Context: an optimization exercise on an open-source flow, tuned for small area, a short achievable clock period and few clock cycles per item. The choices shown serve that exercise and are no tape-out recipe. Where RTL was checked, it was by simulation tests only, not by an equivalence proof against the original. Some runs may be left out. An edit can pass the tests and still lose a function that they never use. For runs 6 to 15, only the layout was checked, not whether the RTL still works.

==> flow/run.sh <==
#!/bin/bash
# synth_recipe.tcl (not shown) runs the flow's synth.tcl, then flattens the netlist and writes it again
# the make line also repeats each setting of config.mk as NAME=value (left out here)
make -C /OpenROAD-flow-scripts/flow DESIGN_CONFIG=/design/flow/config.mk WORK_HOME=/design/flow/orfs CLKGATE_MAP_FILE= SYNTH_SCRIPT=/design/flow/synth_recipe.tcl finish
==> flow/config.mk <==
export PLATFORM = sky130hd
export DESIGN_NAME = LWC
export DESIGN_NICKNAME = LWC
export VERILOG_FILES = /design/flow/design.v
export SDC_FILE = /design/flow/constraint.sdc
export NUM_CORES = 4
export LEC_CHECK = 0
export CAP_MARGIN = 20
export CORE_MARGIN = 2
export CORE_UTILIZATION = 40
export SLEW_MARGIN = 20
==> flow/constraint.sdc <==
create_clock -name core_clock -period 5.5 [get_ports {clk}]
set_input_delay 1.1000 -clock core_clock [delete_from_list [all_inputs] [get_ports {clk}]]
set_output_delay 1.1000 -clock core_clock [all_outputs]
set_load 0.01 [all_outputs]
==> flow/design.v <==
module state_reg ( 
   so,
   si, skinnys, clk, rst, enc, se
   ) ;
   parameter initial_value = 0;
   parameter width = 32;   
   output reg [width-1:0] so;
   input [width-1:0]      si, skinnys;
   input 	     clk, rst, enc, se;
   always @ (posedge clk) begin
	   if (enc) begin
			if (se) so <= (rst) ? initial_value : si;
			else so <= skinnys;
		end
		else begin
		   so <= so;
		end
   end
endmodule  
module key_reg ( 
   so,
   si, skinnys, sld, clk, rst, enc, se
   ) ;
   parameter initial_value = 0;
   parameter width = 32;   
   output reg [width-1:0] so;
   input [width-1:0]      si, skinnys, sld;
   input 	     clk, rst, enc, se;
   always @ (posedge clk) begin
	   if (enc) begin
         if (se) so <= rst ? sld : si;
         else so <= skinnys;
      end
		else begin
		   so <= so;
		end
   end
endmodule  
module state_update_32b ( 
   state, pdo,
   skinny_state, pdi, clk, rst, enc, se, decrypt
   ) ;
	parameter clock_gate = 0;
   output [127:0] state;
   output [31:0]  pdo;   
   input  [127:0] skinny_state;
   input [31:0]   pdi;
   input 	  clk, rst, enc, se;
   input [3:0]	  decrypt;   
   wire [127:0]   si;
   wire [31:0]   gofs;
   wire [31:0] 	  state_buf;   
   wire [31:0] 	  pdi_eff;
   assign pdi_eff[7:0] = decrypt[0]   ? pdo[7:0] : pdi[7:0];
   assign pdi_eff[15:8] = decrypt[1]  ? pdo[15:8] : pdi[15:8];
   assign pdi_eff[23:16] = decrypt[2] ? pdo[23:16] : pdi[23:16];
   assign pdi_eff[31:24] = decrypt[3] ? pdo[31:24] : pdi[31:24];
   assign si = {state[95:0], pdi_eff^state[127:96]};
   assign state_buf = state[127:96];
   assign gofs[7:0] = {state_buf[0]^state_buf[7],state_buf[7:1]};
   assign gofs[15:8] = {state_buf[8]^state_buf[15],state_buf[15:9]};
   assign gofs[23:16] = {state_buf[16]^state_buf[23],state_buf[23:17]};
   assign gofs[31:24] = {state_buf[24]^state_buf[31],state_buf[31:25]};
   assign pdo = pdi ^ gofs;   
   generate
	if (clock_gate == 1) begin
      state_reg_cg s0 (.so(state[31:0])  ,.si(si[31:0])  ,.skinnys(skinny_state[31:0])  ,.clk(clk),.rst(rst),.enc(enc),.se(se));
      state_reg_cg s1 (.so(state[63:32]) ,.si(si[63:32]) ,.skinnys(skinny_state[63:32]) ,.clk(clk),.rst(rst),.enc(enc),.se(se));
      state_reg_cg s2 (.so(state[95:64]) ,.si(si[95:64]) ,.skinnys(skinny_state[95:64]) ,.clk(clk),.rst(rst),.enc(enc),.se(se));
      state_reg_cg s3 (.so(state[127:96]),.si(si[127:96]),.skinnys(skinny_state[127:96]),.clk(clk),.rst(rst),.enc(enc),.se(se));
   end
	else begin
      state_reg s0 (.so(state[31:0])  ,.si(si[31:0])  ,.skinnys(skinny_state[31:0])  ,.clk(clk),.rst(rst),.enc(enc),.se(se));
      state_reg s1 (.so(state[63:32]) ,.si(si[63:32]) ,.skinnys(skinny_state[63:32]) ,.clk(clk),.rst(rst),.enc(enc),.se(se));
      state_reg s2 (.so(state[95:64]) ,.si(si[95:64]) ,.skinnys(skinny_state[95:64]) ,.clk(clk),.rst(rst),.enc(enc),.se(se));
      state_reg s3 (.so(state[127:96]),.si(si[127:96]),.skinnys(skinny_state[127:96]),.clk(clk),.rst(rst),.enc(enc),.se(se));   
	end
	endgenerate
endmodule  
module tkx_update_32b ( 
   tkx,
   skinny_tkx, skinny_tkx_revert, sdi, clk, rst, enc, se
   ) ;
	parameter clock_gate = 0;
   output [127:0] tkx;
   input [127:0]  skinny_tkx;
   input [127:0]  skinny_tkx_revert;   
   input [31:0]   sdi;
   input 	  clk, rst, enc, se;
   wire [127:0]   si;
   assign si = skinny_tkx_revert;   
   generate
	if (clock_gate == 1) begin   
      key_reg_cg tkx0 (.so(tkx[31:0]),  .si(si[31:0]),  .skinnys(skinny_tkx[31:0]),  .sld(sdi),       .clk(clk),.rst(rst),.enc(enc),.se(se));
      key_reg_cg tkx1 (.so(tkx[63:32]), .si(si[63:32]), .skinnys(skinny_tkx[63:32]), .sld(tkx[31:0]), .clk(clk),.rst(rst),.enc(enc),.se(se));
      key_reg_cg tkx2 (.so(tkx[95:064]),.si(si[95:64]), .skinnys(skinny_tkx[95:64]), .sld(tkx[63:32]),.clk(clk),.rst(rst),.enc(enc),.se(se));
      key_reg_cg tkx3 (.so(tkx[127:96]),.si(si[127:96]),.skinnys(skinny_tkx[127:96]),.sld(tkx[95:64]),.clk(clk),.rst(rst),.enc(enc),.se(se));	 
   end
	else begin
   	key_reg tkx0 (.so(tkx[31:0]),  .si(si[31:0]),  .skinnys(skinny_tkx[31:0]),  .sld(sdi),       .clk(clk),.rst(rst),.enc(enc),.se(se));
      key_reg tkx1 (.so(tkx[63:32]), .si(si[63:32]), .skinnys(skinny_tkx[63:32]), .sld(tkx[31:0]), .clk(clk),.rst(rst),.enc(enc),.se(se));
      key_reg tkx2 (.so(tkx[95:064]),.si(si[95:64]), .skinnys(skinny_tkx[95:64]), .sld(tkx[63:32]),.clk(clk),.rst(rst),.enc(enc),.se(se));
      key_reg tkx3 (.so(tkx[127:96]),.si(si[127:96]),.skinnys(skinny_tkx[127:96]),.sld(tkx[95:64]),.clk(clk),.rst(rst),.enc(enc),.se(se));	 
	end
	endgenerate
endmodule  
module tky_update_32b ( 
   tky,
   skinny_tky, skinny_tky_revert, pdi, clk, rst, enc, se
   ) ;
	parameter clock_gate = 0;
   output [127:0] tky;
   input [127:0]  skinny_tky;
   input [127:0]  skinny_tky_revert;   
   input [31:0]   pdi;
   input 	  clk, rst, enc, se;
   wire [127:0]   si;
   assign si = skinny_tky_revert;   
   generate
	if (clock_gate == 1) begin   
      key_reg_cg tky0 (.so(tky[31:0]),  .si(si[31:0]),  .skinnys(skinny_tky[31:0]),  .sld(pdi),       .clk(clk),.rst(rst),.enc(enc),.se(se));
      key_reg_cg tky1 (.so(tky[63:32]), .si(si[63:32]), .skinnys(skinny_tky[63:32]), .sld(tky[31:0]), .clk(clk),.rst(rst),.enc(enc),.se(se));
      key_reg_cg tky2 (.so(tky[95:064]),.si(si[95:64]), .skinnys(skinny_tky[95:64]), .sld(tky[63:32]),.clk(clk),.rst(rst),.enc(enc),.se(se));
      key_reg_cg tky3 (.so(tky[127:96]),.si(si[127:96]),.skinnys(skinny_tky[127:96]),.sld(tky[95:64]),.clk(clk),.rst(rst),.enc(enc),.se(se));	 
   end
	else begin
      key_reg tky0 (.so(tky[31:0]),  .si(si[31:0]),  .skinnys(skinny_tky[31:0]),  .sld(pdi),       .clk(clk),.rst(rst),.enc(enc),.se(se));
      key_reg tky1 (.so(tky[63:32]), .si(si[63:32]), .skinnys(skinny_tky[63:32]), .sld(tky[31:0]), .clk(clk),.rst(rst),.enc(enc),.se(se));
      key_reg tky2 (.so(tky[95:064]),.si(si[95:64]), .skinnys(skinny_tky[95:64]), .sld(tky[63:32]),.clk(clk),.rst(rst),.enc(enc),.se(se));
      key_reg tky3 (.so(tky[127:96]),.si(si[127:96]),.skinnys(skinny_tky[127:96]),.sld(tky[95:64]),.clk(clk),.rst(rst),.enc(enc),.se(se));
	end
	endgenerate
endmodule  
module tkz_update_32b ( 
   tkz,
   skinny_tkz, skinny_tkz_revert, clk, rst, enc, se
   ) ;
	parameter clock_gate = 0;
   output [63:0] tkz;
   input [63:0]  skinny_tkz;
   input [63:0]  skinny_tkz_revert;   
   input 	  clk, rst, enc, se;
   wire [63:0]   si;
   assign si = skinny_tkz_revert;   
   generate
	if (clock_gate == 1) begin 
      state_reg_cg #(.initial_value(32'h00000000)) tkz0 (.so(tkz[31:0]),  .si(si[31:0]),  .skinnys(skinny_tkz[31:0]),  .clk(clk),.rst(rst),.enc(enc),.se(se));
      state_reg_cg #(.initial_value(32'h01000000)) tkz1 (.so(tkz[63:32]), .si(si[63:32]), .skinnys(skinny_tkz[63:32]), .clk(clk),.rst(rst),.enc(enc),.se(se));
   end
	else begin
	end
   	state_reg #(.initial_value(32'h00000000)) tkz0 (.so(tkz[31:0]),  .si(si[31:0]),  .skinnys(skinny_tkz[31:0]),  .clk(clk),.rst(rst),.enc(enc),.se(se));
      state_reg #(.initial_value(32'h01000000)) tkz1 (.so(tkz[63:32]), .si(si[63:32]), .skinnys(skinny_tkz[63:32]), .clk(clk),.rst(rst),.enc(enc),.se(se));
	endgenerate
endmodule  
module SBox (
   input  [7:0] X,
   output [7:0] Y
   ) ;
   wire [39:0] P;
   wire [31:0] O;
   assign P[7:0] = X;
   genvar i;
   generate
      for (i = 0; i < 4; i = i + 1) begin : GEN
         assign O[8*i+7:8*i+4] = {P[8*i+7:8*i+5], P[8*i+4] ^ ~(P[8*i+7] | P[8*i+6])};
         assign O[8*i+3:8*i+0] = {P[8*i+3:8*i+1], P[8*i+0] ^ ~(P[8*i+3] | P[8*i+2])};
         assign P[8*i+15:8*i+8] = {O[8*i+2], O[8*i+1], O[8*i+7], O[8*i+6],
                                   O[8*i+4], O[8*i+0], O[8*i+3], O[8*i+5]};
      end
   endgenerate
   assign Y = {O[31:27], O[25], O[26], O[24]};
endmodule  
module ShiftRows (
   input  [127:0] X,
   output [127:0] Y
   ) ;
   assign Y[127:96] = X[127:96];
   assign Y[ 95:64] = {X[71:64], X[95:72]};
   assign Y[ 63:32] = {X[47:32], X[63:48]};
   assign Y[ 31: 0] = {X[23: 0], X[31:24]};
endmodule  
module MixColumns (
   input  [127:0] X,
   output [127:0] Y
   ) ;
   wire [7:0] c1_x2x1 = X[ 95: 88] ^ X[63:56];
   wire [7:0] c2_x2x1 = X[ 87: 80] ^ X[55:48];
   wire [7:0] c3_x2x1 = X[ 79: 72] ^ X[47:40];
   wire [7:0] c4_x2x1 = X[ 71: 64] ^ X[39:32];
   wire [7:0] c1_x2x0 = X[127:120] ^ X[63:56];
   wire [7:0] c2_x2x0 = X[119:112] ^ X[55:48];
   wire [7:0] c3_x2x0 = X[111:104] ^ X[47:40];
   wire [7:0] c4_x2x0 = X[103: 96] ^ X[39:32];
   assign Y[127:120] = c1_x2x0 ^ X[31:24];
   assign Y[ 95: 88] = X[127:120];
   assign Y[ 63: 56] = c1_x2x1;
   assign Y[ 31: 24] = c1_x2x0;
   assign Y[119:112] = c2_x2x0 ^ X[23:16];
   assign Y[ 87: 80] = X[119:112];
   assign Y[ 55: 48] = c2_x2x1;
   assign Y[ 23: 16] = c2_x2x0;
   assign Y[111:104] = c3_x2x0 ^ X[15:8];
   assign Y[ 79: 72] = X[111:104];
   assign Y[ 47: 40] = c3_x2x1;
   assign Y[ 15:  8] = c3_x2x0;
   assign Y[103: 96] = c4_x2x0 ^ X[7:0];
   assign Y[ 71: 64] = X[103:96];
   assign Y[ 39: 32] = c4_x2x1;
   assign Y[  7:  0] = c4_x2x0;
endmodule  
module Permutation (
   input  [127:0] X,
   output [127:0] Y
   ) ;
   assign Y[127:120] = X[ 55: 48];
   assign Y[119:112] = X[  7:  0];
   assign Y[111:104] = X[ 63: 56];
   assign Y[103: 96] = X[ 23: 16];
   assign Y[ 95: 88] = X[ 47: 40];
   assign Y[ 87: 80] = X[ 15:  8];
   assign Y[ 79: 72] = X[ 31: 24];
   assign Y[ 71: 64] = X[ 39: 32];
   assign Y[ 63: 56] = X[127:120];
   assign Y[ 55: 48] = X[119:112];
   assign Y[ 47: 40] = X[111:104];
   assign Y[ 39: 32] = X[103: 96];
   assign Y[ 31: 24] = X[ 95: 88];
   assign Y[ 23: 16] = X[ 87: 80];
   assign Y[ 15:  8] = X[ 79: 72];
   assign Y[  7:  0] = X[ 71: 64];
endmodule  
module HPermutation (
   input  [63:0] X,
   output [63:0] Y
   ) ;
   assign Y[63:56] = X[55:48];
   assign Y[55:48] = X[ 7: 0];
   assign Y[47:40] = X[63:56];
   assign Y[39:32] = X[23:16];
   assign Y[31:24] = X[47:40];
   assign Y[23:16] = X[15: 8];
   assign Y[15: 8] = X[31:24];
   assign Y[ 7: 0] = X[39:32];
endmodule  
module RoundFunction (
   input  [383:0] ROUND_KEY,
   input  [127:0] ROUND_IN,
   output [127:0] ROUND_OUT,
   input  [5:0]   CONST_IN
   ) ;
   wire [127:0] substitution, const_addition, key_addition, shiftrows;
   genvar i;
   generate
      for (i = 0; i < 16; i = i + 1) begin : GEN
         SBox S (.X(ROUND_IN[8*i+7:8*i]), .Y(substitution[8*i+7:8*i]));
      end
   endgenerate
   assign const_addition = substitution ^
                           {4'h0, CONST_IN[3:0], 30'h0, CONST_IN[5:4], 30'h0, 1'b1, 57'h0};
   assign key_addition[127:64] = const_addition[127:64] ^ ROUND_KEY[383:320] ^
                                 ROUND_KEY[255:192] ^ ROUND_KEY[127:64];
   assign key_addition[63:0]   = const_addition[63:0];
   ShiftRows SR (.X(key_addition), .Y(shiftrows));
   MixColumns MC (.X(shiftrows), .Y(ROUND_OUT));
endmodule  
module KeyExpansion (
   input  [319:0] KEY,
   output [319:0] ROUND_KEY
   ) ;
   wire [319:0] permuted_key;
   HPermutation P1 (.X(KEY[319:256]), .Y(permuted_key[319:256]));
   assign ROUND_KEY[319:256] = permuted_key[319:256];
   Permutation P2 (.X(KEY[255:128]), .Y(permuted_key[255:128]));
   Permutation P3 (.X(KEY[127:0]), .Y(permuted_key[127:0]));
   genvar i;
   generate
      for (i = 0; i < 8; i = i + 1) begin : LFSR
         assign ROUND_KEY[128+64+8*i+7:128+64+8*i] =
                {permuted_key[128+64+8*i+6:128+64+8*i],
                 permuted_key[128+64+8*i+7] ^ permuted_key[128+64+8*i+5]};
         assign ROUND_KEY[64+8*i+7:64+8*i] =
                {permuted_key[64+8*i] ^ permuted_key[64+8*i+6],
                 permuted_key[64+8*i+7:64+8*i+1]};
      end
   endgenerate
   assign ROUND_KEY[191:128] = permuted_key[191:128];
   assign ROUND_KEY[63:0]    = permuted_key[63:0];
endmodule  
module lfsr_gf56 ( 
   so,
   si, domain
   ) ;
   output [63:0] so;
   input [55:0]  si;
   input [7:0] 	  domain;
   wire [55:0] 	  lfsr, lfsrs, lfsrn;
   assign lfsr = {si[7:0],
		  si[15:8],
		  si[23:16],
		  si[31:24],
		  si[39:32],
		  si[47:40],
		  si[55:48]
		  };
   assign lfsrs = {lfsr[54:0],lfsr[55]};
   assign lfsrn = lfsrs ^ {lfsr[55],2'b0,lfsr[55],1'b0,lfsr[55],2'b0};   
   assign so = {lfsrn[7:0],
		lfsrn[15:8],
		lfsrn[23:16],
		lfsrn[31:24],
		lfsrn[39:32],
		lfsrn[47:40],
		lfsrn[55:48],
		domain};   
endmodule  
module lfsr2_20 ( 
   so,
   si
   ) ;
   output [127:0] so;
   input [127:0]  si;
   wire [7:0] 	  m [15:0];
   wire [7:0] 	  z [15:0];
   assign m[0] = si[7:0];
   assign m[1] = si[15:8];
   assign m[2] = si[23:16];
   assign m[3] = si[31:24];
   assign m[4] = si[39:32];
   assign m[5] = si[47:40];
   assign m[6] = si[55:48];
   assign m[7] = si[63:56];
   assign m[8] = si[71:64];
   assign m[9] = si[79:72];
   assign m[10] = si[87:80];
   assign m[11] = si[95:88];
   assign m[12] = si[103:96];
   assign m[13] = si[111:104];
   assign m[14] = si[119:112];
   assign m[15] = si[127:120];
   assign z[0] = {m[0][3]^m[0][5]^m[0][7], m[0][2]^m[0][4]^m[0][6], m[0][1]^m[0][3]^m[0][5], m[0][0]^m[0][2]^m[0][4], m[0][1]^m[0][3]^m[0][5]^m[0][7], m[0][0]^m[0][2]^m[0][4]^m[0][6], m[0][1]^m[0][3]^m[0][7], m[0][0]^m[0][2]^m[0][6]};
   assign z[1] = {m[1][3]^m[1][5]^m[1][7], m[1][2]^m[1][4]^m[1][6], m[1][1]^m[1][3]^m[1][5], m[1][0]^m[1][2]^m[1][4], m[1][1]^m[1][3]^m[1][5]^m[1][7], m[1][0]^m[1][2]^m[1][4]^m[1][6], m[1][1]^m[1][3]^m[1][7], m[1][0]^m[1][2]^m[1][6]};
   assign z[2] = {m[2][3]^m[2][5]^m[2][7], m[2][2]^m[2][4]^m[2][6], m[2][1]^m[2][3]^m[2][5], m[2][0]^m[2][2]^m[2][4], m[2][1]^m[2][3]^m[2][5]^m[2][7], m[2][0]^m[2][2]^m[2][4]^m[2][6], m[2][1]^m[2][3]^m[2][7], m[2][0]^m[2][2]^m[2][6]};
   assign z[3] = {m[3][3]^m[3][5]^m[3][7], m[3][2]^m[3][4]^m[3][6], m[3][1]^m[3][3]^m[3][5], m[3][0]^m[3][2]^m[3][4], m[3][1]^m[3][3]^m[3][5]^m[3][7], m[3][0]^m[3][2]^m[3][4]^m[3][6], m[3][1]^m[3][3]^m[3][7], m[3][0]^m[3][2]^m[3][6]};
   assign z[4] = {m[4][3]^m[4][5]^m[4][7], m[4][2]^m[4][4]^m[4][6], m[4][1]^m[4][3]^m[4][5], m[4][0]^m[4][2]^m[4][4], m[4][1]^m[4][3]^m[4][5]^m[4][7], m[4][0]^m[4][2]^m[4][4]^m[4][6], m[4][1]^m[4][3]^m[4][7], m[4][0]^m[4][2]^m[4][6]};
   assign z[5] = {m[5][3]^m[5][5]^m[5][7], m[5][2]^m[5][4]^m[5][6], m[5][1]^m[5][3]^m[5][5], m[5][0]^m[5][2]^m[5][4], m[5][1]^m[5][3]^m[5][5]^m[5][7], m[5][0]^m[5][2]^m[5][4]^m[5][6], m[5][1]^m[5][3]^m[5][7], m[5][0]^m[5][2]^m[5][6]};
   assign z[6] = {m[6][3]^m[6][5]^m[6][7], m[6][2]^m[6][4]^m[6][6], m[6][1]^m[6][3]^m[6][5], m[6][0]^m[6][2]^m[6][4], m[6][1]^m[6][3]^m[6][5]^m[6][7], m[6][0]^m[6][2]^m[6][4]^m[6][6], m[6][1]^m[6][3]^m[6][7], m[6][0]^m[6][2]^m[6][6]};
   assign z[7] = {m[7][3]^m[7][5]^m[7][7], m[7][2]^m[7][4]^m[7][6], m[7][1]^m[7][3]^m[7][5], m[7][0]^m[7][2]^m[7][4], m[7][1]^m[7][3]^m[7][5]^m[7][7], m[7][0]^m[7][2]^m[7][4]^m[7][6], m[7][1]^m[7][3]^m[7][7], m[7][0]^m[7][2]^m[7][6]};
   assign z[8] = {m[8][3]^m[8][5]^m[8][7], m[8][2]^m[8][4]^m[8][6], m[8][1]^m[8][3]^m[8][5], m[8][0]^m[8][2]^m[8][4], m[8][1]^m[8][3]^m[8][5]^m[8][7], m[8][0]^m[8][2]^m[8][4]^m[8][6], m[8][1]^m[8][3]^m[8][7], m[8][0]^m[8][2]^m[8][6]};
   assign z[9] = {m[9][3]^m[9][5]^m[9][7], m[9][2]^m[9][4]^m[9][6], m[9][1]^m[9][3]^m[9][5], m[9][0]^m[9][2]^m[9][4], m[9][1]^m[9][3]^m[9][5]^m[9][7], m[9][0]^m[9][2]^m[9][4]^m[9][6], m[9][1]^m[9][3]^m[9][7], m[9][0]^m[9][2]^m[9][6]};
   assign z[10] = {m[10][3]^m[10][5]^m[10][7], m[10][2]^m[10][4]^m[10][6], m[10][1]^m[10][3]^m[10][5], m[10][0]^m[10][2]^m[10][4], m[10][1]^m[10][3]^m[10][5]^m[10][7], m[10][0]^m[10][2]^m[10][4]^m[10][6], m[10][1]^m[10][3]^m[10][7], m[10][0]^m[10][2]^m[10][6]};
   assign z[11] = {m[11][3]^m[11][5]^m[11][7], m[11][2]^m[11][4]^m[11][6], m[11][1]^m[11][3]^m[11][5], m[11][0]^m[11][2]^m[11][4], m[11][1]^m[11][3]^m[11][5]^m[11][7], m[11][0]^m[11][2]^m[11][4]^m[11][6], m[11][1]^m[11][3]^m[11][7], m[11][0]^m[11][2]^m[11][6]};
   assign z[12] = {m[12][3]^m[12][5]^m[12][7], m[12][2]^m[12][4]^m[12][6], m[12][1]^m[12][3]^m[12][5], m[12][0]^m[12][2]^m[12][4], m[12][1]^m[12][3]^m[12][5]^m[12][7], m[12][0]^m[12][2]^m[12][4]^m[12][6], m[12][1]^m[12][3]^m[12][7], m[12][0]^m[12][2]^m[12][6]};
   assign z[13] = {m[13][3]^m[13][5]^m[13][7], m[13][2]^m[13][4]^m[13][6], m[13][1]^m[13][3]^m[13][5], m[13][0]^m[13][2]^m[13][4], m[13][1]^m[13][3]^m[13][5]^m[13][7], m[13][0]^m[13][2]^m[13][4]^m[13][6], m[13][1]^m[13][3]^m[13][7], m[13][0]^m[13][2]^m[13][6]};
   assign z[14] = {m[14][3]^m[14][5]^m[14][7], m[14][2]^m[14][4]^m[14][6], m[14][1]^m[14][3]^m[14][5], m[14][0]^m[14][2]^m[14][4], m[14][1]^m[14][3]^m[14][5]^m[14][7], m[14][0]^m[14][2]^m[14][4]^m[14][6], m[14][1]^m[14][3]^m[14][7], m[14][0]^m[14][2]^m[14][6]};
   assign z[15] = {m[15][3]^m[15][5]^m[15][7], m[15][2]^m[15][4]^m[15][6], m[15][1]^m[15][3]^m[15][5], m[15][0]^m[15][2]^m[15][4], m[15][1]^m[15][3]^m[15][5]^m[15][7], m[15][0]^m[15][2]^m[15][4]^m[15][6], m[15][1]^m[15][3]^m[15][7], m[15][0]^m[15][2]^m[15][6]};
   assign so = {z[15],
		z[14],
		z[13],
		z[12],
		z[11],
		z[10],
		z[9],
		z[8],
		z[7],
		z[6],
		z[5],
		z[4],
		z[3],
		z[2],
		z[1],
		z[0]};
endmodule  
module lfsr3_20 ( 
   so,
   si
   ) ;
   output [127:0] so;
   input [127:0]  si;
   wire [7:0] 	  m [15:0];
   wire [7:0] 	  z [15:0];
   assign m[0] = si[7:0];
   assign m[1] = si[15:8];
   assign m[2] = si[23:16];
   assign m[3] = si[31:24];
   assign m[4] = si[39:32];
   assign m[5] = si[47:40];
   assign m[6] = si[55:48];
   assign m[7] = si[63:56];
   assign m[8] = si[71:64];
   assign m[9] = si[79:72];
   assign m[10] = si[87:80];
   assign m[11] = si[95:88];
   assign m[12] = si[103:96];
   assign m[13] = si[111:104];
   assign m[14] = si[119:112];
   assign m[15] = si[127:120];
   assign z[0] =  {m[0][5] ^ m[0][3], m[0][4] ^ m[0][2], m[0][3] ^ m[0][1], m[0][2] ^ m[0][0], m[0][7] ^ m[0][5] ^ m[0][1], m[0][6] ^ m[0][4] ^ m[0][0], m[0][7] ^ m[0][3], m[0][6] ^ m[0][2]};
   assign z[1] =  {m[1][5] ^ m[1][3], m[1][4] ^ m[1][2], m[1][3] ^ m[1][1], m[1][2] ^ m[1][0], m[1][7] ^ m[1][5] ^ m[1][1], m[1][6] ^ m[1][4] ^ m[1][0], m[1][7] ^ m[1][3], m[1][6] ^ m[1][2]};
   assign z[2] =  {m[2][5] ^ m[2][3], m[2][4] ^ m[2][2], m[2][3] ^ m[2][1], m[2][2] ^ m[2][0], m[2][7] ^ m[2][5] ^ m[2][1], m[2][6] ^ m[2][4] ^ m[2][0], m[2][7] ^ m[2][3], m[2][6] ^ m[2][2]};
   assign z[3] =  {m[3][5] ^ m[3][3], m[3][4] ^ m[3][2], m[3][3] ^ m[3][1], m[3][2] ^ m[3][0], m[3][7] ^ m[3][5] ^ m[3][1], m[3][6] ^ m[3][4] ^ m[3][0], m[3][7] ^ m[3][3], m[3][6] ^ m[3][2]};
   assign z[4] =  {m[4][5] ^ m[4][3], m[4][4] ^ m[4][2], m[4][3] ^ m[4][1], m[4][2] ^ m[4][0], m[4][7] ^ m[4][5] ^ m[4][1], m[4][6] ^ m[4][4] ^ m[4][0], m[4][7] ^ m[4][3], m[4][6] ^ m[4][2]};
   assign z[5] =  {m[5][5] ^ m[5][3], m[5][4] ^ m[5][2], m[5][3] ^ m[5][1], m[5][2] ^ m[5][0], m[5][7] ^ m[5][5] ^ m[5][1], m[5][6] ^ m[5][4] ^ m[5][0], m[5][7] ^ m[5][3], m[5][6] ^ m[5][2]};
   assign z[6] =  {m[6][5] ^ m[6][3], m[6][4] ^ m[6][2], m[6][3] ^ m[6][1], m[6][2] ^ m[6][0], m[6][7] ^ m[6][5] ^ m[6][1], m[6][6] ^ m[6][4] ^ m[6][0], m[6][7] ^ m[6][3], m[6][6] ^ m[6][2]};
   assign z[7] =  {m[7][5] ^ m[7][3], m[7][4] ^ m[7][2], m[7][3] ^ m[7][1], m[7][2] ^ m[7][0], m[7][7] ^ m[7][5] ^ m[7][1], m[7][6] ^ m[7][4] ^ m[7][0], m[7][7] ^ m[7][3], m[7][6] ^ m[7][2]};
   assign z[8] =  {m[8][5] ^ m[8][3], m[8][4] ^ m[8][2], m[8][3] ^ m[8][1], m[8][2] ^ m[8][0], m[8][7] ^ m[8][5] ^ m[8][1], m[8][6] ^ m[8][4] ^ m[8][0], m[8][7] ^ m[8][3], m[8][6] ^ m[8][2]};
   assign z[9] =  {m[9][5] ^ m[9][3], m[9][4] ^ m[9][2], m[9][3] ^ m[9][1], m[9][2] ^ m[9][0], m[9][7] ^ m[9][5] ^ m[9][1], m[9][6] ^ m[9][4] ^ m[9][0], m[9][7] ^ m[9][3], m[9][6] ^ m[9][2]};
   assign z[10] =  {m[10][5] ^ m[10][3], m[10][4] ^ m[10][2], m[10][3] ^ m[10][1], m[10][2] ^ m[10][0], m[10][7] ^ m[10][5] ^ m[10][1], m[10][6] ^ m[10][4] ^ m[10][0], m[10][7] ^ m[10][3], m[10][6] ^ m[10][2]};
   assign z[11] =  {m[11][5] ^ m[11][3], m[11][4] ^ m[11][2], m[11][3] ^ m[11][1], m[11][2] ^ m[11][0], m[11][7] ^ m[11][5] ^ m[11][1], m[11][6] ^ m[11][4] ^ m[11][0], m[11][7] ^ m[11][3], m[11][6] ^ m[11][2]};
   assign z[12] =  {m[12][5] ^ m[12][3], m[12][4] ^ m[12][2], m[12][3] ^ m[12][1], m[12][2] ^ m[12][0], m[12][7] ^ m[12][5] ^ m[12][1], m[12][6] ^ m[12][4] ^ m[12][0], m[12][7] ^ m[12][3], m[12][6] ^ m[12][2]};
   assign z[13] =  {m[13][5] ^ m[13][3], m[13][4] ^ m[13][2], m[13][3] ^ m[13][1], m[13][2] ^ m[13][0], m[13][7] ^ m[13][5] ^ m[13][1], m[13][6] ^ m[13][4] ^ m[13][0], m[13][7] ^ m[13][3], m[13][6] ^ m[13][2]};
   assign z[14] =  {m[14][5] ^ m[14][3], m[14][4] ^ m[14][2], m[14][3] ^ m[14][1], m[14][2] ^ m[14][0], m[14][7] ^ m[14][5] ^ m[14][1], m[14][6] ^ m[14][4] ^ m[14][0], m[14][7] ^ m[14][3], m[14][6] ^ m[14][2]};
   assign z[15] =  {m[15][5] ^ m[15][3], m[15][4] ^ m[15][2], m[15][3] ^ m[15][1], m[15][2] ^ m[15][0], m[15][7] ^ m[15][5] ^ m[15][1], m[15][6] ^ m[15][4] ^ m[15][0], m[15][7] ^ m[15][3], m[15][6] ^ m[15][2]};
   assign so = {z[15],
		z[14],
		z[13],
		z[12],
		z[11],
		z[10],
		z[9],
		z[8],
		z[7],
		z[6],
		z[5],
		z[4],
		z[3],
		z[2],
		z[1],
		z[0]};
endmodule  
module pt8 ( 
   tk1o,
   tk1i
   ) ;
   output [127:0] tk1o;
   input  [127:0] tk1i;
   wire [127:0]   tk1 [7:0];   
   Permutation p0 (.Y(tk1[0]),.X(tk1i));
   Permutation p1 (.Y(tk1[1]),.X(tk1[0]));
   Permutation p2 (.Y(tk1[2]),.X(tk1[1]));
   Permutation p3 (.Y(tk1[3]),.X(tk1[2]));
   Permutation p4 (.Y(tk1[4]),.X(tk1[3]));
   Permutation p5 (.Y(tk1[5]),.X(tk1[4]));
   Permutation p6 (.Y(tk1[6]),.X(tk1[5]));
   Permutation p7 (.Y(tk1[7]),.X(tk1[6]));
   assign tk1o = tk1[7];
endmodule  
module pt4 ( 
   tk1o,
   tk1i
   ) ;
   output [63:0] tk1o;
   input  [63:0] tk1i;
   wire [63:0]   tk1 [3:0];   
   HPermutation p0 (.Y(tk1[0]),.X(tk1i));
   HPermutation p1 (.Y(tk1[1]),.X(tk1[0]));
   HPermutation p2 (.Y(tk1[2]),.X(tk1[1]));
   HPermutation p3 (.Y(tk1[3]),.X(tk1[2]));
   assign tk1o = tk1[3];
endmodule  
module mode_top ( 
   pdo, counter,
   pdi, sdi, domain, decrypt, clk, srst, senc, sse, xrst, xenc, xse,
   yrst, yenc, yse, zrst, zenc, zse, correct_cnt, constant,
   tk1s
   ) ;
   output [31:0] pdo;
   output [55:0] counter;   
   input [31:0]  pdi;
   input [31:0]  sdi;
   input [7:0] 	 domain;
   input [3:0] 	 decrypt;   
   input 	 clk;
   input 	 srst, senc, sse;
   input 	 xrst, xenc, xse;
   input 	 yrst, yenc, yse;
   input 	 zrst, zenc, zse;
   input 	 correct_cnt;
   input [5:0] 	 constant;
   input 	 tk1s;
   wire [127:0]  tk1, tk2;
   wire [63:0] 	 tk3;
   wire [127:0]  tka, tkb;
   wire [63:0] 	 tkc;
   wire [127:0]  skinnyS;
   wire [127:0]  skinnyX, skinnyY;
   wire [63:0] 	 skinnyZ;
   wire [127:0]  S, TKX, TKY, TKZZ;
   wire [63:0] 	 TKZ, TKZN;   
   wire [55:0]  cin;   
   assign counter = TKZ[63:8];
   state_update_32b STATE (.state(S), .pdo(pdo), .skinny_state(skinnyS), .pdi(pdi),
			   .clk(clk), .rst(srst), .enc(senc), .se(sse), .decrypt(decrypt));
   tkx_update_32b TKEYX (.tkx(TKX), .skinny_tkx(skinnyX), .skinny_tkx_revert(tk2), .sdi(sdi),
			 .clk(clk), .rst(xrst), .enc(xenc), .se(xse));
   tky_update_32b TKEYY (.tky(TKY), .skinny_tky(skinnyY), .skinny_tky_revert(tk1), .pdi(pdi),
			 .clk(clk), .rst(yrst), .enc(yenc), .se(yse));
   tkz_update_32b TKEYZ (.tkz(TKZ), .skinny_tkz(TKZN), .skinny_tkz_revert(tk3),
			 .clk(clk), .rst(zrst), .enc(zenc), .se(zse));
   assign cin = correct_cnt ? TKZ[63:8] : tkc[63:8];
   assign TKZZ = tk1s ? {TKZ, 64'h0} : 128'h0;
   assign TKZN = skinnyZ;   
   pt8 permA (.tk1o(tka), .tk1i(TKX));
   pt8 permB (.tk1o(tkb), .tk1i(TKY));
   pt4 permC (.tk1o(tkc), .tk1i(TKZ));
   lfsr_gf56 CNT (.so(tk3), .si(cin), .domain(domain));
   lfsr3_20 LFSR2 (.so(tk1), .si(tkb));
   lfsr2_20 LFSR3 (.so(tk2), .si(tka));
   RoundFunction SKINNY (.ROUND_KEY({TKZZ, TKY, TKX}), 
			 .ROUND_IN(S), .ROUND_OUT(skinnyS), .CONST_IN(constant));
   KeyExpansion KEYEXP (.ROUND_KEY({skinnyZ, skinnyY, skinnyX}), .KEY({TKZ,TKY,TKX}));
endmodule  
module api ( 
   pdo_data, pdi, pdi_ready, sdi_ready, pdo_valid, do_last, domain, srst, senc,
   sse, xrst, xenc, xse, yrst, yenc, yse, zrst, zenc, zse,
   decrypt, correct_cnt, constant, tk1s,
   counter, pdi_data, pdo, sdi_data, pdi_valid, sdi_valid, pdo_ready, clk, rst
   ) ;
   parameter FINCONST = 7'b011010;
   parameter INITCTR = 56'h02000000000000;
parameter INITCTR2 = 56'h01000000000000;   
   parameter LDKEY = 4;
   parameter ACTKEY = 7;
   parameter ENC = 2;
   parameter DEC = 3;
   parameter SUCCESS = 14;
   parameter FAILURE = 15;
   parameter RSRVD1 = 0;
   parameter AD = 1;
   parameter NpubAD = 2; 
   parameter ADNpub = 3; 
   parameter PLAIN = 4; 
   parameter CIPHER = 5; 
   parameter CIPHERTAG = 6; 
   parameter RSRVD = 7; 
   parameter TAG = 8; 
   parameter RSRVD2 = 9; 
   parameter LENGTH = 10;
   parameter RSRVD3 = 11;  
   parameter KEY = 12; 
   parameter Npub = 13; 
   parameter Nsec = 14; 
   parameter ENCNsec = 15;
   parameter adnormal = 8;
   parameter adfinal = 24;
   parameter adpadded = 26;
   parameter msgnormal = 4;
   parameter msgfinal = 20;
   parameter msgpadded = 21;   
   parameter idle        = 0;
   parameter loadkey     = 1;
	parameter keyheader   = 2;   
   parameter storekey    = 3;
   parameter nonceheader = 4;
   parameter storen      = 5;
   parameter adheader    = 6;
   parameter adheader2   = 7;
   parameter msgheader   = 8;
   parameter storeadsf   = 9;
   parameter storeadtf   = 10;
   parameter storeadsp   = 11;
   parameter storeadtp   = 12;
   parameter storemf     = 13;
   parameter storemp     = 14;
   parameter encryptad   = 15;
   parameter encryptn    = 16;
   parameter encryptm    = 17;
   parameter outputtag0  = 18;
   parameter outputtag1  = 19;   
   parameter verifytag0  = 20;
   parameter verifytag1  = 21;
   parameter statuse     = 22;	
	parameter statusdf    = 23;	
	parameter statusds    = 24;	
   output reg [31:0] pdo_data, pdi;
   output reg        pdi_ready, sdi_ready, pdo_valid, do_last;
   output reg [7:0]  domain;
   output reg        srst, senc, sse;
   output reg        xrst, xenc, xse;
   output reg        yrst, yenc, yse;
   output reg        zrst, zenc, zse;
   output reg [3:0]  decrypt;
   output reg        correct_cnt;
   output  [5:0]       constant;   
   output reg        tk1s; 
   input [55:0]      counter;   
   input [31:0]      pdi_data, pdo, sdi_data;
   input             pdi_valid, sdi_valid, pdo_ready;
   input             clk, rst;
   reg [4:0]         fsm, fsmn;
   reg [15:0]         seglen, seglenn;  
   reg [3:0]         flags, flagsn;
   reg               dec, decn;
   reg [7:0]         nonce_domain, nonce_domainn;
   reg [5:0]         cnt, cntn;   
   reg               correct_cntn;
   reg               st0, st0n;
   reg               c2, c2n;
   reg               tk1sn;
   assign constant = cnt;   
   always @ (posedge clk) begin
      if (rst) begin
         fsm <= idle;
         seglen <= 0;
         flags <= 0;
         dec <= 0;
         correct_cnt <= 1;
         cnt <= 6'h01;   
         st0 <= 0;
         c2 <= 0;        
         tk1s <= 1;      
         nonce_domain <= adpadded;       
      end
      else begin
         fsm <= fsmn;
         seglen <= seglenn;
         flags <= flagsn;
         dec <= decn;
         cnt <= cntn;    
         nonce_domain <= nonce_domainn;
         st0 <= st0n;
         c2 <= c2n;
         tk1s <= tk1sn;  
         correct_cnt <= correct_cntn;    
      end
   end
   always @ ( counter or c2 or cnt or correct_cnt or dec or flags
	     or fsm or nonce_domain or pdi_data or sdi_data or pdi_valid or pdo
	     or pdo_ready or sdi_valid or seglen or st0 or tk1s) begin
      pdo_data <= 0;      
      pdi <= pdi_data;    
      do_last <= 0;		
      domain <= 0;         
      srst   <= 0;
      senc   <= 0;
      sse    <= 0;
      xrst   <= 0;
      xenc   <= 0;
      xse    <= 0;
      yrst   <= 0;
      yenc   <= 0;
      yse    <= 0;
      zrst   <= 0;
      zenc   <= 0;
      zse    <= 0;
      decrypt <= 0;      
      sdi_ready <= 0;
      pdi_ready <= 0;
      pdo_valid <= 0;
      tk1sn <= tk1s;      
      nonce_domainn <= nonce_domain;      
      fsmn <= fsm;
      seglenn <= seglen; 
      flagsn <= flags;
      decn <= dec;
      correct_cntn <= correct_cnt;
      st0n <= st0;
      c2n <= c2;           
      cntn <= cnt;      
      case (fsm) 
        idle: begin
		  pdi_ready <= 1;
	   srst <= 1;
	   sse <= 1;
	   senc <= 1;	   
           tk1sn <= 1;     
           nonce_domainn <= adpadded; 
           if (pdi_valid) begin
              pdi_ready <= 1;
              if (pdi_data[31:28] == ACTKEY) begin
                 fsmn <= loadkey;              
              end
              else if (pdi_data[31:28] == ENC) begin
                 zenc <= 1;        
                 zrst <= 1;
                 correct_cntn <= 1;           
                 zse <= 1;         
                 fsmn <= adheader;
                 decn <= 0;              
              end
              else if (pdi_data[31:28] == DEC) begin
                 zenc <= 1;        
                 zrst <= 1;
                 correct_cntn <= 1;           
                 zse <= 1;         
                 fsmn <= adheader;
                 decn <= 1;             
              end
           end     
        end  
		  loadkey: begin
           if (sdi_valid) begin
              sdi_ready <= 1;
              if (sdi_data[31:28] == LDKEY) begin
                 fsmn <= keyheader;               
              end             
           end
        end
        keyheader: begin
           if (sdi_valid) begin
              sdi_ready <= 1;
              if (sdi_data[31:28] == KEY) begin
                 fsmn <= storekey;               
              end             
           end
			  else if (pdi_valid) begin
			     if (pdi_data[31:28] == ENC) begin
                 zenc <= 1;        
                 zrst <= 1;
                 correct_cntn <= 1;           
                 zse <= 1;         
                 fsmn <= adheader;
                 decn <= 0;              
              end
              else if (pdi_data[31:28] == DEC) begin
                 zenc <= 1;        
                 zrst <= 1;
                 correct_cntn <= 1;           
                 zse <= 1;         
                 fsmn <= adheader;
                 decn <= 1;             
              end
			  end
        end
        storekey: begin
           if (sdi_valid) begin
              sdi_ready <= 1;
              xrst <= 1;
              xenc <= 1;
              xse <= 1;
              if (cnt == 5'h0F) begin
                 cntn <= 6'h01;
                 fsmn <= idle;           
              end
              else begin
                 cntn <= {cnt[4:0], cnt[5]^cnt[4]^1'b1};                
              end
           end
        end  
        nonceheader: begin
           if (pdi_valid) begin
              pdi_ready <= 1;
              if (pdi_data[31:28] == Npub) begin
                 fsmn <= storen;             
              end             
           end
        end
        storen: begin
           if (pdi_valid) begin
              pdi_ready <= 1;
              yenc <= 1;
              yse <= 1;
              yrst <= 1;              	      
              if (cnt == 5'h0F) begin
		 domain <= nonce_domain;
                 cntn <= 6'h01;
                 fsmn <= encryptn;               
              end
              else begin
                 cntn <= {cnt[4:0], cnt[5]^cnt[4]^1'b1};                
              end
           end
        end  
        adheader: begin
           if (pdi_valid) begin
              pdi_ready <= 1;
              if (pdi_data[31:28] == AD) begin
                 seglenn <= pdi_data[15:0];
                 flagsn <= pdi_data[27:24];              
                 if ((pdi_data[25] == 1) && (pdi_data[15:0] < 16)) begin
                    fsmn <= storeadsp;
                 end
                 else begin
                    fsmn <= storeadsf;
                 end
              end             
           end
        end  
        adheader2: begin
           if (pdi_valid) begin
              pdi_ready <= 1;
              if (pdi_data[31:28] == AD) begin
                 seglenn <= pdi_data[15:0];
                 flagsn <= pdi_data[27:24];              
                 if ((pdi_data[25] == 1) && (pdi_data[15:0] < 16)) begin
                    fsmn <= storeadtp;
                 end
                 else begin
                    fsmn <= storeadtf;
                 end
              end             
           end
        end  
        storeadsf: begin
           if (pdi_valid) begin
              pdi_ready <= 1;                 
              senc <= 1;
              sse <= 1;
				  if (cnt == 5'h01) begin
				     seglenn <= seglen - 16;
				  end	
              if (cnt == 5'h0F) begin
				     if (counter != INITCTR2) begin
		    xse <= 1;
		    xenc <= 1;		    
		 end 
                 cntn <= 6'h01;
		           zenc <= 1;
		           zse <= 1;
                 if (seglen == 0) begin		 
                 if (flags[1] == 1) begin
                    fsmn <= nonceheader;
		              nonce_domainn <= adfinal;
		              domain <= adfinal;		    
                 end
                 else begin
                    fsmn <= adheader2;
		              domain <= adnormal;		    
                 end
					  end
					  else if (seglen < 16) begin
					    fsmn <= storeadtp;
						 domain <= adnormal;
					  end
					  else begin
					    fsmn <= storeadtf;
						 domain <= adnormal;
					  end
              end
              else begin
                 cntn <= {cnt[4:0], cnt[5]^cnt[4]^1'b1};                
              end
           end     
        end     
        storeadsp: begin
           case (cnt) 
             6'h01: begin
                if (seglen > 0) begin
                   if (pdi_valid) begin
                      pdi_ready <= 1;                 
                      senc <= 1;
                      sse <= 1;
                      cntn <= {cnt[4:0], cnt[5]^cnt[4]^1'b1};           
                   end                     
                end  
                else begin
                   pdi <= 0;               
                   senc <= 1;
                   sse <= 1;
                   cntn <= {cnt[4:0], cnt[5]^cnt[4]^1'b1};                                 
                end  
             end  
             6'h03: begin
                if (seglen > 4) begin
                   if (pdi_valid) begin
                      pdi_ready <= 1;                 
                      senc <= 1;
                      sse <= 1;
                      cntn <= {cnt[4:0], cnt[5]^cnt[4]^1'b1};           
                   end                     
                end  
                else begin
                   pdi <= 0;               
                   senc <= 1;
                   sse <= 1;
                   cntn <= {cnt[4:0], cnt[5]^cnt[4]^1'b1};                                 
                end             
             end
             6'h07: begin
                if (seglen > 8) begin
                   if (pdi_valid) begin
                      pdi_ready <= 1;                 
                      senc <= 1;
                      sse <= 1;
                      cntn <= {cnt[4:0], cnt[5]^cnt[4]^1'b1};           
                   end                     
                end  
                else begin
                   pdi <= 0;               
                   senc <= 1;
                   sse <= 1;
                   cntn <= {cnt[4:0], cnt[5]^cnt[4]^1'b1};                                 
                end             
             end
             6'h0F: begin
				    if ((seglen <= 12) || pdi_valid) seglenn <= 0;
                if (seglen > 12) begin
                   if (pdi_valid) begin
						    if (counter != INITCTR2) begin
		    xse <= 1;
		    xenc <= 1;		    
		 end 
                      pdi_ready <= 1;
                      pdi <= {pdi_data[31:4],seglen[3:0]};                                 
                      senc <= 1;
                      sse <= 1;
		      zenc <= 1;
		      zse <= 1;	
	 	      domain <= adpadded;
		      nonce_domainn <= adpadded;		      
                      cntn <= 6'h01;
                      fsmn <= nonceheader;                    
                   end                     
                end  
                else begin
					 if (counter != INITCTR2) begin
		    xse <= 1;
		    xenc <= 1;		    
		 end 
                   pdi <= {28'h0,seglen[3:0]};                  
                   senc <= 1;
                   sse <= 1;
		   zenc <= 1;
		   zse <= 1;		 		   
	 	   domain <= (seglen == 0) ? nonce_domain : adpadded;
		   nonce_domainn <= adpadded;		      
                   cntn <= 6'h01;
                   fsmn <= nonceheader;               
                end                             
             end  
           endcase  
        end  
        storeadtf: begin
           if (pdi_valid) begin
              pdi_ready <= 1;                 
              yenc <= 1;
              yse <= 1;
              yrst <= 1;  
              if (cnt == 5'h01) begin
				     seglenn <= seglen - 16;
				  end				  
              if (cnt == 5'h0F) begin
                 cntn <= 6'h01;
		 if (flags[1] == 1) begin
		    nonce_domainn <= adfinal;		      
		 end
                 fsmn <= encryptad;
              end
              else begin
                 cntn <= {cnt[4:0], cnt[5]^cnt[4]^1'b1};                
              end
           end     
        end     
        storeadtp: begin
           case (cnt) 
             6'h01: begin
                if (seglen > 0) begin
                   if (pdi_valid) begin
                      pdi_ready <= 1;                 
                      yenc <= 1;
                      yse <= 1;
                      yrst <= 1;                      
                      cntn <= {cnt[4:0], cnt[5]^cnt[4]^1'b1};           
                   end                     
                end  
                else begin
                   pdi <= 0;
                   yenc <= 1;
                   yse <= 1;
                   yrst <= 1;                 
                   cntn <= {cnt[4:0], cnt[5]^cnt[4]^1'b1};                                 
                end  
             end  
             6'h03: begin
                if (seglen > 4) begin
                   if (pdi_valid) begin
                      pdi_ready <= 1;                 
                      yenc <= 1;
                      yse <= 1;
                      yrst <= 1;                      
                      cntn <= {cnt[4:0], cnt[5]^cnt[4]^1'b1};           
                   end                     
                end  
                else begin
                   pdi <= 0;               
                   yenc <= 1;
                   yse <= 1;
                   yrst <= 1;                 
                   cntn <= {cnt[4:0], cnt[5]^cnt[4]^1'b1};                                 
                end             
             end
             6'h07: begin
                if (seglen > 8) begin
                   if (pdi_valid) begin
                      pdi_ready <= 1;                 
                      yenc <= 1;
                      yse <= 1;
                      yrst <= 1;                      
                      cntn <= {cnt[4:0], cnt[5]^cnt[4]^1'b1};           
                   end                     
                end  
                else begin
                   pdi <= 0;               
                   yenc <= 1;
                   yse <= 1;
                   yrst <= 1;                 
                   cntn <= {cnt[4:0], cnt[5]^cnt[4]^1'b1};                                 
                end             
             end
             6'h0F: begin
				    if ((seglen <= 12) || pdi_valid) seglenn <= 0;
                if (seglen > 12) begin
                   if (pdi_valid) begin
                      pdi_ready <= 1;
                      pdi <= {pdi_data[31:4],seglen[3:0]};                 
                      yenc <= 1;
                      yse <= 1;
                      yrst <= 1;                      
                      cntn <= 6'h01;
		      nonce_domainn <= adpadded;		      
                      cntn <= 6'h01;                 		      
                      fsmn <= encryptad;                      
                   end                     
                end  
                else begin
                   pdi <= {28'h0,seglen[3:0]};                  
                   yenc <= 1;
                   yse <= 1;
                   yrst <= 1;    
		   nonce_domainn <= adpadded;		      
                   cntn <= 6'h01;
                   fsmn <= encryptad;                 
                end                             
             end  
           endcase  
        end  
        msgheader: begin
           if (pdi_valid) begin
              if (dec == 1) begin
                 if (pdi_data[31:28] == CIPHER) begin            
                    seglenn <= pdi_data[15:0];
                    flagsn <= pdi_data[27:24];           
                    if ((pdi_data[25] == 1) && (pdi_data[15:0] < 16)) begin
			              if (pdo_ready) begin
			        			  fsmn <= storemp;
			     			     pdi_ready <= 1;
			     			     pdo_valid <= 1;
			     			     pdo_data <= {PLAIN , pdi_data[27], 1'b0, pdi_data[25],pdi_data[25],pdi_data[23:0]};
			  			     end
		              end
                    else begin
		                 if (pdo_ready) begin
			  			        pdi_ready <= 1;
			  			        fsmn <= storemf;
			  			        pdo_valid <= 1;
		     			        pdo_data <= {PLAIN , pdi_data[27], 1'b0, pdi_data[25],pdi_data[25],pdi_data[23:0]};
							  end
		       		  end
                 end         
              end  
              else begin
		           seglenn <= pdi_data[15:0];
                 flagsn <= pdi_data[27:24];           
                 if ((pdi_data[25] == 1) && (pdi_data[15:0] < 16)) begin
		              if (pdo_ready) begin
			              fsmn <= storemp;
			              pdi_ready <= 1;
			              pdo_valid <= 1;
			              pdo_data <= {CIPHER , pdi_data[27], 1'b0, pdi_data[25],1'b0,pdi_data[23:0]};
		              end
				     end
                 else begin
		              if (pdo_ready) begin
		                 pdi_ready <= 1;
		                 fsmn <= storemf;
		                 pdo_valid <= 1;
		                 pdo_data <= {CIPHER , pdi_data[27], 1'b0, pdi_data[25],1'b0,pdi_data[23:0]};
						  end
     		        end  
              end  
           end  
        end  
        storemf: begin
           if (pdi_valid) begin
	           if (pdo_ready) begin
		           decrypt <= {dec,dec,dec,dec};		 
		           pdo_valid <= 1;
		           pdo_data <= pdo;		 
		           pdi_ready <= 1;                 
		           senc <= 1;
		           sse <= 1;
		           if (cnt == 5'h01) begin
		              seglenn <= seglen - 16;
		           end
		           if (cnt == 5'h0F) begin
		              zenc <= 1;
		              zse <= 1;
		              yenc <= 1;
		              yse <= 1;
		              xenc <= 1;
		              xse <= 1;
		              correct_cntn <= 1;	      
		              if ((seglen == 0) && (flags[1] == 1)) begin
		                 domain <= msgfinal;
		                 nonce_domainn <= adpadded;		       
		              end
		              else begin
		                 domain <= msgnormal;		       
		              end
                    cntn <= 6'h01;
                    fsmn <= encryptm;               
		           end
		           else begin
                    cntn <= {cnt[4:0], cnt[5]^cnt[4]^1'b1};                
		           end
              end  
	        end          
        end
        storemp: begin
           case (cnt) 
             6'h01: begin		
                if (seglen > 0) begin
		   if (pdo_ready) begin
                      if (pdi_valid) begin
			 pdo_valid <= 1;
			 case (seglen) 
			   1: begin
			      pdo_data <= {pdo[31:24],24'h0};
			      decrypt <= {dec,3'b0};		 
			   end
			   2: begin
			      pdo_data <= {pdo[31:16],16'h0};
			      decrypt <= {dec,dec,2'b0};		 
			   end
			   3: begin
			      pdo_data <= {pdo[31:8],8'h0};
			      decrypt <= {dec,dec,dec,1'b0};		 
			   end
			   default: begin
			      pdo_data <= pdo;		
			      decrypt <= {dec,dec,dec,dec};		 	      
			   end
			 endcase  
			 pdi_ready <= 1;                 
			 senc <= 1;
			 sse <= 1;
			 cntn <= {cnt[4:0], cnt[5]^cnt[4]^1'b1};           
                      end                     
                   end		   
		end		
                else begin
                   pdi <= 0;
                   senc <= 1;
                   sse <= 1;
                   cntn <= {cnt[4:0], cnt[5]^cnt[4]^1'b1};                                 
                end  
	     end  
             6'h03: begin
                if (seglen > 4) begin
		   if (pdo_ready) begin
                      if (pdi_valid) begin
			 pdo_valid <= 1;
			 case (seglen) 
			   5: begin
			      pdo_data <= {pdo[31:24],24'h0};		
			      decrypt <= {dec,3'b0};		 	      
			   end
			   6: begin
			      pdo_data <= {pdo[31:16],16'h0};
			      decrypt <= {dec,dec,2'b0};		 
			   end
			   7: begin
			      pdo_data <= {pdo[31:8],8'h0};
			      decrypt <= {dec,dec,dec,1'b0};		 
			   end
			   default: begin
			      pdo_data <= pdo;		
			      decrypt <= {dec,dec,dec,dec};		 	      
			   end
			 endcase  
			 pdi_ready <= 1;                 
			 senc <= 1;
			 sse <= 1;
			 cntn <= {cnt[4:0], cnt[5]^cnt[4]^1'b1};           
                      end               
		   end      
                end  
                else begin
                   pdi <= 0;               
                   senc <= 1;
                   sse <= 1;                  
                   cntn <= {cnt[4:0], cnt[5]^cnt[4]^1'b1};                                 
                end             
             end
             6'h07: begin
                if (seglen > 8) begin
		   if (pdo_ready) begin
                      if (pdi_valid) begin
			 pdo_valid <= 1;
			 case (seglen) 
			   9: begin
			      pdo_data <= {pdo[31:24],24'h0};		
			      decrypt <= {dec,3'b0};		 
			   end
			   10: begin
			      pdo_data <= {pdo[31:16],16'h0};
			      decrypt <= {dec,dec,2'b0};		 
			   end
			   11: begin
			      pdo_data <= {pdo[31:8],8'h0};
			      decrypt <= {dec,dec,dec,1'b0};		 
			   end
			   default: begin
			      pdo_data <= pdo;		
			      decrypt <= {dec,dec,dec,dec};		 	      
			   end
			 endcase  
			 pdi_ready <= 1;                 
			 senc <= 1;
			 sse <= 1;
			 cntn <= {cnt[4:0], cnt[5]^cnt[4]^1'b1};           
                      end               
		   end      
                end  
                else begin
                   pdi <= 0;               
                   senc <= 1;
                   sse <= 1;
                   cntn <= {cnt[4:0], cnt[5]^cnt[4]^1'b1};                                 
                end             
             end
             6'h0F: begin
				    if ((seglen <= 12) || (pdi_valid && pdo_ready)) seglenn <= 0;
                if (seglen > 12) begin
		   if (pdo_ready) begin		      
                      if (pdi_valid) begin
			 pdo_valid <= 1;
			 case (seglen) 
			   13: begin
			      pdo_data <= {pdo[31:24],24'h0};		
			      decrypt <= {dec,3'b0};		 	      
			   end
			   14: begin
			      pdo_data <= {pdo[31:16],16'h0};
			      decrypt <= {dec,dec,2'b0};		 
			   end
			   15: begin
			      pdo_data <= {pdo[31:8],8'h0};
			      decrypt <= {dec,dec,dec,1'b0};		 
			   end
			   default: begin
			      pdo_data <= pdo;		
			      decrypt <= {dec,dec,dec,dec};		 
			   end
			 endcase  
			 domain <= msgpadded;
			 zenc <= 1;
			 zse <= 1;
			 correct_cntn <= 1;	      
			 yenc <= 1;
			 yse <= 1;
			 xenc <= 1;
			 xse <= 1;	      	      		      
			 pdi_ready <= 1;
			 pdi <= {pdi_data[31:4],seglen[3:0]};                 
			 senc <= 1;
			 sse <= 1;
			 cntn <= 6'h01;
			 fsmn <= encryptm;               
                      end            
		   end         
                end  
                else begin
		   domain <= msgpadded;
		   zenc <= 1;
		   zse <= 1;
		   correct_cntn <= 1;	      
		   yenc <= 1;
		   yse <= 1;
		   xenc <= 1;
		   xse <= 1;	      	      		   
                   pdi <= {28'h0,seglen[3:0]};                  
                   senc <= 1;
                   sse <= 1;
                   cntn <= 6'h01;
                   fsmn <= encryptm;                  
                end                             
             end  
           endcase  
        end  
        encryptad: begin
           correct_cntn <= 0;
           tk1sn <= ~tk1s;         
           senc <= 1;
           xenc <= 1;
           yenc <= 1;
           zenc <= tk1s;
           cntn <= {cnt[4:0], cnt[5]^cnt[4]^1'b1};                                         
           if (cnt == FINCONST) begin
              cntn <= 6'h01;
				  if (seglen == 0) begin
              if (flags[1] == 1) begin
                 fsmn <= storeadsp;
                 seglenn <= 0;           
                 st0n <= 1;
                 c2n <= 0;               
              end
              else begin
				     correct_cntn <= 1;
		           zenc <= 1;
		           zse <= 1;		 
                 fsmn <= adheader;
                 c2n <= 1;                  
              end    
              end
              else if (seglen < 16) begin
				     correct_cntn <= 1;
				     fsmn <= storeadsp;
					  zenc <= 1;
		           zse <= 1;
                 c2n <= 1;
              end
              else begin
				     correct_cntn <= 1;
				     fsmn <= storeadsf;
					  zenc <= 1;
		           zse <= 1;
                 c2n <= 1;
              end				  
           end  
        end  
        encryptn: begin
           correct_cntn <= 0;
           tk1sn <= ~tk1s;         
           senc <= 1;
           xenc <= 1;
           yenc <= 1;
           zenc <= tk1s;
           cntn <= {cnt[4:0], cnt[5]^cnt[4]^1'b1};                                         
           if (cnt == FINCONST) begin
              cntn <= 6'h01;          
              fsmn <= msgheader;
	      zrst <= 1;
	      zenc <= 1;
	      zse <= 1;
	      correct_cntn <= 1;	      
              c2n <= 1;             
           end  
        end  
        encryptm: begin
           correct_cntn <= 0;
           tk1sn <= ~tk1s;         
           senc <= 1;
           xenc <= 1;
           yenc <= 1;
           zenc <= tk1s;
           cntn <= {cnt[4:0], cnt[5]^cnt[4]^1'b1};                                         
           if (cnt == FINCONST) begin
              cntn <= 6'h01;
              if (seglen == 0) begin				  
              if (flags[1] == 1) begin
                 if (dec == 1) begin
                    fsmn <= verifytag0;
                 end
                 else begin
                    fsmn <= outputtag0;
                 end
                 seglenn <= 0;           
                 st0n <= 1;
                 c2n <= 0;               
              end
              else begin
                 fsmn <= msgheader;
                 c2n <= 1;                  
              end
              end
              else if (seglen < 16) begin
                 fsmn <= storemp;
                 c2n <= 1;
              end
              else begin
                 fsmn <= storemf;
                 c2n <= 1;
              end				  
           end  
        end  
        outputtag0: begin
           if (pdo_ready) begin
              pdi <= 0;    
              pdo_valid <= 1;      
              pdo_data <= {TAG,4'h3,8'h0,16'h010};
              fsmn <= outputtag1;             
           end
        end
        outputtag1: begin
           if (pdo_ready) begin
              pdi <= 0;    
              senc <= 1;
              sse <= 1;
              pdo_valid <= 1;      
              pdo_data <= pdo;
              cntn <= {cnt[4:0], cnt[5]^cnt[4]^1'b1};
              if (cnt == 6'h0F) begin
                 fsmn <= statuse;
                 cntn <= 6'h01;
              end
           end  
        end  
		  statuse: begin
		     if (pdo_ready) begin
			     pdo_valid <= 1;
              pdo_data <= {SUCCESS, 28'h0};
				  do_last <= 1;
				  fsmn <= idle;
				  xse <= 1;
				  xenc <= 1;
			  end
		  end
        verifytag0: begin
           if (pdi_valid) begin
              if (pdi_data[31:28] == TAG) begin
                 fsmn <= verifytag1;
                 pdi_ready <= 1;
              end             
           end     
        end
        verifytag1: begin
           if (pdi_valid) begin
              pdi_ready <= 1;
              if (cnt == 6'h0F) begin
                 cntn <= 6'h01;
                 if ((pdo != 32'h0) || (dec == 0)) begin
                    fsmn <= statusdf;
                 end
                 else begin
                    fsmn <= statusds;
                 end  
              end  
              else begin
                 cntn <= {cnt[4:0], cnt[5]^cnt[4]^1'b1}; 
		           senc <= 1;
		           sse <= 1;
                 if (pdo != 32'h0) begin
                    decn <= 0;           
                 end
              end  
           end  
        end  
        statusds: begin
		     if (pdo_ready) begin
			     pdo_valid <= 1;
              pdo_data <= {SUCCESS, 28'h0};
				  do_last <= 1;
				  fsmn <= idle;
				  xse <= 1;
				  xenc <= 1;
		     end
        end	
        statusdf: begin
		     if (pdo_ready) begin
			     pdo_valid <= 1;
              pdo_data <= {FAILURE, 28'h0};
				  do_last <= 1;
				  fsmn <= idle;
				  xse <= 1;
				  xenc <= 1;
		     end
        end			  
      endcase  
   end
endmodule  
module LWC ( 
   do_data, pdi_ready, sdi_ready, do_valid, do_last,
   pdi_data, sdi_data, pdi_valid, sdi_valid, do_ready, clk, rst
   ) ;
   output [31:0] do_data;
   output 	 pdi_ready, sdi_ready, do_valid, do_last;
   input [31:0]  pdi_data, sdi_data;
   input 	 pdi_valid, sdi_valid, do_ready;
   input 	 clk, rst;
   wire [31:0] 	 pdo, pdi;
   wire [7:0] domain;
   wire [3:0] decrypt;
   wire		     srst, senc, sse;
   wire		     xrst, xenc, xse;
   wire		     yrst, yenc, yse;
   wire		     zrst, zenc, zse;
   wire 	     tk1s;   
   wire [55:0]      counter;
   wire [5:0] 	    constant;
   wire 	    correct_cnt;   
   mode_top datapath (
		      pdo, counter,
		      pdi, sdi_data, domain, decrypt, clk, srst, senc, sse, xrst, xenc, xse,
		      yrst, yenc, yse, zrst, zenc, zse, correct_cnt, constant, tk1s
		      ) ;
   api control (
		do_data, pdi, pdi_ready, sdi_ready, do_valid, do_last, domain,
		srst, senc, sse, xrst, xenc, xse, yrst, yenc, yse, zrst, zenc, zse, decrypt, correct_cnt, constant, tk1s,
		counter, pdi_data, pdo, sdi_data, pdi_valid, sdi_valid, do_ready,
		clk, rst
		) ;
endmodule  
Figure 1. Gate-type map (run 1).
(2 px per um)
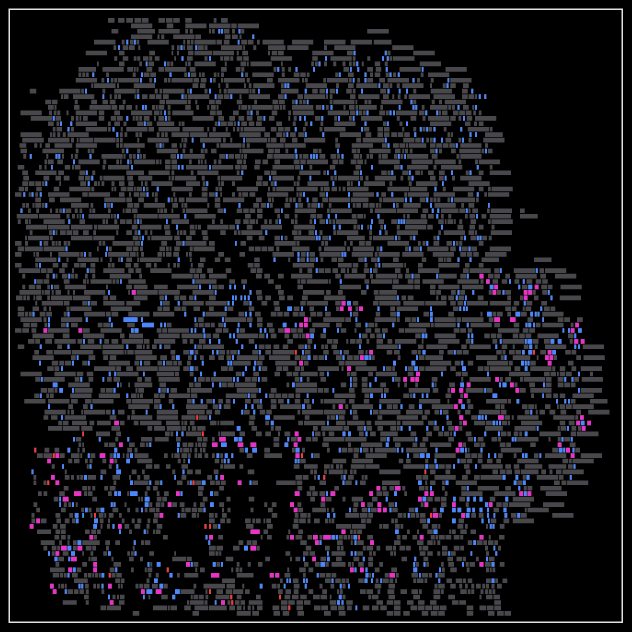
magenta -> and/or cells  # cells 144
red -> inv cells  # cells 24
blue -> nand cells  # cells 871, where all over the die

Figure 2. The metal 1 layer (run 1).
(2 px per um)
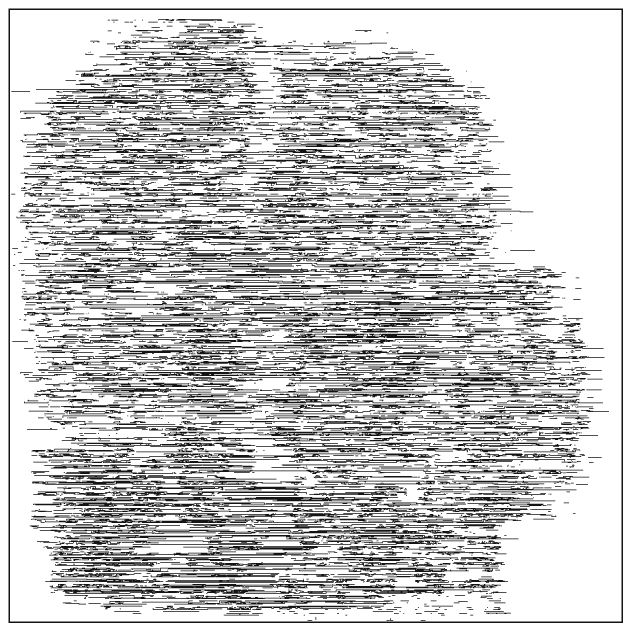
longest straight run = 132 um
main direction = horizontal
share of all routed wire = 41%

Figure 3. Cell sizes after repair (run 1).
(2 px per um)
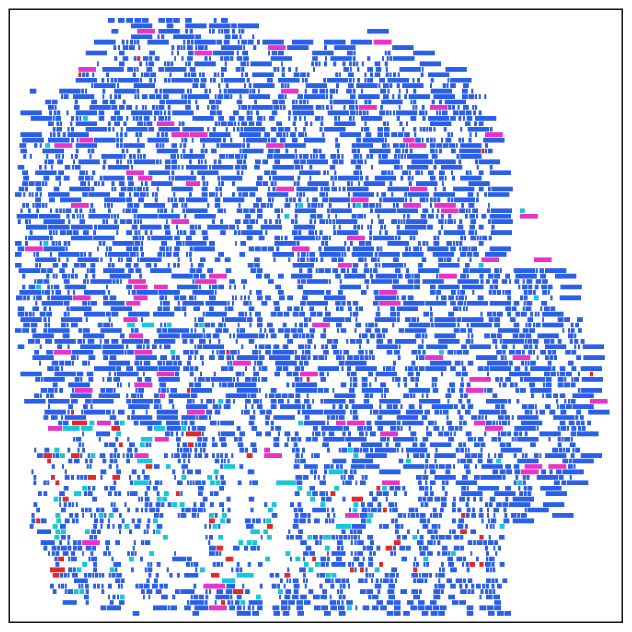
cyan -> x3 and x4  # cells 123, share 2.9%, most used buf_4
blue -> x1 and smaller  # cells 3,962, share 94%, most used nand2_1
red -> x2  # cells 52, share 1.2%, most used or2_2
magenta -> x6 and larger  # cells 82, share 1.9%, most used clkbuf_16

Figure 4. Layout detail (run 1).
Window x 128 to 178, y 189 to 239 um. Cells in grey, sequential cells in the stronger grey; small squares are vias.
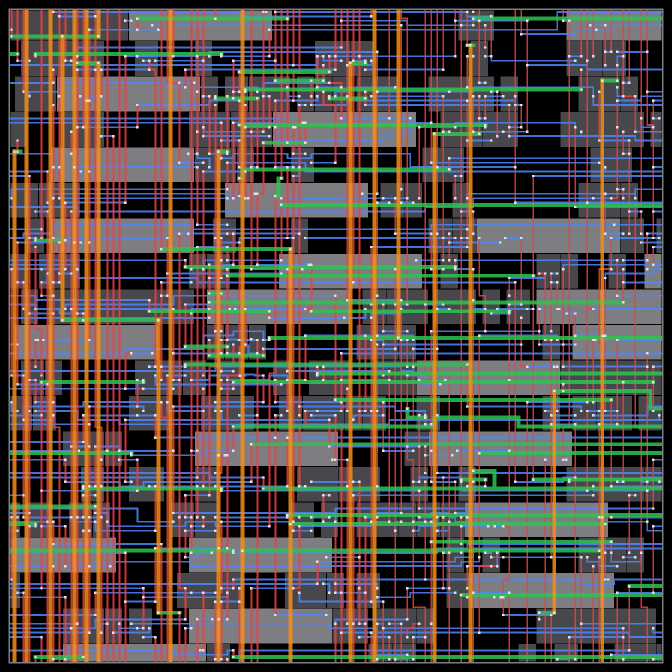
blue -> M1
orange -> M4
green -> M3
red -> M2
sequential cells in the window = 22
netlist names of flops here include = datapath.TKEYY.genblk1.tky1.so (8), datapath.TKEYY.genblk1.tky3.so (7), datapath.TKEYY.genblk1.tky2.so (4)
cells with their middle in the window = 168
most frequent = o21ai_0 (42), nand2_1 (39), xnor2_1 (29)

==> metrics.sh, run 1 <==
RRSETUPSLACK_NS=0.18
CP-END-KIND='primary output'
MAXSLEWVIOLCOUNT=0
WORSTREG2REGSTART='control.seglen[4]$_SDFFE_PP0P_'
SETUP_TNS_NS=0
CP_NUM_BUF_INV=3
WORST_SETUP_PATH_START_KIND='flop'
WORST-ENDPOINT-ARRIVAL_NS=4.27
FINCLKSKEW_NS=0.0475
GRT_PASS1_VIAS=30400
SETUP_SLACK_NS=0.125
FLOORPLAN.DIE.HEIGHT_UM=306
NETLIST.TOP_CELL.BY_AREA='edfxtp_1'
HOLD_VIOLATIONS=0
CRITICAL_PATH_REQUIRED_NS=4.40
CRIT_PATH_TOP_DELAY_CELL='or4_1'
CRITICAL-PATH-TOP-DELAY-FAMILY='compound AO/OA/AOI/OAI gates'
CLK_TRANSITION_REPORTED_PATHS_NS=0.06
MAX-CAP-VIOLATIONS=0
PERIOD_NEEDED_NS=5.37
PLACE.GP.CONGESTION=1.03
COUNT_OF_PINS_ON_THE_BLOCK_BOUNDARY=105
H-TREE-DEPTH=2
CORE_REGION_AREA_UM2=90100
TOTAL_PLACED_CELLS_INCLUDING_TAP_CELLS=5288
WIRELENGTH_UM=152000
LAYOUT.FILLER_CELLS=8792
OUTCOME='complete, no violations'
SETUP.WORST_PATH.CLASS='reg -> out'
TOP_CELLS_BY_AREA_IN_THE_SYNTHESIZED_NETLIST='edfxtp_1 37%, xnor2_1 14%, nand2_1 7.3%'
YS_SEQ_ELEMENTS=480
REPORT.FINAL.SETUP_VIOL=0
SYNTH-EDFF-COUNT=448
ANTENNA_VIOLATIONS_BEFORE_REPAIR=2
YS_WARN_COUNT=9
CP.DEPTH=11
ASYNC_FLOP_SHARE_PCT=0
TIMING.MAX_SLEW.REL_SLACK_PCT=21.4
NUM-NETS-FINAL=4245
MIN_PERIOD_OVER_PERIOD_PCT=97.7
SLOWEST_DELAY_NS=0.56
PATH_MAX_FANOUT=8
Testbench counts for the RTL of run 1, summed over its fixed seeds: cycles 62,602, bytes 18,726.
run 1: synth_stat cells, types with 47 or more instances:
cell type	instances
mux2i_1	58
nand3_1	86
xor2_1	254
and2_1	47
xnor2_1	580
clkbuf_1	307
o31ai_1	137
nor2_1	275
nand2_1	711
o21ai_0	454
edfxtp_1	448
a21oi_1	246
run 1: worst min-delay path by stage:
stage	start	end	slack, ns	cells past startpoint
finish	control.nonce_domain[1]$_SDFFE_PP1P_	control.nonce_domain[1]$_SDFFE_PP1P_	0.50	2
CTS	control.nonce_domain[1]$_SDFFE_PP1P_	control.nonce_domain[1]$_SDFFE_PP1P_	0.50	2
floorplan	control.nonce_domain[1]$_SDFFE_PP1P_	control.nonce_domain[1]$_SDFFE_PP1P_	0.44	2
global placement	control.nonce_domain[1]$_SDFFE_PP1P_	control.nonce_domain[1]$_SDFFE_PP1P_	0.48	2
global route	control.nonce_domain[1]$_SDFFE_PP1P_	control.nonce_domain[1]$_SDFFE_PP1P_	0.53	2
detailed placement	control.nonce_domain[1]$_SDFFE_PP1P_	control.nonce_domain[1]$_SDFFE_PP1P_	0.49	2
run 1: worst min-delay path, delay by kind of cell (launching register included):
family | cells | cell delay [ns]
flops | 1 | 0.34
simple gates | 1 | 0.06
mux | 1 | 0.08
run 1: metal layers:
layer / track usage, % / vias up / wire, um
met3: 5.55 / 360 / 16000
met1: 44.8 / 15900 / 62600
met2: 45.5 / 2028 / 62900
met4: 17.9 / 2 / 10100
li1: - / 14800 / -
met5: 0 / - / 13
run 1: flip-flops by register name, summed over array words and instances, names as in the netlist:
name                            cells
control.nonce_domain                1
control.flags                       1
datapath.TKEYX.genblk1.tkx1.so     32
control.seglen                     16
datapath.STATE.genblk1.s1.so       32
control.dec                         1
control.cnt                         6
datapath.TKEYY.genblk1.tky1.so     32
datapath.STATE.genblk1.s0.so       32
datapath.TKEYY.genblk1.tky2.so     32
datapath.STATE.genblk1.s3.so       32
datapath.TKEYZ.tkz1.so             32
control.correct_cnt                 1
datapath.TKEYY.genblk1.tky0.so     32
datapath.TKEYY.genblk1.tky3.so     32
datapath.TKEYX.genblk1.tkx0.so     32
control.tk1s                        1
datapath.TKEYX.genblk1.tkx2.so     32
datapath.TKEYX.genblk1.tkx3.so     32
control.fsm                         5
datapath.TKEYZ.tkz0.so             32
datapath.STATE.genblk1.s2.so       32
run 1: stage by stage:
step / area, um^2 / hold WS (ns) / util [%]
floorplan: 36500 / 0.443 / -
global placement: 38800 / 0.479 / 43.0
detailed placement: 38800 / 0.488 / 43.0
CTS: 40600 / 0.503 / 45.1
global route: 40600 / 0.531 / 45.1
finish: 40600 / 0.505 / 45.1
run 1: final cells by class:
type	count	area, um^2	share of cell area [%]
tap	1176	1470	3.62
antenna	2	5.00	0.0123
multi-input combinational	3391	21100	51.9
timing repair buffer	218	2070	5.10
inverter	24	90.1	0.222
clock inverter	32	319	0.785
sequential	480	14100	34.7
clock buffer	74	1500	3.69
run 1: cell usage in the layout, fill, tap and decap left out, drive strengths merged, types with 30 or more instances in the layout:
cell type      count
a211oi            31
and2              49
mux2i             58
o211ai            38
nand2            711
nor3              34
nand4             41
a21oi            248
xor2             254
buf              114
or3               42
clkbuf            74
dfxtp             32
xnor2            580
nor2             275
nor4              30
nand3             86
clkdlybuf4s50    104
edfxtp           448
o31ai            137
o21ai            457
run 1: kinds of logic (layout without fill, tap and decap cells):
| logic type | count (synthesis) | in the layout | synth area share [%] |
|---|---|---|---|
| AOI/OAI and AO/OA | 1103 | 1103 | 18.4 |
| xor gates and xnor gates | 835 | 835 | 20.1 |
| other | 0 | 2 | 0 |
| muxes | 59 | 59 | 1.62 |
| adders and majority gates | 4 | 4 | 0.137 |
| buffers and inverters | 374 | 348 | 3.91 |
| DFF | 480 | 480 | 38.7 |
| and+or+nand+nor | 1390 | 1390 | 17.1 |
run 1: timing repair:
action / 4_1_cts / 5_1_grt
buffers inserted: 0 / 1
pin swaps: 1 / 0
resized for setup: 6 / 7
setup endpoints to repair: 24 / 23
==> run 2: a larger rewrite; changed files in full <==
==> flow/design.v <==
module SBox (
   input  [7:0] X,
   output [7:0] Y
   ) ;
   wire [39:0] P;
   wire [31:0] O;
   assign P[7:0] = X;
   genvar i;
   generate
      for (i = 0; i < 4; i = i + 1) begin : GEN
         assign O[8*i+7:8*i+4] = {P[8*i+7:8*i+5], P[8*i+4] ^ ~(P[8*i+7] | P[8*i+6])};
         assign O[8*i+3:8*i+0] = {P[8*i+3:8*i+1], P[8*i+0] ^ ~(P[8*i+3] | P[8*i+2])};
         assign P[8*i+15:8*i+8] = {O[8*i+2], O[8*i+1], O[8*i+7], O[8*i+6],
                                   O[8*i+4], O[8*i+0], O[8*i+3], O[8*i+5]};
      end
   endgenerate
   assign Y = {O[31:27], O[25], O[26], O[24]};
endmodule  
module ShiftRows (
   input  [127:0] X,
   output [127:0] Y
   ) ;
   assign Y[127:96] = X[127:96];
   assign Y[ 95:64] = {X[71:64], X[95:72]};
   assign Y[ 63:32] = {X[47:32], X[63:48]};
   assign Y[ 31: 0] = {X[23: 0], X[31:24]};
endmodule  
module MixColumns (
   input  [127:0] X,
   output [127:0] Y
   ) ;
   wire [7:0] c1_x2x1 = X[ 95: 88] ^ X[63:56];
   wire [7:0] c2_x2x1 = X[ 87: 80] ^ X[55:48];
   wire [7:0] c3_x2x1 = X[ 79: 72] ^ X[47:40];
   wire [7:0] c4_x2x1 = X[ 71: 64] ^ X[39:32];
   wire [7:0] c1_x2x0 = X[127:120] ^ X[63:56];
   wire [7:0] c2_x2x0 = X[119:112] ^ X[55:48];
   wire [7:0] c3_x2x0 = X[111:104] ^ X[47:40];
   wire [7:0] c4_x2x0 = X[103: 96] ^ X[39:32];
   assign Y[127:120] = c1_x2x0 ^ X[31:24];
   assign Y[ 95: 88] = X[127:120];
   assign Y[ 63: 56] = c1_x2x1;
   assign Y[ 31: 24] = c1_x2x0;
   assign Y[119:112] = c2_x2x0 ^ X[23:16];
   assign Y[ 87: 80] = X[119:112];
   assign Y[ 55: 48] = c2_x2x1;
   assign Y[ 23: 16] = c2_x2x0;
   assign Y[111:104] = c3_x2x0 ^ X[15:8];
   assign Y[ 79: 72] = X[111:104];
   assign Y[ 47: 40] = c3_x2x1;
   assign Y[ 15:  8] = c3_x2x0;
   assign Y[103: 96] = c4_x2x0 ^ X[7:0];
   assign Y[ 71: 64] = X[103:96];
   assign Y[ 39: 32] = c4_x2x1;
   assign Y[  7:  0] = c4_x2x0;
endmodule  
module Permutation (
   input  [127:0] X,
   output [127:0] Y
   ) ;
   assign Y[127:120] = X[ 55: 48];
   assign Y[119:112] = X[  7:  0];
   assign Y[111:104] = X[ 63: 56];
   assign Y[103: 96] = X[ 23: 16];
   assign Y[ 95: 88] = X[ 47: 40];
   assign Y[ 87: 80] = X[ 15:  8];
   assign Y[ 79: 72] = X[ 31: 24];
   assign Y[ 71: 64] = X[ 39: 32];
   assign Y[ 63: 56] = X[127:120];
   assign Y[ 55: 48] = X[119:112];
   assign Y[ 47: 40] = X[111:104];
   assign Y[ 39: 32] = X[103: 96];
   assign Y[ 31: 24] = X[ 95: 88];
   assign Y[ 23: 16] = X[ 87: 80];
   assign Y[ 15:  8] = X[ 79: 72];
   assign Y[  7:  0] = X[ 71: 64];
endmodule  
module HPermutation (
   input  [63:0] X,
   output [63:0] Y
   ) ;
   assign Y[63:56] = X[55:48];
   assign Y[55:48] = X[ 7: 0];
   assign Y[47:40] = X[63:56];
   assign Y[39:32] = X[23:16];
   assign Y[31:24] = X[47:40];
   assign Y[23:16] = X[15: 8];
   assign Y[15: 8] = X[31:24];
   assign Y[ 7: 0] = X[39:32];
endmodule  
module lfsr_gf56 ( 
   so,
   si, domain
   ) ;
   output [63:0] so;
   input [55:0]  si;
   input [7:0] 	  domain;
   wire [55:0] 	  lfsr, lfsrs, lfsrn;
   assign lfsr = {si[7:0],
		  si[15:8],
		  si[23:16],
		  si[31:24],
		  si[39:32],
		  si[47:40],
		  si[55:48]
		  };
   assign lfsrs = {lfsr[54:0],lfsr[55]};
   assign lfsrn = lfsrs ^ {lfsr[55],2'b0,lfsr[55],1'b0,lfsr[55],2'b0};   
   assign so = {lfsrn[7:0],
		lfsrn[15:8],
		lfsrn[23:16],
		lfsrn[31:24],
		lfsrn[39:32],
		lfsrn[47:40],
		lfsrn[55:48],
		domain};   
endmodule  
module LWC ( 
   do_data, pdi_ready, sdi_ready, do_valid, do_last,
   pdi_data, sdi_data, pdi_valid, sdi_valid, do_ready, clk, rst
   ) ;
   output reg [31:0] do_data;
   output reg        pdi_ready, sdi_ready, do_valid, do_last;
   input [31:0]  pdi_data, sdi_data;
   input         pdi_valid, sdi_valid, do_ready;
   input         clk, rst;
   localparam IDLE = 5'd0,  KLD = 5'd1,  KHD = 5'd2,  KW  = 5'd3,
              ADH  = 5'd4,  ADS = 5'd5,  ADT = 5'd6,  NH  = 5'd7,
              NW   = 5'd8,  NWT = 5'd9,  MH  = 5'd10, MS  = 5'd11,
              TH   = 5'd12, TW  = 5'd13, ST  = 5'd14, VH  = 5'd15,
              VW   = 5'd16, VS  = 5'd17;
   localparam C_AD = 2'd0, C_N = 2'd1, C_M = 2'd2;
   reg [127:0] S, K, T3, NB, T2;
   reg [63:0]  Z;
   reg [4:0]   st;
   reg [1:0]   wc;
   reg [15:0]  seglen;
   reg         dec, fail, sclr;
   reg         tpart;
   reg         busy, first, par;
   reg [5:0]   rc;
   reg [1:0]   ctype;
   wire [127:0] tk2 = first ? NB : T2;
   wire [127:0] tk3 = first ? K  : T3;
   wire [63:0]  rk  = (par ? 64'h0 : Z) ^ tk2[127:64] ^ tk3[127:64];
   wire [127:0] sb, ka, sr, rout;
   genvar i;
   generate
      for (i = 0; i < 16; i = i + 1) begin : SBOXES
         SBox SB (.X(S[8*i+7:8*i]), .Y(sb[8*i+7:8*i]));
      end
   endgenerate
   assign ka[127:64] = sb[127:64] ^ rk ^ {4'h0, rc[3:0], 30'h0, rc[5:4], 24'h0};
   assign ka[63:0]   = sb[63:0] ^ {8'h02, 56'h0};
   ShiftRows  SR (.X(ka), .Y(sr));
   MixColumns MC (.X(sr), .Y(rout));
   wire [127:0] p2, p3, ks2, ks3;
   Permutation PT2 (.X(tk2), .Y(p2));
   Permutation PT3 (.X(tk3), .Y(p3));
   generate
      for (i = 0; i < 8; i = i + 1) begin : LFSRS
         assign ks2[64+8*i+7:64+8*i] = {p2[64+8*i+6:64+8*i], p2[64+8*i+7] ^ p2[64+8*i+5]};
         assign ks3[64+8*i+7:64+8*i] = {p3[64+8*i] ^ p3[64+8*i+6], p3[64+8*i+7:64+8*i+1]};
      end
   endgenerate
   assign ks2[63:0] = p2[63:0];
   assign ks3[63:0] = p3[63:0];
   wire [63:0] zp, zr, zr2, zr3, zr4, zrev;
   HPermutation HP0 (.X(Z),   .Y(zp));
   HPermutation HP1 (.X(zp),  .Y(zr));
   HPermutation HP2 (.X(zr),  .Y(zr2));
   HPermutation HP3 (.X(zr2), .Y(zr3));
   HPermutation HP4 (.X(zr3), .Y(zr4));
   assign zrev = zr4;                     
   reg  [7:0]  zdom;
   reg         zrevsel;
   wire [63:0] zsrc = zrevsel ? zrev : Z;
   wire [63:0] zstep;
   lfsr_gf56 CNT (.so(zstep), .si(zsrc[63:8]), .domain(zdom));
   localparam [63:0] ZINIT = 64'h0100_0000_0000_0000;
   wire [31:0] stop = S[127:96];
   wire [31:0] gofs = {stop[24]^stop[31], stop[31:25],
                       stop[16]^stop[23], stop[23:17],
                       stop[8]^stop[15],  stop[15:9],
                       stop[0]^stop[7],   stop[7:1]};
   wire        full   = |seglen[15:4];
   wire        blast  = ~|seglen[15:5] & (~seglen[4] | ~|seglen[3:0]);  
   wire        bpart  = ~full;                                          
   wire [3:0]  r4     = seglen[3:0];
   wire [3:0]  b0 = {wc, 2'b00};
   wire [3:0]  bmask = {full | (b0 < r4), full | ((b0 | 4'd1) < r4),
                        full | ((b0 | 4'd2) < r4), full | ((b0 | 4'd3) < r4)};
   wire        offered = bmask[3];
   wire [31:0] mask = {{8{bmask[3]}}, {8{bmask[2]}}, {8{bmask[1]}}, {8{bmask[0]}}};
   wire        j3part = (wc == 2'd3) & bpart;
   wire [31:0] pdo   = pdi_data ^ gofs;
   wire [31:0] wsel  = ((st == MS) & dec) ? pdo : pdi_data;
   wire [31:0] wm    = wsel & mask;
   wire [31:0] w     = {wm[31:4], j3part ? r4 : wm[3:0]};
   wire        last_rnd  = busy & (rc == 6'h1A);
   wire        can_start = ~busy | last_rnd;
   wire        pin = pdi_valid & pdi_ready;
   wire        sin = sdi_valid & sdi_ready;
   wire        dout = do_valid & do_ready;
   reg [4:0]   stn;
   reg         sh, sclrn, absw, nbsh, ksh, start;
   reg [1:0]   ctn;
   reg         wstep, zstepn, zinit;
   reg         endw;           
   always @* begin
      pdi_ready = 1'b0;
      sdi_ready = 1'b0;
      do_valid  = 1'b0;
      do_last   = 1'b0;
      do_data   = 32'h0;
      stn   = st;
      sh    = 1'b0;
      absw  = 1'b0;
      nbsh  = 1'b0;
      ksh   = 1'b0;
      start = 1'b0;
      ctn   = C_M;
      wstep = 1'b0;
      zstepn = 1'b0;
      zinit = 1'b0;
      zdom  = 8'h08;
      endw  = 1'b0;
      case (st)
        IDLE: begin
           pdi_ready = 1'b1;
        end
        KLD, KHD, KW: begin
           sdi_ready = 1'b1;
           ksh = (st == KW) & sdi_valid;
        end
        ADH, NH, VH: begin
           pdi_ready = 1'b1;
        end
        ADS: begin
           pdi_ready = offered & ~busy;
           sh   = ~busy & (pdi_valid | ~offered);
           absw = 1'b1;
           wstep = sh;
           endw = sh & (wc == 2'd3);
        end
        ADT: begin
           pdi_ready = offered;
           nbsh = pdi_valid | ~offered;
           wstep = nbsh;
           endw = nbsh & (wc == 2'd3);
        end
        NW: begin
           pdi_ready = 1'b1;
           nbsh = pdi_valid;
           wstep = nbsh;
           endw = nbsh & (wc == 2'd3);
        end
        MH: begin
           pdi_ready = do_ready;
           do_valid  = pdi_valid;
           do_data   = {dec ? 8'h43 : 8'h5A, pdi_data[23:0]};
        end
        MS: begin
           pdi_ready = offered & ~busy & do_ready;
           do_valid  = offered & ~busy & pdi_valid;
           do_data   = pdo & mask;
           sh   = ~busy & (offered ? (pdi_valid & do_ready) : 1'b1);
           absw = 1'b1;
           wstep = sh;
           endw = sh & (wc == 2'd3);
        end
        TH: begin
           do_valid = 1'b1;
           do_data  = 32'h8300_0010;
        end
        TW: begin
           do_valid = ~busy;
           do_data  = gofs;
           sh    = ~busy & do_ready;
           wstep = sh;
        end
        VW: begin
           pdi_ready = ~busy;
           sh    = ~busy & pdi_valid;
           wstep = sh;
        end
        ST, VS: begin
           do_valid = 1'b1;
           do_last  = 1'b1;
           do_data  = ((st == VS) & fail) ? 32'hF000_0000 : 32'hE000_0000;
        end
        default: ;
      endcase
      case (st)
        IDLE: if (pin) begin
           if (pdi_data[31:28] == 4'h7) stn = KLD;
           else if (pdi_data[31:28] == 4'h2 || pdi_data[31:28] == 4'h3) begin
              stn = ADH;
              zinit = 1'b1;
           end
        end
        KLD: if (sin && sdi_data[31:28] == 4'h4) stn = KHD;
        KHD: if (sin) stn = KW;
        KW:  if (sin && wc == 2'd3) stn = IDLE;
        ADH: if (pin) stn = ADS;
        ADS: if (endw) begin
           zstepn = 1'b1;
           zdom   = blast ? (bpart ? 8'd26 : 8'd24) : 8'd8;
           stn    = blast ? NH : ADT;
        end
        ADT: if (endw) begin
           start = 1'b1;
           ctn   = C_AD;
           stn   = blast ? NH : ADS;
        end
        NH:  if (pin) stn = NW;
        NW:  if (endw) begin
           if (can_start) begin
              start = 1'b1;
              ctn   = C_N;
              stn   = MH;
           end
           else stn = NWT;
        end
        NWT: if (can_start) begin
           start = 1'b1;
           ctn   = C_N;
           stn   = MH;
        end
        MH:  if (pin) stn = MS;
        MS:  if (endw) begin
           zstepn = 1'b1;
           zdom   = blast ? (bpart ? 8'd21 : 8'd20) : 8'd4;
           start  = 1'b1;
           ctn    = C_M;
           stn    = blast ? (dec ? VH : TH) : MS;
        end
        TH:  if (dout) stn = TW;
        TW:  if (sh && wc == 2'd3) stn = ST;
        ST:  if (dout) stn = IDLE;
        VH:  if (pin) stn = VW;
        VW:  if (sh && wc == 2'd3) stn = VS;
        VS:  if (dout) stn = IDLE;
        default: stn = IDLE;
      endcase
      zrevsel = last_rnd;
      if (last_rnd && ctype == C_AD) zdom = tpart ? 8'd26 : 8'd24;
   end
   always @(posedge clk) begin
      if (busy)
        S <= rout;
      else if (sh)
        S <= {S[95:0], ((absw & sclr & (st == ADS)) ? 32'h0 : stop) ^ (absw ? w : 32'h0)};
      T2 <= ks2;
      T3 <= ks3;
      if (nbsh) NB <= {NB[95:0], (st == ADT) ? w : pdi_data};
      if (ksh)  K  <= {K[95:0], sdi_data};
      if (last_rnd)
        Z <= (ctype == C_AD) ? zstep : (ctype == C_N) ? ZINIT : zrev;
      else if (busy & par)
        Z <= zp;
      else if (zstepn)
        Z <= zstep;
      else if (zinit)
        Z <= ZINIT;
   end
   always @(posedge clk) begin
      if (rst) begin
         st    <= IDLE;
         wc    <= 2'd0;
         busy  <= 1'b0;
         first <= 1'b0;
         par   <= 1'b0;
         rc    <= 6'h01;
         ctype <= C_M;
         seglen <= 16'h0;
         dec   <= 1'b0;
         fail  <= 1'b0;
         sclr  <= 1'b0;
         tpart <= 1'b0;
      end
      else begin
         st <= stn;
         if (st != stn) wc <= 2'd0;
         else if (wstep || ksh) wc <= wc + 2'd1;
         if (start) begin
            busy  <= 1'b1;
            first <= 1'b1;
            par   <= 1'b0;
            rc    <= 6'h01;
            ctype <= ctn;
         end
         else if (busy) begin
            first <= 1'b0;
            par   <= ~par;
            rc    <= {rc[4:0], rc[5] ^ rc[4] ^ 1'b1};
            if (last_rnd) busy <= 1'b0;
         end
         if (st == IDLE && pin) begin
            dec  <= pdi_data[28];
            fail <= 1'b0;
         end
         if ((st == ADH || st == MH) && pin) seglen <= pdi_data[15:0];
         if (st == ADH && pin) sclr <= 1'b1;
         if (endw && st != NW) begin
            seglen <= blast ? 16'h0 : seglen - 16'd16;
            if (st == ADS) sclr <= 1'b0;
            if (st == ADT) tpart <= bpart;
         end
         if (st == VW && sh && (pdo != 32'h0)) fail <= 1'b1;
      end
   end
endmodule  
==> flow/config.mk <==
export PLATFORM = sky130hd
export DESIGN_NAME = LWC
export DESIGN_NICKNAME = LWC
export VERILOG_FILES = /design/flow/design.v
export SDC_FILE = /design/flow/constraint.sdc
export NUM_CORES = 4
export LEC_CHECK = 0
export ABC_CLOCK_PERIOD_IN_PS = 2800
export CAP_MARGIN = 20
export CORE_MARGIN = 2
export CORE_UTILIZATION = 40
export SETUP_SLACK_MARGIN = 2.5
export SLEW_MARGIN = 20
Figure 5. Path with the least slack (run 2).
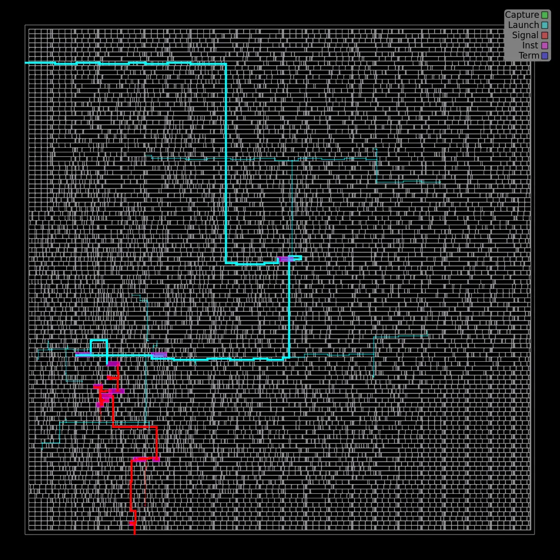
final critical path time including I/O delays and setup: 3.95 ns
Cell Count, Final, Fillers Out: 4,491
final core utilization: 49.9%

==> metrics.sh, run 2 <==
PLACE.GP.CONGESTION=0.941  # was 1.03
COUNT_OF_PINS_ON_THE_BLOCK_BOUNDARY=105  # unchanged
SETUP.WORST_PATH.CLASS='reg -> out'  # unchanged
RRSETUPSLACK_NS=2.32  # was 0.18 ns
WORST_SETUP_PATH_START_KIND='flop'  # unchanged
TIMING.MAX_SLEW.REL_SLACK_PCT=27.9  # was 21.4%
CP_NUM_BUF_INV=3  # unchanged
SYNTH-EDFF-COUNT=448  # unchanged
FLOORPLAN.DIE.HEIGHT_UM=304  # was 306 um
GRT_PASS1_VIAS=24700  # was 30,400
MIN_FROM='NB[94]$_DFFE_PP_'  # was control.nonce_domain[1]$_SDFFE_PP1P_
WIRELENGTH_UM=129000  # was 152,000 um
NETLIST.TOP_CELL.BY_AREA='edfxtp_1'  # unchanged
REPORT.FINAL.SETUP_VIOL=0  # unchanged
CLK_TRANSITION_REPORTED_PATHS_NS=0.06  # about the same
TOP_CELLS_BY_AREA_IN_THE_SYNTHESIZED_NETLIST='edfxtp_1 37%, dfxtp_1 16%, mux2_2 9.5%'  # was edfxtp_1 37%, xnor2_1 14%, nand2_1 7.3%
WORSTREG2REGSTART='seglen[3]$_SDFFE_PP0P_'  # was control.seglen[4]$_SDFFE_PP0P_
CRITICAL-PATH-TOP-DELAY-FAMILY='simple AND/OR/NAND/NOR gates'  # was compound AO/OA/AOI/OAI gates
HIGHEST_COUNT_CELLS_IN_THE_LAYOUT_IGNORING_FILL_AND_TAPS='448 x edfxtp_1, 304 x mux2_2, 277 x dfxtp_1, 271 x xnor2_1, 215 x nand2_1'  # was 709 x nand2_1, 580 x xnor2_1, 452 x o21ai_0, 448 x edfxtp_1, 273 x nor2_1
HOLD_VIOLATIONS=0  # unchanged
OUTCOME='complete, no violations'  # unchanged
MAXSLEWVIOLCOUNT=0  # unchanged
CRITICAL_PATH_REQUIRED_NS=4.40  # about the same
NUM-NETS-FINAL=3317  # was 4,245
SLOWEST_DELAY_NS=0.55  # was 0.56 ns
MAX-CAP-VIOLATIONS=0  # unchanged
SETUP_TNS_NS=0  # unchanged
Testbench counts for the RTL of run 2, summed over its fixed seeds: cycles 61,408, bytes 18,726.
Figure 6. The metal 1 layer (run 2).
(2 px per um)
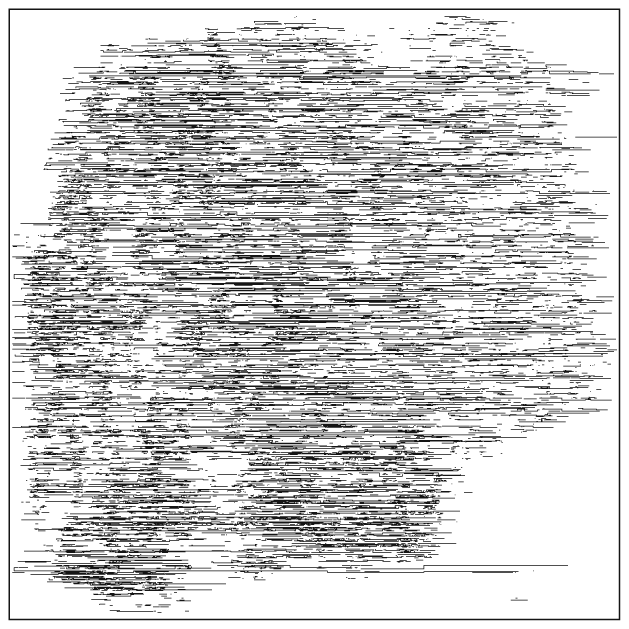
nets with wire on the layer = 3,142
longest straight run = 107 um
main direction = horizontal
share of all routed wire = 42%
wire length on this layer = 54.5 mm

-- run 2: cell count changes in the layout (fill, tap and decap cells not counted), sizes merged, moves of 144 or more --
cell	change
nor2	-150
o21ai	-274
buf	+144
dfxtp	+262
xnor2	-290
mux2	+305
a21oi	-174
nand2	-483
-- run 2: how the worst max path moves through the flow --
stage | from | end | slack (ns) | cells after the start
floorplan | pdi_valid | Z[0]$_DFFE_PP_ | 0.55 | 7
global placement | pdi_valid | Z[37]$_DFFE_PP_ | 1.31 | 8
detailed placement | pdi_valid | Z[29]$_DFFE_PP_ | 1.27 | 8
CTS | seglen[3]$_SDFFE_PP0P_ | do_data[24] | 1.55 | 9
global route | seglen[3]$_SDFFE_PP0P_ | do_data[31] | 1.50 | 10
finish | seglen[3]$_SDFFE_PP0P_ | do_data[31] | 1.55 | 10
-- run 2: cell families (layout without fill, tap and decap cells) --
logic type	count (synthesis)	in the layout	share of synthesized area (%)
and+or+nand+nor	682	689	9.52
muxes	384	384	11.7
xor gates and xnor gates	463	463	13.7
buffers and inverters	213	546	2.42
adders and majority gates	6	6	0.208
AOI/OAI and AO/OA	480	481	8.93
DFF	742	742	53.6
other	0	4	0
-- run 2: area by class of cell --
class / instances / area share, %
Antenna cell: 4 / 0.0224
Inverter: 48 / 0.414
Clock buffer: 115 / 5.30
Multi-Input combinational cell: 2023 / 38.6
Clock inverter: 37 / 0.975
Tap cell: 1176 / 3.29
Sequential cell: 742 / 43.3
Timing Repair Buffer: 346 / 8.07
-- run 2: worst register-to-register path: cells and delay by family (launching register included) --
family	cells	cell delay (ns)
fa+ha+maj	1	0.27
compound gates	4	0.56
buf+inv	5	0.64
flops	1	0.34
simple gates	4	1.29
-- run 2: layer usage --
metal  share of wire, %  GRT usage [%]
met1                 42           36.6
met2                 45           42.0
met3                7.4           4.00
met4                5.5           11.8
met5                  0              0
-- run 2: timing repair --
| action | CTS | global route |
|---|---|---|
| setup buffers | 118 | 66 |
| cloned | 14 | 15 |
| gates resized for setup | 327 | 196 |
| pin swaps | 62 | 92 |
| endpoints found under the setup margin | 506 | 263 |
-- run 2: stage by stage --
step	cells	worst slack [ns]	hold slack, ns
2_1_floorplan	2970	0.551	0.420
3_3_place_gp	4122	1.31	0.422
3_5_place_dp	4122	1.27	0.428
4_1_cts	4406	1.55	0.441
5_1_grt	4487	1.50	0.451
6_report	4491	1.55	0.442
==> run 2 -> run 3 <==
--- a/flow/config.mk
+++ b/flow/config.mk
@@ -7,3 +7,2 @@
 export LEC_CHECK = 0
-export ABC_CLOCK_PERIOD_IN_PS = 2800
 export CAP_MARGIN = 20
@@ -11,3 +10,2 @@
 export CORE_UTILIZATION = 40
-export SETUP_SLACK_MARGIN = 2.5
 export SLEW_MARGIN = 20
Figure 7. Layout detail (run 3).
Window x 127 to 177, y 188 to 238 um. Cells in grey, sequential cells in the stronger grey; small squares are vias.
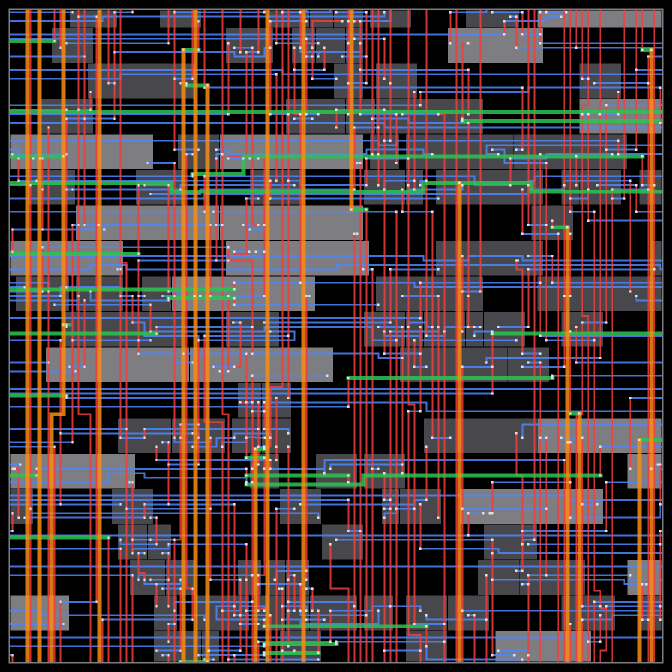
red -> M2
green -> M3
orange -> M4
blue -> M1
most frequent = xnor2_1 (19), edfxtp_1 (12), mux2_2 (8)
cells with their middle in the window = 99
netlist names of flops here include = S (10), T2 (3), NB (2)
sequential cells in the window = 15

==> metrics.sh, run 3 <==
OUTCOME='complete, no violations'  # unchanged
SYNTH-XOR-AREA-SHARE_PCT=13.7  # unchanged
YS_SEQ_ELEMENTS=742  # unchanged
COUNT_OF_PINS_ON_THE_BLOCK_BOUNDARY=105  # unchanged
YS_WARN_COUNT=1  # unchanged
SYNTH_TOP_FAMILY_BY_AREA='XOR/XNOR gates'  # unchanged
DIE_WIDTH_UM=304  # unchanged
MIN_DELAY_PATH_DEPTH=0  # unchanged
TIMING.CRITICAL_PATH.FROM='st[3]$_SDFF_PP0_'  # was seglen[3]$_SDFFE_PP0P_
FINCLKSKEW_NS=0.0403  # was 0.0371 ns
CLK_TRANSITION_REPORTED_PATHS_NS=0.06  # about the same
MAXSLEWVIOLCOUNT=0  # unchanged
TOP_CELLS_BY_AREA_IN_THE_SYNTHESIZED_NETLIST='edfxtp_1 37%, dfxtp_1 16%, mux2_2 9.5%'  # unchanged
NETLIST.TOP_CELL.BY_AREA='edfxtp_1'  # unchanged
CTS_RESIZED=0  # was 327
DR.FIRST_ITER.DRC_COUNT=3127  # was 3,105
SYNTH_FA_HA_AREA_SHARE_PCT=0.208  # unchanged
COMMONEST_NON_FILL_NON_TAP_CELL_IN_THE_LAYOUT='edfxtp_1'  # unchanged
FLOORPLAN.DIE.HEIGHT_UM=304  # unchanged
SYNTH-COMPOUND-AREA-SHARE_PCT=8.93  # unchanged
ASYNC_FLOP_SHARE_PCT=0  # unchanged
SETUP_TNS_NS=0  # unchanged
PERIOD_NEEDED_NS=5.08  # was 3.95 ns
COMMONEST_CELLS_POST_SYNTH='448 x edfxtp_1, 306 x mux2_2, 294 x dfxtp_1'  # unchanged
CP-END-KIND='primary output'  # unchanged
PLACE.GP.CONGESTION=0.926  # was 0.941
WL_PER_CELL_UM=28.2  # was 28.8 um
REPORT.FINAL.SETUP_VIOL=0  # unchanged
DIEAREA_UM2=92700  # unchanged
NUM-NETS-FINAL=3107  # was 3,317
WORSTREG2REGSTART='st[0]$_SDFF_PP0_'  # was seglen[3]$_SDFFE_PP0P_
POSTCTSSETUPBUFFERS=0  # was 118
SYNTH-EDFF-COUNT=448  # unchanged
MAX-CAP-VIOLATIONS=0  # unchanged
H-TREE-DEPTH=3  # unchanged
WIRELENGTH_UM=121000  # was 129,000 um
YOSYS.CELL_COUNT.TOP_TYPE='edfxtp_1'  # unchanged
HIGHEST_COUNT_CELLS_IN_THE_LAYOUT_IGNORING_FILL_AND_TAPS='448 x edfxtp_1, 306 x mux2_2, 291 x dfxtp_1, 289 x xnor2_1, 226 x nand2_1'  # was 448 x edfxtp_1, 304 x mux2_2, 277 x dfxtp_1, 271 x xnor2_1, 215 x nand2_1
MIN_FROM='K[83]$_DFFE_PP_'  # was NB[94]$_DFFE_PP_
CORE_REGION_AREA_UM2=89700  # unchanged
RRSETUPSLACK_NS=1.64  # was 2.32 ns
WORST_HOLD_PATH.ENDPOINT='K[115]$_DFFE_PP_'  # was NB[126]$_DFFE_PP_
MIN_PERIOD_OVER_PERIOD_PCT=92.4  # was 71.8%
SYNTH_MUX_AREA_SHARE_PCT=11.7  # unchanged
SETUP.WORST_PATH.CLASS='reg -> out'  # unchanged
Figure 8. Cell sizes after repair (run 3).
(2 px per um)
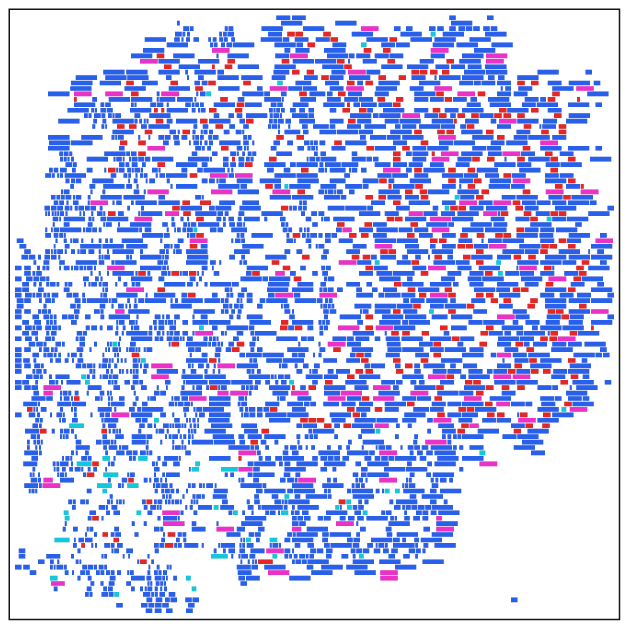
final critical-path setup slack: 0.418 ns
number of buffers outside the clock class in the layout: 144
total non-filler cell area in the finished layout: 41,200 um^2
area growth from synthesis to final layout: 14.1%

==> run 3: changes by cell type in the layout (fill, tap and decap cells not counted), sizes merged, moves of 3 or more <==
cell	change
buf	-218
clkdlybuf4s50	+37
clkbuf	-18
bufbuf	-7
clkinv	+3
nand2b	-3
==> run 3: worst max-delay path by stage <==
stage,to,depth (start not counted)
after floorplan,Z[0]$_DFFE_PP_,7
after global placement,Z[61]$_DFFE_PP_,9
after detailed placement,Z[61]$_DFFE_PP_,9
after CTS,do_data[28],5
after global routing,do_data[7],5
final,do_data[13],5
==> run 3: final cells by class <==
type                            count  area, um^2
Multi-Input combinational cell   2015       16000
Fill cell                        8196       48600
Clock buffer                      108        2260
Inverter                           48         180
Antenna cell                        2        5.00
Clock inverter                     42         534
Sequential cell                   742       19300
Timing Repair Buffer              144        1430
Tap cell                         1176        1470
==> run 3: metal layers <==
layer	GRT usage [%]	vias to the layer above	part of all wire, %
li1	-	10900	-
met1	36.0	12300	44
met2	40.2	1086	46
met3	3.45	183	6.2
met4	9.56	2	4.1
met5	0	-	0.0099
==> run 3: kinds of logic (layout without fill, tap and decap cells) <==
logic type,after synthesis,count (layout)
AOI/OAI and AO/OA,480,480
xor gates and xnor gates,463,463
adders and majority gates,6,6
buffers and inverters,213,342
DFF,742,742
muxes,384,384
other,0,2
and+or+nand+nor,682,682
==> run 3: stage by stage <==
| stage | hold slack [ns] | std cells | area (um^2) | utilization, % |
|---|---|---|---|---|
| floorplan | 0.420 | 2970 | 36100 | - |
| global placement | 0.425 | 4125 | 38400 | 42.8 |
| detailed placement | 0.428 | 4125 | 38400 | 42.8 |
| CTS | 0.442 | 4275 | 41200 | 45.9 |
| global route | 0.454 | 4275 | 41200 | 45.9 |
| finish | 0.440 | 4277 | 41200 | 45.9 |
==> run 3: worst max-delay path, cell delays in order (launching register included) <==
cell,delay [ns]
dfxtp_1,0.86
nor2b_1,0.47
nand3_1,0.87
o21ai_0,0.40
a22o_1,0.19
clkdlybuf4s50_1,0.53
==> run 3 -> run 4 <==
--- a/flow/design.v
+++ b/flow/design.v
@@ -144,25 +144,11 @@
    wire [127:0] tk3 = first ? K  : T3;
-   wire [63:0]  rk  = (par ? 64'h0 : Z) ^ tk2[127:64] ^ tk3[127:64];
-   wire [127:0] sb, ka, sr, rout;
-   genvar i;
-   generate
-      for (i = 0; i < 16; i = i + 1) begin : SBOXES
-         SBox SB (.X(S[8*i+7:8*i]), .Y(sb[8*i+7:8*i]));
-      end
-   endgenerate
-   assign ka[127:64] = sb[127:64] ^ rk ^ {4'h0, rc[3:0], 30'h0, rc[5:4], 24'h0};
-   assign ka[63:0]   = sb[63:0] ^ {8'h02, 56'h0};
-   ShiftRows  SR (.X(ka), .Y(sr));
-   MixColumns MC (.X(sr), .Y(rout));
-   wire [127:0] p2, p3, ks2, ks3;
-   Permutation PT2 (.X(tk2), .Y(p2));
-   Permutation PT3 (.X(tk3), .Y(p3));
-   generate
-      for (i = 0; i < 8; i = i + 1) begin : LFSRS
-         assign ks2[64+8*i+7:64+8*i] = {p2[64+8*i+6:64+8*i], p2[64+8*i+7] ^ p2[64+8*i+5]};
-         assign ks3[64+8*i+7:64+8*i] = {p3[64+8*i] ^ p3[64+8*i+6], p3[64+8*i+7:64+8*i+1]};
-      end
-   endgenerate
-   assign ks2[63:0] = p2[63:0];
-   assign ks3[63:0] = p3[63:0];
+   wire [63:0]  rk  = Z ^ tk2[127:64] ^ tk3[127:64];
+   wire [127:0] rout1, rout;
+   wire [5:0]   rc2 = {rc[4:0], rc[5] ^ rc[4] ^ 1'b1};
+   SkinnyRound RND1 (.X(S),     .RK(rk),  .RC(rc),  .Y(rout1));
+   wire [127:0] ks2a, ks3a, ks2, ks3;
+   TKStep KA (.T2(tk2),  .T3(tk3),  .N2(ks2a), .N3(ks3a));
+   TKStep KB (.T2(ks2a), .T3(ks3a), .N2(ks2),  .N3(ks3));
+   wire [63:0]  rkb = ks2a[127:64] ^ ks3a[127:64];
+   SkinnyRound RND2 (.X(rout1), .RK(rkb), .RC(rc2), .Y(rout));
    wire [63:0] zp, zr, zr2, zr3, zr4, zrev;
@@ -199,3 +185,3 @@
    wire [31:0] w     = {wm[31:4], j3part ? r4 : wm[3:0]};
-   wire        last_rnd  = busy & (rc == 6'h1A);
+   wire        last_rnd  = busy & (rc == 6'h2D);
    wire        can_start = ~busy | last_rnd;
@@ -359,3 +345,3 @@
         Z <= (ctype == C_AD) ? zstep : (ctype == C_N) ? ZINIT : zrev;
-      else if (busy & par)
+      else if (busy)
         Z <= zp;
@@ -395,3 +381,3 @@
             par   <= ~par;
-            rc    <= {rc[4:0], rc[5] ^ rc[4] ^ 1'b1};
+            rc    <= {rc2[4:0], rc2[5] ^ rc2[4] ^ 1'b1};
             if (last_rnd) busy <= 1'b0;
@@ -413 +399,36 @@
 endmodule  
+module SkinnyRound (
+   input  [127:0] X,
+   input  [63:0]  RK,
+   input  [5:0]   RC,
+   output [127:0] Y
+   ) ;
+   wire [127:0] sb, ka, sr;
+   genvar i;
+   generate
+      for (i = 0; i < 16; i = i + 1) begin : SBOXES
+         SBox SB (.X(X[8*i+7:8*i]), .Y(sb[8*i+7:8*i]));
+      end
+   endgenerate
+   assign ka[127:64] = sb[127:64] ^ RK ^ {4'h0, RC[3:0], 30'h0, RC[5:4], 24'h0};
+   assign ka[63:0]   = sb[63:0] ^ {8'h02, 56'h0};
+   ShiftRows  SR (.X(ka), .Y(sr));
+   MixColumns MC (.X(sr), .Y(Y));
+endmodule  
+module TKStep (
+   input  [127:0] T2, T3,
+   output [127:0] N2, N3
+   ) ;
+   wire [127:0] p2, p3;
+   Permutation PT2 (.X(T2), .Y(p2));
+   Permutation PT3 (.X(T3), .Y(p3));
+   genvar i;
+   generate
+      for (i = 0; i < 8; i = i + 1) begin : LFSRS
+         assign N2[64+8*i+7:64+8*i] = {p2[64+8*i+6:64+8*i], p2[64+8*i+7] ^ p2[64+8*i+5]};
+         assign N3[64+8*i+7:64+8*i] = {p3[64+8*i] ^ p3[64+8*i+6], p3[64+8*i+7:64+8*i+1]};
+      end
+   endgenerate
+   assign N2[63:0] = p2[63:0];
+   assign N3[63:0] = p3[63:0];
+endmodule  
--- a/flow/config.mk
+++ b/flow/config.mk
@@ -7,2 +7,3 @@
 export LEC_CHECK = 0
+export ABC_CLOCK_PERIOD_IN_PS = 4500
 export CAP_MARGIN = 20
@@ -10,2 +11,3 @@
 export CORE_UTILIZATION = 40
+export SETUP_SLACK_MARGIN = 1.0
 export SLEW_MARGIN = 20
Figure 9. Layout detail (run 4).
Window x 138 to 188, y 204 to 254 um. Cells in grey, sequential cells in the stronger grey; small squares are vias.
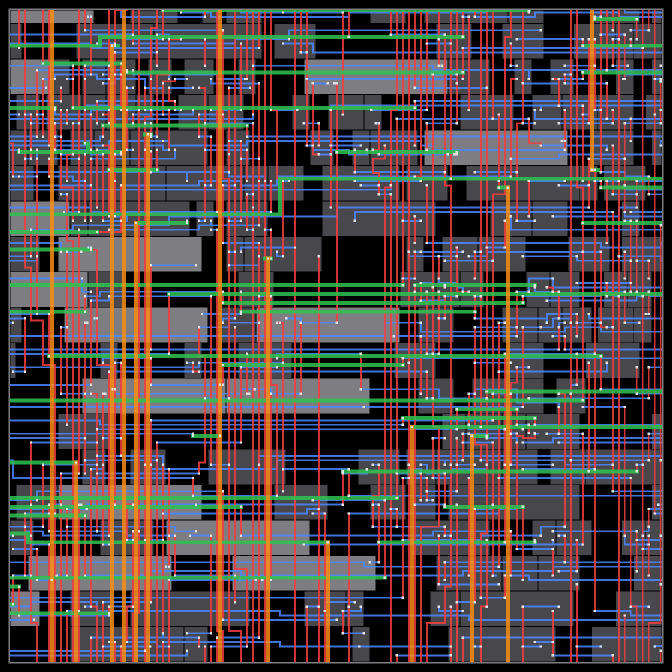
blue -> M1
red -> M2
orange -> M4
green -> M3
sequential cells in the window = 12
cells with their middle in the window = 151
most frequent = buf_4 (25), xnor2_1 (13), edfxtp_1 (12)
netlist names of flops here include = S (12)

==> metrics.sh, run 4 <==
GRT_PASS1_VIAS=28800  # was 23,700
MIN_PERIOD_OVER_PERIOD_PCT=84.1  # was 92.4%
SYNTH-EDFF-COUNT=448  # unchanged
RRSETUPSLACK_NS=0.87  # was 1.64 ns
HIGHEST_COUNT_CELLS_IN_THE_LAYOUT_IGNORING_FILL_AND_TAPS='448 x edfxtp_1, 406 x xnor2_1, 288 x dfxtp_1, 263 x buf_4, 240 x nor2_1'  # was 448 x edfxtp_1, 306 x mux2_2, 291 x dfxtp_1, 289 x xnor2_1, 226 x nand2_1
PLACE.GP.CONGESTION=1.05  # was 0.926
TOTAL_PLACED_CELLS_INCLUDING_TAP_CELLS=5146  # was 4,125
CP_NUM_BUF_INV=3  # was 1
CRITICAL-PATH-TOP-DELAY-FAMILY='XOR/XNOR gates'  # was simple AND/OR/NAND/NOR gates
TOP_CELLS_BY_AREA_IN_THE_SYNTHESIZED_NETLIST='edfxtp_1 32%, dfxtp_1 14%, xnor2_1 9.9%'  # was edfxtp_1 37%, dfxtp_1 16%, mux2_2 9.5%
CORE_REGION_AREA_UM2=103000  # was 89,700 um^2
TOTAL_NON_FILLER_CELL_AREA_IN_THE_FINISHED_LAYOUT_UM2=50500  # was 41,200 um^2
WORST-ENDPOINT-ARRIVAL_NS=5.04  # was 3.98 ns
YS_SEQ_ELEMENTS=741  # was 742
FINISH.UTILIZATION_PCT=48.8  # was 45.9%
PLACED_CELL_AREA_UM2=44700  # was 38,400 um^2
TIMING.MAX_SLEW.REL_SLACK_PCT=10.9  # was 22.5%
PATH_COMMON_CELL='xor2_2'
CLK_TRANSITION_REPORTED_PATHS_NS=0.07  # was 0.06 ns
WORST_SETUP_PATH_START_KIND='flop'  # unchanged
COUNT_OF_PINS_ON_THE_BLOCK_BOUNDARY=105  # unchanged
WIRELENGTH_UM=167000  # was 121,000 um
REPORT.FINAL.SETUP_VIOL=0  # unchanged
H-TREE-DEPTH=3  # unchanged
FLOORPLAN.DIE.HEIGHT_UM=327  # was 304 um
YOSYS.CELL_COUNT.TOP_TYPE='xnor2_1'  # was edfxtp_1
CRIT_PATH_TOP_DELAY_CELL='dfxtp_4'  # was nand3_1
WL_PER_CELL_UM=30.5  # was 28.2 um
CP-END-KIND='flop'  # was primary output
MAX-CAP-VIOLATIONS=0  # unchanged
COMMONEST_CELLS_POST_SYNTH='472 x xnor2_1, 448 x edfxtp_1, 293 x dfxtp_1'  # was 448 x edfxtp_1, 306 x mux2_2, 294 x dfxtp_1
DRIVE_ABOVE_1_SHARE_PCT=23.3  # was 16.3%
OUTCOME='complete, no violations'  # unchanged
ANTENNA_VIOLATIONS_BEFORE_REPAIR=6  # was 7
POST-PLACE-WS_NS=0.445  # was 0.978 ns
SETUP_SLACK_NS=0.873  # was 0.418 ns
DIEAREA_UM2=107000  # was 92,700 um^2
COMMONEST_NON_FILL_NON_TAP_CELL_IN_THE_LAYOUT='edfxtp_1'  # unchanged
AREA_DELTA_SYNTH_FINAL_PCT=21.1  # was 14.1%
GRT_START_MAX_NET_PINS=184  # was 175
DRT_PASS1_ITERATIONS=8  # was 6
MAXSLEWVIOLCOUNT=0  # unchanged
NUM-NETS-FINAL=4097  # was 3,107
DIE_WIDTH_UM=327  # was 304 um
CELLS_ALONG_THE_CRITICAL_PATH='buf_12, buf_16, mux2_2, xnor2_1, xnor2_2, xor2_2, xor2_2, xor2_2, xnor2_4, nand3b_1, and4_1, or2_1, xor2_2, xor2_1, buf_4, xor2_1, mux2_4'  # was nor2b_1, nand3_1, o21ai_0, a22o_1, clkdlybuf4s50_1
SLOWEST_DELAY_NS=0.41  # was 0.87 ns
SETUP.WORST_PATH.CLASS='reg -> reg'  # was reg -> out
DR.FIRST_ITER.DRC_COUNT=4184  # was 3,127
PATH_MAX_FANOUT=18  # was 28
ASYNC_FLOP_SHARE_PCT=0  # unchanged
Testbench counts for the RTL of run 4, summed over its fixed seeds: cycles 34,408, bytes 18,726.
Figure 10. Path with the least slack (run 4).
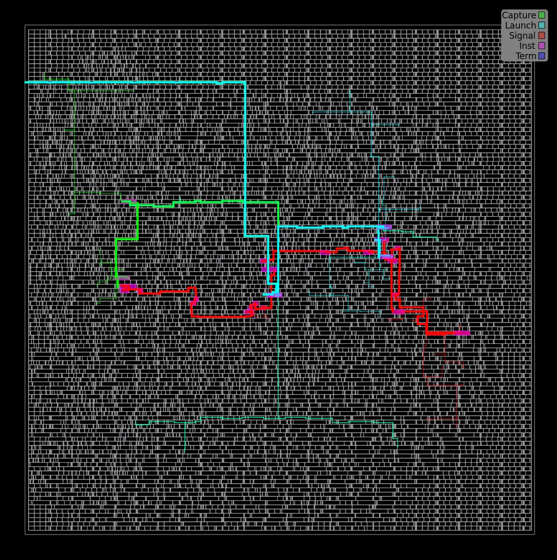
setup TNS: 0 ns
Cell Count, Final, Fillers Out: 5,478
final critical path time including I/O delays and setup: 4.63 ns

[run 4: cell types whose count changed after synthesis, sizes merged, moves of 38 or more]
cell,delta
xnor2,+199
nor2,+131
xor2,+131
mux2i,+96
a21oi,+70
mux2,-67
nor2b,-54
o21ai,+47
inv,+43
a22oi,+39
nand3,+38
[run 4: cell type report]
cell class              count  area [um^2]
fillers                  9353        53000
multi-input cells        2712        22700
flip-flops and latches    741        19300
repair buffers            393         3520
clock buffers             113         2330
well taps                1380         1730
clock inverters            44          467
inverters                  90          342
diodes                      5         12.5
[run 4: metrics by stage]
stage	hold WS, ns
after floorplan	0.420
after global placement	0.429
after detailed placement	0.427
after CTS	0.443
after global routing	0.454
final	0.444
[run 4: path summary, 6_finish.rpt]
path	start	endpoint	cells after the start
min	NB[86]$_DFFE_PP_	NB[118]$_DFFE_PP_	0
min reg2reg	NB[86]$_DFFE_PP_	NB[118]$_DFFE_PP_	0
max reg2reg	first$_SDFFE_PP0P_	S[97]$_DFFE_PP_	17
max	first$_SDFFE_PP0P_	S[97]$_DFFE_PP_	17
[run 4: what timing repair did]
item	CTS	global route
resized for setup	135	175
setup buffers	93	71
pin swaps	28	48
endpoints found under the setup margin	92	75
gates cloned	3	3
[run 4: cell families after synthesis]
logic type                 after synthesis  share of synthesized area (%)
muxes                                  413                           10.7
AOI/OAI and AO/OA                      590                           8.70
xor gates and xnor gates               829                           21.2
DFF                                    741                           46.4
and+or+nand+nor                        872                           10.0
buffers and inverters                  269                           2.80
adders and majority gates                6                          0.180
[run 4: worst register-to-register path: stages (launching register included)]
cell and delay [ns]:
dfxtp_4 0.41, buf_12 0.16, buf_16 0.20, mux2_2 0.40, xnor2_1 0.28, xnor2_2 0.18
xor2_2 0.28, xor2_2 0.33, xor2_2 0.28, xnor2_4 0.14, nand3b_1 0.22, and4_1 0.23
or2_1 0.26, xor2_2 0.21, xor2_1 0.18, buf_4 0.17, xor2_1 0.16, mux2_4 0.27
[run 4: metal layers]
metal	up-vias	GRT usage [%]	part of all wire, %
met5	-	0	0
met4	0	12.5	5.1
met3	293	5.16	8.8
met2	1598	46.8	44
met1	15500	42.7	42
li1	13800	-	-
==> run 4 -> run 5 <==
--- a/flow/config.mk
+++ b/flow/config.mk
@@ -7,3 +7,2 @@
 export LEC_CHECK = 0
-export ABC_CLOCK_PERIOD_IN_PS = 4500
 export CAP_MARGIN = 20
@@ -11,3 +10,2 @@
 export CORE_UTILIZATION = 40
-export SETUP_SLACK_MARGIN = 1.0
 export SLEW_MARGIN = 20
Figure 11. Path with the least slack (run 5).
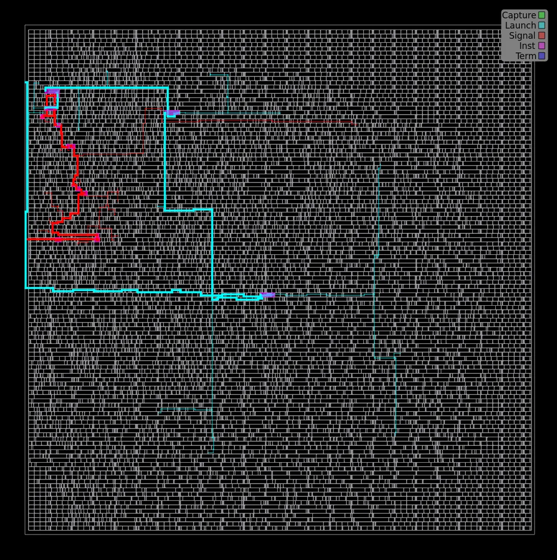
final critical path time including I/O delays and setup: 5.24 ns
final critical-path setup slack: 0.257 ns
Cell Count, Final, Fillers Out: 5,334
final core utilization: 46.1%

==> metrics.sh, run 5 <==
MAXSLEWVIOLCOUNT=0  # unchanged
POSTCTSSETUPBUFFERS=0  # was 93
PLACE.GP.CONGESTION=1.06  # was 1.05
PATH_MAX_FANOUT=16  # was 18
DIEAREA_UM2=107000  # unchanged
SYNTH_TOP_FAMILY_BY_AREA='XOR/XNOR gates'  # unchanged
WORST-ENDPOINT-ARRIVAL_NS=4.14  # was 5.04 ns
WORSTREG2REGSTART='S[98]$_DFFE_PP_'  # was first$_SDFFE_PP0P_
SYNTH-XOR-AREA-SHARE_PCT=21.2  # unchanged
TOP_CELLS_BY_AREA_IN_THE_SYNTHESIZED_NETLIST='edfxtp_1 32%, dfxtp_1 14%, xnor2_1 9.9%'  # unchanged
CP-END-KIND='primary output'  # was flop
WIRELENGTH_UM=164000  # was 167,000 um
TIMING.CRITICAL_PATH.FROM='seglen[7]$_SDFFE_PP0P_'  # was first$_SDFFE_PP0P_
GRT_PASS1_VIAS=28200  # was 28,800
YOSYS.CELL_COUNT.TOP_TYPE='xnor2_1'  # unchanged
OUTCOME='complete, no violations'  # unchanged
ASYNC_FLOP_SHARE_PCT=0  # unchanged
WL_PER_CELL_UM=30.7  # was 30.5 um
GRT_START_MAX_NET_PINS=188  # was 184
COMMONEST_CELLS_POST_SYNTH='472 x xnor2_1, 448 x edfxtp_1, 293 x dfxtp_1'  # unchanged
MAX-CAP-VIOLATIONS=0  # unchanged
DRIVE_ABOVE_1_SHARE_PCT=14.8  # was 23.3%
FLOORPLAN.DIE.HEIGHT_UM=327  # unchanged
REPORT.FINAL.SETUP_VIOL=0  # unchanged
YS_SEQ_ELEMENTS=741  # unchanged
SETUP.WORST_PATH.CLASS='reg -> out'  # was reg -> reg
SLOWEST_DELAY_NS=0.50  # was 0.41 ns
COUNT_OF_PINS_ON_THE_BLOCK_BOUNDARY=105  # unchanged
Figure 12. Register map, names as in the netlist (run 5).
(1.5 px per um)
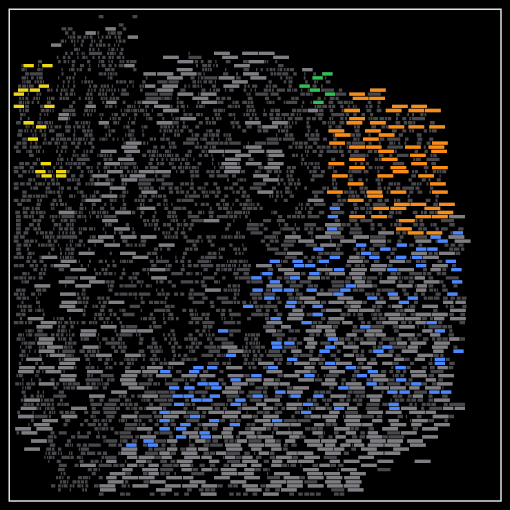
green -> rc  # placed flops 6
blue -> T2  # placed flops 128
yellow -> seglen  # placed flops 16, where north-west
orange -> Z  # placed flops 64

[run 5: cell types whose count changed in the layout (fill, tap and decap cells not counted), moves of 28 or more]
cell | previous run | this run
xnor2_1 | 406 | 470
buf_4 | 263 | 139
xnor2_2 | 70 | 18
xnor3_2 | 31 | 3
xor2_1 | 198 | 235
mux2i_1 | 143 | 172
xor2_2 | 38 | 7
xnor3_1 | 46 | 74
[run 5: metal layers]
| metal | vias up | global-route usage (%) | part of all wire, % |
|---|---|---|---|
| li1 | 13500 | - | - |
| met1 | 14800 | 40.4 | 41 |
| met2 | 1595 | 44.9 | 43 |
| met3 | 305 | 6.97 | 9.8 |
| met4 | 16 | 16.9 | 6.1 |
| met5 | - | 0 | 0.070 |
[run 5: cell families after synthesis]
group | count (synthesis)
AO/OA/AOI/OAI | 590
adder cells (fa/ha/maj) | 6
flip-flops | 741
multiplexers | 413
AND/OR/NAND/NOR | 872
XOR/XNOR | 829
buffers and inverters | 269
[run 5: stage by stage]
stage	hold slack [ns]	setup slack (ns)	cell area, um^2	util [%]
5_1_grt	0.452	0.00361	47800	46.1
4_1_cts	0.444	0.303	47700	46.1
6_report	0.438	0.257	47800	46.1
3_3_place_gp	0.428	0.435	44900	43.4
2_1_floorplan	0.420	0.108	41700	-
3_5_place_dp	0.429	0.530	44900	43.4
[run 5: final timing paths]
path	end	slack (ns)	depth (start not counted)
worst min register to register	K[61]$_DFFE_PP_	0.44	0
worst max register to register	S[97]$_DFFE_PP_	0.30	14
worst min-delay path	K[61]$_DFFE_PP_	0.44	0
worst max-delay path	do_data[17]	0.26	11
[run 5: critical path: cells and delay by family, from the launching register on]
kind	cells	cell delay [ns]
AND/OR/NAND/NOR	5	1.56
flip-flops	1	0.35
AO/OA/AOI/OAI	2	0.43
buffers and inverters	4	1.13
[run 5: final cells by class]
| class | count | area [um^2] |
|---|---|---|
| fillers | 9557 | 55700 |
| multi-input cells | 2710 | 21300 |
| flip-flops and latches | 741 | 19300 |
| clock buffers | 116 | 2390 |
| repair buffers | 252 | 2260 |
| well taps | 1380 | 1730 |
| clock inverters | 40 | 450 |
| inverters | 90 | 343 |
| diodes | 5 | 12.5 |
==> run 5 -> run 6 <==
--- a/flow/design.v
+++ b/flow/design.v
@@ -121,4 +121,5 @@
    ) ;
-   output reg [31:0] do_data;
-   output reg        pdi_ready, sdi_ready, do_valid, do_last;
+   output [31:0] do_data;
+   output reg    pdi_ready, sdi_ready;
+   output        do_valid, do_last;
    input [31:0]  pdi_data, sdi_data;
@@ -126,2 +127,3 @@
    input         clk, rst;
+   localparam R = 1;
    localparam IDLE = 5'd0,  KLD = 5'd1,  KHD = 5'd2,  KW  = 5'd3,
@@ -137,2 +139,4 @@
    reg [15:0]  seglen;
+   reg [3:0]   bm;             
+   reg         blast, bpart, j3p;
    reg         dec, fail, sclr;
@@ -142,14 +146,29 @@
    reg [1:0]   ctype;
+   reg [31:0]  od;
+   reg         ov, ol;
+   assign do_data  = od;
+   assign do_valid = ov;
+   assign do_last  = ol;
    wire [127:0] tk2 = first ? NB : T2;
    wire [127:0] tk3 = first ? K  : T3;
-   wire [63:0]  rk  = Z ^ tk2[127:64] ^ tk3[127:64];
-   wire [127:0] rout1, rout;
+   wire [127:0] ks2a, ks3a, ks2, ks3, rout1, rout;
    wire [5:0]   rc2 = {rc[4:0], rc[5] ^ rc[4] ^ 1'b1};
-   SkinnyRound RND1 (.X(S),     .RK(rk),  .RC(rc),  .Y(rout1));
-   wire [127:0] ks2a, ks3a, ks2, ks3;
-   TKStep KA (.T2(tk2),  .T3(tk3),  .N2(ks2a), .N3(ks3a));
-   TKStep KB (.T2(ks2a), .T3(ks3a), .N2(ks2),  .N3(ks3));
-   wire [63:0]  rkb = ks2a[127:64] ^ ks3a[127:64];
-   SkinnyRound RND2 (.X(rout1), .RK(rkb), .RC(rc2), .Y(rout));
-   wire [63:0] zp, zr, zr2, zr3, zr4, zrev;
+   wire [63:0]  rk  = ((R == 1 && par) ? 64'h0 : Z) ^ tk2[127:64] ^ tk3[127:64];
+   wire         last_rnd;
+   SkinnyRound RND1 (.X(S), .RK(rk), .RC(rc), .Y(rout1));
+   TKStep KA (.T2(tk2), .T3(tk3), .N2(ks2a), .N3(ks3a));
+   generate
+      if (R == 2) begin : TWO
+         SkinnyRound RND2 (.X(rout1), .RK(ks2a[127:64] ^ ks3a[127:64]), .RC(rc2), .Y(rout));
+         TKStep KB (.T2(ks2a), .T3(ks3a), .N2(ks2), .N3(ks3));
+         assign last_rnd = busy & (rc == 6'h2D);
+      end
+      else begin : ONE
+         assign rout = rout1;
+         assign ks2  = ks2a;
+         assign ks3  = ks3a;
+         assign last_rnd = busy & (rc == 6'h1A);
+      end
+   endgenerate
+   wire [63:0] zp, zr, zr2, zr3, zrev;
    HPermutation HP0 (.X(Z),   .Y(zp));
@@ -158,7 +177,5 @@
    HPermutation HP3 (.X(zr2), .Y(zr3));
-   HPermutation HP4 (.X(zr3), .Y(zr4));
-   assign zrev = zr4;                     
+   HPermutation HP4 (.X(zr3), .Y(zrev));    
    reg  [7:0]  zdom;
-   reg         zrevsel;
-   wire [63:0] zsrc = zrevsel ? zrev : Z;
+   wire [63:0] zsrc = last_rnd ? zrev : Z;
    wire [63:0] zstep;
@@ -171,12 +188,4 @@
                        stop[0]^stop[7],   stop[7:1]};
-   wire        full   = |seglen[15:4];
-   wire        blast  = ~|seglen[15:5] & (~seglen[4] | ~|seglen[3:0]);  
-   wire        bpart  = ~full;                                          
-   wire [3:0]  r4     = seglen[3:0];
-   wire [3:0]  b0 = {wc, 2'b00};
-   wire [3:0]  bmask = {full | (b0 < r4), full | ((b0 | 4'd1) < r4),
-                        full | ((b0 | 4'd2) < r4), full | ((b0 | 4'd3) < r4)};
-   wire        offered = bmask[3];
-   wire [31:0] mask = {{8{bmask[3]}}, {8{bmask[2]}}, {8{bmask[1]}}, {8{bmask[0]}}};
-   wire        j3part = (wc == 2'd3) & bpart;
+   wire        offered = bm[3];
+   wire [31:0] mask = {{8{bm[3]}}, {8{bm[2]}}, {8{bm[1]}}, {8{bm[0]}}};
    wire [31:0] pdo   = pdi_data ^ gofs;
@@ -184,10 +193,9 @@
    wire [31:0] wm    = wsel & mask;
-   wire [31:0] w     = {wm[31:4], j3part ? r4 : wm[3:0]};
-   wire        last_rnd  = busy & (rc == 6'h2D);
+   wire [31:0] w     = {wm[31:4], j3p ? seglen[3:0] : wm[3:0]};
    wire        can_start = ~busy | last_rnd;
+   wire        oready = ~ov | do_ready;
    wire        pin = pdi_valid & pdi_ready;
    wire        sin = sdi_valid & sdi_ready;
-   wire        dout = do_valid & do_ready;
    reg [4:0]   stn;
-   reg         sh, sclrn, absw, nbsh, ksh, start;
+   reg         sh, absw, nbsh, ksh, start;
    reg [1:0]   ctn;
@@ -195,2 +203,4 @@
    reg         endw;           
+   reg         emit, elast;
+   reg [31:0]  edata;
    always @* begin
@@ -198,5 +208,5 @@
       sdi_ready = 1'b0;
-      do_valid  = 1'b0;
-      do_last   = 1'b0;
-      do_data   = 32'h0;
+      emit  = 1'b0;
+      elast = 1'b0;
+      edata = pdo & mask;
       stn   = st;
@@ -214,3 +224,3 @@
       case (st)
-        IDLE: begin
+        IDLE, ADH, NH, VH: begin
            pdi_ready = 1'b1;
@@ -221,5 +231,2 @@
         end
-        ADH, NH, VH: begin
-           pdi_ready = 1'b1;
-        end
         ADS: begin
@@ -244,11 +251,10 @@
         MH: begin
-           pdi_ready = do_ready;
-           do_valid  = pdi_valid;
-           do_data   = {dec ? 8'h43 : 8'h5A, pdi_data[23:0]};
+           pdi_ready = oready;
+           emit  = pdi_valid & oready;
+           edata = {dec ? 8'h43 : 8'h5A, pdi_data[23:0]};
         end
         MS: begin
-           pdi_ready = offered & ~busy & do_ready;
-           do_valid  = offered & ~busy & pdi_valid;
-           do_data   = pdo & mask;
-           sh   = ~busy & (offered ? (pdi_valid & do_ready) : 1'b1);
+           pdi_ready = offered & ~busy & oready;
+           emit = offered & ~busy & pdi_valid & oready;
+           sh   = ~busy & (offered ? (pdi_valid & oready) : 1'b1);
            absw = 1'b1;
@@ -258,9 +264,9 @@
         TH: begin
-           do_valid = 1'b1;
-           do_data  = 32'h8300_0010;
+           emit  = oready;
+           edata = 32'h8300_0010;
         end
         TW: begin
-           do_valid = ~busy;
-           do_data  = gofs;
-           sh    = ~busy & do_ready;
+           emit  = ~busy & oready;
+           edata = gofs;
+           sh    = emit;
            wstep = sh;
@@ -273,5 +279,5 @@
         ST, VS: begin
-           do_valid = 1'b1;
-           do_last  = 1'b1;
-           do_data  = ((st == VS) & fail) ? 32'hF000_0000 : 32'hE000_0000;
+           emit  = oready;
+           elast = 1'b1;
+           edata = ((st == VS) & fail) ? 32'hF000_0000 : 32'hE000_0000;
         end
@@ -323,13 +329,29 @@
         end
-        TH:  if (dout) stn = TW;
+        TH:  if (emit) stn = TW;
         TW:  if (sh && wc == 2'd3) stn = ST;
-        ST:  if (dout) stn = IDLE;
+        ST:  if (emit) stn = IDLE;
         VH:  if (pin) stn = VW;
         VW:  if (sh && wc == 2'd3) stn = VS;
-        VS:  if (dout) stn = IDLE;
+        VS:  if (emit) stn = IDLE;
         default: stn = IDLE;
       endcase
-      zrevsel = last_rnd;
       if (last_rnd && ctype == C_AD) zdom = tpart ? 8'd26 : 8'd24;
    end
+   reg [15:0] seglen_n;
+   reg [1:0]  wc_n;
+   always @* begin
+      seglen_n = seglen;
+      if ((st == ADH || st == MH) && pin) seglen_n = pdi_data[15:0];
+      else if (endw && st != NW) seglen_n = blast ? 16'h0 : seglen - 16'd16;
+      if (st != stn) wc_n = 2'd0;
+      else if (wstep || ksh) wc_n = wc + 2'd1;
+      else wc_n = wc;
+   end
+   wire        full_n = |seglen_n[15:4];
+   wire [3:0]  b0_n = {wc_n, 2'b00};
+   wire [3:0]  bm_n = {full_n | (b0_n < seglen_n[3:0]),
+                       full_n | ((b0_n | 4'd1) < seglen_n[3:0]),
+                       full_n | ((b0_n | 4'd2) < seglen_n[3:0]),
+                       full_n | ((b0_n | 4'd3) < seglen_n[3:0])};
+   wire        blast_n = ~|seglen_n[15:5] & (~seglen_n[4] | ~|seglen_n[3:0]);  
    always @(posedge clk) begin
@@ -345,3 +367,3 @@
         Z <= (ctype == C_AD) ? zstep : (ctype == C_N) ? ZINIT : zrev;
-      else if (busy)
+      else if (busy & (R == 2 || par))
         Z <= zp;
@@ -351,2 +373,4 @@
         Z <= ZINIT;
+      if (emit) od <= edata;
+      if (emit) ol <= elast;
    end
@@ -362,2 +386,6 @@
          seglen <= 16'h0;
+         bm    <= 4'h0;
+         blast <= 1'b1;
+         bpart <= 1'b1;
+         j3p   <= 1'b0;
          dec   <= 1'b0;
@@ -366,2 +394,3 @@
          tpart <= 1'b0;
+         ov    <= 1'b0;
       end
@@ -369,4 +398,8 @@
          st <= stn;
-         if (st != stn) wc <= 2'd0;
-         else if (wstep || ksh) wc <= wc + 2'd1;
+         wc <= wc_n;
+         seglen <= seglen_n;
+         bm    <= bm_n;
+         blast <= blast_n;
+         bpart <= ~full_n;
+         j3p   <= (wc_n == 2'd3) & ~full_n;
          if (start) begin
@@ -381,3 +414,3 @@
             par   <= ~par;
-            rc    <= {rc2[4:0], rc2[5] ^ rc2[4] ^ 1'b1};
+            rc    <= (R == 2) ? {rc2[4:0], rc2[5] ^ rc2[4] ^ 1'b1} : rc2;
             if (last_rnd) busy <= 1'b0;
@@ -388,10 +421,8 @@
          end
-         if ((st == ADH || st == MH) && pin) seglen <= pdi_data[15:0];
          if (st == ADH && pin) sclr <= 1'b1;
-         if (endw && st != NW) begin
-            seglen <= blast ? 16'h0 : seglen - 16'd16;
-            if (st == ADS) sclr <= 1'b0;
-            if (st == ADT) tpart <= bpart;
-         end
+         if (endw && st == ADS) sclr <= 1'b0;
+         if (endw && st == ADT) tpart <= bpart;
          if (st == VW && sh && (pdo != 32'h0)) fail <= 1'b1;
+         if (emit) ov <= 1'b1;
+         else if (do_ready) ov <= 1'b0;
       end
--- a/flow/config.mk
+++ b/flow/config.mk
@@ -10,2 +10,3 @@
 export CORE_UTILIZATION = 40
+export SETUP_SLACK_MARGIN = 2.6
 export SLEW_MARGIN = 20
Figure 13. Register map, names as in the netlist (run 6).
(1.5 px per um)
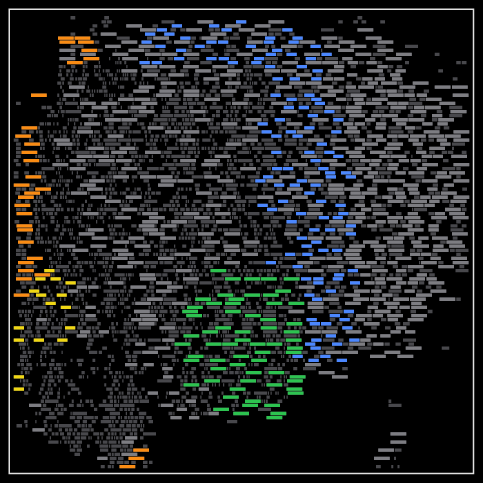
orange -> od  # placed flops 32
green -> Z  # placed flops 64, where south
yellow -> seglen  # placed flops 16
blue -> T2  # placed flops 128

==> metrics.sh, run 6 <==
COMMONEST_NON_FILL_NON_TAP_CELL_IN_THE_LAYOUT='edfxtp_1'  # was xnor2_1
HOLD_VIOLATIONS=0  # unchanged
COUNT_OF_PINS_ON_THE_BLOCK_BOUNDARY=105  # unchanged
BUSIEST_LAYER='met2'  # unchanged
CP_NUM_BUF_INV=1  # was 4
NETLIST.TOP_CELL.BY_AREA='edfxtp_1'  # unchanged
GRT_START_MAX_NET_PINS=174  # was 188
CRITICAL_PATH_REQUIRED_NS=6.09  # was 4.40 ns
PERIOD_NEEDED_NS=3.81  # was 5.24 ns
CRITICAL-PATH-TOP-DELAY-FAMILY='simple AND/OR/NAND/NOR gates'  # unchanged
GRT_PASS1_VIAS=24400  # was 28,200
YOSYS.CELL_COUNT.TOP_TYPE='edfxtp_1'  # was xnor2_1
OUTCOME='complete, no violations'  # unchanged
MIN_PERIOD_OVER_PERIOD_PCT=69.2  # was 95.3%
PLACE.GP.CONGESTION=0.941  # was 1.06
SETUP.WORST_PATH.CLASS='reg -> reg'  # was reg -> out
MAX-CAP-VIOLATIONS=0  # unchanged
NUM-NETS-FINAL=3359  # was 3,954
PLACED_CELL_AREA_UM2=39700  # was 44,900 um^2
POST-PLACE-WS_NS=0.303  # was 0.530 ns
DRIVE_ABOVE_1_SHARE_PCT=24.9  # was 14.8%
MULTIINPUTGATEAREA_UM2=16900  # was 21,300 um^2
DRT_PASS1_ITERATIONS=8  # was 6
CORE_REGION_AREA_UM2=91800  # was 103,000 um^2
PATH_COMMON_CELL='a21oi_1'  # was buf_4
HIGHEST_COUNT_CELLS_IN_THE_LAYOUT_IGNORING_FILL_AND_TAPS='481 x edfxtp_1, 316 x nand2_1, 305 x mux2_2, 294 x dfxtp_1, 221 x xnor2_1'  # was 470 x xnor2_1, 448 x edfxtp_1, 291 x dfxtp_1, 252 x nor2_1
Figure 14. Cell sizes after repair (run 6).
(2 px per um)
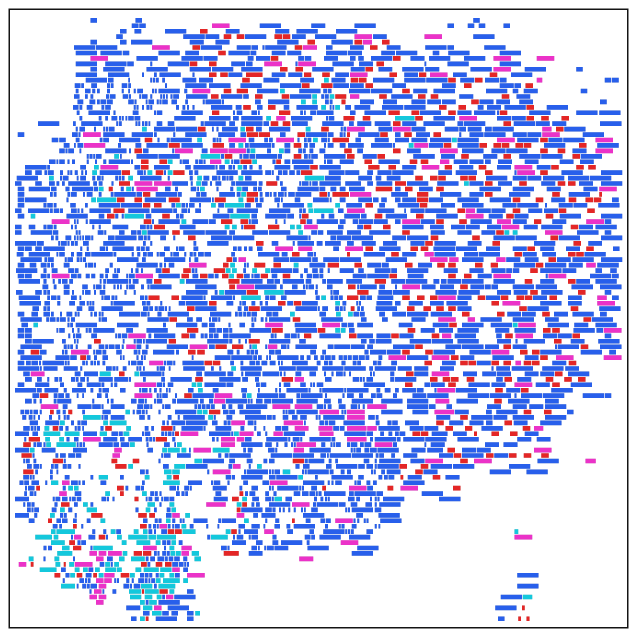
number of buffers outside the clock class in the layout: 313
final critical-path setup slack: 1.69 ns

-- run 6: cell types whose count changed after synthesis, moves of 52 or more --
cell / delta
mux2i_1: -119
nand2_1: +83
xor2_1: -109
a21oi_1: -78
nor2_1: -123
mux2_2: +72
xnor2_1: -214
nor2b_1: +52
-- run 6: kinds of logic after synthesis --
kind of cell	synth area share (%)
simple gates	10.4
fa+ha+maj	0.202
mux	10.7
xor+xnor	13.2
flops	55.3
compound gates	7.87
buf+inv	2.31
-- run 6: metrics by stage --
| step | utilization [%] | TNS (ns) |
|---|---|---|
| after floorplan | - | -1.54 |
| after global placement | 43.2 | 0 |
| after detailed placement | 43.2 | 0 |
| after CTS | 48.1 | 0 |
| after global routing | 49.2 | 0 |
| final | 49.2 | 0 |
-- run 6: what timing repair did --
action	CTS	global route
pin swaps	35	58
endpoints found under the setup margin	490	302
gates cloned	7	2
gates resized for setup	168	113
buffers inserted	93	52
-- run 6: layer usage --
layer | vias up | part of all wire, %
li1 | 11500 | -
met1 | 12700 | 44
met2 | 1203 | 44
met3 | 222 | 7.9
met4 | 0 | 4.6
met5 | - | 0
-- run 6: final cells by class --
type	instances	area share, %
timing repair buffer	313	6.92
sequential	783	45.4
inverter	46	0.410
clock inverter	21	0.515
multi-input combinational	2054	37.4
antenna	4	0.0221
tap	1243	3.44
clock buffer	138	5.94
-- run 6: path summary, 6_finish.rpt --
kind | from | end | depth (start not counted)
setup / recovery | st[1]$_SDFF_PP0_ | bm[3]$_SDFF_PP0_ | 13
hold / removal | K[73]$_DFFE_PP_ | K[105]$_DFFE_PP_ | 0
setup reg to reg | st[1]$_SDFF_PP0_ | bm[3]$_SDFF_PP0_ | 13
hold reg to reg | K[73]$_DFFE_PP_ | K[105]$_DFFE_PP_ | 0
==> run 6 -> run 7 <==
--- a/flow/design.v
+++ b/flow/design.v
@@ -127,3 +127,3 @@
    input         clk, rst;
-   localparam R = 1;
+   localparam R = 2;
    localparam IDLE = 5'd0,  KLD = 5'd1,  KHD = 5'd2,  KW  = 5'd3,
--- a/flow/config.mk
+++ b/flow/config.mk
@@ -10,3 +10,3 @@
 export CORE_UTILIZATION = 40
-export SETUP_SLACK_MARGIN = 2.6
+export SETUP_SLACK_MARGIN = 1.3
 export SLEW_MARGIN = 20
Figure 15. Path with the least slack (run 7).
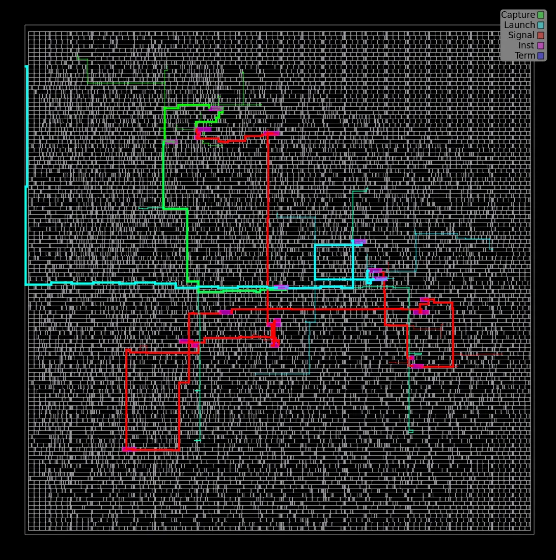
final core utilization: 52.0%
final critical path time including I/O delays and setup: 4.61 ns
Cell Count, Final, Fillers Out: 5,814
final critical-path setup slack: 0.895 ns

==> metrics.sh, run 7 <==
FF2FF_PATH_DEPTH=15  # was 13
COMMONEST_CELLS_POST_SYNTH='481 x edfxtp_1, 455 x xnor2_1, 301 x dfxtp_1'  # was 481 x edfxtp_1, 318 x nand2_1, 305 x mux2_2
MAXSLEWVIOLCOUNT=0  # unchanged
COUNT_OF_PINS_ON_THE_BLOCK_BOUNDARY=105  # unchanged
DIEAREA_UM2=111000  # was 95,100 um^2
CP-END-KIND='flop'  # unchanged
ANTENNA_VIOLATIONS_BEFORE_REPAIR=16  # was 7
SYNTH_FA_HA_AREA_SHARE_PCT=0.173  # was 0.202%
SYNTH_MUX_AREA_SHARE_PCT=9.78  # was 10.7%
PLACE.GP.CONGESTION=1.05  # was 0.941
GRT_START_MAX_NET_PINS=156  # was 174
HIGHEST_COUNT_CELLS_IN_THE_LAYOUT_IGNORING_FILL_AND_TAPS='481 x edfxtp_1, 427 x buf_4, 331 x xnor2_1, 295 x dfxtp_1, 256 x nor2_1'  # was 481 x edfxtp_1, 316 x nand2_1, 305 x mux2_2, 294 x dfxtp_1, 221 x xnor2_1
NETLIST.TOP_CELL.BY_AREA='edfxtp_1'  # unchanged
AREA_DELTA_SYNTH_FINAL_PCT=28.6  # was 22.0%
WORST_SETUP_PATH_START_KIND='flop'  # unchanged
SYNTH-XOR-AREA-SHARE_PCT=20.4  # was 13.2%
CRITICAL_PATH_REQUIRED_NS=5.88  # was 6.09 ns
CORE_REGION_AREA_UM2=107000  # was 91,800 um^2
WL_PER_CELL_UM=31.9  # was 26.8 um
CLK_TRANSITION_REPORTED_PATHS_NS=0.06  # about the same
COMMONEST_NON_FILL_NON_TAP_CELL_IN_THE_LAYOUT='edfxtp_1'  # unchanged
DRIVE_ABOVE_1_SHARE_PCT=29.7  # was 24.9%
WORSTREG2REGSTART='first$_SDFFE_PP0P_'  # was st[1]$_SDFF_PP0_
REPORT.FINAL.SETUP_VIOL=0  # unchanged
H-TREE-DEPTH=3  # unchanged
PATH_MAX_FANOUT=5  # was 10
OUTCOME='complete, no violations'  # unchanged
FINCLKSKEW_NS=0.0662  # was 0.0263 ns
TIMING.CRITICAL_PATH.FROM='first$_SDFFE_PP0P_'  # was st[1]$_SDFF_PP0_
Figure 16. Cell sizes after repair (run 7).
(2 px per um)
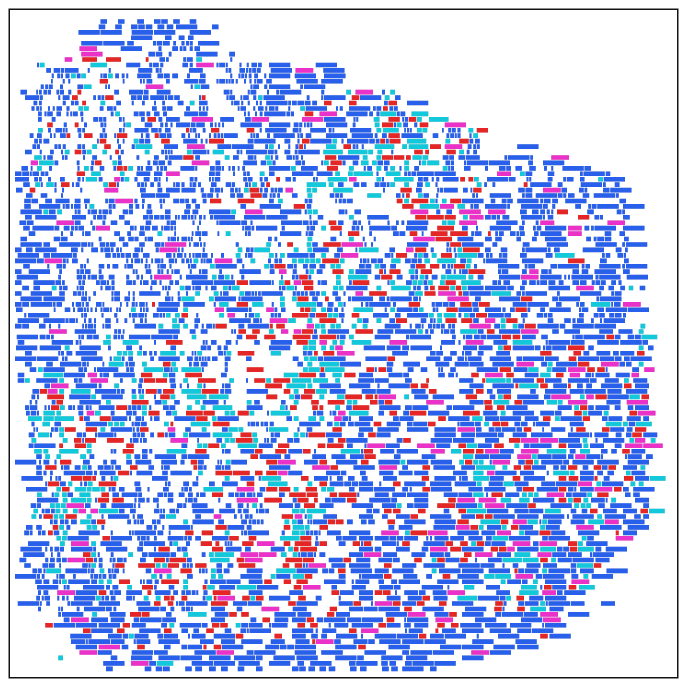
number of buffers outside the clock class in the layout: 590
total non-filler cell area in the finished layout: 55,800 um^2

run 7: cell types whose count changed in the layout (fill, tap and decap cells not counted), sizes merged, moves of 63 or more:
cell   delta
nor2    +144
a21oi    +71
buf     +270
o21ai    +63
mux2i   +120
mux2     -89
xor2    +108
xnor2   +209
run 7: worst max-delay path, cell delays in order, from the launching register on:
cell     delay [ns]
dfxtp_4        0.42
buf_4          0.15
buf_12         0.12
mux2_4         0.33
xor2_4         0.24
xnor3_2        0.58
xnor3_2        0.35
nor2b_4        0.17
xnor3_2        0.46
nor2_4         0.17
mux2i_2        0.28
buf_4          0.15
xnor3_2        0.35
xnor2_4        0.24
xor2_1         0.17
o21ai_1        0.07
run 7: kinds of logic after synthesis:
logic type,after synthesis
and+or+nand+nor,952
xor gates and xnor gates,813
DFF,782
AOI/OAI and AO/OA,632
muxes,389
buffers and inverters,278
adders and majority gates,6
run 7: final cells by class:
type                       count  area, um^2
multi-input combinational   2792       25000
fill                        9293       51500
antenna                        6        15.0
tap                         1403        1760
sequential                   782       20500
timing repair buffer         590        5220
inverter                      75         282
clock inverter                45         554
clock buffer                 121        2480
run 7: how the worst min path moves through the flow:
stage	startpoint	endpoint	slack [ns]	cells past startpoint
floorplan	K[68]$_DFFE_PP_	K[100]$_DFFE_PP_	0.42	0
global route	NB[57]$_DFFE_PP_	NB[89]$_DFFE_PP_	0.45	0
detailed placement	NB[57]$_DFFE_PP_	NB[89]$_DFFE_PP_	0.43	0
global placement	NB[57]$_DFFE_PP_	NB[89]$_DFFE_PP_	0.43	0
CTS	NB[64]$_DFFE_PP_	NB[96]$_DFFE_PP_	0.44	0
finish	NB[64]$_DFFE_PP_	NB[96]$_DFFE_PP_	0.44	0
run 7: layer usage:
metal  wire length [um]  track usage, %  up-vias
met1              75900            44.5    16900
met5                 22               0        -
met4              12600            17.4        4
met2              79300            47.7     1871
met3              17800            5.72      409
li1                   -               -    14600
run 7: timing repair:
item,4_1_cts,5_1_grt
resized for setup,281,322
pin swaps,74,138
setup endpoints to repair,99,92
setup buffers,137,173
cloned,2,3
run 7: stage by stage:
| step | hold slack, ns | cells | utilization, % | cell area (um^2) | worst slack (ns) |
|---|---|---|---|---|---|
| 2_1_floorplan | 0.420 | 3852 | - | 43600 | 0.628 |
| 3_3_place_gp | 0.425 | 5327 | 43.7 | 47000 | 0.370 |
| 3_5_place_dp | 0.429 | 5327 | 43.7 | 47000 | 0.321 |
| 4_1_cts | 0.441 | 5632 | 49.0 | 52700 | 1.01 |
| 5_1_grt | 0.447 | 5808 | 52.0 | 55800 | 0.820 |
| 6_report | 0.438 | 5814 | 52.0 | 55800 | 0.895 |
==> run 7 -> run 8 <==
--- a/flow/design.v
+++ b/flow/design.v
@@ -138,2 +138,3 @@
    reg [1:0]   wc;
+   reg [1:0]   g;              
    reg [15:0]  seglen;
@@ -143,3 +144,3 @@
    reg         tpart;
-   reg         busy, first, par;
+   reg         busy, par;
    reg [5:0]   rc;
@@ -151,4 +152,4 @@
    assign do_last  = ol;
-   wire [127:0] tk2 = first ? NB : T2;
-   wire [127:0] tk3 = first ? K  : T3;
+   wire [127:0] tk2 = T2;
+   wire [127:0] tk3 = T3;
    wire [127:0] ks2a, ks3a, ks2, ks3, rout1, rout;
@@ -205,2 +206,5 @@
    reg [31:0]  edata;
+   wire         ph = (g == wc);
+   wire [127:0] nb_n = {NB[95:0], nbsh ? ((st == ADT) ? w : pdi_data) : NB[127:96]};
+   wire [127:0] k_n  = {K[95:0], ksh ? sdi_data : K[127:96]};
    always @* begin
@@ -227,5 +231,8 @@
         end
-        KLD, KHD, KW: begin
+        KLD, KHD: begin
            sdi_ready = 1'b1;
-           ksh = (st == KW) & sdi_valid;
+        end
+        KW: begin
+           sdi_ready = ph;
+           ksh = ph & sdi_valid;
         end
@@ -239,4 +246,4 @@
         ADT: begin
-           pdi_ready = offered;
-           nbsh = pdi_valid | ~offered;
+           pdi_ready = offered & ph;
+           nbsh = ph & (pdi_valid | ~offered);
            wstep = nbsh;
@@ -245,4 +252,4 @@
         NW: begin
-           pdi_ready = 1'b1;
-           nbsh = pdi_valid;
+           pdi_ready = ph;
+           nbsh = ph & pdi_valid;
            wstep = nbsh;
@@ -256,5 +263,5 @@
         MS: begin
-           pdi_ready = offered & ~busy & oready;
-           emit = offered & ~busy & pdi_valid & oready;
-           sh   = ~busy & (offered ? (pdi_valid & oready) : 1'b1);
+           pdi_ready = offered & ~busy & ph & oready;
+           emit = offered & ~busy & ph & pdi_valid & oready;
+           sh   = ~busy & ph & (offered ? (pdi_valid & oready) : 1'b1);
            absw = 1'b1;
@@ -316,3 +323,3 @@
         end
-        NWT: if (can_start) begin
+        NWT: if (can_start && g == 2'd3) begin
            start = 1'b1;
@@ -361,6 +368,6 @@
         S <= {S[95:0], ((absw & sclr & (st == ADS)) ? 32'h0 : stop) ^ (absw ? w : 32'h0)};
-      T2 <= ks2;
-      T3 <= ks3;
-      if (nbsh) NB <= {NB[95:0], (st == ADT) ? w : pdi_data};
-      if (ksh)  K  <= {K[95:0], sdi_data};
+      T2 <= start ? nb_n : ks2;
+      T3 <= start ? k_n : ks3;
+      NB <= nb_n;
+      K  <= k_n;
       if (last_rnd)
@@ -379,5 +386,5 @@
          st    <= IDLE;
+         g     <= 2'd0;
          wc    <= 2'd0;
          busy  <= 1'b0;
-         first <= 1'b0;
          par   <= 1'b0;
@@ -398,2 +405,3 @@
          st <= stn;
+         g  <= g + 2'd1;
          wc <= wc_n;
@@ -406,3 +414,2 @@
             busy  <= 1'b1;
-            first <= 1'b1;
             par   <= 1'b0;
@@ -412,3 +419,2 @@
          else if (busy) begin
-            first <= 1'b0;
             par   <= ~par;
--- a/flow/config.mk
+++ b/flow/config.mk
@@ -10,3 +10,3 @@
 export CORE_UTILIZATION = 40
-export SETUP_SLACK_MARGIN = 1.3
+export SETUP_SLACK_MARGIN = 0.4
 export SLEW_MARGIN = 20
Figure 17. Register map, names as in the netlist (run 8).
(1.5 px per um)
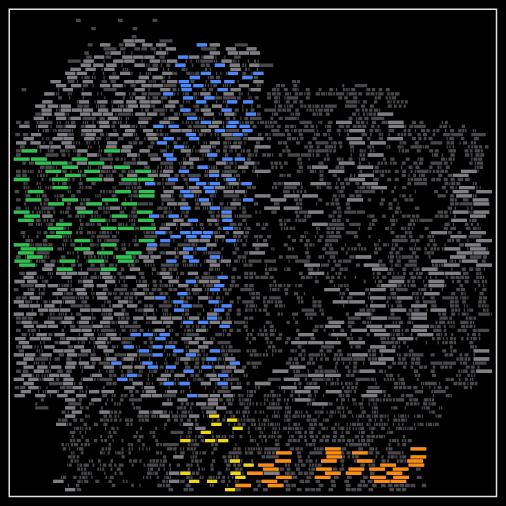
blue -> T2  # placed flops 128
orange -> od  # placed flops 32
yellow -> seglen  # placed flops 16, where south
green -> Z  # placed flops 64, where west
not coloured = 543

==> metrics.sh, run 8 <==
OUTCOME='complete, no violations'  # unchanged
GRT_START_MAX_NET_PINS=85  # was 156
GRT_PASS1_VIAS=31000  # was 30,600
TOTAL_PLACED_CELLS_INCLUDING_TAP_CELLS=5831  # was 5,327
REPORT.FINAL.SETUP_VIOL=0  # unchanged
DETAIL_ROUTE.WIRELENGTH.MET1_UM=70900  # was 75,900 um
ASYNC_FLOP_SHARE_PCT=0  # unchanged
CELL_COUNT_FINAL_FILLERS_OUT=5994  # was 5,814
CP-END-KIND='flop'  # unchanged
PLACE.GP.CONGESTION=0.989  # was 1.05
HOLD_VIOLATIONS=0  # unchanged
WORST_SETUP_PATH_START_KIND='flop'  # unchanged
MAXSLEWVIOLCOUNT=0  # unchanged
TOP_CELLS_BY_AREA_IN_THE_SYNTHESIZED_NETLIST='dfxtp_1 27%, edfxtp_1 17%, xnor2_1 13%'  # was edfxtp_1 33%, dfxtp_1 14%, xnor2_1 9.2%
COMMONEST_CELLS_POST_SYNTH='994 x nand2_1, 585 x xnor2_1, 558 x dfxtp_1'  # was 481 x edfxtp_1, 455 x xnor2_1, 301 x dfxtp_1
WORST-ENDPOINT-ARRIVAL_NS=5.40  # was 4.99 ns
YS_SEQ_ELEMENTS=783  # was 782
CORE_REGION_AREA_UM2=102000  # was 107,000 um^2
ANTENNA_VIOLATIONS_BEFORE_REPAIR=8  # was 16
FINISH.UTILIZATION_PCT=46.1  # was 52.0%
FLOORPLAN.DIE.HEIGHT_UM=324  # was 333 um
H-TREE-DEPTH=3  # unchanged
AREA_DELTA_SYNTH_FINAL_PCT=14.5  # was 28.6%
DIEAREA_UM2=105000  # was 111,000 um^2
HIGHEST_COUNT_CELLS_IN_THE_LAYOUT_IGNORING_FILL_AND_TAPS='992 x nand2_1, 579 x xnor2_1, 557 x dfxtp_1, 326 x nor2_1, 238 x o21ai_0'  # was 481 x edfxtp_1, 427 x buf_4, 331 x xnor2_1, 295 x dfxtp_1, 256 x nor2_1
NUM-NETS-FINAL=4633  # was 4,404
DRT_PASS1_ITERATIONS=8  # was 5
LAYOUT.FILLER_CELLS=9864  # was 9,293
CLK_TRANSITION_REPORTED_PATHS_NS=0.06  # about the same
MET3_LENGTH_UM=14000  # was 17,800 um
FINAL.HOLD.WORST_SLACK_NS=0.345  # was 0.438 ns
FINCLKSKEW_NS=0.0345  # was 0.0662 ns
TIMING.MAX_SLEW.REL_SLACK_PCT=24.0  # was 24.3%
DRIVE_ABOVE_1_SHARE_PCT=9.71  # was 29.7%
MAX-CAP-VIOLATIONS=0  # unchanged
PATH_MAX_FANOUT=5  # unchanged
WL_PER_CELL_UM=27.8  # was 31.9 um
SETUP.WORST_PATH.CLASS='reg -> reg'  # unchanged
SETUP_TNS_NS=0  # unchanged
PERIOD_NEEDED_NS=4.96  # was 4.61 ns
YOSYS.CELL_COUNT.TOP_TYPE='nand2_1'  # was edfxtp_1
CTS.SINKS=783  # was 782
COUNT_OF_PINS_ON_THE_BLOCK_BOUNDARY=105  # unchanged
DR.FIRST_ITER.DRC_COUNT=4551  # was 4,538
SYNTH-EDFF-COUNT=225  # was 481
WIRELENGTH_UM=167000  # was 186,000 um
YS_WARN_COUNT=1  # unchanged
MIN_PERIOD_OVER_PERIOD_PCT=90.2  # was 83.7%
DETAILROUTE.WIRELENGTH.MET2_UM=72400  # was 79,300 um
GLOBAL_ROUTE_WIRE_LENGTH_BEFORE_REPAIR_UM=231000  # was 247,000 um
Figure 18. Layout detail (run 8).
Window x 137 to 187, y 202 to 252 um. Cells in grey, sequential cells in the stronger grey; small squares are vias.
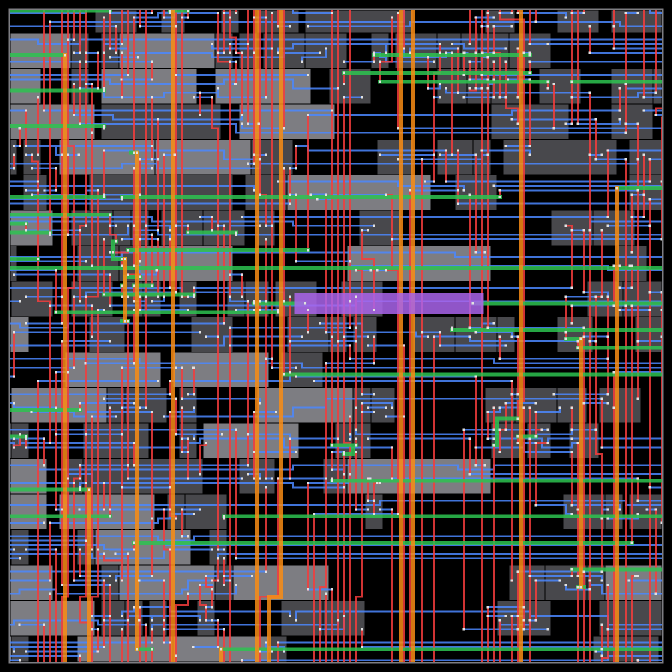
green -> M3
orange -> M4
purple -> M5
red -> M2
blue -> M1
most frequent = xnor2_1 (38), nand2_1 (36), dfxtp_1 (21)
cells with their middle in the window = 146
sequential cells in the window = 24
netlist names of flops here include = NB (11), T2 (10), S (3)

run 8: cell count changes after synthesis, sizes merged, moves of 27 or more:
cell / change
a21oi: +57
a221o: +34
a22oi: -51
buf: -27
clkbuf: +57
dfxtp: +257
edfxtp: -256
inv: -35
mux2: -108
mux2i: -147
nand2: +729
nor2: +51
xnor2: +126
xnor3: -49
run 8: kinds of logic (layout without fill, tap and decap cells):
kind of cell / after synthesis / after routing / share of synthesized area (%)
buf+inv: 274 / 425 / 2.63
fa+ha+maj: 7 / 7 / 0.214
simple gates: 1709 / 1709 / 18.2
flops: 783 / 783 / 43.8
mux: 134 / 134 / 3.62
xor+xnor: 877 / 877 / 20.8
compound gates: 690 / 690 / 10.7
other cells: 0 / 1 / 0
run 8: routing by layer:
| metal | up-vias | track usage, % |
|---|---|---|
| met5 | - | 0 |
| met3 | 319 | 4.68 |
| met2 | 1709 | 47.8 |
| met4 | 10 | 15.3 |
| li1 | 15300 | - |
| met1 | 16300 | 43.3 |
run 8: cell type report:
class | instances | area, um^2 | share of cell area [%]
diodes | 1 | 2.50 | 0.00534
inverters | 41 | 154 | 0.329
repair buffers | 229 | 2060 | 4.40
flip-flops and latches | 783 | 17900 | 38.3
well taps | 1368 | 1710 | 3.65
clock buffers | 123 | 2520 | 5.39
clock inverters | 32 | 428 | 0.914
multi-input cells | 3417 | 22000 | 47.0
run 8: metrics by stage:
step           instance area [um^2]  worst slack (ns)
3_5_place_dp                  43800             0.311
5_1_grt                       46800             0.416
2_1_floorplan                 40900             0.467
3_3_place_gp                  43800             0.310
4_1_cts                       46700             0.443
6_report                      46800             0.539
run 8: what timing repair did:
action / CTS / global route
endpoints found under the setup margin: 2 / 14
gates cloned: 0 / 0
gates resized for setup: 1 / 8
setup buffers: 0 / 7
run 8: path summary, 6_finish.rpt:
check             startpoint               end  slack (ns)  depth (start not counted)
max          Z[43]$_DFFE_PP_  S[104]$_DFFE_PP_        0.54                         14
max reg2reg  Z[43]$_DFFE_PP_  S[104]$_DFFE_PP_        0.54                         14
min reg2reg    K[23]$_DFF_P_     K[55]$_DFF_P_        0.35                          0
min            K[23]$_DFF_P_     K[55]$_DFF_P_        0.35                          0
run 8: worst max-delay path, cell delays in order (launching register included):
cell      delay (ns)
edfxtp_1        0.44
xor2_1          0.50
xnor2_1         0.31
xnor3_1         0.46
xnor3_1         0.44
o21ai_1         0.10
or3_1           0.34
a211o_1         0.34
and4_4          0.21
or4_1           0.52
a211oi_2        0.25
xnor2_1         0.19
xor2_1          0.25
xnor2_1         0.10
mux2_2          0.27
==> run 8 -> run 9 <==
--- a/flow/config.mk
+++ b/flow/config.mk
@@ -10,3 +10,3 @@
 export CORE_UTILIZATION = 40
-export SETUP_SLACK_MARGIN = 0.4
+export SETUP_SLACK_MARGIN = 0.8
 export SLEW_MARGIN = 20
Figure 19. Cell sizes after repair (run 9).
(2 px per um)
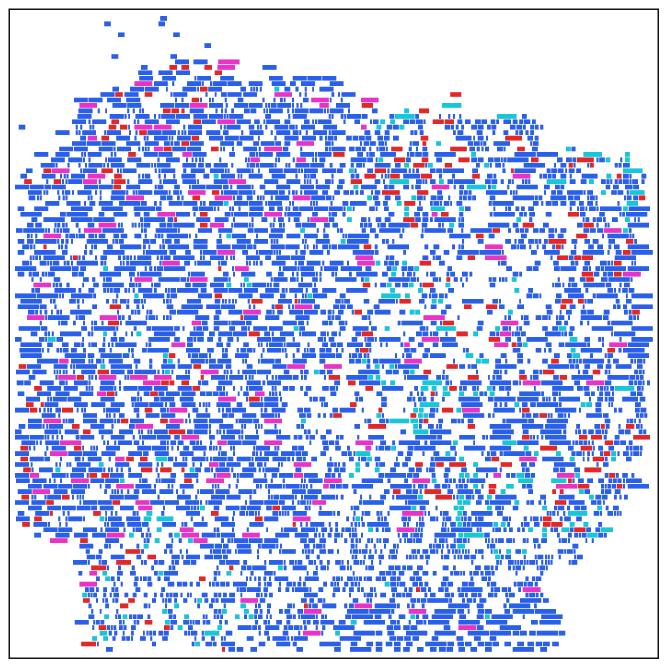
cyan -> x3 and x4  # cells 244, share 5.2%, most used buf_4
red -> x2  # cells 240, share 5.1%, most used mux2_2
magenta -> x6 and larger  # cells 129, share 2.7%, most used clkbuf_16
blue -> x1 and smaller  # cells 4,081, share 87%, most used nand2_1

==> metrics.sh, run 9 <==
CELLS_ALONG_THE_CRITICAL_PATH='xor2_2, xnor2_2, xnor3_2, xnor3_2, o21ai_1, or3_1, a211o_1, and2_0, a21oi_1, nor2_1, xnor2_1, xnor2_1, xor2_1, mux2_2'  # was xor2_1, xnor2_1, xnor3_1, xnor3_1, o21ai_1, or3_1, a211o_1, and4_4, or4_1, a211oi_2, xnor2_1, xor2_1, xnor2_1, mux2_2
MIN_PERIOD_OVER_PERIOD_PCT=85.2  # was 90.2%
SETUP.WORST_PATH.CLASS='reg -> reg'  # unchanged
COMMONEST_CELLS_POST_SYNTH='994 x nand2_1, 585 x xnor2_1, 558 x dfxtp_1'  # unchanged
GLOBAL_ROUTE_WIRE_LENGTH_BEFORE_REPAIR_UM=230000  # was 231,000 um
PLACE.GP.CONGESTION=1.05  # was 0.989
REPORT.FINAL.SETUP_VIOL=0  # unchanged
CLK_TRANSITION_REPORTED_PATHS_NS=0.06  # about the same
FINAL.HOLD.WORST_SLACK_NS=0.346  # was 0.345 ns
FINCLKSKEW_NS=0.0454  # was 0.0345 ns
SYNTH-EDFF-COUNT=225  # unchanged
CRIT_PATH_TOP_DELAY_CELL='edfxtp_1'  # was or4_1
LAYOUT.FILLER_CELLS=9705  # was 9,864
GRT_START_MAX_NET_PINS=187  # was 85
COMMONEST_NON_FILL_NON_TAP_CELL_IN_THE_LAYOUT='nand2_1'  # unchanged
CRITICAL_PATH_REQUIRED_NS=5.91  # was 5.94 ns
OUTCOME='complete, no violations'  # unchanged
CP_NUM_BUF_INV=0  # unchanged
FLOORPLAN.DIE.HEIGHT_UM=324  # unchanged
GRT_PASS1_VIAS=30700  # was 31,000
DR.FIRST_ITER.DRC_COUNT=4477  # was 4,551
YOSYS.CELL_COUNT.TOP_TYPE='nand2_1'  # unchanged
WORST-ENDPOINT-ARRIVAL_NS=5.10  # was 5.40 ns
DRIVE_ABOVE_1_SHARE_PCT=13.1  # was 9.71%
YS_WARN_COUNT=1  # unchanged
H-TREE-DEPTH=3  # unchanged
PATH_MAX_FANOUT=4  # was 5
CORE_REGION_AREA_UM2=102000  # unchanged
DIE_WIDTH_UM=324  # unchanged
DRT_PASS1_ITERATIONS=7  # was 8
MAX-CAP-VIOLATIONS=0  # unchanged
TIMING.MAX_SLEW.REL_SLACK_PCT=23.6  # was 24.0%
HIGHEST_COUNT_CELLS_IN_THE_LAYOUT_IGNORING_FILL_AND_TAPS='992 x nand2_1, 553 x dfxtp_1, 545 x xnor2_1, 323 x nor2_1, 231 x o21ai_0'  # was 992 x nand2_1, 579 x xnor2_1, 557 x dfxtp_1, 326 x nor2_1, 238 x o21ai_0
TOP_CELLS_BY_AREA_IN_THE_SYNTHESIZED_NETLIST='dfxtp_1 27%, edfxtp_1 17%, xnor2_1 13%'  # unchanged
CP-END-KIND='flop'  # unchanged
MAXSLEWVIOLCOUNT=0  # unchanged
Figure 20. Path with the least slack (run 9).
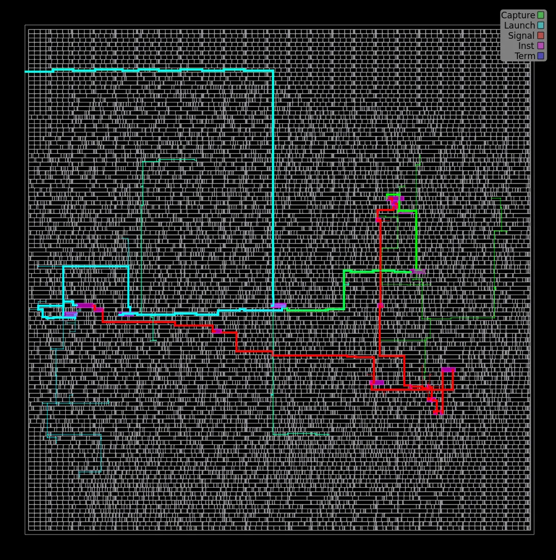
final critical path time including I/O delays and setup: 4.69 ns
final core utilization: 47.3%
Cell Count, Final, Fillers Out: 6,064
final critical-path setup slack: 0.813 ns

[run 9: cell types whose count changed in the layout (fill, tap and decap cells not counted), moves of 5 or more]
cell | before | now
buf_4 | 118 | 191
clkbuf_1 | 16 | 9
nor3_1 | 52 | 47
o21ai_0 | 238 | 231
o21ai_1 | 6 | 12
xnor2_1 | 579 | 545
xnor2_2 | 14 | 39
xnor2_4 | 0 | 9
xnor3_1 | 43 | 33
xnor3_2 | 0 | 10
xor2_1 | 227 | 213
xor2_2 | 4 | 15
[run 9: path summary, 6_finish.rpt]
path	endpoint	slack, ns	startpoint	depth (start not counted)
min reg2reg	NB[92]$_DFF_P_	0.35	NB[60]$_DFF_P_	0
max	S[107]$_DFFE_PP_	0.81	Z[43]$_DFFE_PP_	14
min	NB[92]$_DFF_P_	0.35	NB[60]$_DFF_P_	0
max reg2reg	S[107]$_DFFE_PP_	0.81	Z[43]$_DFFE_PP_	14
[run 9: stage by stage]
step                      std cells  worst slack, ns  utilization, %
after detailed placement       5841           0.0946            43.2
final                          6064            0.813            47.3
after global placement         5841           0.0834            43.2
after floorplan                4474            0.804               -
after CTS                      5999            0.760            46.2
after global routing           6062            0.727            47.3
[run 9: layout make-up]
class | instances | area (um^2) | share of cell area, %
antenna | 2 | 5.00 | 0.0104
tap | 1368 | 1710 | 3.56
sequential | 783 | 17900 | 37.3
timing repair buffer | 305 | 2660 | 5.54
inverter | 41 | 154 | 0.320
multi-input combinational | 3417 | 22800 | 47.3
clock buffer | 112 | 2440 | 5.08
clock inverter | 36 | 398 | 0.828
[run 9: what timing repair did]
item,CTS,global route
resized for setup,26,106
pin swaps,3,27
endpoints found under the setup margin,28,45
buffers inserted,10,63
[run 9: cells by family (layout without fill, tap and decap cells)]
kind of cell | count (synthesis) | after routing | synth area share [%]
DFF | 783 | 783 | 43.8
other | 0 | 2 | 0
and+or+nand+nor | 1709 | 1709 | 18.2
buffers and inverters | 274 | 494 | 2.63
adders and majority gates | 7 | 7 | 0.214
muxes | 134 | 134 | 3.62
AOI/OAI and AO/OA | 690 | 690 | 10.7
xor gates and xnor gates | 877 | 877 | 20.8
[run 9: metal layers]
metal | track usage [%] | up-vias | part of all wire [%]
met5 | 0 | - | 0.030
met2 | 46.7 | 1798 | 43
met1 | 43.1 | 16400 | 42
li1 | - | 15400 | -
met4 | 16.7 | 8 | 6.5
met3 | 4.79 | 361 | 8.8
==> run 10: a larger rewrite; changed files in full <==
==> flow/design.v <==
module SBox (
   input  [7:0] X,
   output [7:0] Y
   ) ;
   wire [39:0] P;
   wire [31:0] O;
   assign P[7:0] = X;
   genvar i;
   generate
      for (i = 0; i < 4; i = i + 1) begin : GEN
         assign O[8*i+7:8*i+4] = {P[8*i+7:8*i+5], P[8*i+4] ^ ~(P[8*i+7] | P[8*i+6])};
         assign O[8*i+3:8*i+0] = {P[8*i+3:8*i+1], P[8*i+0] ^ ~(P[8*i+3] | P[8*i+2])};
         assign P[8*i+15:8*i+8] = {O[8*i+2], O[8*i+1], O[8*i+7], O[8*i+6],
                                   O[8*i+4], O[8*i+0], O[8*i+3], O[8*i+5]};
      end
   endgenerate
   assign Y = {O[31:27], O[25], O[26], O[24]};
endmodule  
module ShiftRows (
   input  [127:0] X,
   output [127:0] Y
   ) ;
   assign Y[127:96] = X[127:96];
   assign Y[ 95:64] = {X[71:64], X[95:72]};
   assign Y[ 63:32] = {X[47:32], X[63:48]};
   assign Y[ 31: 0] = {X[23: 0], X[31:24]};
endmodule  
module MixColumns (
   input  [127:0] X,
   output [127:0] Y
   ) ;
   wire [7:0] c1_x2x1 = X[ 95: 88] ^ X[63:56];
   wire [7:0] c2_x2x1 = X[ 87: 80] ^ X[55:48];
   wire [7:0] c3_x2x1 = X[ 79: 72] ^ X[47:40];
   wire [7:0] c4_x2x1 = X[ 71: 64] ^ X[39:32];
   wire [7:0] c1_x2x0 = X[127:120] ^ X[63:56];
   wire [7:0] c2_x2x0 = X[119:112] ^ X[55:48];
   wire [7:0] c3_x2x0 = X[111:104] ^ X[47:40];
   wire [7:0] c4_x2x0 = X[103: 96] ^ X[39:32];
   assign Y[127:120] = c1_x2x0 ^ X[31:24];
   assign Y[ 95: 88] = X[127:120];
   assign Y[ 63: 56] = c1_x2x1;
   assign Y[ 31: 24] = c1_x2x0;
   assign Y[119:112] = c2_x2x0 ^ X[23:16];
   assign Y[ 87: 80] = X[119:112];
   assign Y[ 55: 48] = c2_x2x1;
   assign Y[ 23: 16] = c2_x2x0;
   assign Y[111:104] = c3_x2x0 ^ X[15:8];
   assign Y[ 79: 72] = X[111:104];
   assign Y[ 47: 40] = c3_x2x1;
   assign Y[ 15:  8] = c3_x2x0;
   assign Y[103: 96] = c4_x2x0 ^ X[7:0];
   assign Y[ 71: 64] = X[103:96];
   assign Y[ 39: 32] = c4_x2x1;
   assign Y[  7:  0] = c4_x2x0;
endmodule  
module Permutation (
   input  [127:0] X,
   output [127:0] Y
   ) ;
   assign Y[127:120] = X[ 55: 48];
   assign Y[119:112] = X[  7:  0];
   assign Y[111:104] = X[ 63: 56];
   assign Y[103: 96] = X[ 23: 16];
   assign Y[ 95: 88] = X[ 47: 40];
   assign Y[ 87: 80] = X[ 15:  8];
   assign Y[ 79: 72] = X[ 31: 24];
   assign Y[ 71: 64] = X[ 39: 32];
   assign Y[ 63: 56] = X[127:120];
   assign Y[ 55: 48] = X[119:112];
   assign Y[ 47: 40] = X[111:104];
   assign Y[ 39: 32] = X[103: 96];
   assign Y[ 31: 24] = X[ 95: 88];
   assign Y[ 23: 16] = X[ 87: 80];
   assign Y[ 15:  8] = X[ 79: 72];
   assign Y[  7:  0] = X[ 71: 64];
endmodule  
module HPermutation (
   input  [63:0] X,
   output [63:0] Y
   ) ;
   assign Y[63:56] = X[55:48];
   assign Y[55:48] = X[ 7: 0];
   assign Y[47:40] = X[63:56];
   assign Y[39:32] = X[23:16];
   assign Y[31:24] = X[47:40];
   assign Y[23:16] = X[15: 8];
   assign Y[15: 8] = X[31:24];
   assign Y[ 7: 0] = X[39:32];
endmodule  
module lfsr_gf56 ( 
   so,
   si, domain
   ) ;
   output [63:0] so;
   input [55:0]  si;
   input [7:0] 	  domain;
   wire [55:0] 	  lfsr, lfsrs, lfsrn;
   assign lfsr = {si[7:0],
		  si[15:8],
		  si[23:16],
		  si[31:24],
		  si[39:32],
		  si[47:40],
		  si[55:48]
		  };
   assign lfsrs = {lfsr[54:0],lfsr[55]};
   assign lfsrn = lfsrs ^ {lfsr[55],2'b0,lfsr[55],1'b0,lfsr[55],2'b0};   
   assign so = {lfsrn[7:0],
		lfsrn[15:8],
		lfsrn[23:16],
		lfsrn[31:24],
		lfsrn[39:32],
		lfsrn[47:40],
		lfsrn[55:48],
		domain};   
endmodule  
module LWC ( 
   do_data, pdi_ready, sdi_ready, do_valid, do_last,
   pdi_data, sdi_data, pdi_valid, sdi_valid, do_ready, clk, rst
   ) ;
   output [31:0] do_data;
   output        pdi_ready, sdi_ready;
   output        do_valid, do_last;
   input [31:0]  pdi_data, sdi_data;
   input         pdi_valid, sdi_valid, do_ready;
   input         clk, rst;
   localparam R = 2;
   localparam IDLE = 0,  KLD = 1,  KHD = 2,  KW  = 3,
              ADH  = 4,  ADS = 5,  ADT = 6,  NH  = 7,
              NW   = 8,  NWT = 9,  MH  = 10, MS  = 11,
              TH   = 12, TW  = 13, ST  = 14, VH  = 15,
              VW   = 16, VS  = 17;
   localparam NS = 18;
   localparam C_AD = 2'd0, C_N = 2'd1, C_M = 2'd2;
   reg [127:0] S, K, T3, NB, T2;
   reg [63:0]  Z;
   reg [NS-1:0] st;
   reg [1:0]   g;              
   reg [1:0]   wc;             
   reg [11:0]  hi;             
   reg [3:0]   lo;             
   reg         full, blast;    
   reg         dec, fail, sclr;
   reg         tpart;
   reg         busy, par;
   reg [5:0]   rc;
   reg [1:0]   ctype;
   reg [31:0]  od;
   reg         ov, ol;
   assign do_data  = od;
   assign do_valid = ov;
   assign do_last  = ol;
   wire [127:0] ks2a, ks3a, ks2, ks3, rout1, rout;
   wire [5:0]   rc2 = {rc[4:0], rc[5] ^ rc[4] ^ 1'b1};
   wire [63:0]  rk  = ((R == 1 && par) ? 64'h0 : Z) ^ T2[127:64] ^ T3[127:64];
   wire         last_rnd;
   SkinnyRound RND1 (.X(S), .RK(rk), .RC(rc), .Y(rout1));
   TKStep KA (.T2(T2), .T3(T3), .N2(ks2a), .N3(ks3a));
   generate
      if (R == 2) begin : TWO
         SkinnyRound RND2 (.X(rout1), .RK(ks2a[127:64] ^ ks3a[127:64]), .RC(rc2), .Y(rout));
         TKStep KB (.T2(ks2a), .T3(ks3a), .N2(ks2), .N3(ks3));
         assign last_rnd = busy & (rc == 6'h2D);
      end
      else begin : ONE
         assign rout = rout1;
         assign ks2  = ks2a;
         assign ks3  = ks3a;
         assign last_rnd = busy & (rc == 6'h1A);
      end
   endgenerate
   wire [63:0] zp, zr, zr2, zr3, zrev;
   HPermutation HP0 (.X(Z),   .Y(zp));
   HPermutation HP1 (.X(zp),  .Y(zr));
   HPermutation HP2 (.X(zr),  .Y(zr2));
   HPermutation HP3 (.X(zr2), .Y(zr3));
   HPermutation HP4 (.X(zr3), .Y(zrev));    
   wire [31:0] stop = S[127:96];
   wire [31:0] gofs = {stop[24]^stop[31], stop[31:25],
                       stop[16]^stop[23], stop[23:17],
                       stop[8]^stop[15],  stop[15:9],
                       stop[0]^stop[7],   stop[7:1]};
   wire [1:0]  wi = wc;
   wire [3:0]  b0 = {wi, 2'b00};
   wire [3:0]  bm = {full | (b0 < lo), full | ((b0 | 4'd1) < lo),
                     full | ((b0 | 4'd2) < lo), full | ((b0 | 4'd3) < lo)};
   wire        off  = bm[3];                     
   wire        w3   = (wi == 2'd3);
   wire [31:0] mask = {{8{bm[3]}}, {8{bm[2]}}, {8{bm[1]}}, {8{bm[0]}}};
   wire [31:0] pdo  = pdi_data ^ gofs;
   wire [31:0] wm   = (st[MS] & dec ? pdo : pdi_data) & mask;
   wire [31:0] w    = {wm[31:4], (w3 & ~full) ? lo : wm[3:0]};
   wire        g3 = (g == 2'd3);
   wire        ph = (g == wi);
   wire        can_start = ~busy | last_rnd;
   wire        oready = ~ov | do_ready;
   wire x_ads = st[ADS] & ~busy & (pdi_valid | ~off);           
   wire x_adt = st[ADT] & ph & (pdi_valid | ~off);               
   wire x_nw  = st[NW] & ph & pdi_valid;                         
   wire x_ms  = st[MS] & ~busy & ph & (~off | (pdi_valid & oready));
   wire x_tw  = st[TW] & ~busy & oready;
   wire x_vw  = st[VW] & ~busy & pdi_valid;
   wire x_kw  = st[KW] & ph & sdi_valid;
   wire x_hdr = (st[IDLE] | st[ADH] | st[NH] | st[VH]) & pdi_valid;
   wire x_mh  = st[MH] & pdi_valid & oready;
   wire x_out = (st[TH] | st[ST] | st[VS]) & oready;
   assign pdi_ready = st[IDLE] | st[ADH] | st[NH] | st[VH]
                    | (st[ADS] & ~busy & off)
                    | ((st[ADT] | st[NW]) & ph & (off | st[NW]))
                    | (st[MS] & ~busy & ph & off & oready)
                    | (st[MH] & oready)
                    | (st[VW] & ~busy);
   assign sdi_ready = st[KLD] | st[KHD] | (st[KW] & ph);
   wire sh   = x_ads | x_ms | x_tw | x_vw;            
   wire nbsh = x_adt | x_nw;
   wire endb = (x_ads | x_adt | x_nw | x_ms) & w3;    
   wire start = g3 & ((x_adt | x_ms | (x_nw & can_start)) | (st[NWT] & can_start));
   wire emit  = x_mh | (x_ms & off) | x_tw | x_out;
   wire [3:0] inst = pdi_data[31:28];
   wire go_key = st[IDLE] & pdi_valid & (inst == 4'h7);
   wire go_op  = st[IDLE] & pdi_valid & (inst == 4'h2 || inst == 4'h3);
   reg [NS-1:0] stn;
   always @* begin
      stn = st;
      if (go_key) begin stn[IDLE] = 1'b0; stn[KLD] = 1'b1; end
      if (go_op)  begin stn[IDLE] = 1'b0; stn[ADH] = 1'b1; end
      if (st[KLD] & sdi_valid & (sdi_data[31:28] == 4'h4)) begin stn[KLD] = 1'b0; stn[KHD] = 1'b1; end
      if (st[KHD] & sdi_valid) begin stn[KHD] = 1'b0; stn[KW] = 1'b1; end
      if (x_kw & w3) begin stn[KW] = 1'b0; stn[IDLE] = 1'b1; end
      if (st[ADH] & pdi_valid) begin stn[ADH] = 1'b0; stn[ADS] = 1'b1; end
      if (x_ads & w3) begin stn[ADS] = 1'b0; stn[NH] = blast; stn[ADT] = ~blast; end
      if (x_adt & w3) begin stn[ADT] = 1'b0; stn[NH] = blast; stn[ADS] = ~blast; end
      if (st[NH] & pdi_valid) begin stn[NH] = 1'b0; stn[NW] = 1'b1; end
      if (x_nw & w3) begin stn[NW] = 1'b0; stn[MH] = can_start; stn[NWT] = ~can_start; end
      if (st[NWT] & can_start & g3) begin stn[NWT] = 1'b0; stn[MH] = 1'b1; end
      if (x_mh) begin stn[MH] = 1'b0; stn[MS] = 1'b1; end
      if (x_ms & w3 & blast) begin stn[MS] = 1'b0; stn[VH] = dec; stn[TH] = ~dec; end
      if (st[TH] & oready) begin stn[TH] = 1'b0; stn[TW] = 1'b1; end
      if (x_tw & w3) begin stn[TW] = 1'b0; stn[ST] = 1'b1; end
      if (st[ST] & oready) begin stn[ST] = 1'b0; stn[IDLE] = 1'b1; end
      if (st[VH] & pdi_valid) begin stn[VH] = 1'b0; stn[VW] = 1'b1; end
      if (x_vw & w3) begin stn[VW] = 1'b0; stn[VS] = 1'b1; end
      if (st[VS] & oready) begin stn[VS] = 1'b0; stn[IDLE] = 1'b1; end
   end
   wire [31:0] edata = ({32{st[MH]}} & {dec ? 8'h43 : 8'h5A, pdi_data[23:0]})
                     | ({32{st[MS]}} & pdo & mask)
                     | ({32{st[TH]}} & 32'h8300_0010)
                     | ({32{st[TW]}} & gofs)
                     | ({32{st[ST] | st[VS]}} & {3'b111, st[VS] & fail, 28'h0});
   wire        zstepn = (x_ads | x_ms) & w3;
   wire [7:0]  zdom = last_rnd ? (tpart ? 8'd26 : 8'd24)
                    : st[ADS] ? (blast ? (full ? 8'd24 : 8'd26) : 8'd8)
                    : (blast ? (full ? 8'd20 : 8'd21) : 8'd4);
   wire [63:0] zsrc = last_rnd ? zrev : Z;
   wire [63:0] zstep;
   lfsr_gf56 CNT (.so(zstep), .si(zsrc[63:8]), .domain(zdom));
   localparam [63:0] ZINIT = 64'h0100_0000_0000_0000;
   wire [127:0] nb_n = {NB[95:0], nbsh ? (st[ADT] ? w : pdi_data) : NB[127:96]};
   wire [127:0] k_n  = {K[95:0], x_kw ? sdi_data : K[127:96]};
   always @(posedge clk) begin
      if (busy)
        S <= rout;
      else if (sh)
        S <= {S[95:0], ((st[ADS] & sclr) ? 32'h0 : stop) ^ ((st[TW] | st[VW]) ? 32'h0 : w)};
      T2 <= start ? nb_n : ks2;
      T3 <= start ? k_n : ks3;
      NB <= nb_n;
      K  <= k_n;
      if (last_rnd)
        Z <= (ctype == C_AD) ? zstep : (ctype == C_N) ? ZINIT : zrev;
      else if (busy & (R == 2 || par))
        Z <= zp;
      else if (zstepn)
        Z <= zstep;
      else if (go_op)
        Z <= ZINIT;
      if (emit) od <= edata;
      if (emit) ol <= st[ST] | st[VS];
   end
   wire [11:0] hin  = pdi_data[15:4];
   wire [3:0]  lon  = pdi_data[3:0];
   wire        ldlen = (st[ADH] | st[MH]) & pdi_valid & (st[ADH] | oready);
   wire        endlen = (x_ads | x_adt | x_ms) & w3;
   always @(posedge clk) begin
      if (rst) begin
         st    <= {{(NS-1){1'b0}}, 1'b1};
         g     <= 2'd0;
         wc    <= 2'd0;
         busy  <= 1'b0;
         par   <= 1'b0;
         rc    <= 6'h01;
         ctype <= C_M;
         hi    <= 12'h0;
         lo    <= 4'h0;
         full  <= 1'b0;
         blast <= 1'b1;
         dec   <= 1'b0;
         fail  <= 1'b0;
         sclr  <= 1'b0;
         tpart <= 1'b0;
         ov    <= 1'b0;
      end
      else begin
         st <= stn;
         g  <= g + 2'd1;
         if (sh | nbsh | x_kw) wc <= wc + 2'd1;
         if (ldlen) begin
            hi    <= hin;
            lo    <= lon;
            full  <= |hin;
            blast <= ~|hin[11:1] & (~hin[0] | ~|lon);
         end
         else if (endlen) begin
            hi    <= blast ? 12'h0 : hi - 12'd1;
            full  <= ~blast & |hi[11:1];
            blast <= blast | (~|hi[11:2] & (hi[1] ? (~hi[0] & ~|lo) : hi[0]));
         end
         if (start) begin
            busy  <= 1'b1;
            par   <= 1'b0;
            rc    <= 6'h01;
            ctype <= st[ADT] ? C_AD : st[MS] ? C_M : C_N;
         end
         else if (busy) begin
            par   <= ~par;
            rc    <= (R == 2) ? {rc2[4:0], rc2[5] ^ rc2[4] ^ 1'b1} : rc2;
            if (last_rnd) busy <= 1'b0;
         end
         if (go_op) begin
            dec  <= pdi_data[28];
            fail <= 1'b0;
         end
         if (st[ADH] & pdi_valid) sclr <= 1'b1;
         if (x_ads & w3) sclr <= 1'b0;
         if (x_adt & w3) tpart <= ~full;
         if (x_vw && (pdo != 32'h0)) fail <= 1'b1;
         if (emit) ov <= 1'b1;
         else if (do_ready) ov <= 1'b0;
      end
   end
endmodule  
module SkinnyRound (
   input  [127:0] X,
   input  [63:0]  RK,
   input  [5:0]   RC,
   output [127:0] Y
   ) ;
   wire [127:0] sb, ka, sr;
   genvar i;
   generate
      for (i = 0; i < 16; i = i + 1) begin : SBOXES
         SBox SB (.X(X[8*i+7:8*i]), .Y(sb[8*i+7:8*i]));
      end
   endgenerate
   assign ka[127:64] = sb[127:64] ^ RK ^ {4'h0, RC[3:0], 30'h0, RC[5:4], 24'h0};
   assign ka[63:0]   = sb[63:0] ^ {8'h02, 56'h0};
   ShiftRows  SR (.X(ka), .Y(sr));
   MixColumns MC (.X(sr), .Y(Y));
endmodule  
module TKStep (
   input  [127:0] T2, T3,
   output [127:0] N2, N3
   ) ;
   wire [127:0] p2, p3;
   Permutation PT2 (.X(T2), .Y(p2));
   Permutation PT3 (.X(T3), .Y(p3));
   genvar i;
   generate
      for (i = 0; i < 8; i = i + 1) begin : LFSRS
         assign N2[64+8*i+7:64+8*i] = {p2[64+8*i+6:64+8*i], p2[64+8*i+7] ^ p2[64+8*i+5]};
         assign N3[64+8*i+7:64+8*i] = {p3[64+8*i] ^ p3[64+8*i+6], p3[64+8*i+7:64+8*i+1]};
      end
   endgenerate
   assign N2[63:0] = p2[63:0];
   assign N3[63:0] = p3[63:0];
endmodule  
==> flow/config.mk <==
export PLATFORM = sky130hd
export DESIGN_NAME = LWC
export DESIGN_NICKNAME = LWC
export VERILOG_FILES = /design/flow/design.v
export SDC_FILE = /design/flow/constraint.sdc
export NUM_CORES = 4
export LEC_CHECK = 0
export CAP_MARGIN = 20
export CORE_MARGIN = 2
export CORE_UTILIZATION = 40
export SETUP_SLACK_MARGIN = 1.0
export SLEW_MARGIN = 20
Figure 21. Layout detail (run 10).
Window x 136 to 186, y 201 to 251 um. Cells in grey, sequential cells in the stronger grey; small squares are vias.
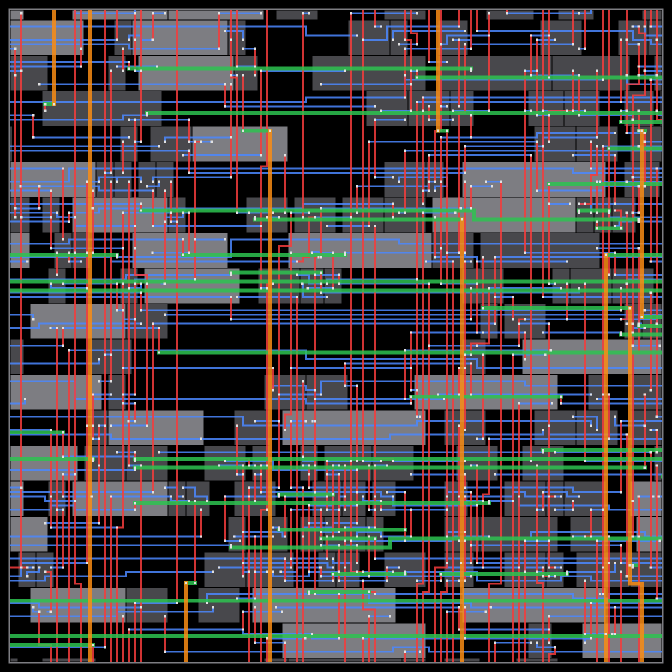

==> metrics.sh, run 10 <==
OUTCOME='complete, no violations'  # unchanged
GLOBAL_ROUTE_WIRE_LENGTH_BEFORE_REPAIR_UM=222000  # was 230,000 um
TOTAL_NON_FILLER_CELL_AREA_IN_THE_FINISHED_LAYOUT_UM2=48400  # was 48,100 um^2
PERIOD_NEEDED_NS=4.50  # was 4.69 ns
FINISH.UTILIZATION_PCT=48.2  # was 47.3%
TOTAL_PLACED_CELLS_INCLUDING_TAP_CELLS=5768  # was 5,841
CTS.SINKS=791  # was 783
CRIT_PATH_TOP_DELAY_CELL='or4_4'  # was edfxtp_1
FINCLKSKEW_NS=0.0292  # was 0.0454 ns
SLOWEST_DELAY_NS=0.54  # was 0.42 ns
CP-END-KIND='flop'  # unchanged
DIE_WIDTH_UM=323  # was 324 um
H-TREE-DEPTH=3  # unchanged
PLACE.GP.CONGESTION=1.05  # about the same
CRITICAL_PATH_REQUIRED_NS=5.91  # about the same
WORST_SETUP_PATH_START_KIND='flop'  # unchanged
ASYNC_FLOP_SHARE_PCT=0  # unchanged
ANTENNA_VIOLATIONS_BEFORE_REPAIR=4  # was 6
YS_WARN_COUNT=1  # unchanged
TOP_CELLS_BY_AREA_IN_THE_SYNTHESIZED_NETLIST='dfxtp_1 28%, edfxtp_1 17%, xnor2_1 13%'  # was dfxtp_1 27%, edfxtp_1 17%, xnor2_1 13%
TIMING.MAX_SLEW.REL_SLACK_PCT=18.6  # was 23.6%
CELL_COUNT_FINAL_FILLERS_OUT=6051  # was 6,064
HIGHEST_COUNT_CELLS_IN_THE_LAYOUT_IGNORING_FILL_AND_TAPS='885 x nand2_1, 564 x dfxtp_1, 543 x xnor2_1, 485 x nor2_1, 252 x o21ai_0'  # was 992 x nand2_1, 553 x dfxtp_1, 545 x xnor2_1, 323 x nor2_1, 231 x o21ai_0
YOSYS.CELL_COUNT.TOP_TYPE='nand2_1'  # unchanged
YS_SEQ_ELEMENTS=791  # was 783
DRT_PASS1_ITERATIONS=7  # unchanged
DIODES=0  # was 2
NUM-NETS-FINAL=4703  # was 4,707
CLK_TRANSITION_REPORTED_PATHS_NS=0.06  # about the same
Figure 22. Cell sizes after repair (run 10).
(2 px per um)
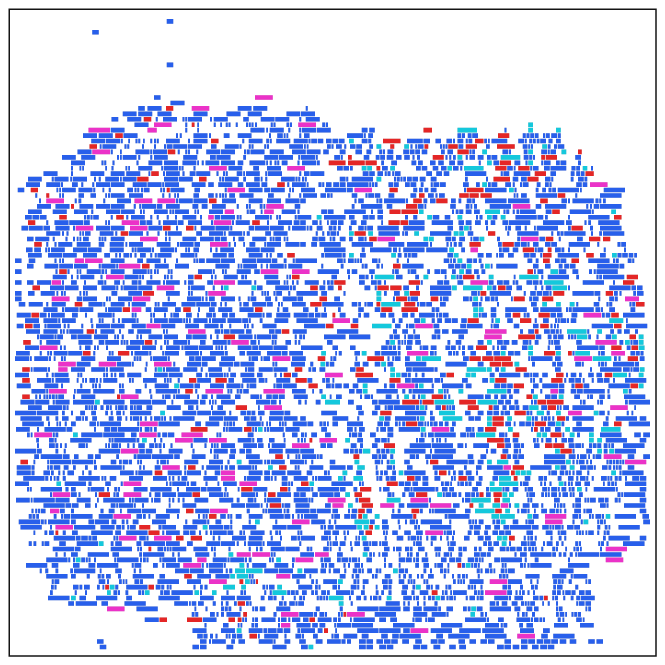
cyan -> x3 and x4  # cells 258, share 5.5%, most used buf_4
blue -> x1 and smaller  # cells 4,034, share 86%, most used nand2_1
red -> x2  # cells 276, share 5.9%, most used mux2_2
magenta -> x6 and larger  # cells 126, share 2.7%, most used clkbuf_16

-- run 10: cell types whose count changed after synthesis, sizes merged, moves of 26 or more --
cell / change
nand2: -104
a21oi: -43
nor2: +172
or3: -26
a221o: -32
a22oi: +29
mux2i: +36
-- run 10: final timing paths --
check | from | end | slack [ns] | depth (start not counted)
worst min register to register | NB[94]$_DFF_P_ | NB[126]$_DFF_P_ | 0.34 | 0
worst max register to register | Z[46]$_DFFE_PP_ | S[112]$_DFFE_PP_ | 1.0 | 14
worst max-delay path | Z[46]$_DFFE_PP_ | S[112]$_DFFE_PP_ | 1.0 | 14
worst min-delay path | NB[94]$_DFF_P_ | NB[126]$_DFF_P_ | 0.34 | 0
-- run 10: final cells by class --
type	instances	area (um^2)
well taps	1357	1700
clock buffers	121	2410
repair buffers	320	2790
clock inverters	31	498
inverters	48	180
fillers	9388	51900
flip-flops and latches	791	18100
multi-input cells	3383	22700
-- run 10: layer usage --
layer	GRT usage [%]	up-vias	part of all wire [%]
met5	0	-	0.013
met4	16.1	4	6.1
li1	-	15300	-
met2	44.6	1670	43
met1	41.0	16300	41
met3	6.22	321	9.7
-- run 10: critical path: cells and delay by family, from the launching register on --
| family | cells | cell delay (ns) |
|---|---|---|
| XOR/XNOR | 5 | 1.57 |
| AO/OA/AOI/OAI | 4 | 1.06 |
| AND/OR/NAND/NOR | 4 | 0.94 |
| buffers and inverters | 1 | 0.15 |
| flip-flops | 1 | 0.48 |
-- run 10: cell families after synthesis --
group	Yosys count	share of synthesized area, %
simple gates	1686	17.5
xor+xnor	893	21.0
flops	791	44.6
compound gates	640	9.83
buf+inv	278	2.68
mux	157	4.18
fa+ha+maj	7	0.216
-- run 10: timing repair --
| item | in CTS | in global routing |
|---|---|---|
| hold buffers | 0 | 0 |
| setup endpoints to repair | 50 | 41 |
| pin swaps | 14 | 49 |
| setup buffers | 53 | 78 |
| gates resized for setup | 66 | 126 |
-- run 10: stage by stage --
stage                     TNS (ns)
final                            0
after global routing             0
after CTS                        0
after detailed placement    -0.497
after global placement      -0.550
after floorplan                  0
==> run 10 -> run 11 <==
--- a/flow/design.v
+++ b/flow/design.v
@@ -127,3 +127,3 @@
    input         clk, rst;
-   localparam R = 2;
+   localparam R = 1;
    localparam IDLE = 0,  KLD = 1,  KHD = 2,  KW  = 3,
--- a/flow/config.mk
+++ b/flow/config.mk
@@ -10,3 +10,3 @@
 export CORE_UTILIZATION = 40
-export SETUP_SLACK_MARGIN = 1.0
+export SETUP_SLACK_MARGIN = 2.6
 export SLEW_MARGIN = 20
Figure 23. Register map, names as in the netlist (run 11).
(1.5 px per um)
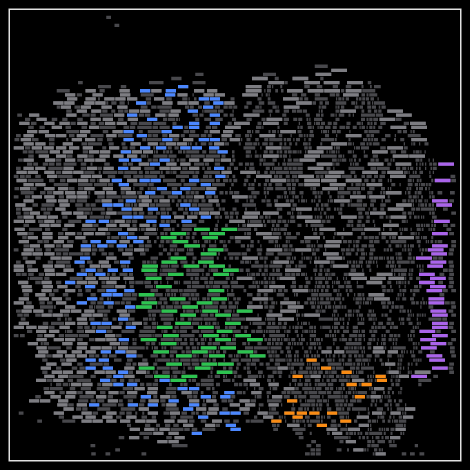
purple -> od  # placed flops 32
orange -> st  # placed flops 18
blue -> T2  # placed flops 128
green -> Z  # placed flops 64

==> metrics.sh, run 11 <==
CP_NUM_BUF_INV=1  # unchanged
CTS_HOLD_BUF=0  # unchanged
SETUP.WORST_PATH.CLASS='reg -> out'  # was reg -> reg
MIN_FROM='NB[88]$_DFF_P_'  # was NB[94]$_DFF_P_
PATH_MAX_FANOUT=9  # was 6
SETUP_SLACK_NS=2.16  # was 0.998 ns
WORSTREG2REGSTART='wc[0]$_SDFFE_PP0P_'  # was Z[46]$_DFFE_PP_
GRT_PASS1_VIAS=25000  # was 30,400
HIGHEST_COUNT_CELLS_IN_THE_LAYOUT_IGNORING_FILL_AND_TAPS='558 x dfxtp_1, 402 x xnor2_1, 345 x mux2_2, 240 x nor2_1, 225 x edfxtp_1'  # was 885 x nand2_1, 564 x dfxtp_1, 543 x xnor2_1, 485 x nor2_1, 252 x o21ai_0
CRIT_PATH_TOP_DELAY_CELL='dfxtp_1'  # was or4_4
ANTENNA_VIOLATIONS_BEFORE_REPAIR=8  # was 4
POST-PLACE-WS_NS=1.51  # was -0.279 ns
CRITICAL-PATH-TOP-DELAY-FAMILY='flip-flops'  # was XOR/XNOR gates
COMMONEST_CELLS_POST_SYNTH='567 x dfxtp_1, 416 x xnor2_1, 357 x mux2_2'  # was 891 x nand2_1, 603 x xnor2_1, 566 x dfxtp_1
WORST-ENDPOINT-ARRIVAL_NS=2.24  # was 4.91 ns
FLOORPLAN.DIE.HEIGHT_UM=300  # was 323 um
CELLS_ALONG_THE_CRITICAL_PATH='nor2b_1, a221oi_2, o2111ai_2, buf_2'  # was xor2_1, xnor2_2, xor2_4, xnor2_4, nor2_2, xnor2_4, or4_4, and4_1, a2111o_1, a22oi_2, buf_6, nor4_1, a31o_1, a2111o_1
DIEAREA_UM2=90000  # was 104,000 um^2
ASYNC_FLOP_SHARE_PCT=0  # unchanged
DR.FIRST_ITER.DRC_COUNT=3152  # was 4,244
PERIOD_NEEDED_NS=3.34  # was 4.50 ns
CP-END-KIND='primary output'  # was flop
RR_ENDPOINT='T3[64]$_DFF_P_'  # was S[112]$_DFFE_PP_
MAX-CAP-VIOLATIONS=0  # unchanged
SYNTH-EDFF-COUNT=225  # unchanged
CORE_REGION_AREA_UM2=86800  # was 100,000 um^2
COMMONEST_NON_FILL_NON_TAP_CELL_IN_THE_LAYOUT='dfxtp_1'  # was nand2_1
SETUP_TNS_NS=0  # unchanged
NUM-NETS-FINAL=3561  # was 4,703
NETLIST.TOP_CELL.BY_AREA='dfxtp_1'  # unchanged
H-TREE-DEPTH=3  # unchanged
GLOBAL_ROUTE_WIRE_LENGTH_BEFORE_REPAIR_UM=171000  # was 222,000 um
MAXSLEWVIOLCOUNT=0  # unchanged
REPORT.FINAL.SETUP_VIOL=0  # unchanged
CRITICAL_PATH_REQUIRED_NS=4.40  # was 5.91 ns
DRT_PASS1_ITERATIONS=6  # was 7
OUTCOME='complete, no violations'  # unchanged
MIN_PERIOD_OVER_PERIOD_PCT=60.7  # was 81.9%
WIRELENGTH_UM=124000  # was 160,000 um
WORST_SETUP_PATH_START_KIND='flop'  # unchanged
YOSYS.CELL_COUNT.TOP_TYPE='dfxtp_1'  # was nand2_1
FINISH.UTILIZATION_PCT=51.8  # was 48.2%
FINCLKSKEW_NS=0.0221  # was 0.0292 ns
YS_SEQ_ELEMENTS=792  # was 791
RRSETUPSLACK_NS=2.24  # was 1.0 ns
PLACE.GP.CONGESTION=0.948  # was 1.05
Figure 24. The metal 1 layer (run 11).
(2 px per um)
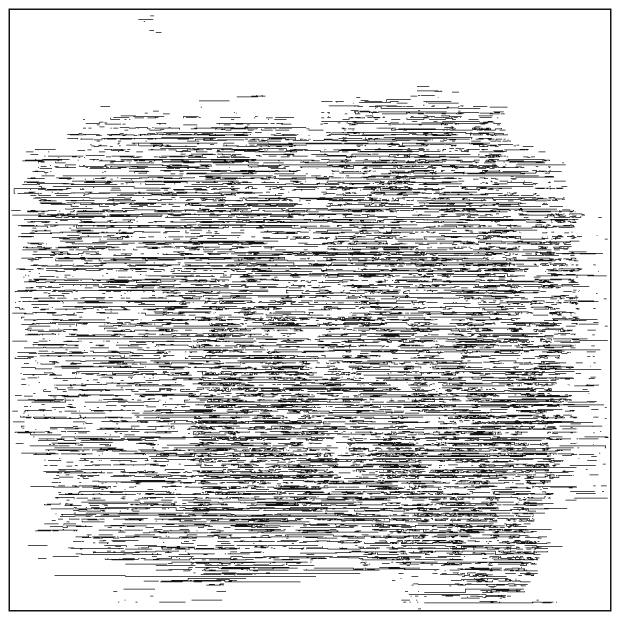
wire length on this layer = 51.3 mm
share of all routed wire = 41%
longest straight run = 95.2 um
main direction = horizontal
nets with wire on the layer = 3,377

run 11: how the worst max path moves through the flow:
stage | cells after the start | to | from | slack (ns)
2_1_floorplan | 5 | S[0]$_DFFE_PP_ | do_ready | 2.52
3_3_place_gp | 5 | Z[28]$_DFFE_PP_ | pdi_valid | 1.58
3_5_place_dp | 5 | Z[12]$_DFFE_PP_ | pdi_valid | 1.51
4_1_cts | 6 | pdi_ready | g[0]$_SDFF_PP0_ | 2.22
5_1_grt | 4 | pdi_ready | st[5]$_SDFFE_PP0P_ | 2.12
6_report | 4 | pdi_ready | st[5]$_SDFFE_PP0P_ | 2.16
run 11: routing by layer:
| layer | global-route usage [%] | vias to the layer above | part of all wire, % |
|---|---|---|---|
| met5 | 0 | - | 0.061 |
| met4 | 11.9 | 14 | 5.9 |
| met3 | 5.58 | 388 | 8.8 |
| met2 | 39.9 | 1388 | 44 |
| met1 | 34.5 | 12900 | 41 |
| li1 | - | 11900 | - |
run 11: timing repair:
action,CTS,global route
endpoints found under the setup margin,518,572
resized for setup,183,239
gates cloned,42,35
pin swaps,24,88
buffers inserted,101,55
run 11: metrics by stage:
stage / instance area, um^2 / std cells / hold WS (ns)
2_1_floorplan: 35100 / 3231 / 0.327
3_3_place_gp: 37100 / 4322 / 0.329
3_5_place_dp: 37200 / 4323 / 0.333
4_1_cts: 42800 / 4617 / 0.340
5_1_grt: 44900 / 4707 / 0.352
6_report: 44900 / 4710 / 0.337
run 11: final cells by class:
type                            instances  area (um^2)
Antenna cell                            3         7.51
Clock buffer                          113         2370
Clock inverter                         38          558
Fill cell                            7520        41800
Inverter                               42          158
Multi-Input combinational cell       2207        17500
Sequential cell                       792        18100
Tap cell                             1155         1450
Timing Repair Buffer                  360         4700
run 11: kinds of logic after synthesis:
group                      count (synthesis)  share of synthesized area, %
AOI/OAI and AO/OA                        511                          9.38
xor gates and xnor gates                 524                          13.4
adders and majority gates                  7                         0.250
buffers and inverters                    247                          2.85
and+or+nand+nor                          759                          9.96
muxes                                    391                          12.5
DFF                                      792                          51.7
==> run 11 -> run 12 <==
--- a/flow/design.v
+++ b/flow/design.v
@@ -127,3 +127,3 @@
    input         clk, rst;
-   localparam R = 1;
+   localparam R = 2;
    localparam IDLE = 0,  KLD = 1,  KHD = 2,  KW  = 3,
@@ -348,3 +348,3 @@
    ) ;
-   wire [127:0] sb, ka, sr;
+   wire [127:0] sb, sr, mc, kv, ksr, kmc;
    genvar i;
@@ -355,6 +355,8 @@
    endgenerate
-   assign ka[127:64] = sb[127:64] ^ RK ^ {4'h0, RC[3:0], 30'h0, RC[5:4], 24'h0};
-   assign ka[63:0]   = sb[63:0] ^ {8'h02, 56'h0};
-   ShiftRows  SR (.X(ka), .Y(sr));
-   MixColumns MC (.X(sr), .Y(Y));
+   ShiftRows  SR (.X(sb), .Y(sr));
+   MixColumns MC (.X(sr), .Y(mc));
+   assign kv = {RK ^ {4'h0, RC[3:0], 30'h0, RC[5:4], 24'h0}, 8'h02, 56'h0};
+   ShiftRows  KSR (.X(kv), .Y(ksr));
+   MixColumns KMC (.X(ksr), .Y(kmc));
+   assign Y = mc ^ kmc;
 endmodule  
--- a/flow/config.mk
+++ b/flow/config.mk
@@ -10,3 +10,3 @@
 export CORE_UTILIZATION = 40
-export SETUP_SLACK_MARGIN = 2.6
+export SETUP_SLACK_MARGIN = 1.0
 export SLEW_MARGIN = 20
Figure 25. Path with the least slack (run 12).
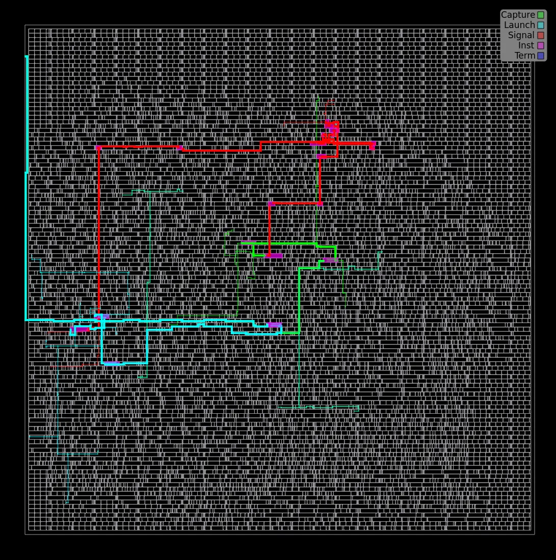
final critical path time including I/O delays and setup: 4.48 ns
Cell Count, Final, Fillers Out: 5,883
final core utilization: 46.9%
final critical-path setup slack: 1.02 ns

==> metrics.sh, run 12 <==
GLOBAL_ROUTE_WIRE_LENGTH_BEFORE_REPAIR_UM=217000  # was 171,000 um
TOTAL_PLACED_CELLS_INCLUDING_TAP_CELLS=5634  # was 4,323
SYNTH-XOR-AREA-SHARE_PCT=21.1  # was 13.4%
TOTAL_NON_FILLER_CELL_AREA_IN_THE_FINISHED_LAYOUT_UM2=46800  # was 44,900 um^2
H-TREE-DEPTH=3  # unchanged
SETUP.WORST_PATH.CLASS='reg -> reg'  # was reg -> out
CRITICAL-PATH-TOP-DELAY-FAMILY='XOR/XNOR gates'  # was flip-flops
GRT_PASS1_VIAS=30000  # was 25,000
YS_SEQ_ELEMENTS=791  # was 792
CTS.SINKS=791  # was 792
GRT_START_MAX_NET_PINS=105  # was 83
CELLS_ALONG_THE_CRITICAL_PATH='xnor2_1, xnor2_1, xnor2_1, xnor2_1, nor2_1, xnor2_4, nor2_1, xnor2_2, nor2b_1, xnor2_2, xnor2_2, xnor2_1, mux2_2'  # was nor2b_1, a221oi_2, o2111ai_2, buf_2
DRIVE_ABOVE_1_SHARE_PCT=11.6  # was 27.8%
WIRELENGTH_UM=156000  # was 124,000 um
MAXSLEWVIOLCOUNT=0  # unchanged
YOSYS.CELL_COUNT.TOP_TYPE='nand2_1'  # was dfxtp_1
PATH_MAX_FANOUT=6  # was 9
OUTCOME='complete, no violations'  # unchanged
MAX-CAP-VIOLATIONS=0  # unchanged
YS_WARN_COUNT=1  # unchanged
SETUP_TNS_NS=0  # unchanged
Figure 26. The metal 1 layer (run 12).
(2 px per um)
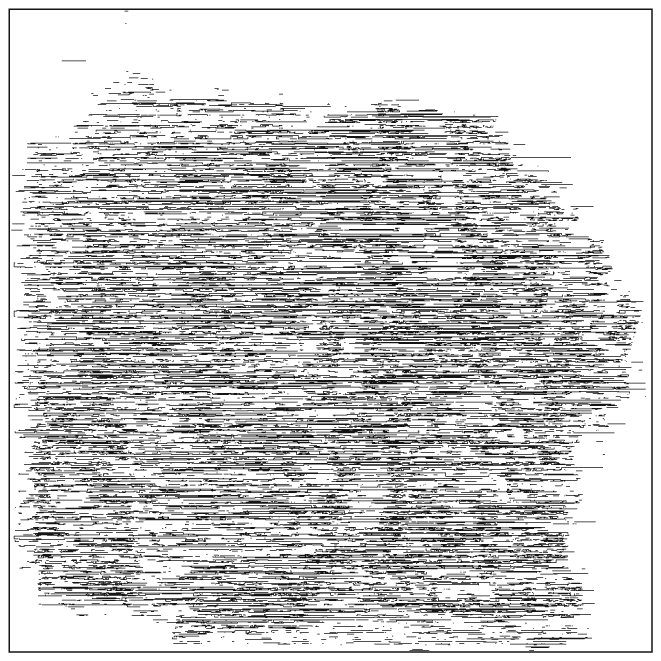
wire length on this layer = 64.0 mm
nets with wire on the layer = 4,375

## run 12: changes by cell type after synthesis, moves of 37 or more
cell,previous run,this run
a221oi_1,121,11
a22oi_1,3,43
a21oi_1,131,168
o21ai_0,155,256
nand2_1,228,887
nor2_1,258,454
nor2b_1,68,22
xor2_1,100,245
xnor2_1,416,585
mux2_2,357,91
clkbuf_1,164,204
## run 12: per-layer routing
| metal | share of wire [%] | GRT usage (%) |
|---|---|---|
| met1 | 41 | 39.5 |
| met2 | 43 | 44.6 |
| met3 | 9.3 | 6.02 |
| met4 | 6.5 | 16.5 |
| met5 | 0.047 | 0 |
## run 12: logic make-up after synthesis
group / Yosys count
mux: 153
flops: 791
xor+xnor: 889
fa+ha+maj: 7
compound gates: 621
simple gates: 1656
buf+inv: 279
## run 12: final timing paths
| kind | cells after the start | startpoint | slack, ns | endpoint |
|---|---|---|---|---|
| setup / recovery | 13 | Z[19]$_DFFE_PP_ | 1.02 | S[124]$_DFFE_PP_ |
| hold / removal | 0 | K[15]$_DFF_P_ | 0.34 | K[47]$_DFF_P_ |
| setup reg to reg | 13 | Z[19]$_DFFE_PP_ | 1.02 | S[124]$_DFFE_PP_ |
| hold reg to reg | 0 | K[15]$_DFF_P_ | 0.34 | K[47]$_DFF_P_ |
## run 12: cell type report
class                   instances  share of cell area, %
inverters                      48                  0.385
clock inverters                35                   1.18
diodes                          6                 0.0321
repair buffers                257                   4.83
multi-input cells            3326                   46.2
flip-flops and latches        791                   38.7
well taps                    1298                   3.47
clock buffers                 122                   5.26
## run 12: repair_timing
action,4_1_cts,5_1_grt
pin swaps,6,16
buffers inserted,43,43
cloned,0,0
endpoints found under the setup margin,27,37
hold endpoints to repair,0,0
gates resized for setup,22,71
==> run 12 -> run 13 <==
--- a/flow/design.v
+++ b/flow/design.v
@@ -127,3 +127,3 @@
    input         clk, rst;
-   localparam R = 2;
+   localparam R = 1;
    localparam IDLE = 0,  KLD = 1,  KHD = 2,  KW  = 3,
--- a/flow/config.mk
+++ b/flow/config.mk
@@ -10,3 +10,3 @@
 export CORE_UTILIZATION = 40
-export SETUP_SLACK_MARGIN = 1.0
+export SETUP_SLACK_MARGIN = 2.6
 export SLEW_MARGIN = 20
Figure 27. Path with the least slack (run 13).
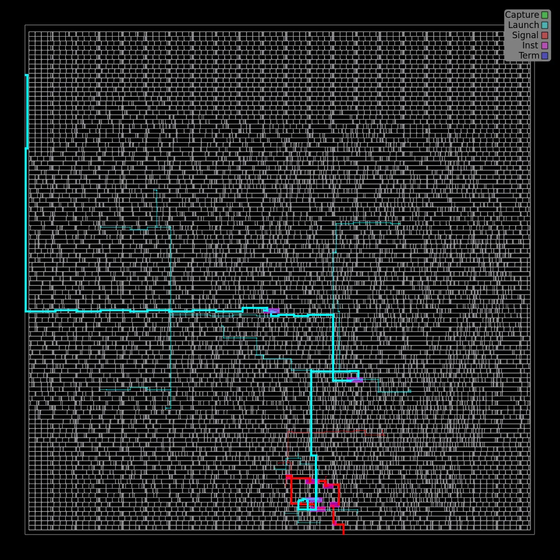
Cell Count, Final, Fillers Out: 4,559
final critical-path setup slack: 2.29 ns
final critical path time including I/O delays and setup: 3.21 ns

==> metrics.sh, run 13 <==
SETUP.WORST_PATH.CLASS='reg -> out'  # was reg -> reg
YOSYS.CELL_COUNT.TOP_TYPE='dfxtp_1'  # was nand2_1
DIE_WIDTH_UM=300  # was 321 um
COMMONEST_NON_FILL_NON_TAP_CELL_IN_THE_LAYOUT='dfxtp_1'  # was nand2_1
MAXSLEWVIOLCOUNT=0  # unchanged
FINISH.UTILIZATION_PCT=47.2  # was 46.9%
NETLIST.TOP_CELL.BY_AREA='dfxtp_1'  # unchanged
CRITICAL_PATH_REQUIRED_NS=4.40  # was 5.90 ns
YS_WARN_COUNT=1  # unchanged
AREA_DELTA_SYNTH_FINAL_PCT=16.6  # was 16.7%
CTS_HOLD_BUF=0  # unchanged
TIMING.MAX_SLEW.REL_SLACK_PCT=27.9  # was 13.5%
SETUP_TNS_NS=0  # unchanged
WIRELENGTH_UM=113000  # was 156,000 um
PLACED_CELL_AREA_UM2=37100  # was 42,600 um^2
WL_PER_CELL_UM=24.8  # was 26.6 um
COMMONEST_CELLS_POST_SYNTH='567 x dfxtp_1, 413 x xnor2_1, 357 x mux2_2'  # was 887 x nand2_1, 585 x xnor2_1, 566 x dfxtp_1
CLK_TRANSITION_REPORTED_PATHS_NS=0.06  # was 0.07 ns
SYNTH-EDFF-COUNT=225  # unchanged
TOTAL_PLACED_CELLS_INCLUDING_TAP_CELLS=4320  # was 5,634
YS_SEQ_ELEMENTS=792  # was 791
HOLD_VIOLATIONS=0  # unchanged
PATH_MAX_FANOUT=7  # was 6
H-TREE-DEPTH=3  # unchanged
TOTAL_NON_FILLER_CELL_AREA_IN_THE_FINISHED_LAYOUT_UM2=41000  # was 46,800 um^2
CTS.SINKS=792  # was 791
LAYOUT.FILLER_CELLS=7960  # was 9,445
PLACE.GP.CONGESTION=0.959  # was 1.05
DRIVE_ABOVE_1_SHARE_PCT=20.5  # was 11.6%
GRT_START_MAX_NET_PINS=126  # was 105
MAX-CAP-VIOLATIONS=0  # unchanged
FLOORPLAN.DIE.HEIGHT_UM=300  # was 321 um
OUTCOME='complete, no violations'  # unchanged
CP-END-KIND='primary output'  # was flop
POST-PLACE-WS_NS=1.53  # was 0.793 ns
GLOBAL_ROUTE_WIRE_LENGTH_BEFORE_REPAIR_UM=160000  # was 217,000 um
NUM-NETS-FINAL=3414  # was 4,585
REPORT.FINAL.SETUP_VIOL=0  # unchanged
MIN_PERIOD_OVER_PERIOD_PCT=58.4  # was 81.5%
DRT_PASS1_ITERATIONS=6  # unchanged
GRT_PASS1_VIAS=23300  # was 30,000
Figure 28. Layout detail (run 13).
Window x 125 to 175, y 185 to 235 um. Cells in grey, sequential cells in the stronger grey; small squares are vias.
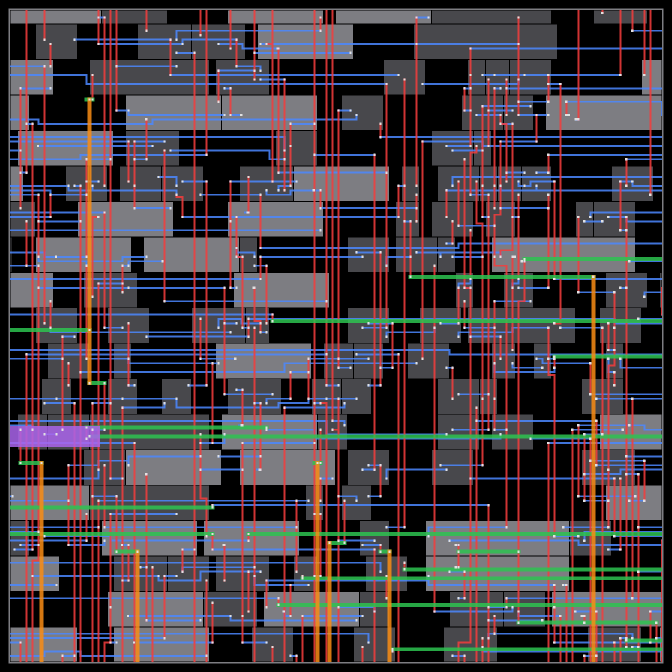
orange -> M4
green -> M3
blue -> M1
purple -> M5
red -> M2
sequential cells in the window = 27
cells with their middle in the window = 121
netlist names of flops here include = NB (12), T2 (10), S (5)
most frequent = xnor2_1 (33), dfxtp_1 (22), mux2_2 (15)

## run 13: through the flow
| step | hold slack (ns) |
|---|---|
| 2_1_floorplan | 0.327 |
| 3_3_place_gp | 0.330 |
| 3_5_place_dp | 0.334 |
| 4_1_cts | 0.343 |
| 5_1_grt | 0.351 |
| 6_report | 0.334 |
## run 13: layout make-up
| cell class | instances | area [um^2] | area share [%] |
|---|---|---|---|
| well taps | 1155 | 1450 | 3.52 |
| clock buffers | 110 | 2300 | 5.60 |
| inverters | 35 | 141 | 0.345 |
| diodes | 3 | 7.51 | 0.0183 |
| multi-input cells | 2213 | 16600 | 40.4 |
| repair buffers | 216 | 2040 | 4.99 |
| clock inverters | 34 | 365 | 0.891 |
| repair inverters | 1 | 7.51 | 0.0183 |
| flip-flops and latches | 792 | 18100 | 44.2 |
## run 13: repair_timing
item                                   in CTS  in global routing
endpoints found under the hold margin       0                  0
gates cloned                                5                  4
setup endpoints to repair                 548                510
buffers inserted                           45                 38
pin swaps                                  13                  8
gates resized for setup                    72                 46
## run 13: kinds of logic after synthesis
kind of cell / Yosys count / synth area share [%]
muxes: 391 / 12.4
DFF: 792 / 51.5
and+or+nand+nor: 720 / 9.70
AOI/OAI and AO/OA: 563 / 9.91
xor gates and xnor gates: 526 / 13.3
buffers and inverters: 248 / 2.88
adders and majority gates: 7 / 0.249
## run 13: worst paths after layout
| check | start | endpoint | cells after the start |
|---|---|---|---|
| hold reg to reg | NB[24]$_DFF_P_ | NB[56]$_DFF_P_ | 0 |
| setup reg to reg | wc[0]$_SDFFE_PP0P_ | T2[11]$_DFF_P_ | 9 |
| setup / recovery | st[11]$_SDFFE_PP0P_ | pdi_ready | 5 |
| hold / removal | NB[24]$_DFF_P_ | NB[56]$_DFF_P_ | 0 |
## run 13: metal layers
layer  vias to the layer above  wire length, um  global-route usage, %
met2                      1157            50700                   37.7
li1                      11600                -                      -
met3                       212             9610                   4.78
met1                     12400            47700                   32.9
met4                         4             4980                   9.61
met5                         -               24                      0
## run 13: worst max-delay path: stages, from the launching register on
cell,delay [ns]
dfxtp_4,0.42
clkinvlp_4,0.14
nor4_4,0.39
a221oi_2,0.12
o2111ai_2,0.22
buf_2,0.16
==> run 13 -> run 14 <==
--- a/flow/design.v
+++ b/flow/design.v
@@ -127,3 +127,3 @@
    input         clk, rst;
-   localparam R = 1;
+   localparam R = 2;
    localparam IDLE = 0,  KLD = 1,  KHD = 2,  KW  = 3,
@@ -148,7 +148,2 @@
    reg [1:0]   ctype;
-   reg [31:0]  od;
-   reg         ov, ol;
-   assign do_data  = od;
-   assign do_valid = ov;
-   assign do_last  = ol;
    wire [127:0] ks2a, ks3a, ks2, ks3, rout1, rout;
@@ -196,3 +191,3 @@
    wire        can_start = ~busy | last_rnd;
-   wire        oready = ~ov | do_ready;
+   wire        oready = do_ready;
    wire x_ads = st[ADS] & ~busy & (pdi_valid | ~off);           
@@ -218,3 +213,5 @@
    wire start = g3 & ((x_adt | x_ms | (x_nw & can_start)) | (st[NWT] & can_start));
-   wire emit  = x_mh | (x_ms & off) | x_tw | x_out;
+   assign do_valid = (st[MH] & pdi_valid) | (st[MS] & ~busy & ph & off & pdi_valid)
+                   | (st[TW] & ~busy) | st[TH] | st[ST] | st[VS];
+   assign do_last  = st[ST] | st[VS];
    wire [3:0] inst = pdi_data[31:28];
@@ -245,3 +242,3 @@
    end
-   wire [31:0] edata = ({32{st[MH]}} & {dec ? 8'h43 : 8'h5A, pdi_data[23:0]})
+   assign do_data    = ({32{st[MH]}} & {dec ? 8'h43 : 8'h5A, pdi_data[23:0]})
                      | ({32{st[MS]}} & pdo & mask)
@@ -277,4 +274,2 @@
         Z <= ZINIT;
-      if (emit) od <= edata;
-      if (emit) ol <= st[ST] | st[VS];
    end
@@ -301,3 +296,2 @@
          tpart <= 1'b0;
-         ov    <= 1'b0;
       end
@@ -337,4 +331,2 @@
          if (x_vw && (pdo != 32'h0)) fail <= 1'b1;
-         if (emit) ov <= 1'b1;
-         else if (do_ready) ov <= 1'b0;
       end
--- a/flow/config.mk
+++ b/flow/config.mk
@@ -10,3 +10,3 @@
 export CORE_UTILIZATION = 40
-export SETUP_SLACK_MARGIN = 2.6
+export SETUP_SLACK_MARGIN = 1.0
 export SLEW_MARGIN = 20
Figure 29. The metal 1 layer (run 14).
(2 px per um)
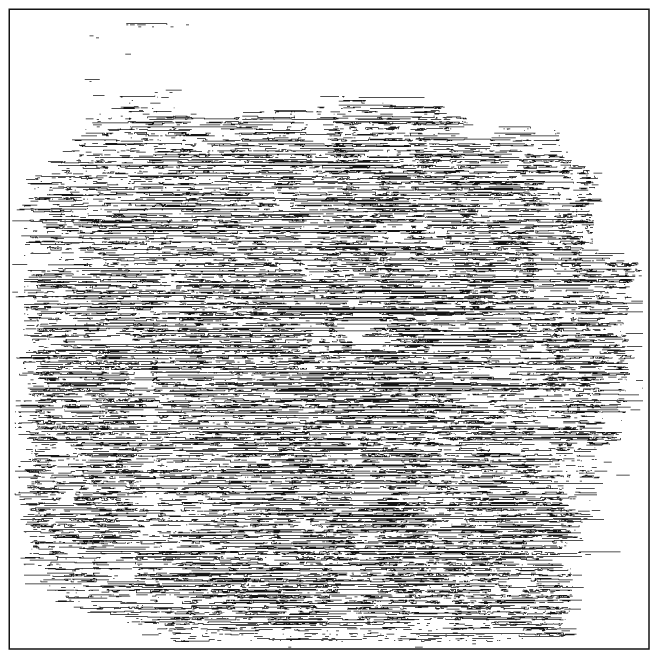
wirelength, routed: 161,000 um
met1 Use GR: 41.3%
total vias in the final route: 33,200

==> metrics.sh, run 14 <==
OUTCOME='complete, no violations'  # unchanged
MIN_PERIOD_OVER_PERIOD_PCT=83.3  # was 58.4%
HIGHEST_COUNT_CELLS_IN_THE_LAYOUT_IGNORING_FILL_AND_TAPS='892 x nand2_1, 561 x dfxtp_1, 559 x xnor2_1, 508 x nor2_1, 211 x xor2_1'  # was 555 x dfxtp_1, 404 x xnor2_1, 357 x mux2_2, 232 x nand2_1, 225 x edfxtp_1
MAX-CAP-VIOLATIONS=0  # unchanged
MET3_LENGTH_UM=15600  # was 9610 um
CRITICAL_PATH_REQUIRED_NS=5.97  # was 4.40 ns
WORST_SETUP_PATH_START_KIND='flop'  # unchanged
ASYNC_FLOP_SHARE_PCT=0  # unchanged
NETLIST.TOP_CELL.BY_AREA='dfxtp_1'  # unchanged
SYNTH_FA_HA_AREA_SHARE_PCT=0.221  # was 0.249%
COMMONEST_CELLS_POST_SYNTH='895 x nand2_1, 611 x xnor2_1, 565 x dfxtp_1'  # was 567 x dfxtp_1, 413 x xnor2_1, 357 x mux2_2
PLACE.GP.CONGESTION=1.01  # was 0.959
HOLD_VIOLATIONS=0  # unchanged
PATH_MAX_FANOUT=5  # was 7
YS_SEQ_ELEMENTS=757  # was 792
FINAL.HOLD.WORST_SLACK_NS=0.333  # was 0.334 ns
COUNT_OF_PINS_ON_THE_BLOCK_BOUNDARY=105  # unchanged
REPORT.FINAL.SETUP_VIOL=0  # unchanged
DRIVE_ABOVE_1_SHARE_PCT=12.8  # was 20.5%
SETUP_TNS_NS=0  # unchanged
DR.FIRST_ITER.DRC_COUNT=4319  # was 2,955
FINCLKSKEW_NS=0.0276  # was 0.0392 ns
SETUP.WORST_PATH.CLASS='reg -> reg'  # was reg -> out
FINISH.UTILIZATION_PCT=47.3  # was 47.2%
DIEAREA_UM2=102000  # was 90,300 um^2
CTS.SINKS=757  # was 792
DETAIL_ROUTE.WIRELENGTH.MET1_UM=65400  # was 47,700 um
CP-END-KIND='flop'  # was primary output
NUM-NETS-FINAL=4633  # was 3,414
SYNTH-EDFF-COUNT=192  # was 225
DRT_PASS1_ITERATIONS=8  # was 6
COMMONEST_NON_FILL_NON_TAP_CELL_IN_THE_LAYOUT='nand2_1'  # was dfxtp_1
WORST-ENDPOINT-ARRIVAL_NS=5.05  # was 2.11 ns
CORE_REGION_AREA_UM2=98400  # was 86,900 um^2
TIMING.MAX_SLEW.REL_SLACK_PCT=24.9  # was 27.9%
GRT_START_MAX_NET_PINS=97  # was 126
YOSYS.CELL_COUNT.TOP_TYPE='nand2_1'  # was dfxtp_1
DETAILROUTE.WIRELENGTH.MET2_UM=70300  # was 50,700 um
Figure 30. Layout detail (run 14).
Window x 135 to 185, y 198 to 248 um. Cells in grey, sequential cells in the stronger grey; small squares are vias.
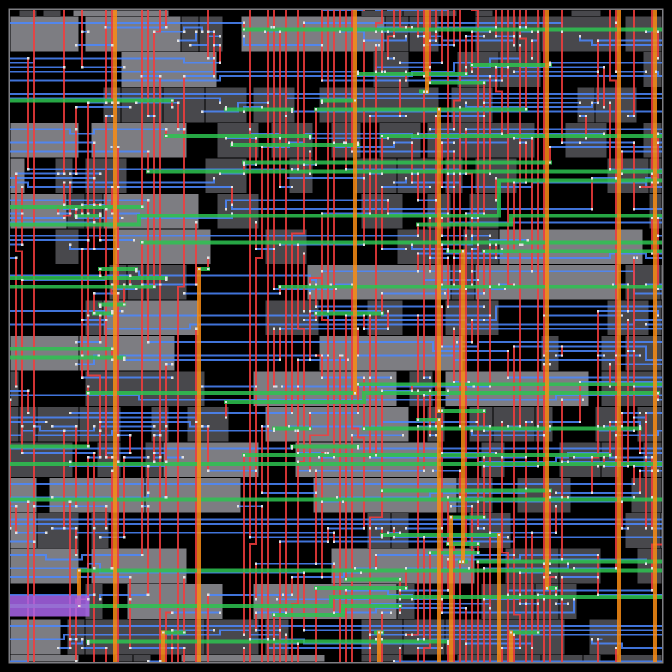
green -> M3
orange -> M4
blue -> M1
purple -> M5
red -> M2
cells with their middle in the window = 137
sequential cells in the window = 30
netlist names of flops here include = S (12), NB (10), T2 (8)
most frequent = xnor2_1 (31), nand2_1 (20), dfxtp_1 (18)

run 14: cell types whose count changed after synthesis, sizes merged, moves of 56 or more:
cell	before	now
a21oi	180	124
mux2	359	93
nand2	234	896
nor2	208	518
xnor2	413	628
xor2	107	228
run 14: worst max-delay path, cell delays in order, from the launching register on:
cell,delay [ns]
edfxtp_1,0.48
or3_4,0.41
nand4_1,0.18
xor2_2,0.14
buf_4,0.17
buf_4,0.12
nand3_1,0.07
nor3b_2,0.18
xnor2_2,0.32
xnor3_2,0.36
xnor2_4,0.19
o41a_1,0.43
nand4_1,0.25
or2_1,0.18
xor3_1,0.44
xor2_1,0.19
a21oi_2,0.27
run 14: repair_timing:
item,4_1_cts,5_1_grt
setup endpoints to repair,47,53
hold buffers,0,0
buffers inserted,46,56
resized for setup,51,88
pin swaps,7,29
run 14: cell families (layout without fill, tap and decap cells):
| kind of cell | after synthesis | after routing |
|---|---|---|
| xor+xnor | 896 | 896 |
| simple gates | 1755 | 1755 |
| other cells | 0 | 3 |
| flops | 757 | 757 |
| fa+ha+maj | 7 | 7 |
| compound gates | 586 | 586 |
| buf+inv | 267 | 481 |
| mux | 141 | 141 |
run 14: cell type report:
type | instances | area [um^2]
flip-flops and latches | 757 | 17100
fillers | 9455 | 51900
clock buffers | 116 | 2330
diodes | 3 | 7.51
clock inverters | 33 | 330
multi-input cells | 3385 | 22500
repair buffers | 292 | 2540
inverters | 40 | 150
well taps | 1287 | 1610
run 14: worst paths after layout:
path | to | start | slack, ns | cells past startpoint
hold reg to reg | NB[51]$_DFF_P_ | NB[19]$_DFF_P_ | 0.33 | 0
setup reg to reg | S[120]$_DFFE_PP_ | S[127]$_DFFE_PP_ | 0.92 | 16
hold / removal | NB[51]$_DFF_P_ | NB[19]$_DFF_P_ | 0.33 | 0
setup / recovery | S[120]$_DFFE_PP_ | S[127]$_DFFE_PP_ | 0.92 | 16
run 14: routing by layer:
metal / vias up / track usage, %
met5: - / 0
met1: 15900 / 41.3
met3: 363 / 5.73
met2: 1885 / 47.3
li1: 15000 / -
met4: 8 / 15.0
run 14: through the flow:
stage / cells / setup WS (ns)
2_1_floorplan: 4409 / 1.27
3_5_place_dp: 5659 / 0.361
3_3_place_gp: 5659 / 0.409
4_1_cts: 5854 / 0.886
5_1_grt: 5910 / 0.847
6_report: 5913 / 0.916
==> run 14 -> run 15 <==
--- a/flow/config.mk
+++ b/flow/config.mk
@@ -10,3 +10,3 @@
 export CORE_UTILIZATION = 40
-export SETUP_SLACK_MARGIN = 1.0
+export SETUP_SLACK_MARGIN = 1.3
 export SLEW_MARGIN = 20
Figure 31. Path with the least slack (run 15).
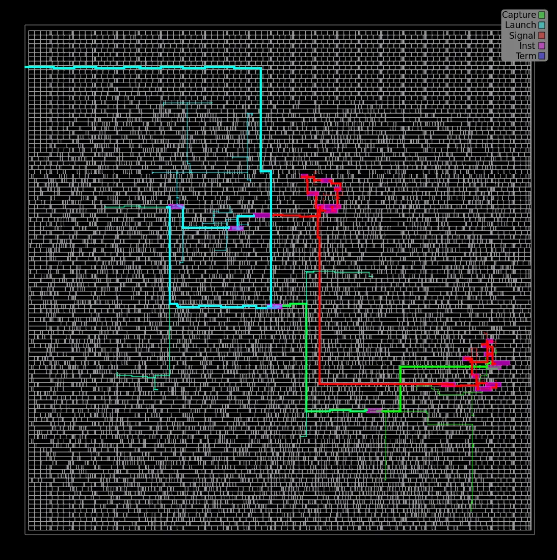
final core utilization: 49.9%
final critical path time including I/O delays and setup: 4.39 ns

==> metrics.sh, run 15 <==
SETUP_TNS_NS=0  # unchanged
CLK_TRANSITION_REPORTED_PATHS_NS=0.06  # was 0.07 ns
AREA_DELTA_SYNTH_FINAL_PCT=23.6  # was 17.2%
MET1_USE_GR_PCT=41.1  # was 41.3%
FF2FF_PATH_DEPTH=15  # was 16
COUNT_OF_PINS_ON_THE_BLOCK_BOUNDARY=105  # unchanged
WIRELENGTH_UM=164000  # was 161,000 um
GRT_PASS1_VIAS=31300  # was 30,100
MULTIINPUTGATEAREA_UM2=23900  # was 22,500 um^2
CTS_HOLD_BUF=0  # unchanged
DRT_PASS1_ITERATIONS=9  # was 8
ROUTED-VIA-COUNT=34000  # was 33,200
MAXSLEWVIOLCOUNT=0  # unchanged
CP-END-KIND='flop'  # unchanged
WORSTREG2REGSTART='S[59]$_DFFE_PP_'  # was S[127]$_DFFE_PP_
GLOBAL_ROUTE.USAGE.MET2_PCT=46.3  # was 47.3%
WL_PER_CELL_UM=27.2  # was 27.3 um
HIGHEST_COUNT_CELLS_IN_THE_LAYOUT_IGNORING_FILL_AND_TAPS='886 x nand2_1, 560 x dfxtp_1, 497 x xnor2_1, 494 x nor2_1, 280 x buf_4'  # was 892 x nand2_1, 561 x dfxtp_1, 559 x xnor2_1, 508 x nor2_1, 211 x xor2_1
DIE_WIDTH_UM=319  # unchanged
YS_SEQ_ELEMENTS=757  # unchanged
FLOORPLAN.DIE.HEIGHT_UM=319  # unchanged
YOSYS.CELL_COUNT.TOP_TYPE='nand2_1'  # unchanged
HOLD_VIOLATIONS=0  # unchanged
WORST_SETUP_PATH_START_KIND='flop'  # unchanged
RR_ENDPOINT='S[104]$_DFFE_PP_'  # was S[120]$_DFFE_PP_
MAX-CAP-VIOLATIONS=0  # unchanged
YS_WARN_COUNT=1  # unchanged
DR.FIRST_ITER.DRC_COUNT=4164  # was 4,319
FINAL-SEQ-AREA_UM2=17100  # about the same
TOP_CELLS_BY_AREA_IN_THE_SYNTHESIZED_NETLIST='dfxtp_1 28%, edfxtp_1 15%, xnor2_1 13%'  # unchanged
RRSETUPSLACK_NS=1.11  # was 0.92 ns
SYNTH-EDFF-COUNT=192  # unchanged
NETLIST.TOP_CELL.BY_AREA='dfxtp_1'  # unchanged
GLOBAL_ROUTE_WIRE_LENGTH_BEFORE_REPAIR_UM=225000  # was 223,000 um
ASYNC_FLOP_SHARE_PCT=0  # unchanged
CORE_REGION_AREA_UM2=98400  # unchanged
FINAL.HOLD.WORST_SLACK_NS=0.337  # was 0.333 ns
OUTCOME='complete, no violations'  # unchanged
PLACE.GP.CONGESTION=1.04  # was 1.01
REPORT.FINAL.SETUP_VIOL=0  # unchanged
TIMING.CRITICAL_PATH.FROM='S[59]$_DFFE_PP_'  # was S[127]$_DFFE_PP_
CRIT_PATH_TOP_DELAY_CELL='edfxtp_1'  # unchanged
GLOBALROUTEMET3UTIL_PCT=5.77  # was 5.73%
BUSIEST_LAYER='met2'  # unchanged
SLOWEST_DELAY_NS=0.48  # about the same
CELL_COUNT_FINAL_FILLERS_OUT=6029  # was 5,913
Figure 32. Cell sizes after repair (run 15).
(2 px per um)
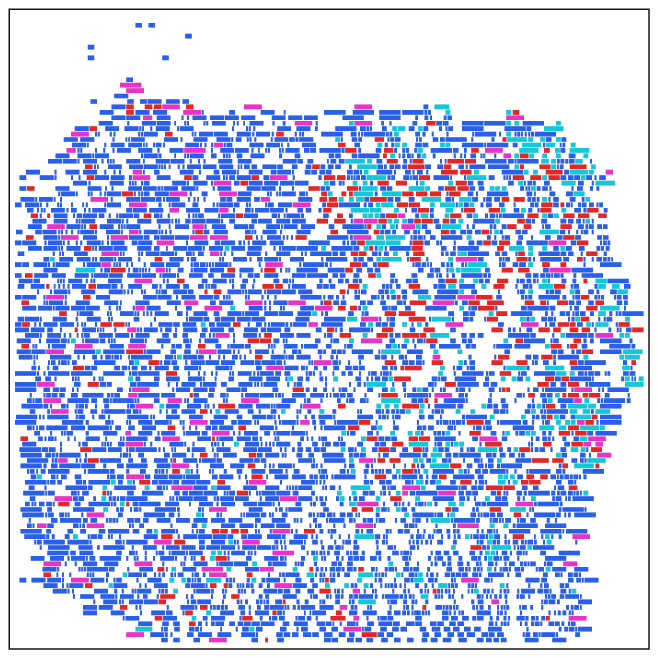
blue -> x1 and smaller  # cells 3,863, share 81%, most used nand2_1
cyan -> x3 and x4  # cells 385, share 8.1%, most used buf_4
magenta -> x6 and larger  # cells 140, share 3.0%, most used clkbuf_16
red -> x2  # cells 352, share 7.4%, most used xnor2_2

[run 15: cell counts after synthesis]
Identical to the previous run, type by type.
[run 15: per-layer routing]
metal / part of all wire [%] / wire length, um / up-vias
met4: 7.7 / 12600 / 0
li1: - / - / 15200
met5: 0 / 0 / -
met3: 9.8 / 16000 / 406
met2: 43 / 69900 / 1863
met1: 40 / 65500 / 16500
[run 15: critical path: cells and delay by family, from the launching register on]
family	cells	cell delay (ns)
buf+inv	1	0.15
xor+xnor	3	0.78
simple gates	8	2.13
flops	1	0.48
compound gates	3	0.63
[run 15: final cells by class]
cell class / instances / area share [%]
multi-input combinational: 3386 / 48.6
sequential: 757 / 34.8
timing repair buffer: 402 / 6.96
clock buffer: 124 / 5.06
tap: 1287 / 3.28
clock inverter: 31 / 0.938
inverter: 40 / 0.311
antenna: 2 / 0.0102
[run 15: kinds of logic after synthesis]
family / Yosys count / share of synthesized area [%]
buffers and inverters: 267 / 2.69
adders and majority gates: 7 / 0.221
muxes: 141 / 3.86
and+or+nand+nor: 1755 / 18.9
DFF: 757 / 43.0
xor gates and xnor gates: 896 / 21.8
AOI/OAI and AO/OA: 586 / 9.56
[run 15: how the worst min path moves through the flow]
stage / from / slack [ns] / cells after the start / to
3_3_place_gp: NB[7]$_DFF_P_ / 0.33 / 0 / NB[39]$_DFF_P_
4_1_cts: K[61]$_DFF_P_ / 0.33 / 0 / K[93]$_DFF_P_
2_1_floorplan: K[68]$_DFF_P_ / 0.33 / 0 / K[100]$_DFF_P_
3_5_place_dp: K[54]$_DFF_P_ / 0.34 / 0 / K[86]$_DFF_P_
5_1_grt: K[61]$_DFF_P_ / 0.34 / 0 / K[93]$_DFF_P_
6_report: K[61]$_DFF_P_ / 0.34 / 0 / K[93]$_DFF_P_
[run 15: metrics by stage]
stage | worst slack [ns] | area [um^2]
final | 1.11 | 49100
after global routing | 1.04 | 49100
after floorplan | 1.42 | 39700
after CTS | 1.20 | 47400
after global placement | 0.585 | 42200
after detailed placement | 0.579 | 42200
[run 15: what timing repair did]
item	CTS	global route
pin swaps	55	91
gates cloned	0	1
buffers inserted	131	78
gates resized for setup	197	203
setup endpoints to repair	95	70
==> run 15 -> run 16 <==
--- a/flow/design.v
+++ b/flow/design.v
@@ -148,2 +148,4 @@
    reg [1:0]   ctype;
+   reg [1:0]   twc;            
+   reg         tth, ttw, tst, tvs;    
    wire [127:0] ks2a, ks3a, ks2, ks3, rout1, rout;
@@ -192,3 +194,5 @@
    wire        oready = do_ready;
-   wire x_ads = st[ADS] & ~busy & (pdi_valid | ~off);           
+   wire tbusy = tth | ttw | tst | tvs;
+   wire adsok = st[ADS] & ~busy & ~tth & (pdi_valid | ~off);
+   wire x_ads = adsok & (~ttw | oready);                        
    wire x_adt = st[ADT] & ph & (pdi_valid | ~off);               
@@ -196,3 +200,4 @@
    wire x_ms  = st[MS] & ~busy & ph & (~off | (pdi_valid & oready));
-   wire x_tw  = st[TW] & ~busy & oready;
+   wire twok  = ttw & ~busy & (~st[ADS] | (~tth & (pdi_valid | ~off)));
+   wire x_tw  = twok & oready;
    wire x_vw  = st[VW] & ~busy & pdi_valid;
@@ -200,9 +205,8 @@
    wire x_hdr = (st[IDLE] | st[ADH] | st[NH] | st[VH]) & pdi_valid;
-   wire x_mh  = st[MH] & pdi_valid & oready;
-   wire x_out = (st[TH] | st[ST] | st[VS]) & oready;
+   wire x_mh  = st[MH] & ~tbusy & pdi_valid & oready;
    assign pdi_ready = st[IDLE] | st[ADH] | st[NH] | st[VH]
-                    | (st[ADS] & ~busy & off)
+                    | (st[ADS] & ~busy & ~tth & off & (~ttw | oready))
                     | ((st[ADT] | st[NW]) & ph & (off | st[NW]))
                     | (st[MS] & ~busy & ph & off & oready)
-                    | (st[MH] & oready)
+                    | (st[MH] & ~tbusy & oready)
                     | (st[VW] & ~busy);
@@ -213,5 +217,5 @@
    wire start = g3 & ((x_adt | x_ms | (x_nw & can_start)) | (st[NWT] & can_start));
-   assign do_valid = (st[MH] & pdi_valid) | (st[MS] & ~busy & ph & off & pdi_valid)
-                   | (st[TW] & ~busy) | st[TH] | st[ST] | st[VS];
-   assign do_last  = st[ST] | st[VS];
+   assign do_valid = (st[MH] & ~tbusy & pdi_valid) | (st[MS] & ~busy & ph & off & pdi_valid)
+                   | twok | tth | tst | tvs;
+   assign do_last  = tst | tvs;
    wire [3:0] inst = pdi_data[31:28];
@@ -234,15 +238,11 @@
       if (x_mh) begin stn[MH] = 1'b0; stn[MS] = 1'b1; end
-      if (x_ms & w3 & blast) begin stn[MS] = 1'b0; stn[VH] = dec; stn[TH] = ~dec; end
-      if (st[TH] & oready) begin stn[TH] = 1'b0; stn[TW] = 1'b1; end
-      if (x_tw & w3) begin stn[TW] = 1'b0; stn[ST] = 1'b1; end
-      if (st[ST] & oready) begin stn[ST] = 1'b0; stn[IDLE] = 1'b1; end
+      if (x_ms & w3 & blast) begin stn[MS] = 1'b0; stn[VH] = dec; stn[IDLE] = ~dec; end
       if (st[VH] & pdi_valid) begin stn[VH] = 1'b0; stn[VW] = 1'b1; end
-      if (x_vw & w3) begin stn[VW] = 1'b0; stn[VS] = 1'b1; end
-      if (st[VS] & oready) begin stn[VS] = 1'b0; stn[IDLE] = 1'b1; end
+      if (x_vw & w3) begin stn[VW] = 1'b0; stn[IDLE] = 1'b1; end
    end
-   assign do_data    = ({32{st[MH]}} & {dec ? 8'h43 : 8'h5A, pdi_data[23:0]})
-                     | ({32{st[MS]}} & pdo & mask)
-                     | ({32{st[TH]}} & 32'h8300_0010)
-                     | ({32{st[TW]}} & gofs)
-                     | ({32{st[ST] | st[VS]}} & {3'b111, st[VS] & fail, 28'h0});
+   assign do_data    = tbusy ? (({32{tth}} & 32'h8300_0010)
+                              | ({32{ttw}} & gofs)
+                              | ({32{tst | tvs}} & {3'b111, tvs & fail, 28'h0}))
+                     : (({32{st[MH]}} & {dec ? 8'h43 : 8'h5A, pdi_data[23:0]})
+                              | ({32{st[MS]}} & pdo & mask));
    wire        zstepn = (x_ads | x_ms) & w3;
@@ -261,3 +261,3 @@
       else if (sh)
-        S <= {S[95:0], ((st[ADS] & sclr) ? 32'h0 : stop) ^ ((st[TW] | st[VW]) ? 32'h0 : w)};
+        S <= {S[95:0], (x_ads | x_ms) ? (((st[ADS] & sclr) ? 32'h0 : stop) ^ w) : stop};
       T2 <= start ? nb_n : ks2;
@@ -272,3 +272,3 @@
         Z <= zstep;
-      else if (go_op)
+      else if (go_op & ~busy)
         Z <= ZINIT;
@@ -296,2 +296,7 @@
          tpart <= 1'b0;
+         twc   <= 2'd0;
+         tth   <= 1'b0;
+         ttw   <= 1'b0;
+         tst   <= 1'b0;
+         tvs   <= 1'b0;
       end
@@ -300,3 +305,12 @@
          g  <= g + 2'd1;
-         if (sh | nbsh | x_kw) wc <= wc + 2'd1;
+         if (x_ads | x_ms | x_vw | nbsh | x_kw) wc <= wc + 2'd1;
+         if (x_tw) twc <= twc + 2'd1;
+         if (x_ms & w3 & blast & ~dec) tth <= 1'b1;
+         else if (tth & oready) tth <= 1'b0;
+         if (tth & oready) ttw <= 1'b1;
+         else if (x_tw & (twc == 2'd3)) ttw <= 1'b0;
+         if (x_tw & (twc == 2'd3)) tst <= 1'b1;
+         else if (oready) tst <= 1'b0;
+         if (x_vw & w3) tvs <= 1'b1;
+         else if (oready) tvs <= 1'b0;
          if (ldlen) begin
@@ -316,3 +330,3 @@
             rc    <= 6'h01;
-            ctype <= st[ADT] ? C_AD : st[MS] ? C_M : C_N;
+            ctype <= st[ADT] ? C_AD : (st[MS] & ~blast) ? C_M : C_N;
          end
@@ -323,6 +337,4 @@
          end
-         if (go_op) begin
-            dec  <= pdi_data[28];
-            fail <= 1'b0;
-         end
+         if (go_op) dec <= pdi_data[28];
+         if (x_ms & w3 & blast) fail <= 1'b0;
          if (st[ADH] & pdi_valid) sclr <= 1'b1;
--- a/flow/config.mk
+++ b/flow/config.mk
@@ -9,4 +9,4 @@
 export CORE_MARGIN = 2
-export CORE_UTILIZATION = 40
-export SETUP_SLACK_MARGIN = 1.3
+export CORE_UTILIZATION = 55
+export SETUP_SLACK_MARGIN = 1.0
 export SLEW_MARGIN = 20
Figure 33. The metal 1 layer (run 16).
(2 px per um)
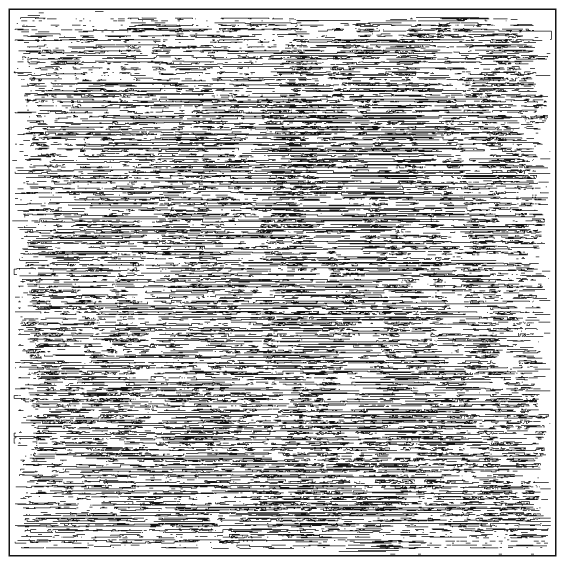
wire length on this layer = 60.4 mm
main direction = horizontal
longest straight run = 86.5 um
nets with wire on the layer = 4,420
share of all routed wire = 38%

==> metrics.sh, run 16 <==
CORE_REGION_AREA_UM2=71500  # was 98,400 um^2
TOTAL_PLACED_CELLS_INCLUDING_TAP_CELLS=5322  # was 5,662
SETUP_TNS_NS=0  # unchanged
OUTCOME='complete, no violations'  # unchanged
RRSETUPSLACK_NS=1.06  # was 1.11 ns
FLOORPLAN.DIE.HEIGHT_UM=273  # was 319 um
COMMONEST_CELLS_POST_SYNTH='950 x nand2_1, 571 x xnor2_1, 567 x dfxtp_1'  # was 895 x nand2_1, 611 x xnor2_1, 565 x dfxtp_1
SLOWEST_DELAY_NS=0.48  # about the same
HOLD_VIOLATIONS=0  # unchanged
SYNTH-EDFF-COUNT=192  # unchanged
WL_PER_CELL_UM=28.3  # was 27.2 um
DIE_WIDTH_UM=273  # was 319 um
WORST-ENDPOINT-ARRIVAL_NS=4.67  # was 4.85 ns
MET1_USE_GR_PCT=53.3  # was 41.1%
WORSTREG2REGSTART='S[62]$_DFFE_PP_'  # was S[59]$_DFFE_PP_
POST-PLACE-WS_NS=0.601  # was 0.579 ns
GLOBAL_ROUTE.USAGE.MET2_PCT=63.7  # was 46.3%
GLOBAL_ROUTE_WIRE_LENGTH_BEFORE_REPAIR_UM=218000  # was 225,000 um
DRT_PASS1_ITERATIONS=7  # was 9
NETLIST.TOP_CELL.BY_AREA='dfxtp_1'  # unchanged
YOSYS.CELL_COUNT.TOP_TYPE='nand2_1'  # unchanged
COMMONEST_NON_FILL_NON_TAP_CELL_IN_THE_LAYOUT='nand2_1'  # unchanged
FINAL-SEQ-AREA_UM2=17100  # about the same
YS_WARN_COUNT=1  # unchanged
GRT_START_MAX_NET_PINS=84  # was 105
CTS_HOLD_BUF=0  # unchanged
ASYNC_FLOP_SHARE_PCT=0  # unchanged
GRT_PASS1_VIAS=30200  # was 31,300
CTS.SINKS=759  # was 757
MIN_PERIOD_OVER_PERIOD_PCT=80.7  # was 79.7%
TIMING.MAX_SLEW.REL_SLACK_PCT=18.4  # was 29.7%
ANTENNA_VIOLATIONS_BEFORE_REPAIR=12  # was 3
PATH_COMMON_CELL='xnor2_1'
MAXSLEWVIOLCOUNT=0  # unchanged
PATH_MAX_FANOUT=5  # was 4
DIEAREA_UM2=74300  # was 102,000 um^2
MULTIINPUTGATEAREA_UM2=22400  # was 23,900 um^2
MAX-CAP-VIOLATIONS=0  # unchanged
TOP_CELLS_BY_AREA_IN_THE_SYNTHESIZED_NETLIST='dfxtp_1 29%, edfxtp_1 15%, xnor2_1 13%'  # was dfxtp_1 28%, edfxtp_1 15%, xnor2_1 13%
BUSIEST_LAYER='met2'  # unchanged
WIRELENGTH_UM=157000  # was 164,000 um
H-TREE-DEPTH=3  # unchanged
CELLS_ALONG_THE_CRITICAL_PATH='or3_4, nand4_2, mux2i_2, mux2i_1, xnor2_1, buf_4, xnor3_2, xor3_2, xnor2_1, xnor2_1, xor2_1, nand2_1, o21ai_0'  # was or3_4, nand4_4, xor2_4, buf_6, a211o_4, and3_4, nor2_8, xnor3_2, xnor2_4, a221oi_4, or3b_4, and4_4, or3_4, and3_4, o31ai_2
CRIT_PATH_TOP_DELAY_CELL='xor3_2'  # was edfxtp_1
COUNT_OF_PINS_ON_THE_BLOCK_BOUNDARY=105  # unchanged
CP-END-KIND='flop'  # unchanged
YS_SEQ_ELEMENTS=759  # was 757
DR.FIRST_ITER.DRC_COUNT=4630  # was 4,164
Testbench counts for the RTL of run 16, summed over its fixed seeds: cycles 33,956, bytes 18,726.
Figure 34. Path with the least slack (run 16).
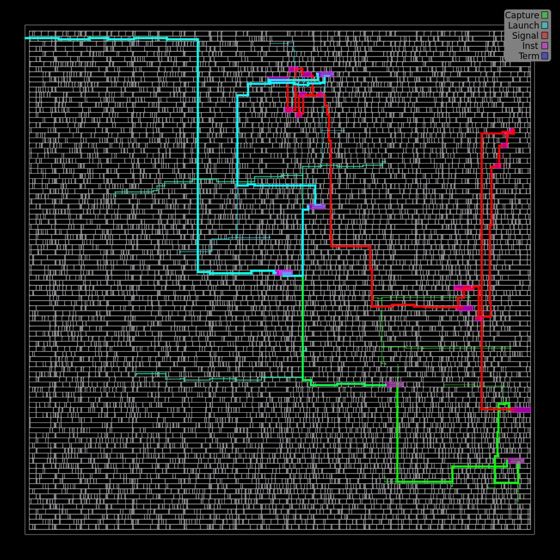
Cell Count, Final, Fillers Out: 5,565
final critical-path setup slack: 1.06 ns
final critical path time including I/O delays and setup: 4.44 ns
final core utilization: 64.4%

-- run 16: cell types whose count changed after synthesis, sizes merged, moves of 24 or more --
cell and change:
nor2 -86, o21ai +61, nand2 +54, xnor2 -50
a21oi +44, and2 +30, o31ai -24
-- run 16: repair_timing --
item,in CTS,in global routing
pin swaps,7,16
setup endpoints to repair,55,68
gates resized for setup,64,89
buffers inserted,47,41
-- run 16: logic make-up (layout without fill, tap and decap cells) --
| kind of cell | after synthesis | count (layout) | share of synthesized area [%] |
|---|---|---|---|
| buf+inv | 269 | 464 | 2.63 |
| compound gates | 648 | 648 | 10.1 |
| flops | 759 | 759 | 43.2 |
| other cells | 0 | 4 | 0 |
| fa+ha+maj | 8 | 8 | 0.252 |
| xor+xnor | 872 | 872 | 21.4 |
| mux | 152 | 152 | 4.13 |
| simple gates | 1708 | 1708 | 18.3 |
-- run 16: area by class of cell --
cell class	count	share of cell area, %
multi-input cells	3388	48.6
flip-flops and latches	759	37.2
repair buffers	275	5.17
clock buffers	114	5.14
well taps	950	2.58
clock inverters	37	1.01
inverters	38	0.310
diodes	4	0.0217
-- run 16: metal layers --
| metal | routed length [um] | up-vias |
|---|---|---|
| li1 | - | 15000 |
| met1 | 60400 | 15900 |
| met2 | 69000 | 1875 |
| met3 | 15600 | 403 |
| met4 | 12200 | 12 |
| met5 | 77 | - |
-- run 16: how the worst max path moves through the flow --
stage | startpoint | end | slack [ns] | cells after the start
2_1_floorplan | do_ready | Z[0]$_DFFE_PP_ | 1.09 | 9
3_3_place_gp | S[58]$_DFFE_PP_ | S[120]$_DFFE_PP_ | 0.69 | 14
3_5_place_dp | S[58]$_DFFE_PP_ | S[120]$_DFFE_PP_ | 0.60 | 14
4_1_cts | lo[2]$_SDFFE_PP0P_ | do_data[14] | 0.87 | 12
5_1_grt | S[34]$_DFFE_PP_ | S[96]$_DFFE_PP_ | 0.94 | 14
6_report | S[62]$_DFFE_PP_ | S[109]$_DFFE_PP_ | 1.06 | 13
-- run 16: worst max-delay path: cells and delay by family (launching register included) --
kind	cells	cell delay (ns)
simple gates	3	0.64
flops	1	0.44
mux	2	0.56
buf+inv	1	0.21
xor+xnor	6	1.79
compound gates	1	0.39
-- run 16: through the flow --
step | util, % | area [um^2]
floorplan | - | 39700
global placement | 58.4 | 41700
detailed placement | 58.4 | 41700
CTS | 63.3 | 45200
global route | 64.4 | 46000
finish | 64.4 | 46000

==> notes/layouts.md <==
Pictures saved along the way, in no particular order.

Register map, names as in the netlist.
(1.5 px per um)
Plate I
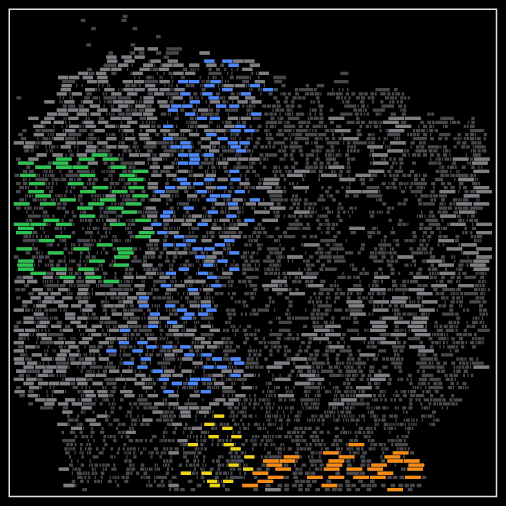
Plate II
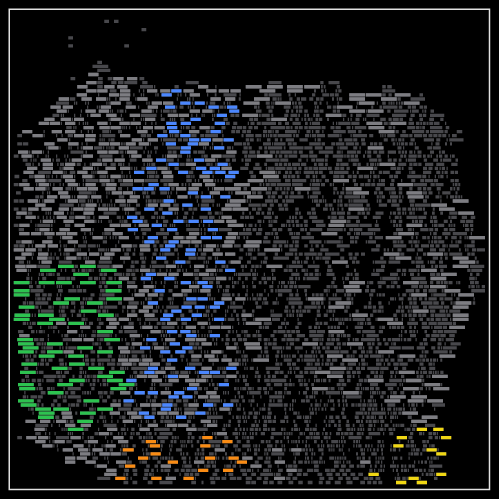
Plate III
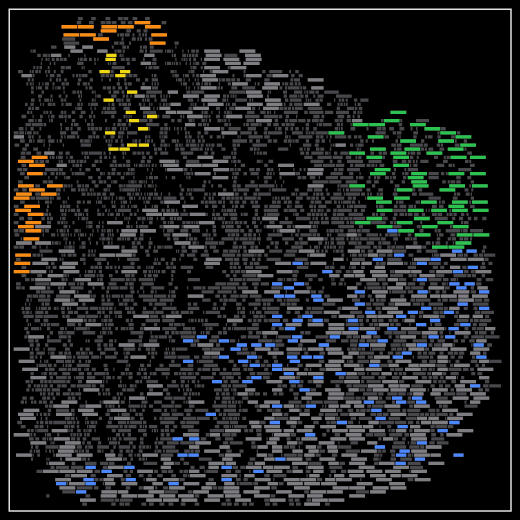
Plate IV
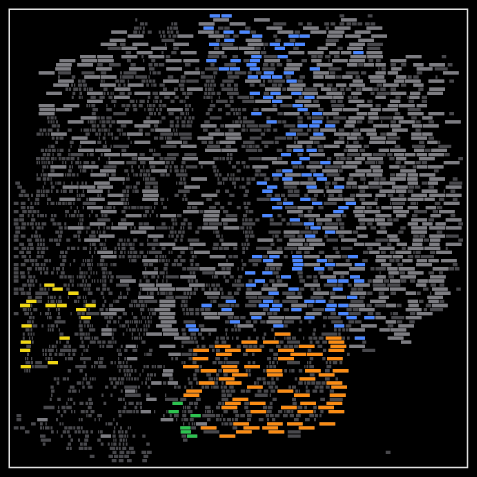
Plate V
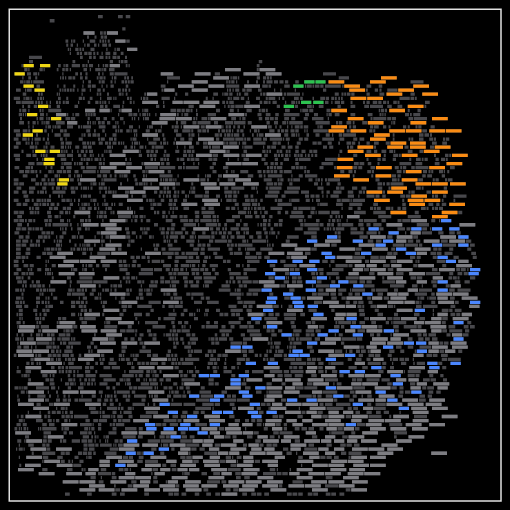
Plate VI
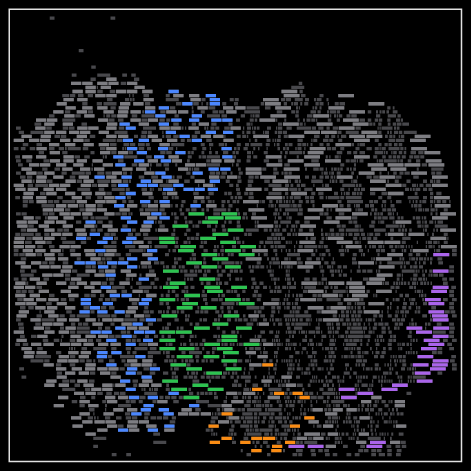
| from | picture |
|---|---|
| run 3 | Plate IV |
| run 7 | Plate III |
| run 4 | Plate V |
| run 15 | Plate II |
| run 9 | Plate I |
| run 13 | Plate VI |

Key to Plate IV:
yellow -> seglen  # placed flops 16
green -> rc  # placed flops 6, where south
blue -> T2  # placed flops 128
orange -> Z  # placed flops 64, where south

-- what the ideal ports hide --
The flow's constraints put no driver on any port. The routed layouts listed below were extracted and timed again, unchanged, in two steps.
Step 1 assumes that a clkbuf_16 drives the clock port and a buf_2 every other input.
Step 2 moves the port delays by t, midway between the first and last clock arrival at a register: inputs arrive t later, outputs are due t later. That takes back most of the time a late clock gives input paths.
Three values: ideal, step 1, step 2; two values: the first two.
| run | t, ns | setup WS [ns] | worst hold slack (ns) | clock arrival spread, ns | worst register clock-pin slew, ns |
|---|---|---|---|---|---|
| run 1 | 0.730 | 0.125 / 0.052 / -0.336 | 0.505 / 0.505 / 0.505 | 0.047 / 0.048 | 0.07 / 0.07 |
| run 2 | 0.714 | 1.553 / 1.484 / 1.706 | 0.442 / 0.442 / 0.442 | 0.037 / 0.038 | 0.07 / 0.07 |
| run 3 | 0.714 | 0.418 / 0.351 / 0.996 | 0.440 / 0.440 / 0.440 | 0.041 / 0.041 | 0.07 / 0.07 |
| run 4 | 0.734 | 0.873 / 0.873 / 0.873 | 0.444 / 0.444 / 0.444 | 0.039 / 0.039 | 0.07 / 0.07 |
| run 5 | 0.738 | 0.257 / 0.185 / 0.297 | 0.438 / 0.438 / 0.438 | 0.028 / 0.028 | 0.07 / 0.07 |
| run 6 | 0.724 | 1.695 / 1.695 / 1.097 | 0.443 / 0.443 / 0.443 | 0.027 / 0.028 | 0.07 / 0.07 |
| run 7 | 0.756 | 0.895 / 0.895 / 0.682 | 0.438 / 0.438 / 0.438 | 0.067 / 0.068 | 0.07 / 0.07 |
| run 8 | 0.741 | 0.539 / 0.539 / 0.274 | 0.345 / 0.345 / 0.345 | 0.039 / 0.038 | 0.07 / 0.07 |
| run 9 | 0.718 | 0.813 / 0.813 / 0.514 | 0.346 / 0.346 / 0.346 | 0.050 / 0.049 | 0.07 / 0.07 |
| run 10 | 0.730 | 0.998 / 0.998 / 0.998 | 0.339 / 0.339 / 0.339 | 0.030 / 0.030 | 0.07 / 0.07 |
| run 11 | 0.720 | 2.160 / 2.097 / 1.623 | 0.337 / 0.337 / 0.337 | 0.025 / 0.025 | 0.07 / 0.07 |
| run 12 | 0.737 | 1.020 / 1.020 / 1.020 | 0.339 / 0.339 / 0.339 | 0.030 / 0.030 | 0.07 / 0.07 |
| run 13 | 0.712 | 2.289 / 2.224 / 1.880 | 0.334 / 0.334 / 0.334 | 0.040 / 0.040 | 0.07 / 0.07 |
| run 14 | 0.724 | 0.916 / 0.916 / 0.916 | 0.333 / 0.333 / 0.333 | 0.028 / 0.028 | 0.07 / 0.07 |
| run 15 | 0.718 | 1.114 / 1.114 / 1.055 | 0.337 / 0.337 / 0.337 | 0.053 / 0.053 | 0.07 / 0.07 |
| run 16 | 0.714 | 1.061 / 1.061 / 1.061 | 0.326 / 0.326 / 0.326 | 0.048 / 0.047 | 0.07 / 0.07 |
Met with ideal ports but missed after step 2: setup timing in run 1. The setup slack of run 6, which loses most, moves by 0.000 ns with the drivers and by -0.598 ns with both steps.
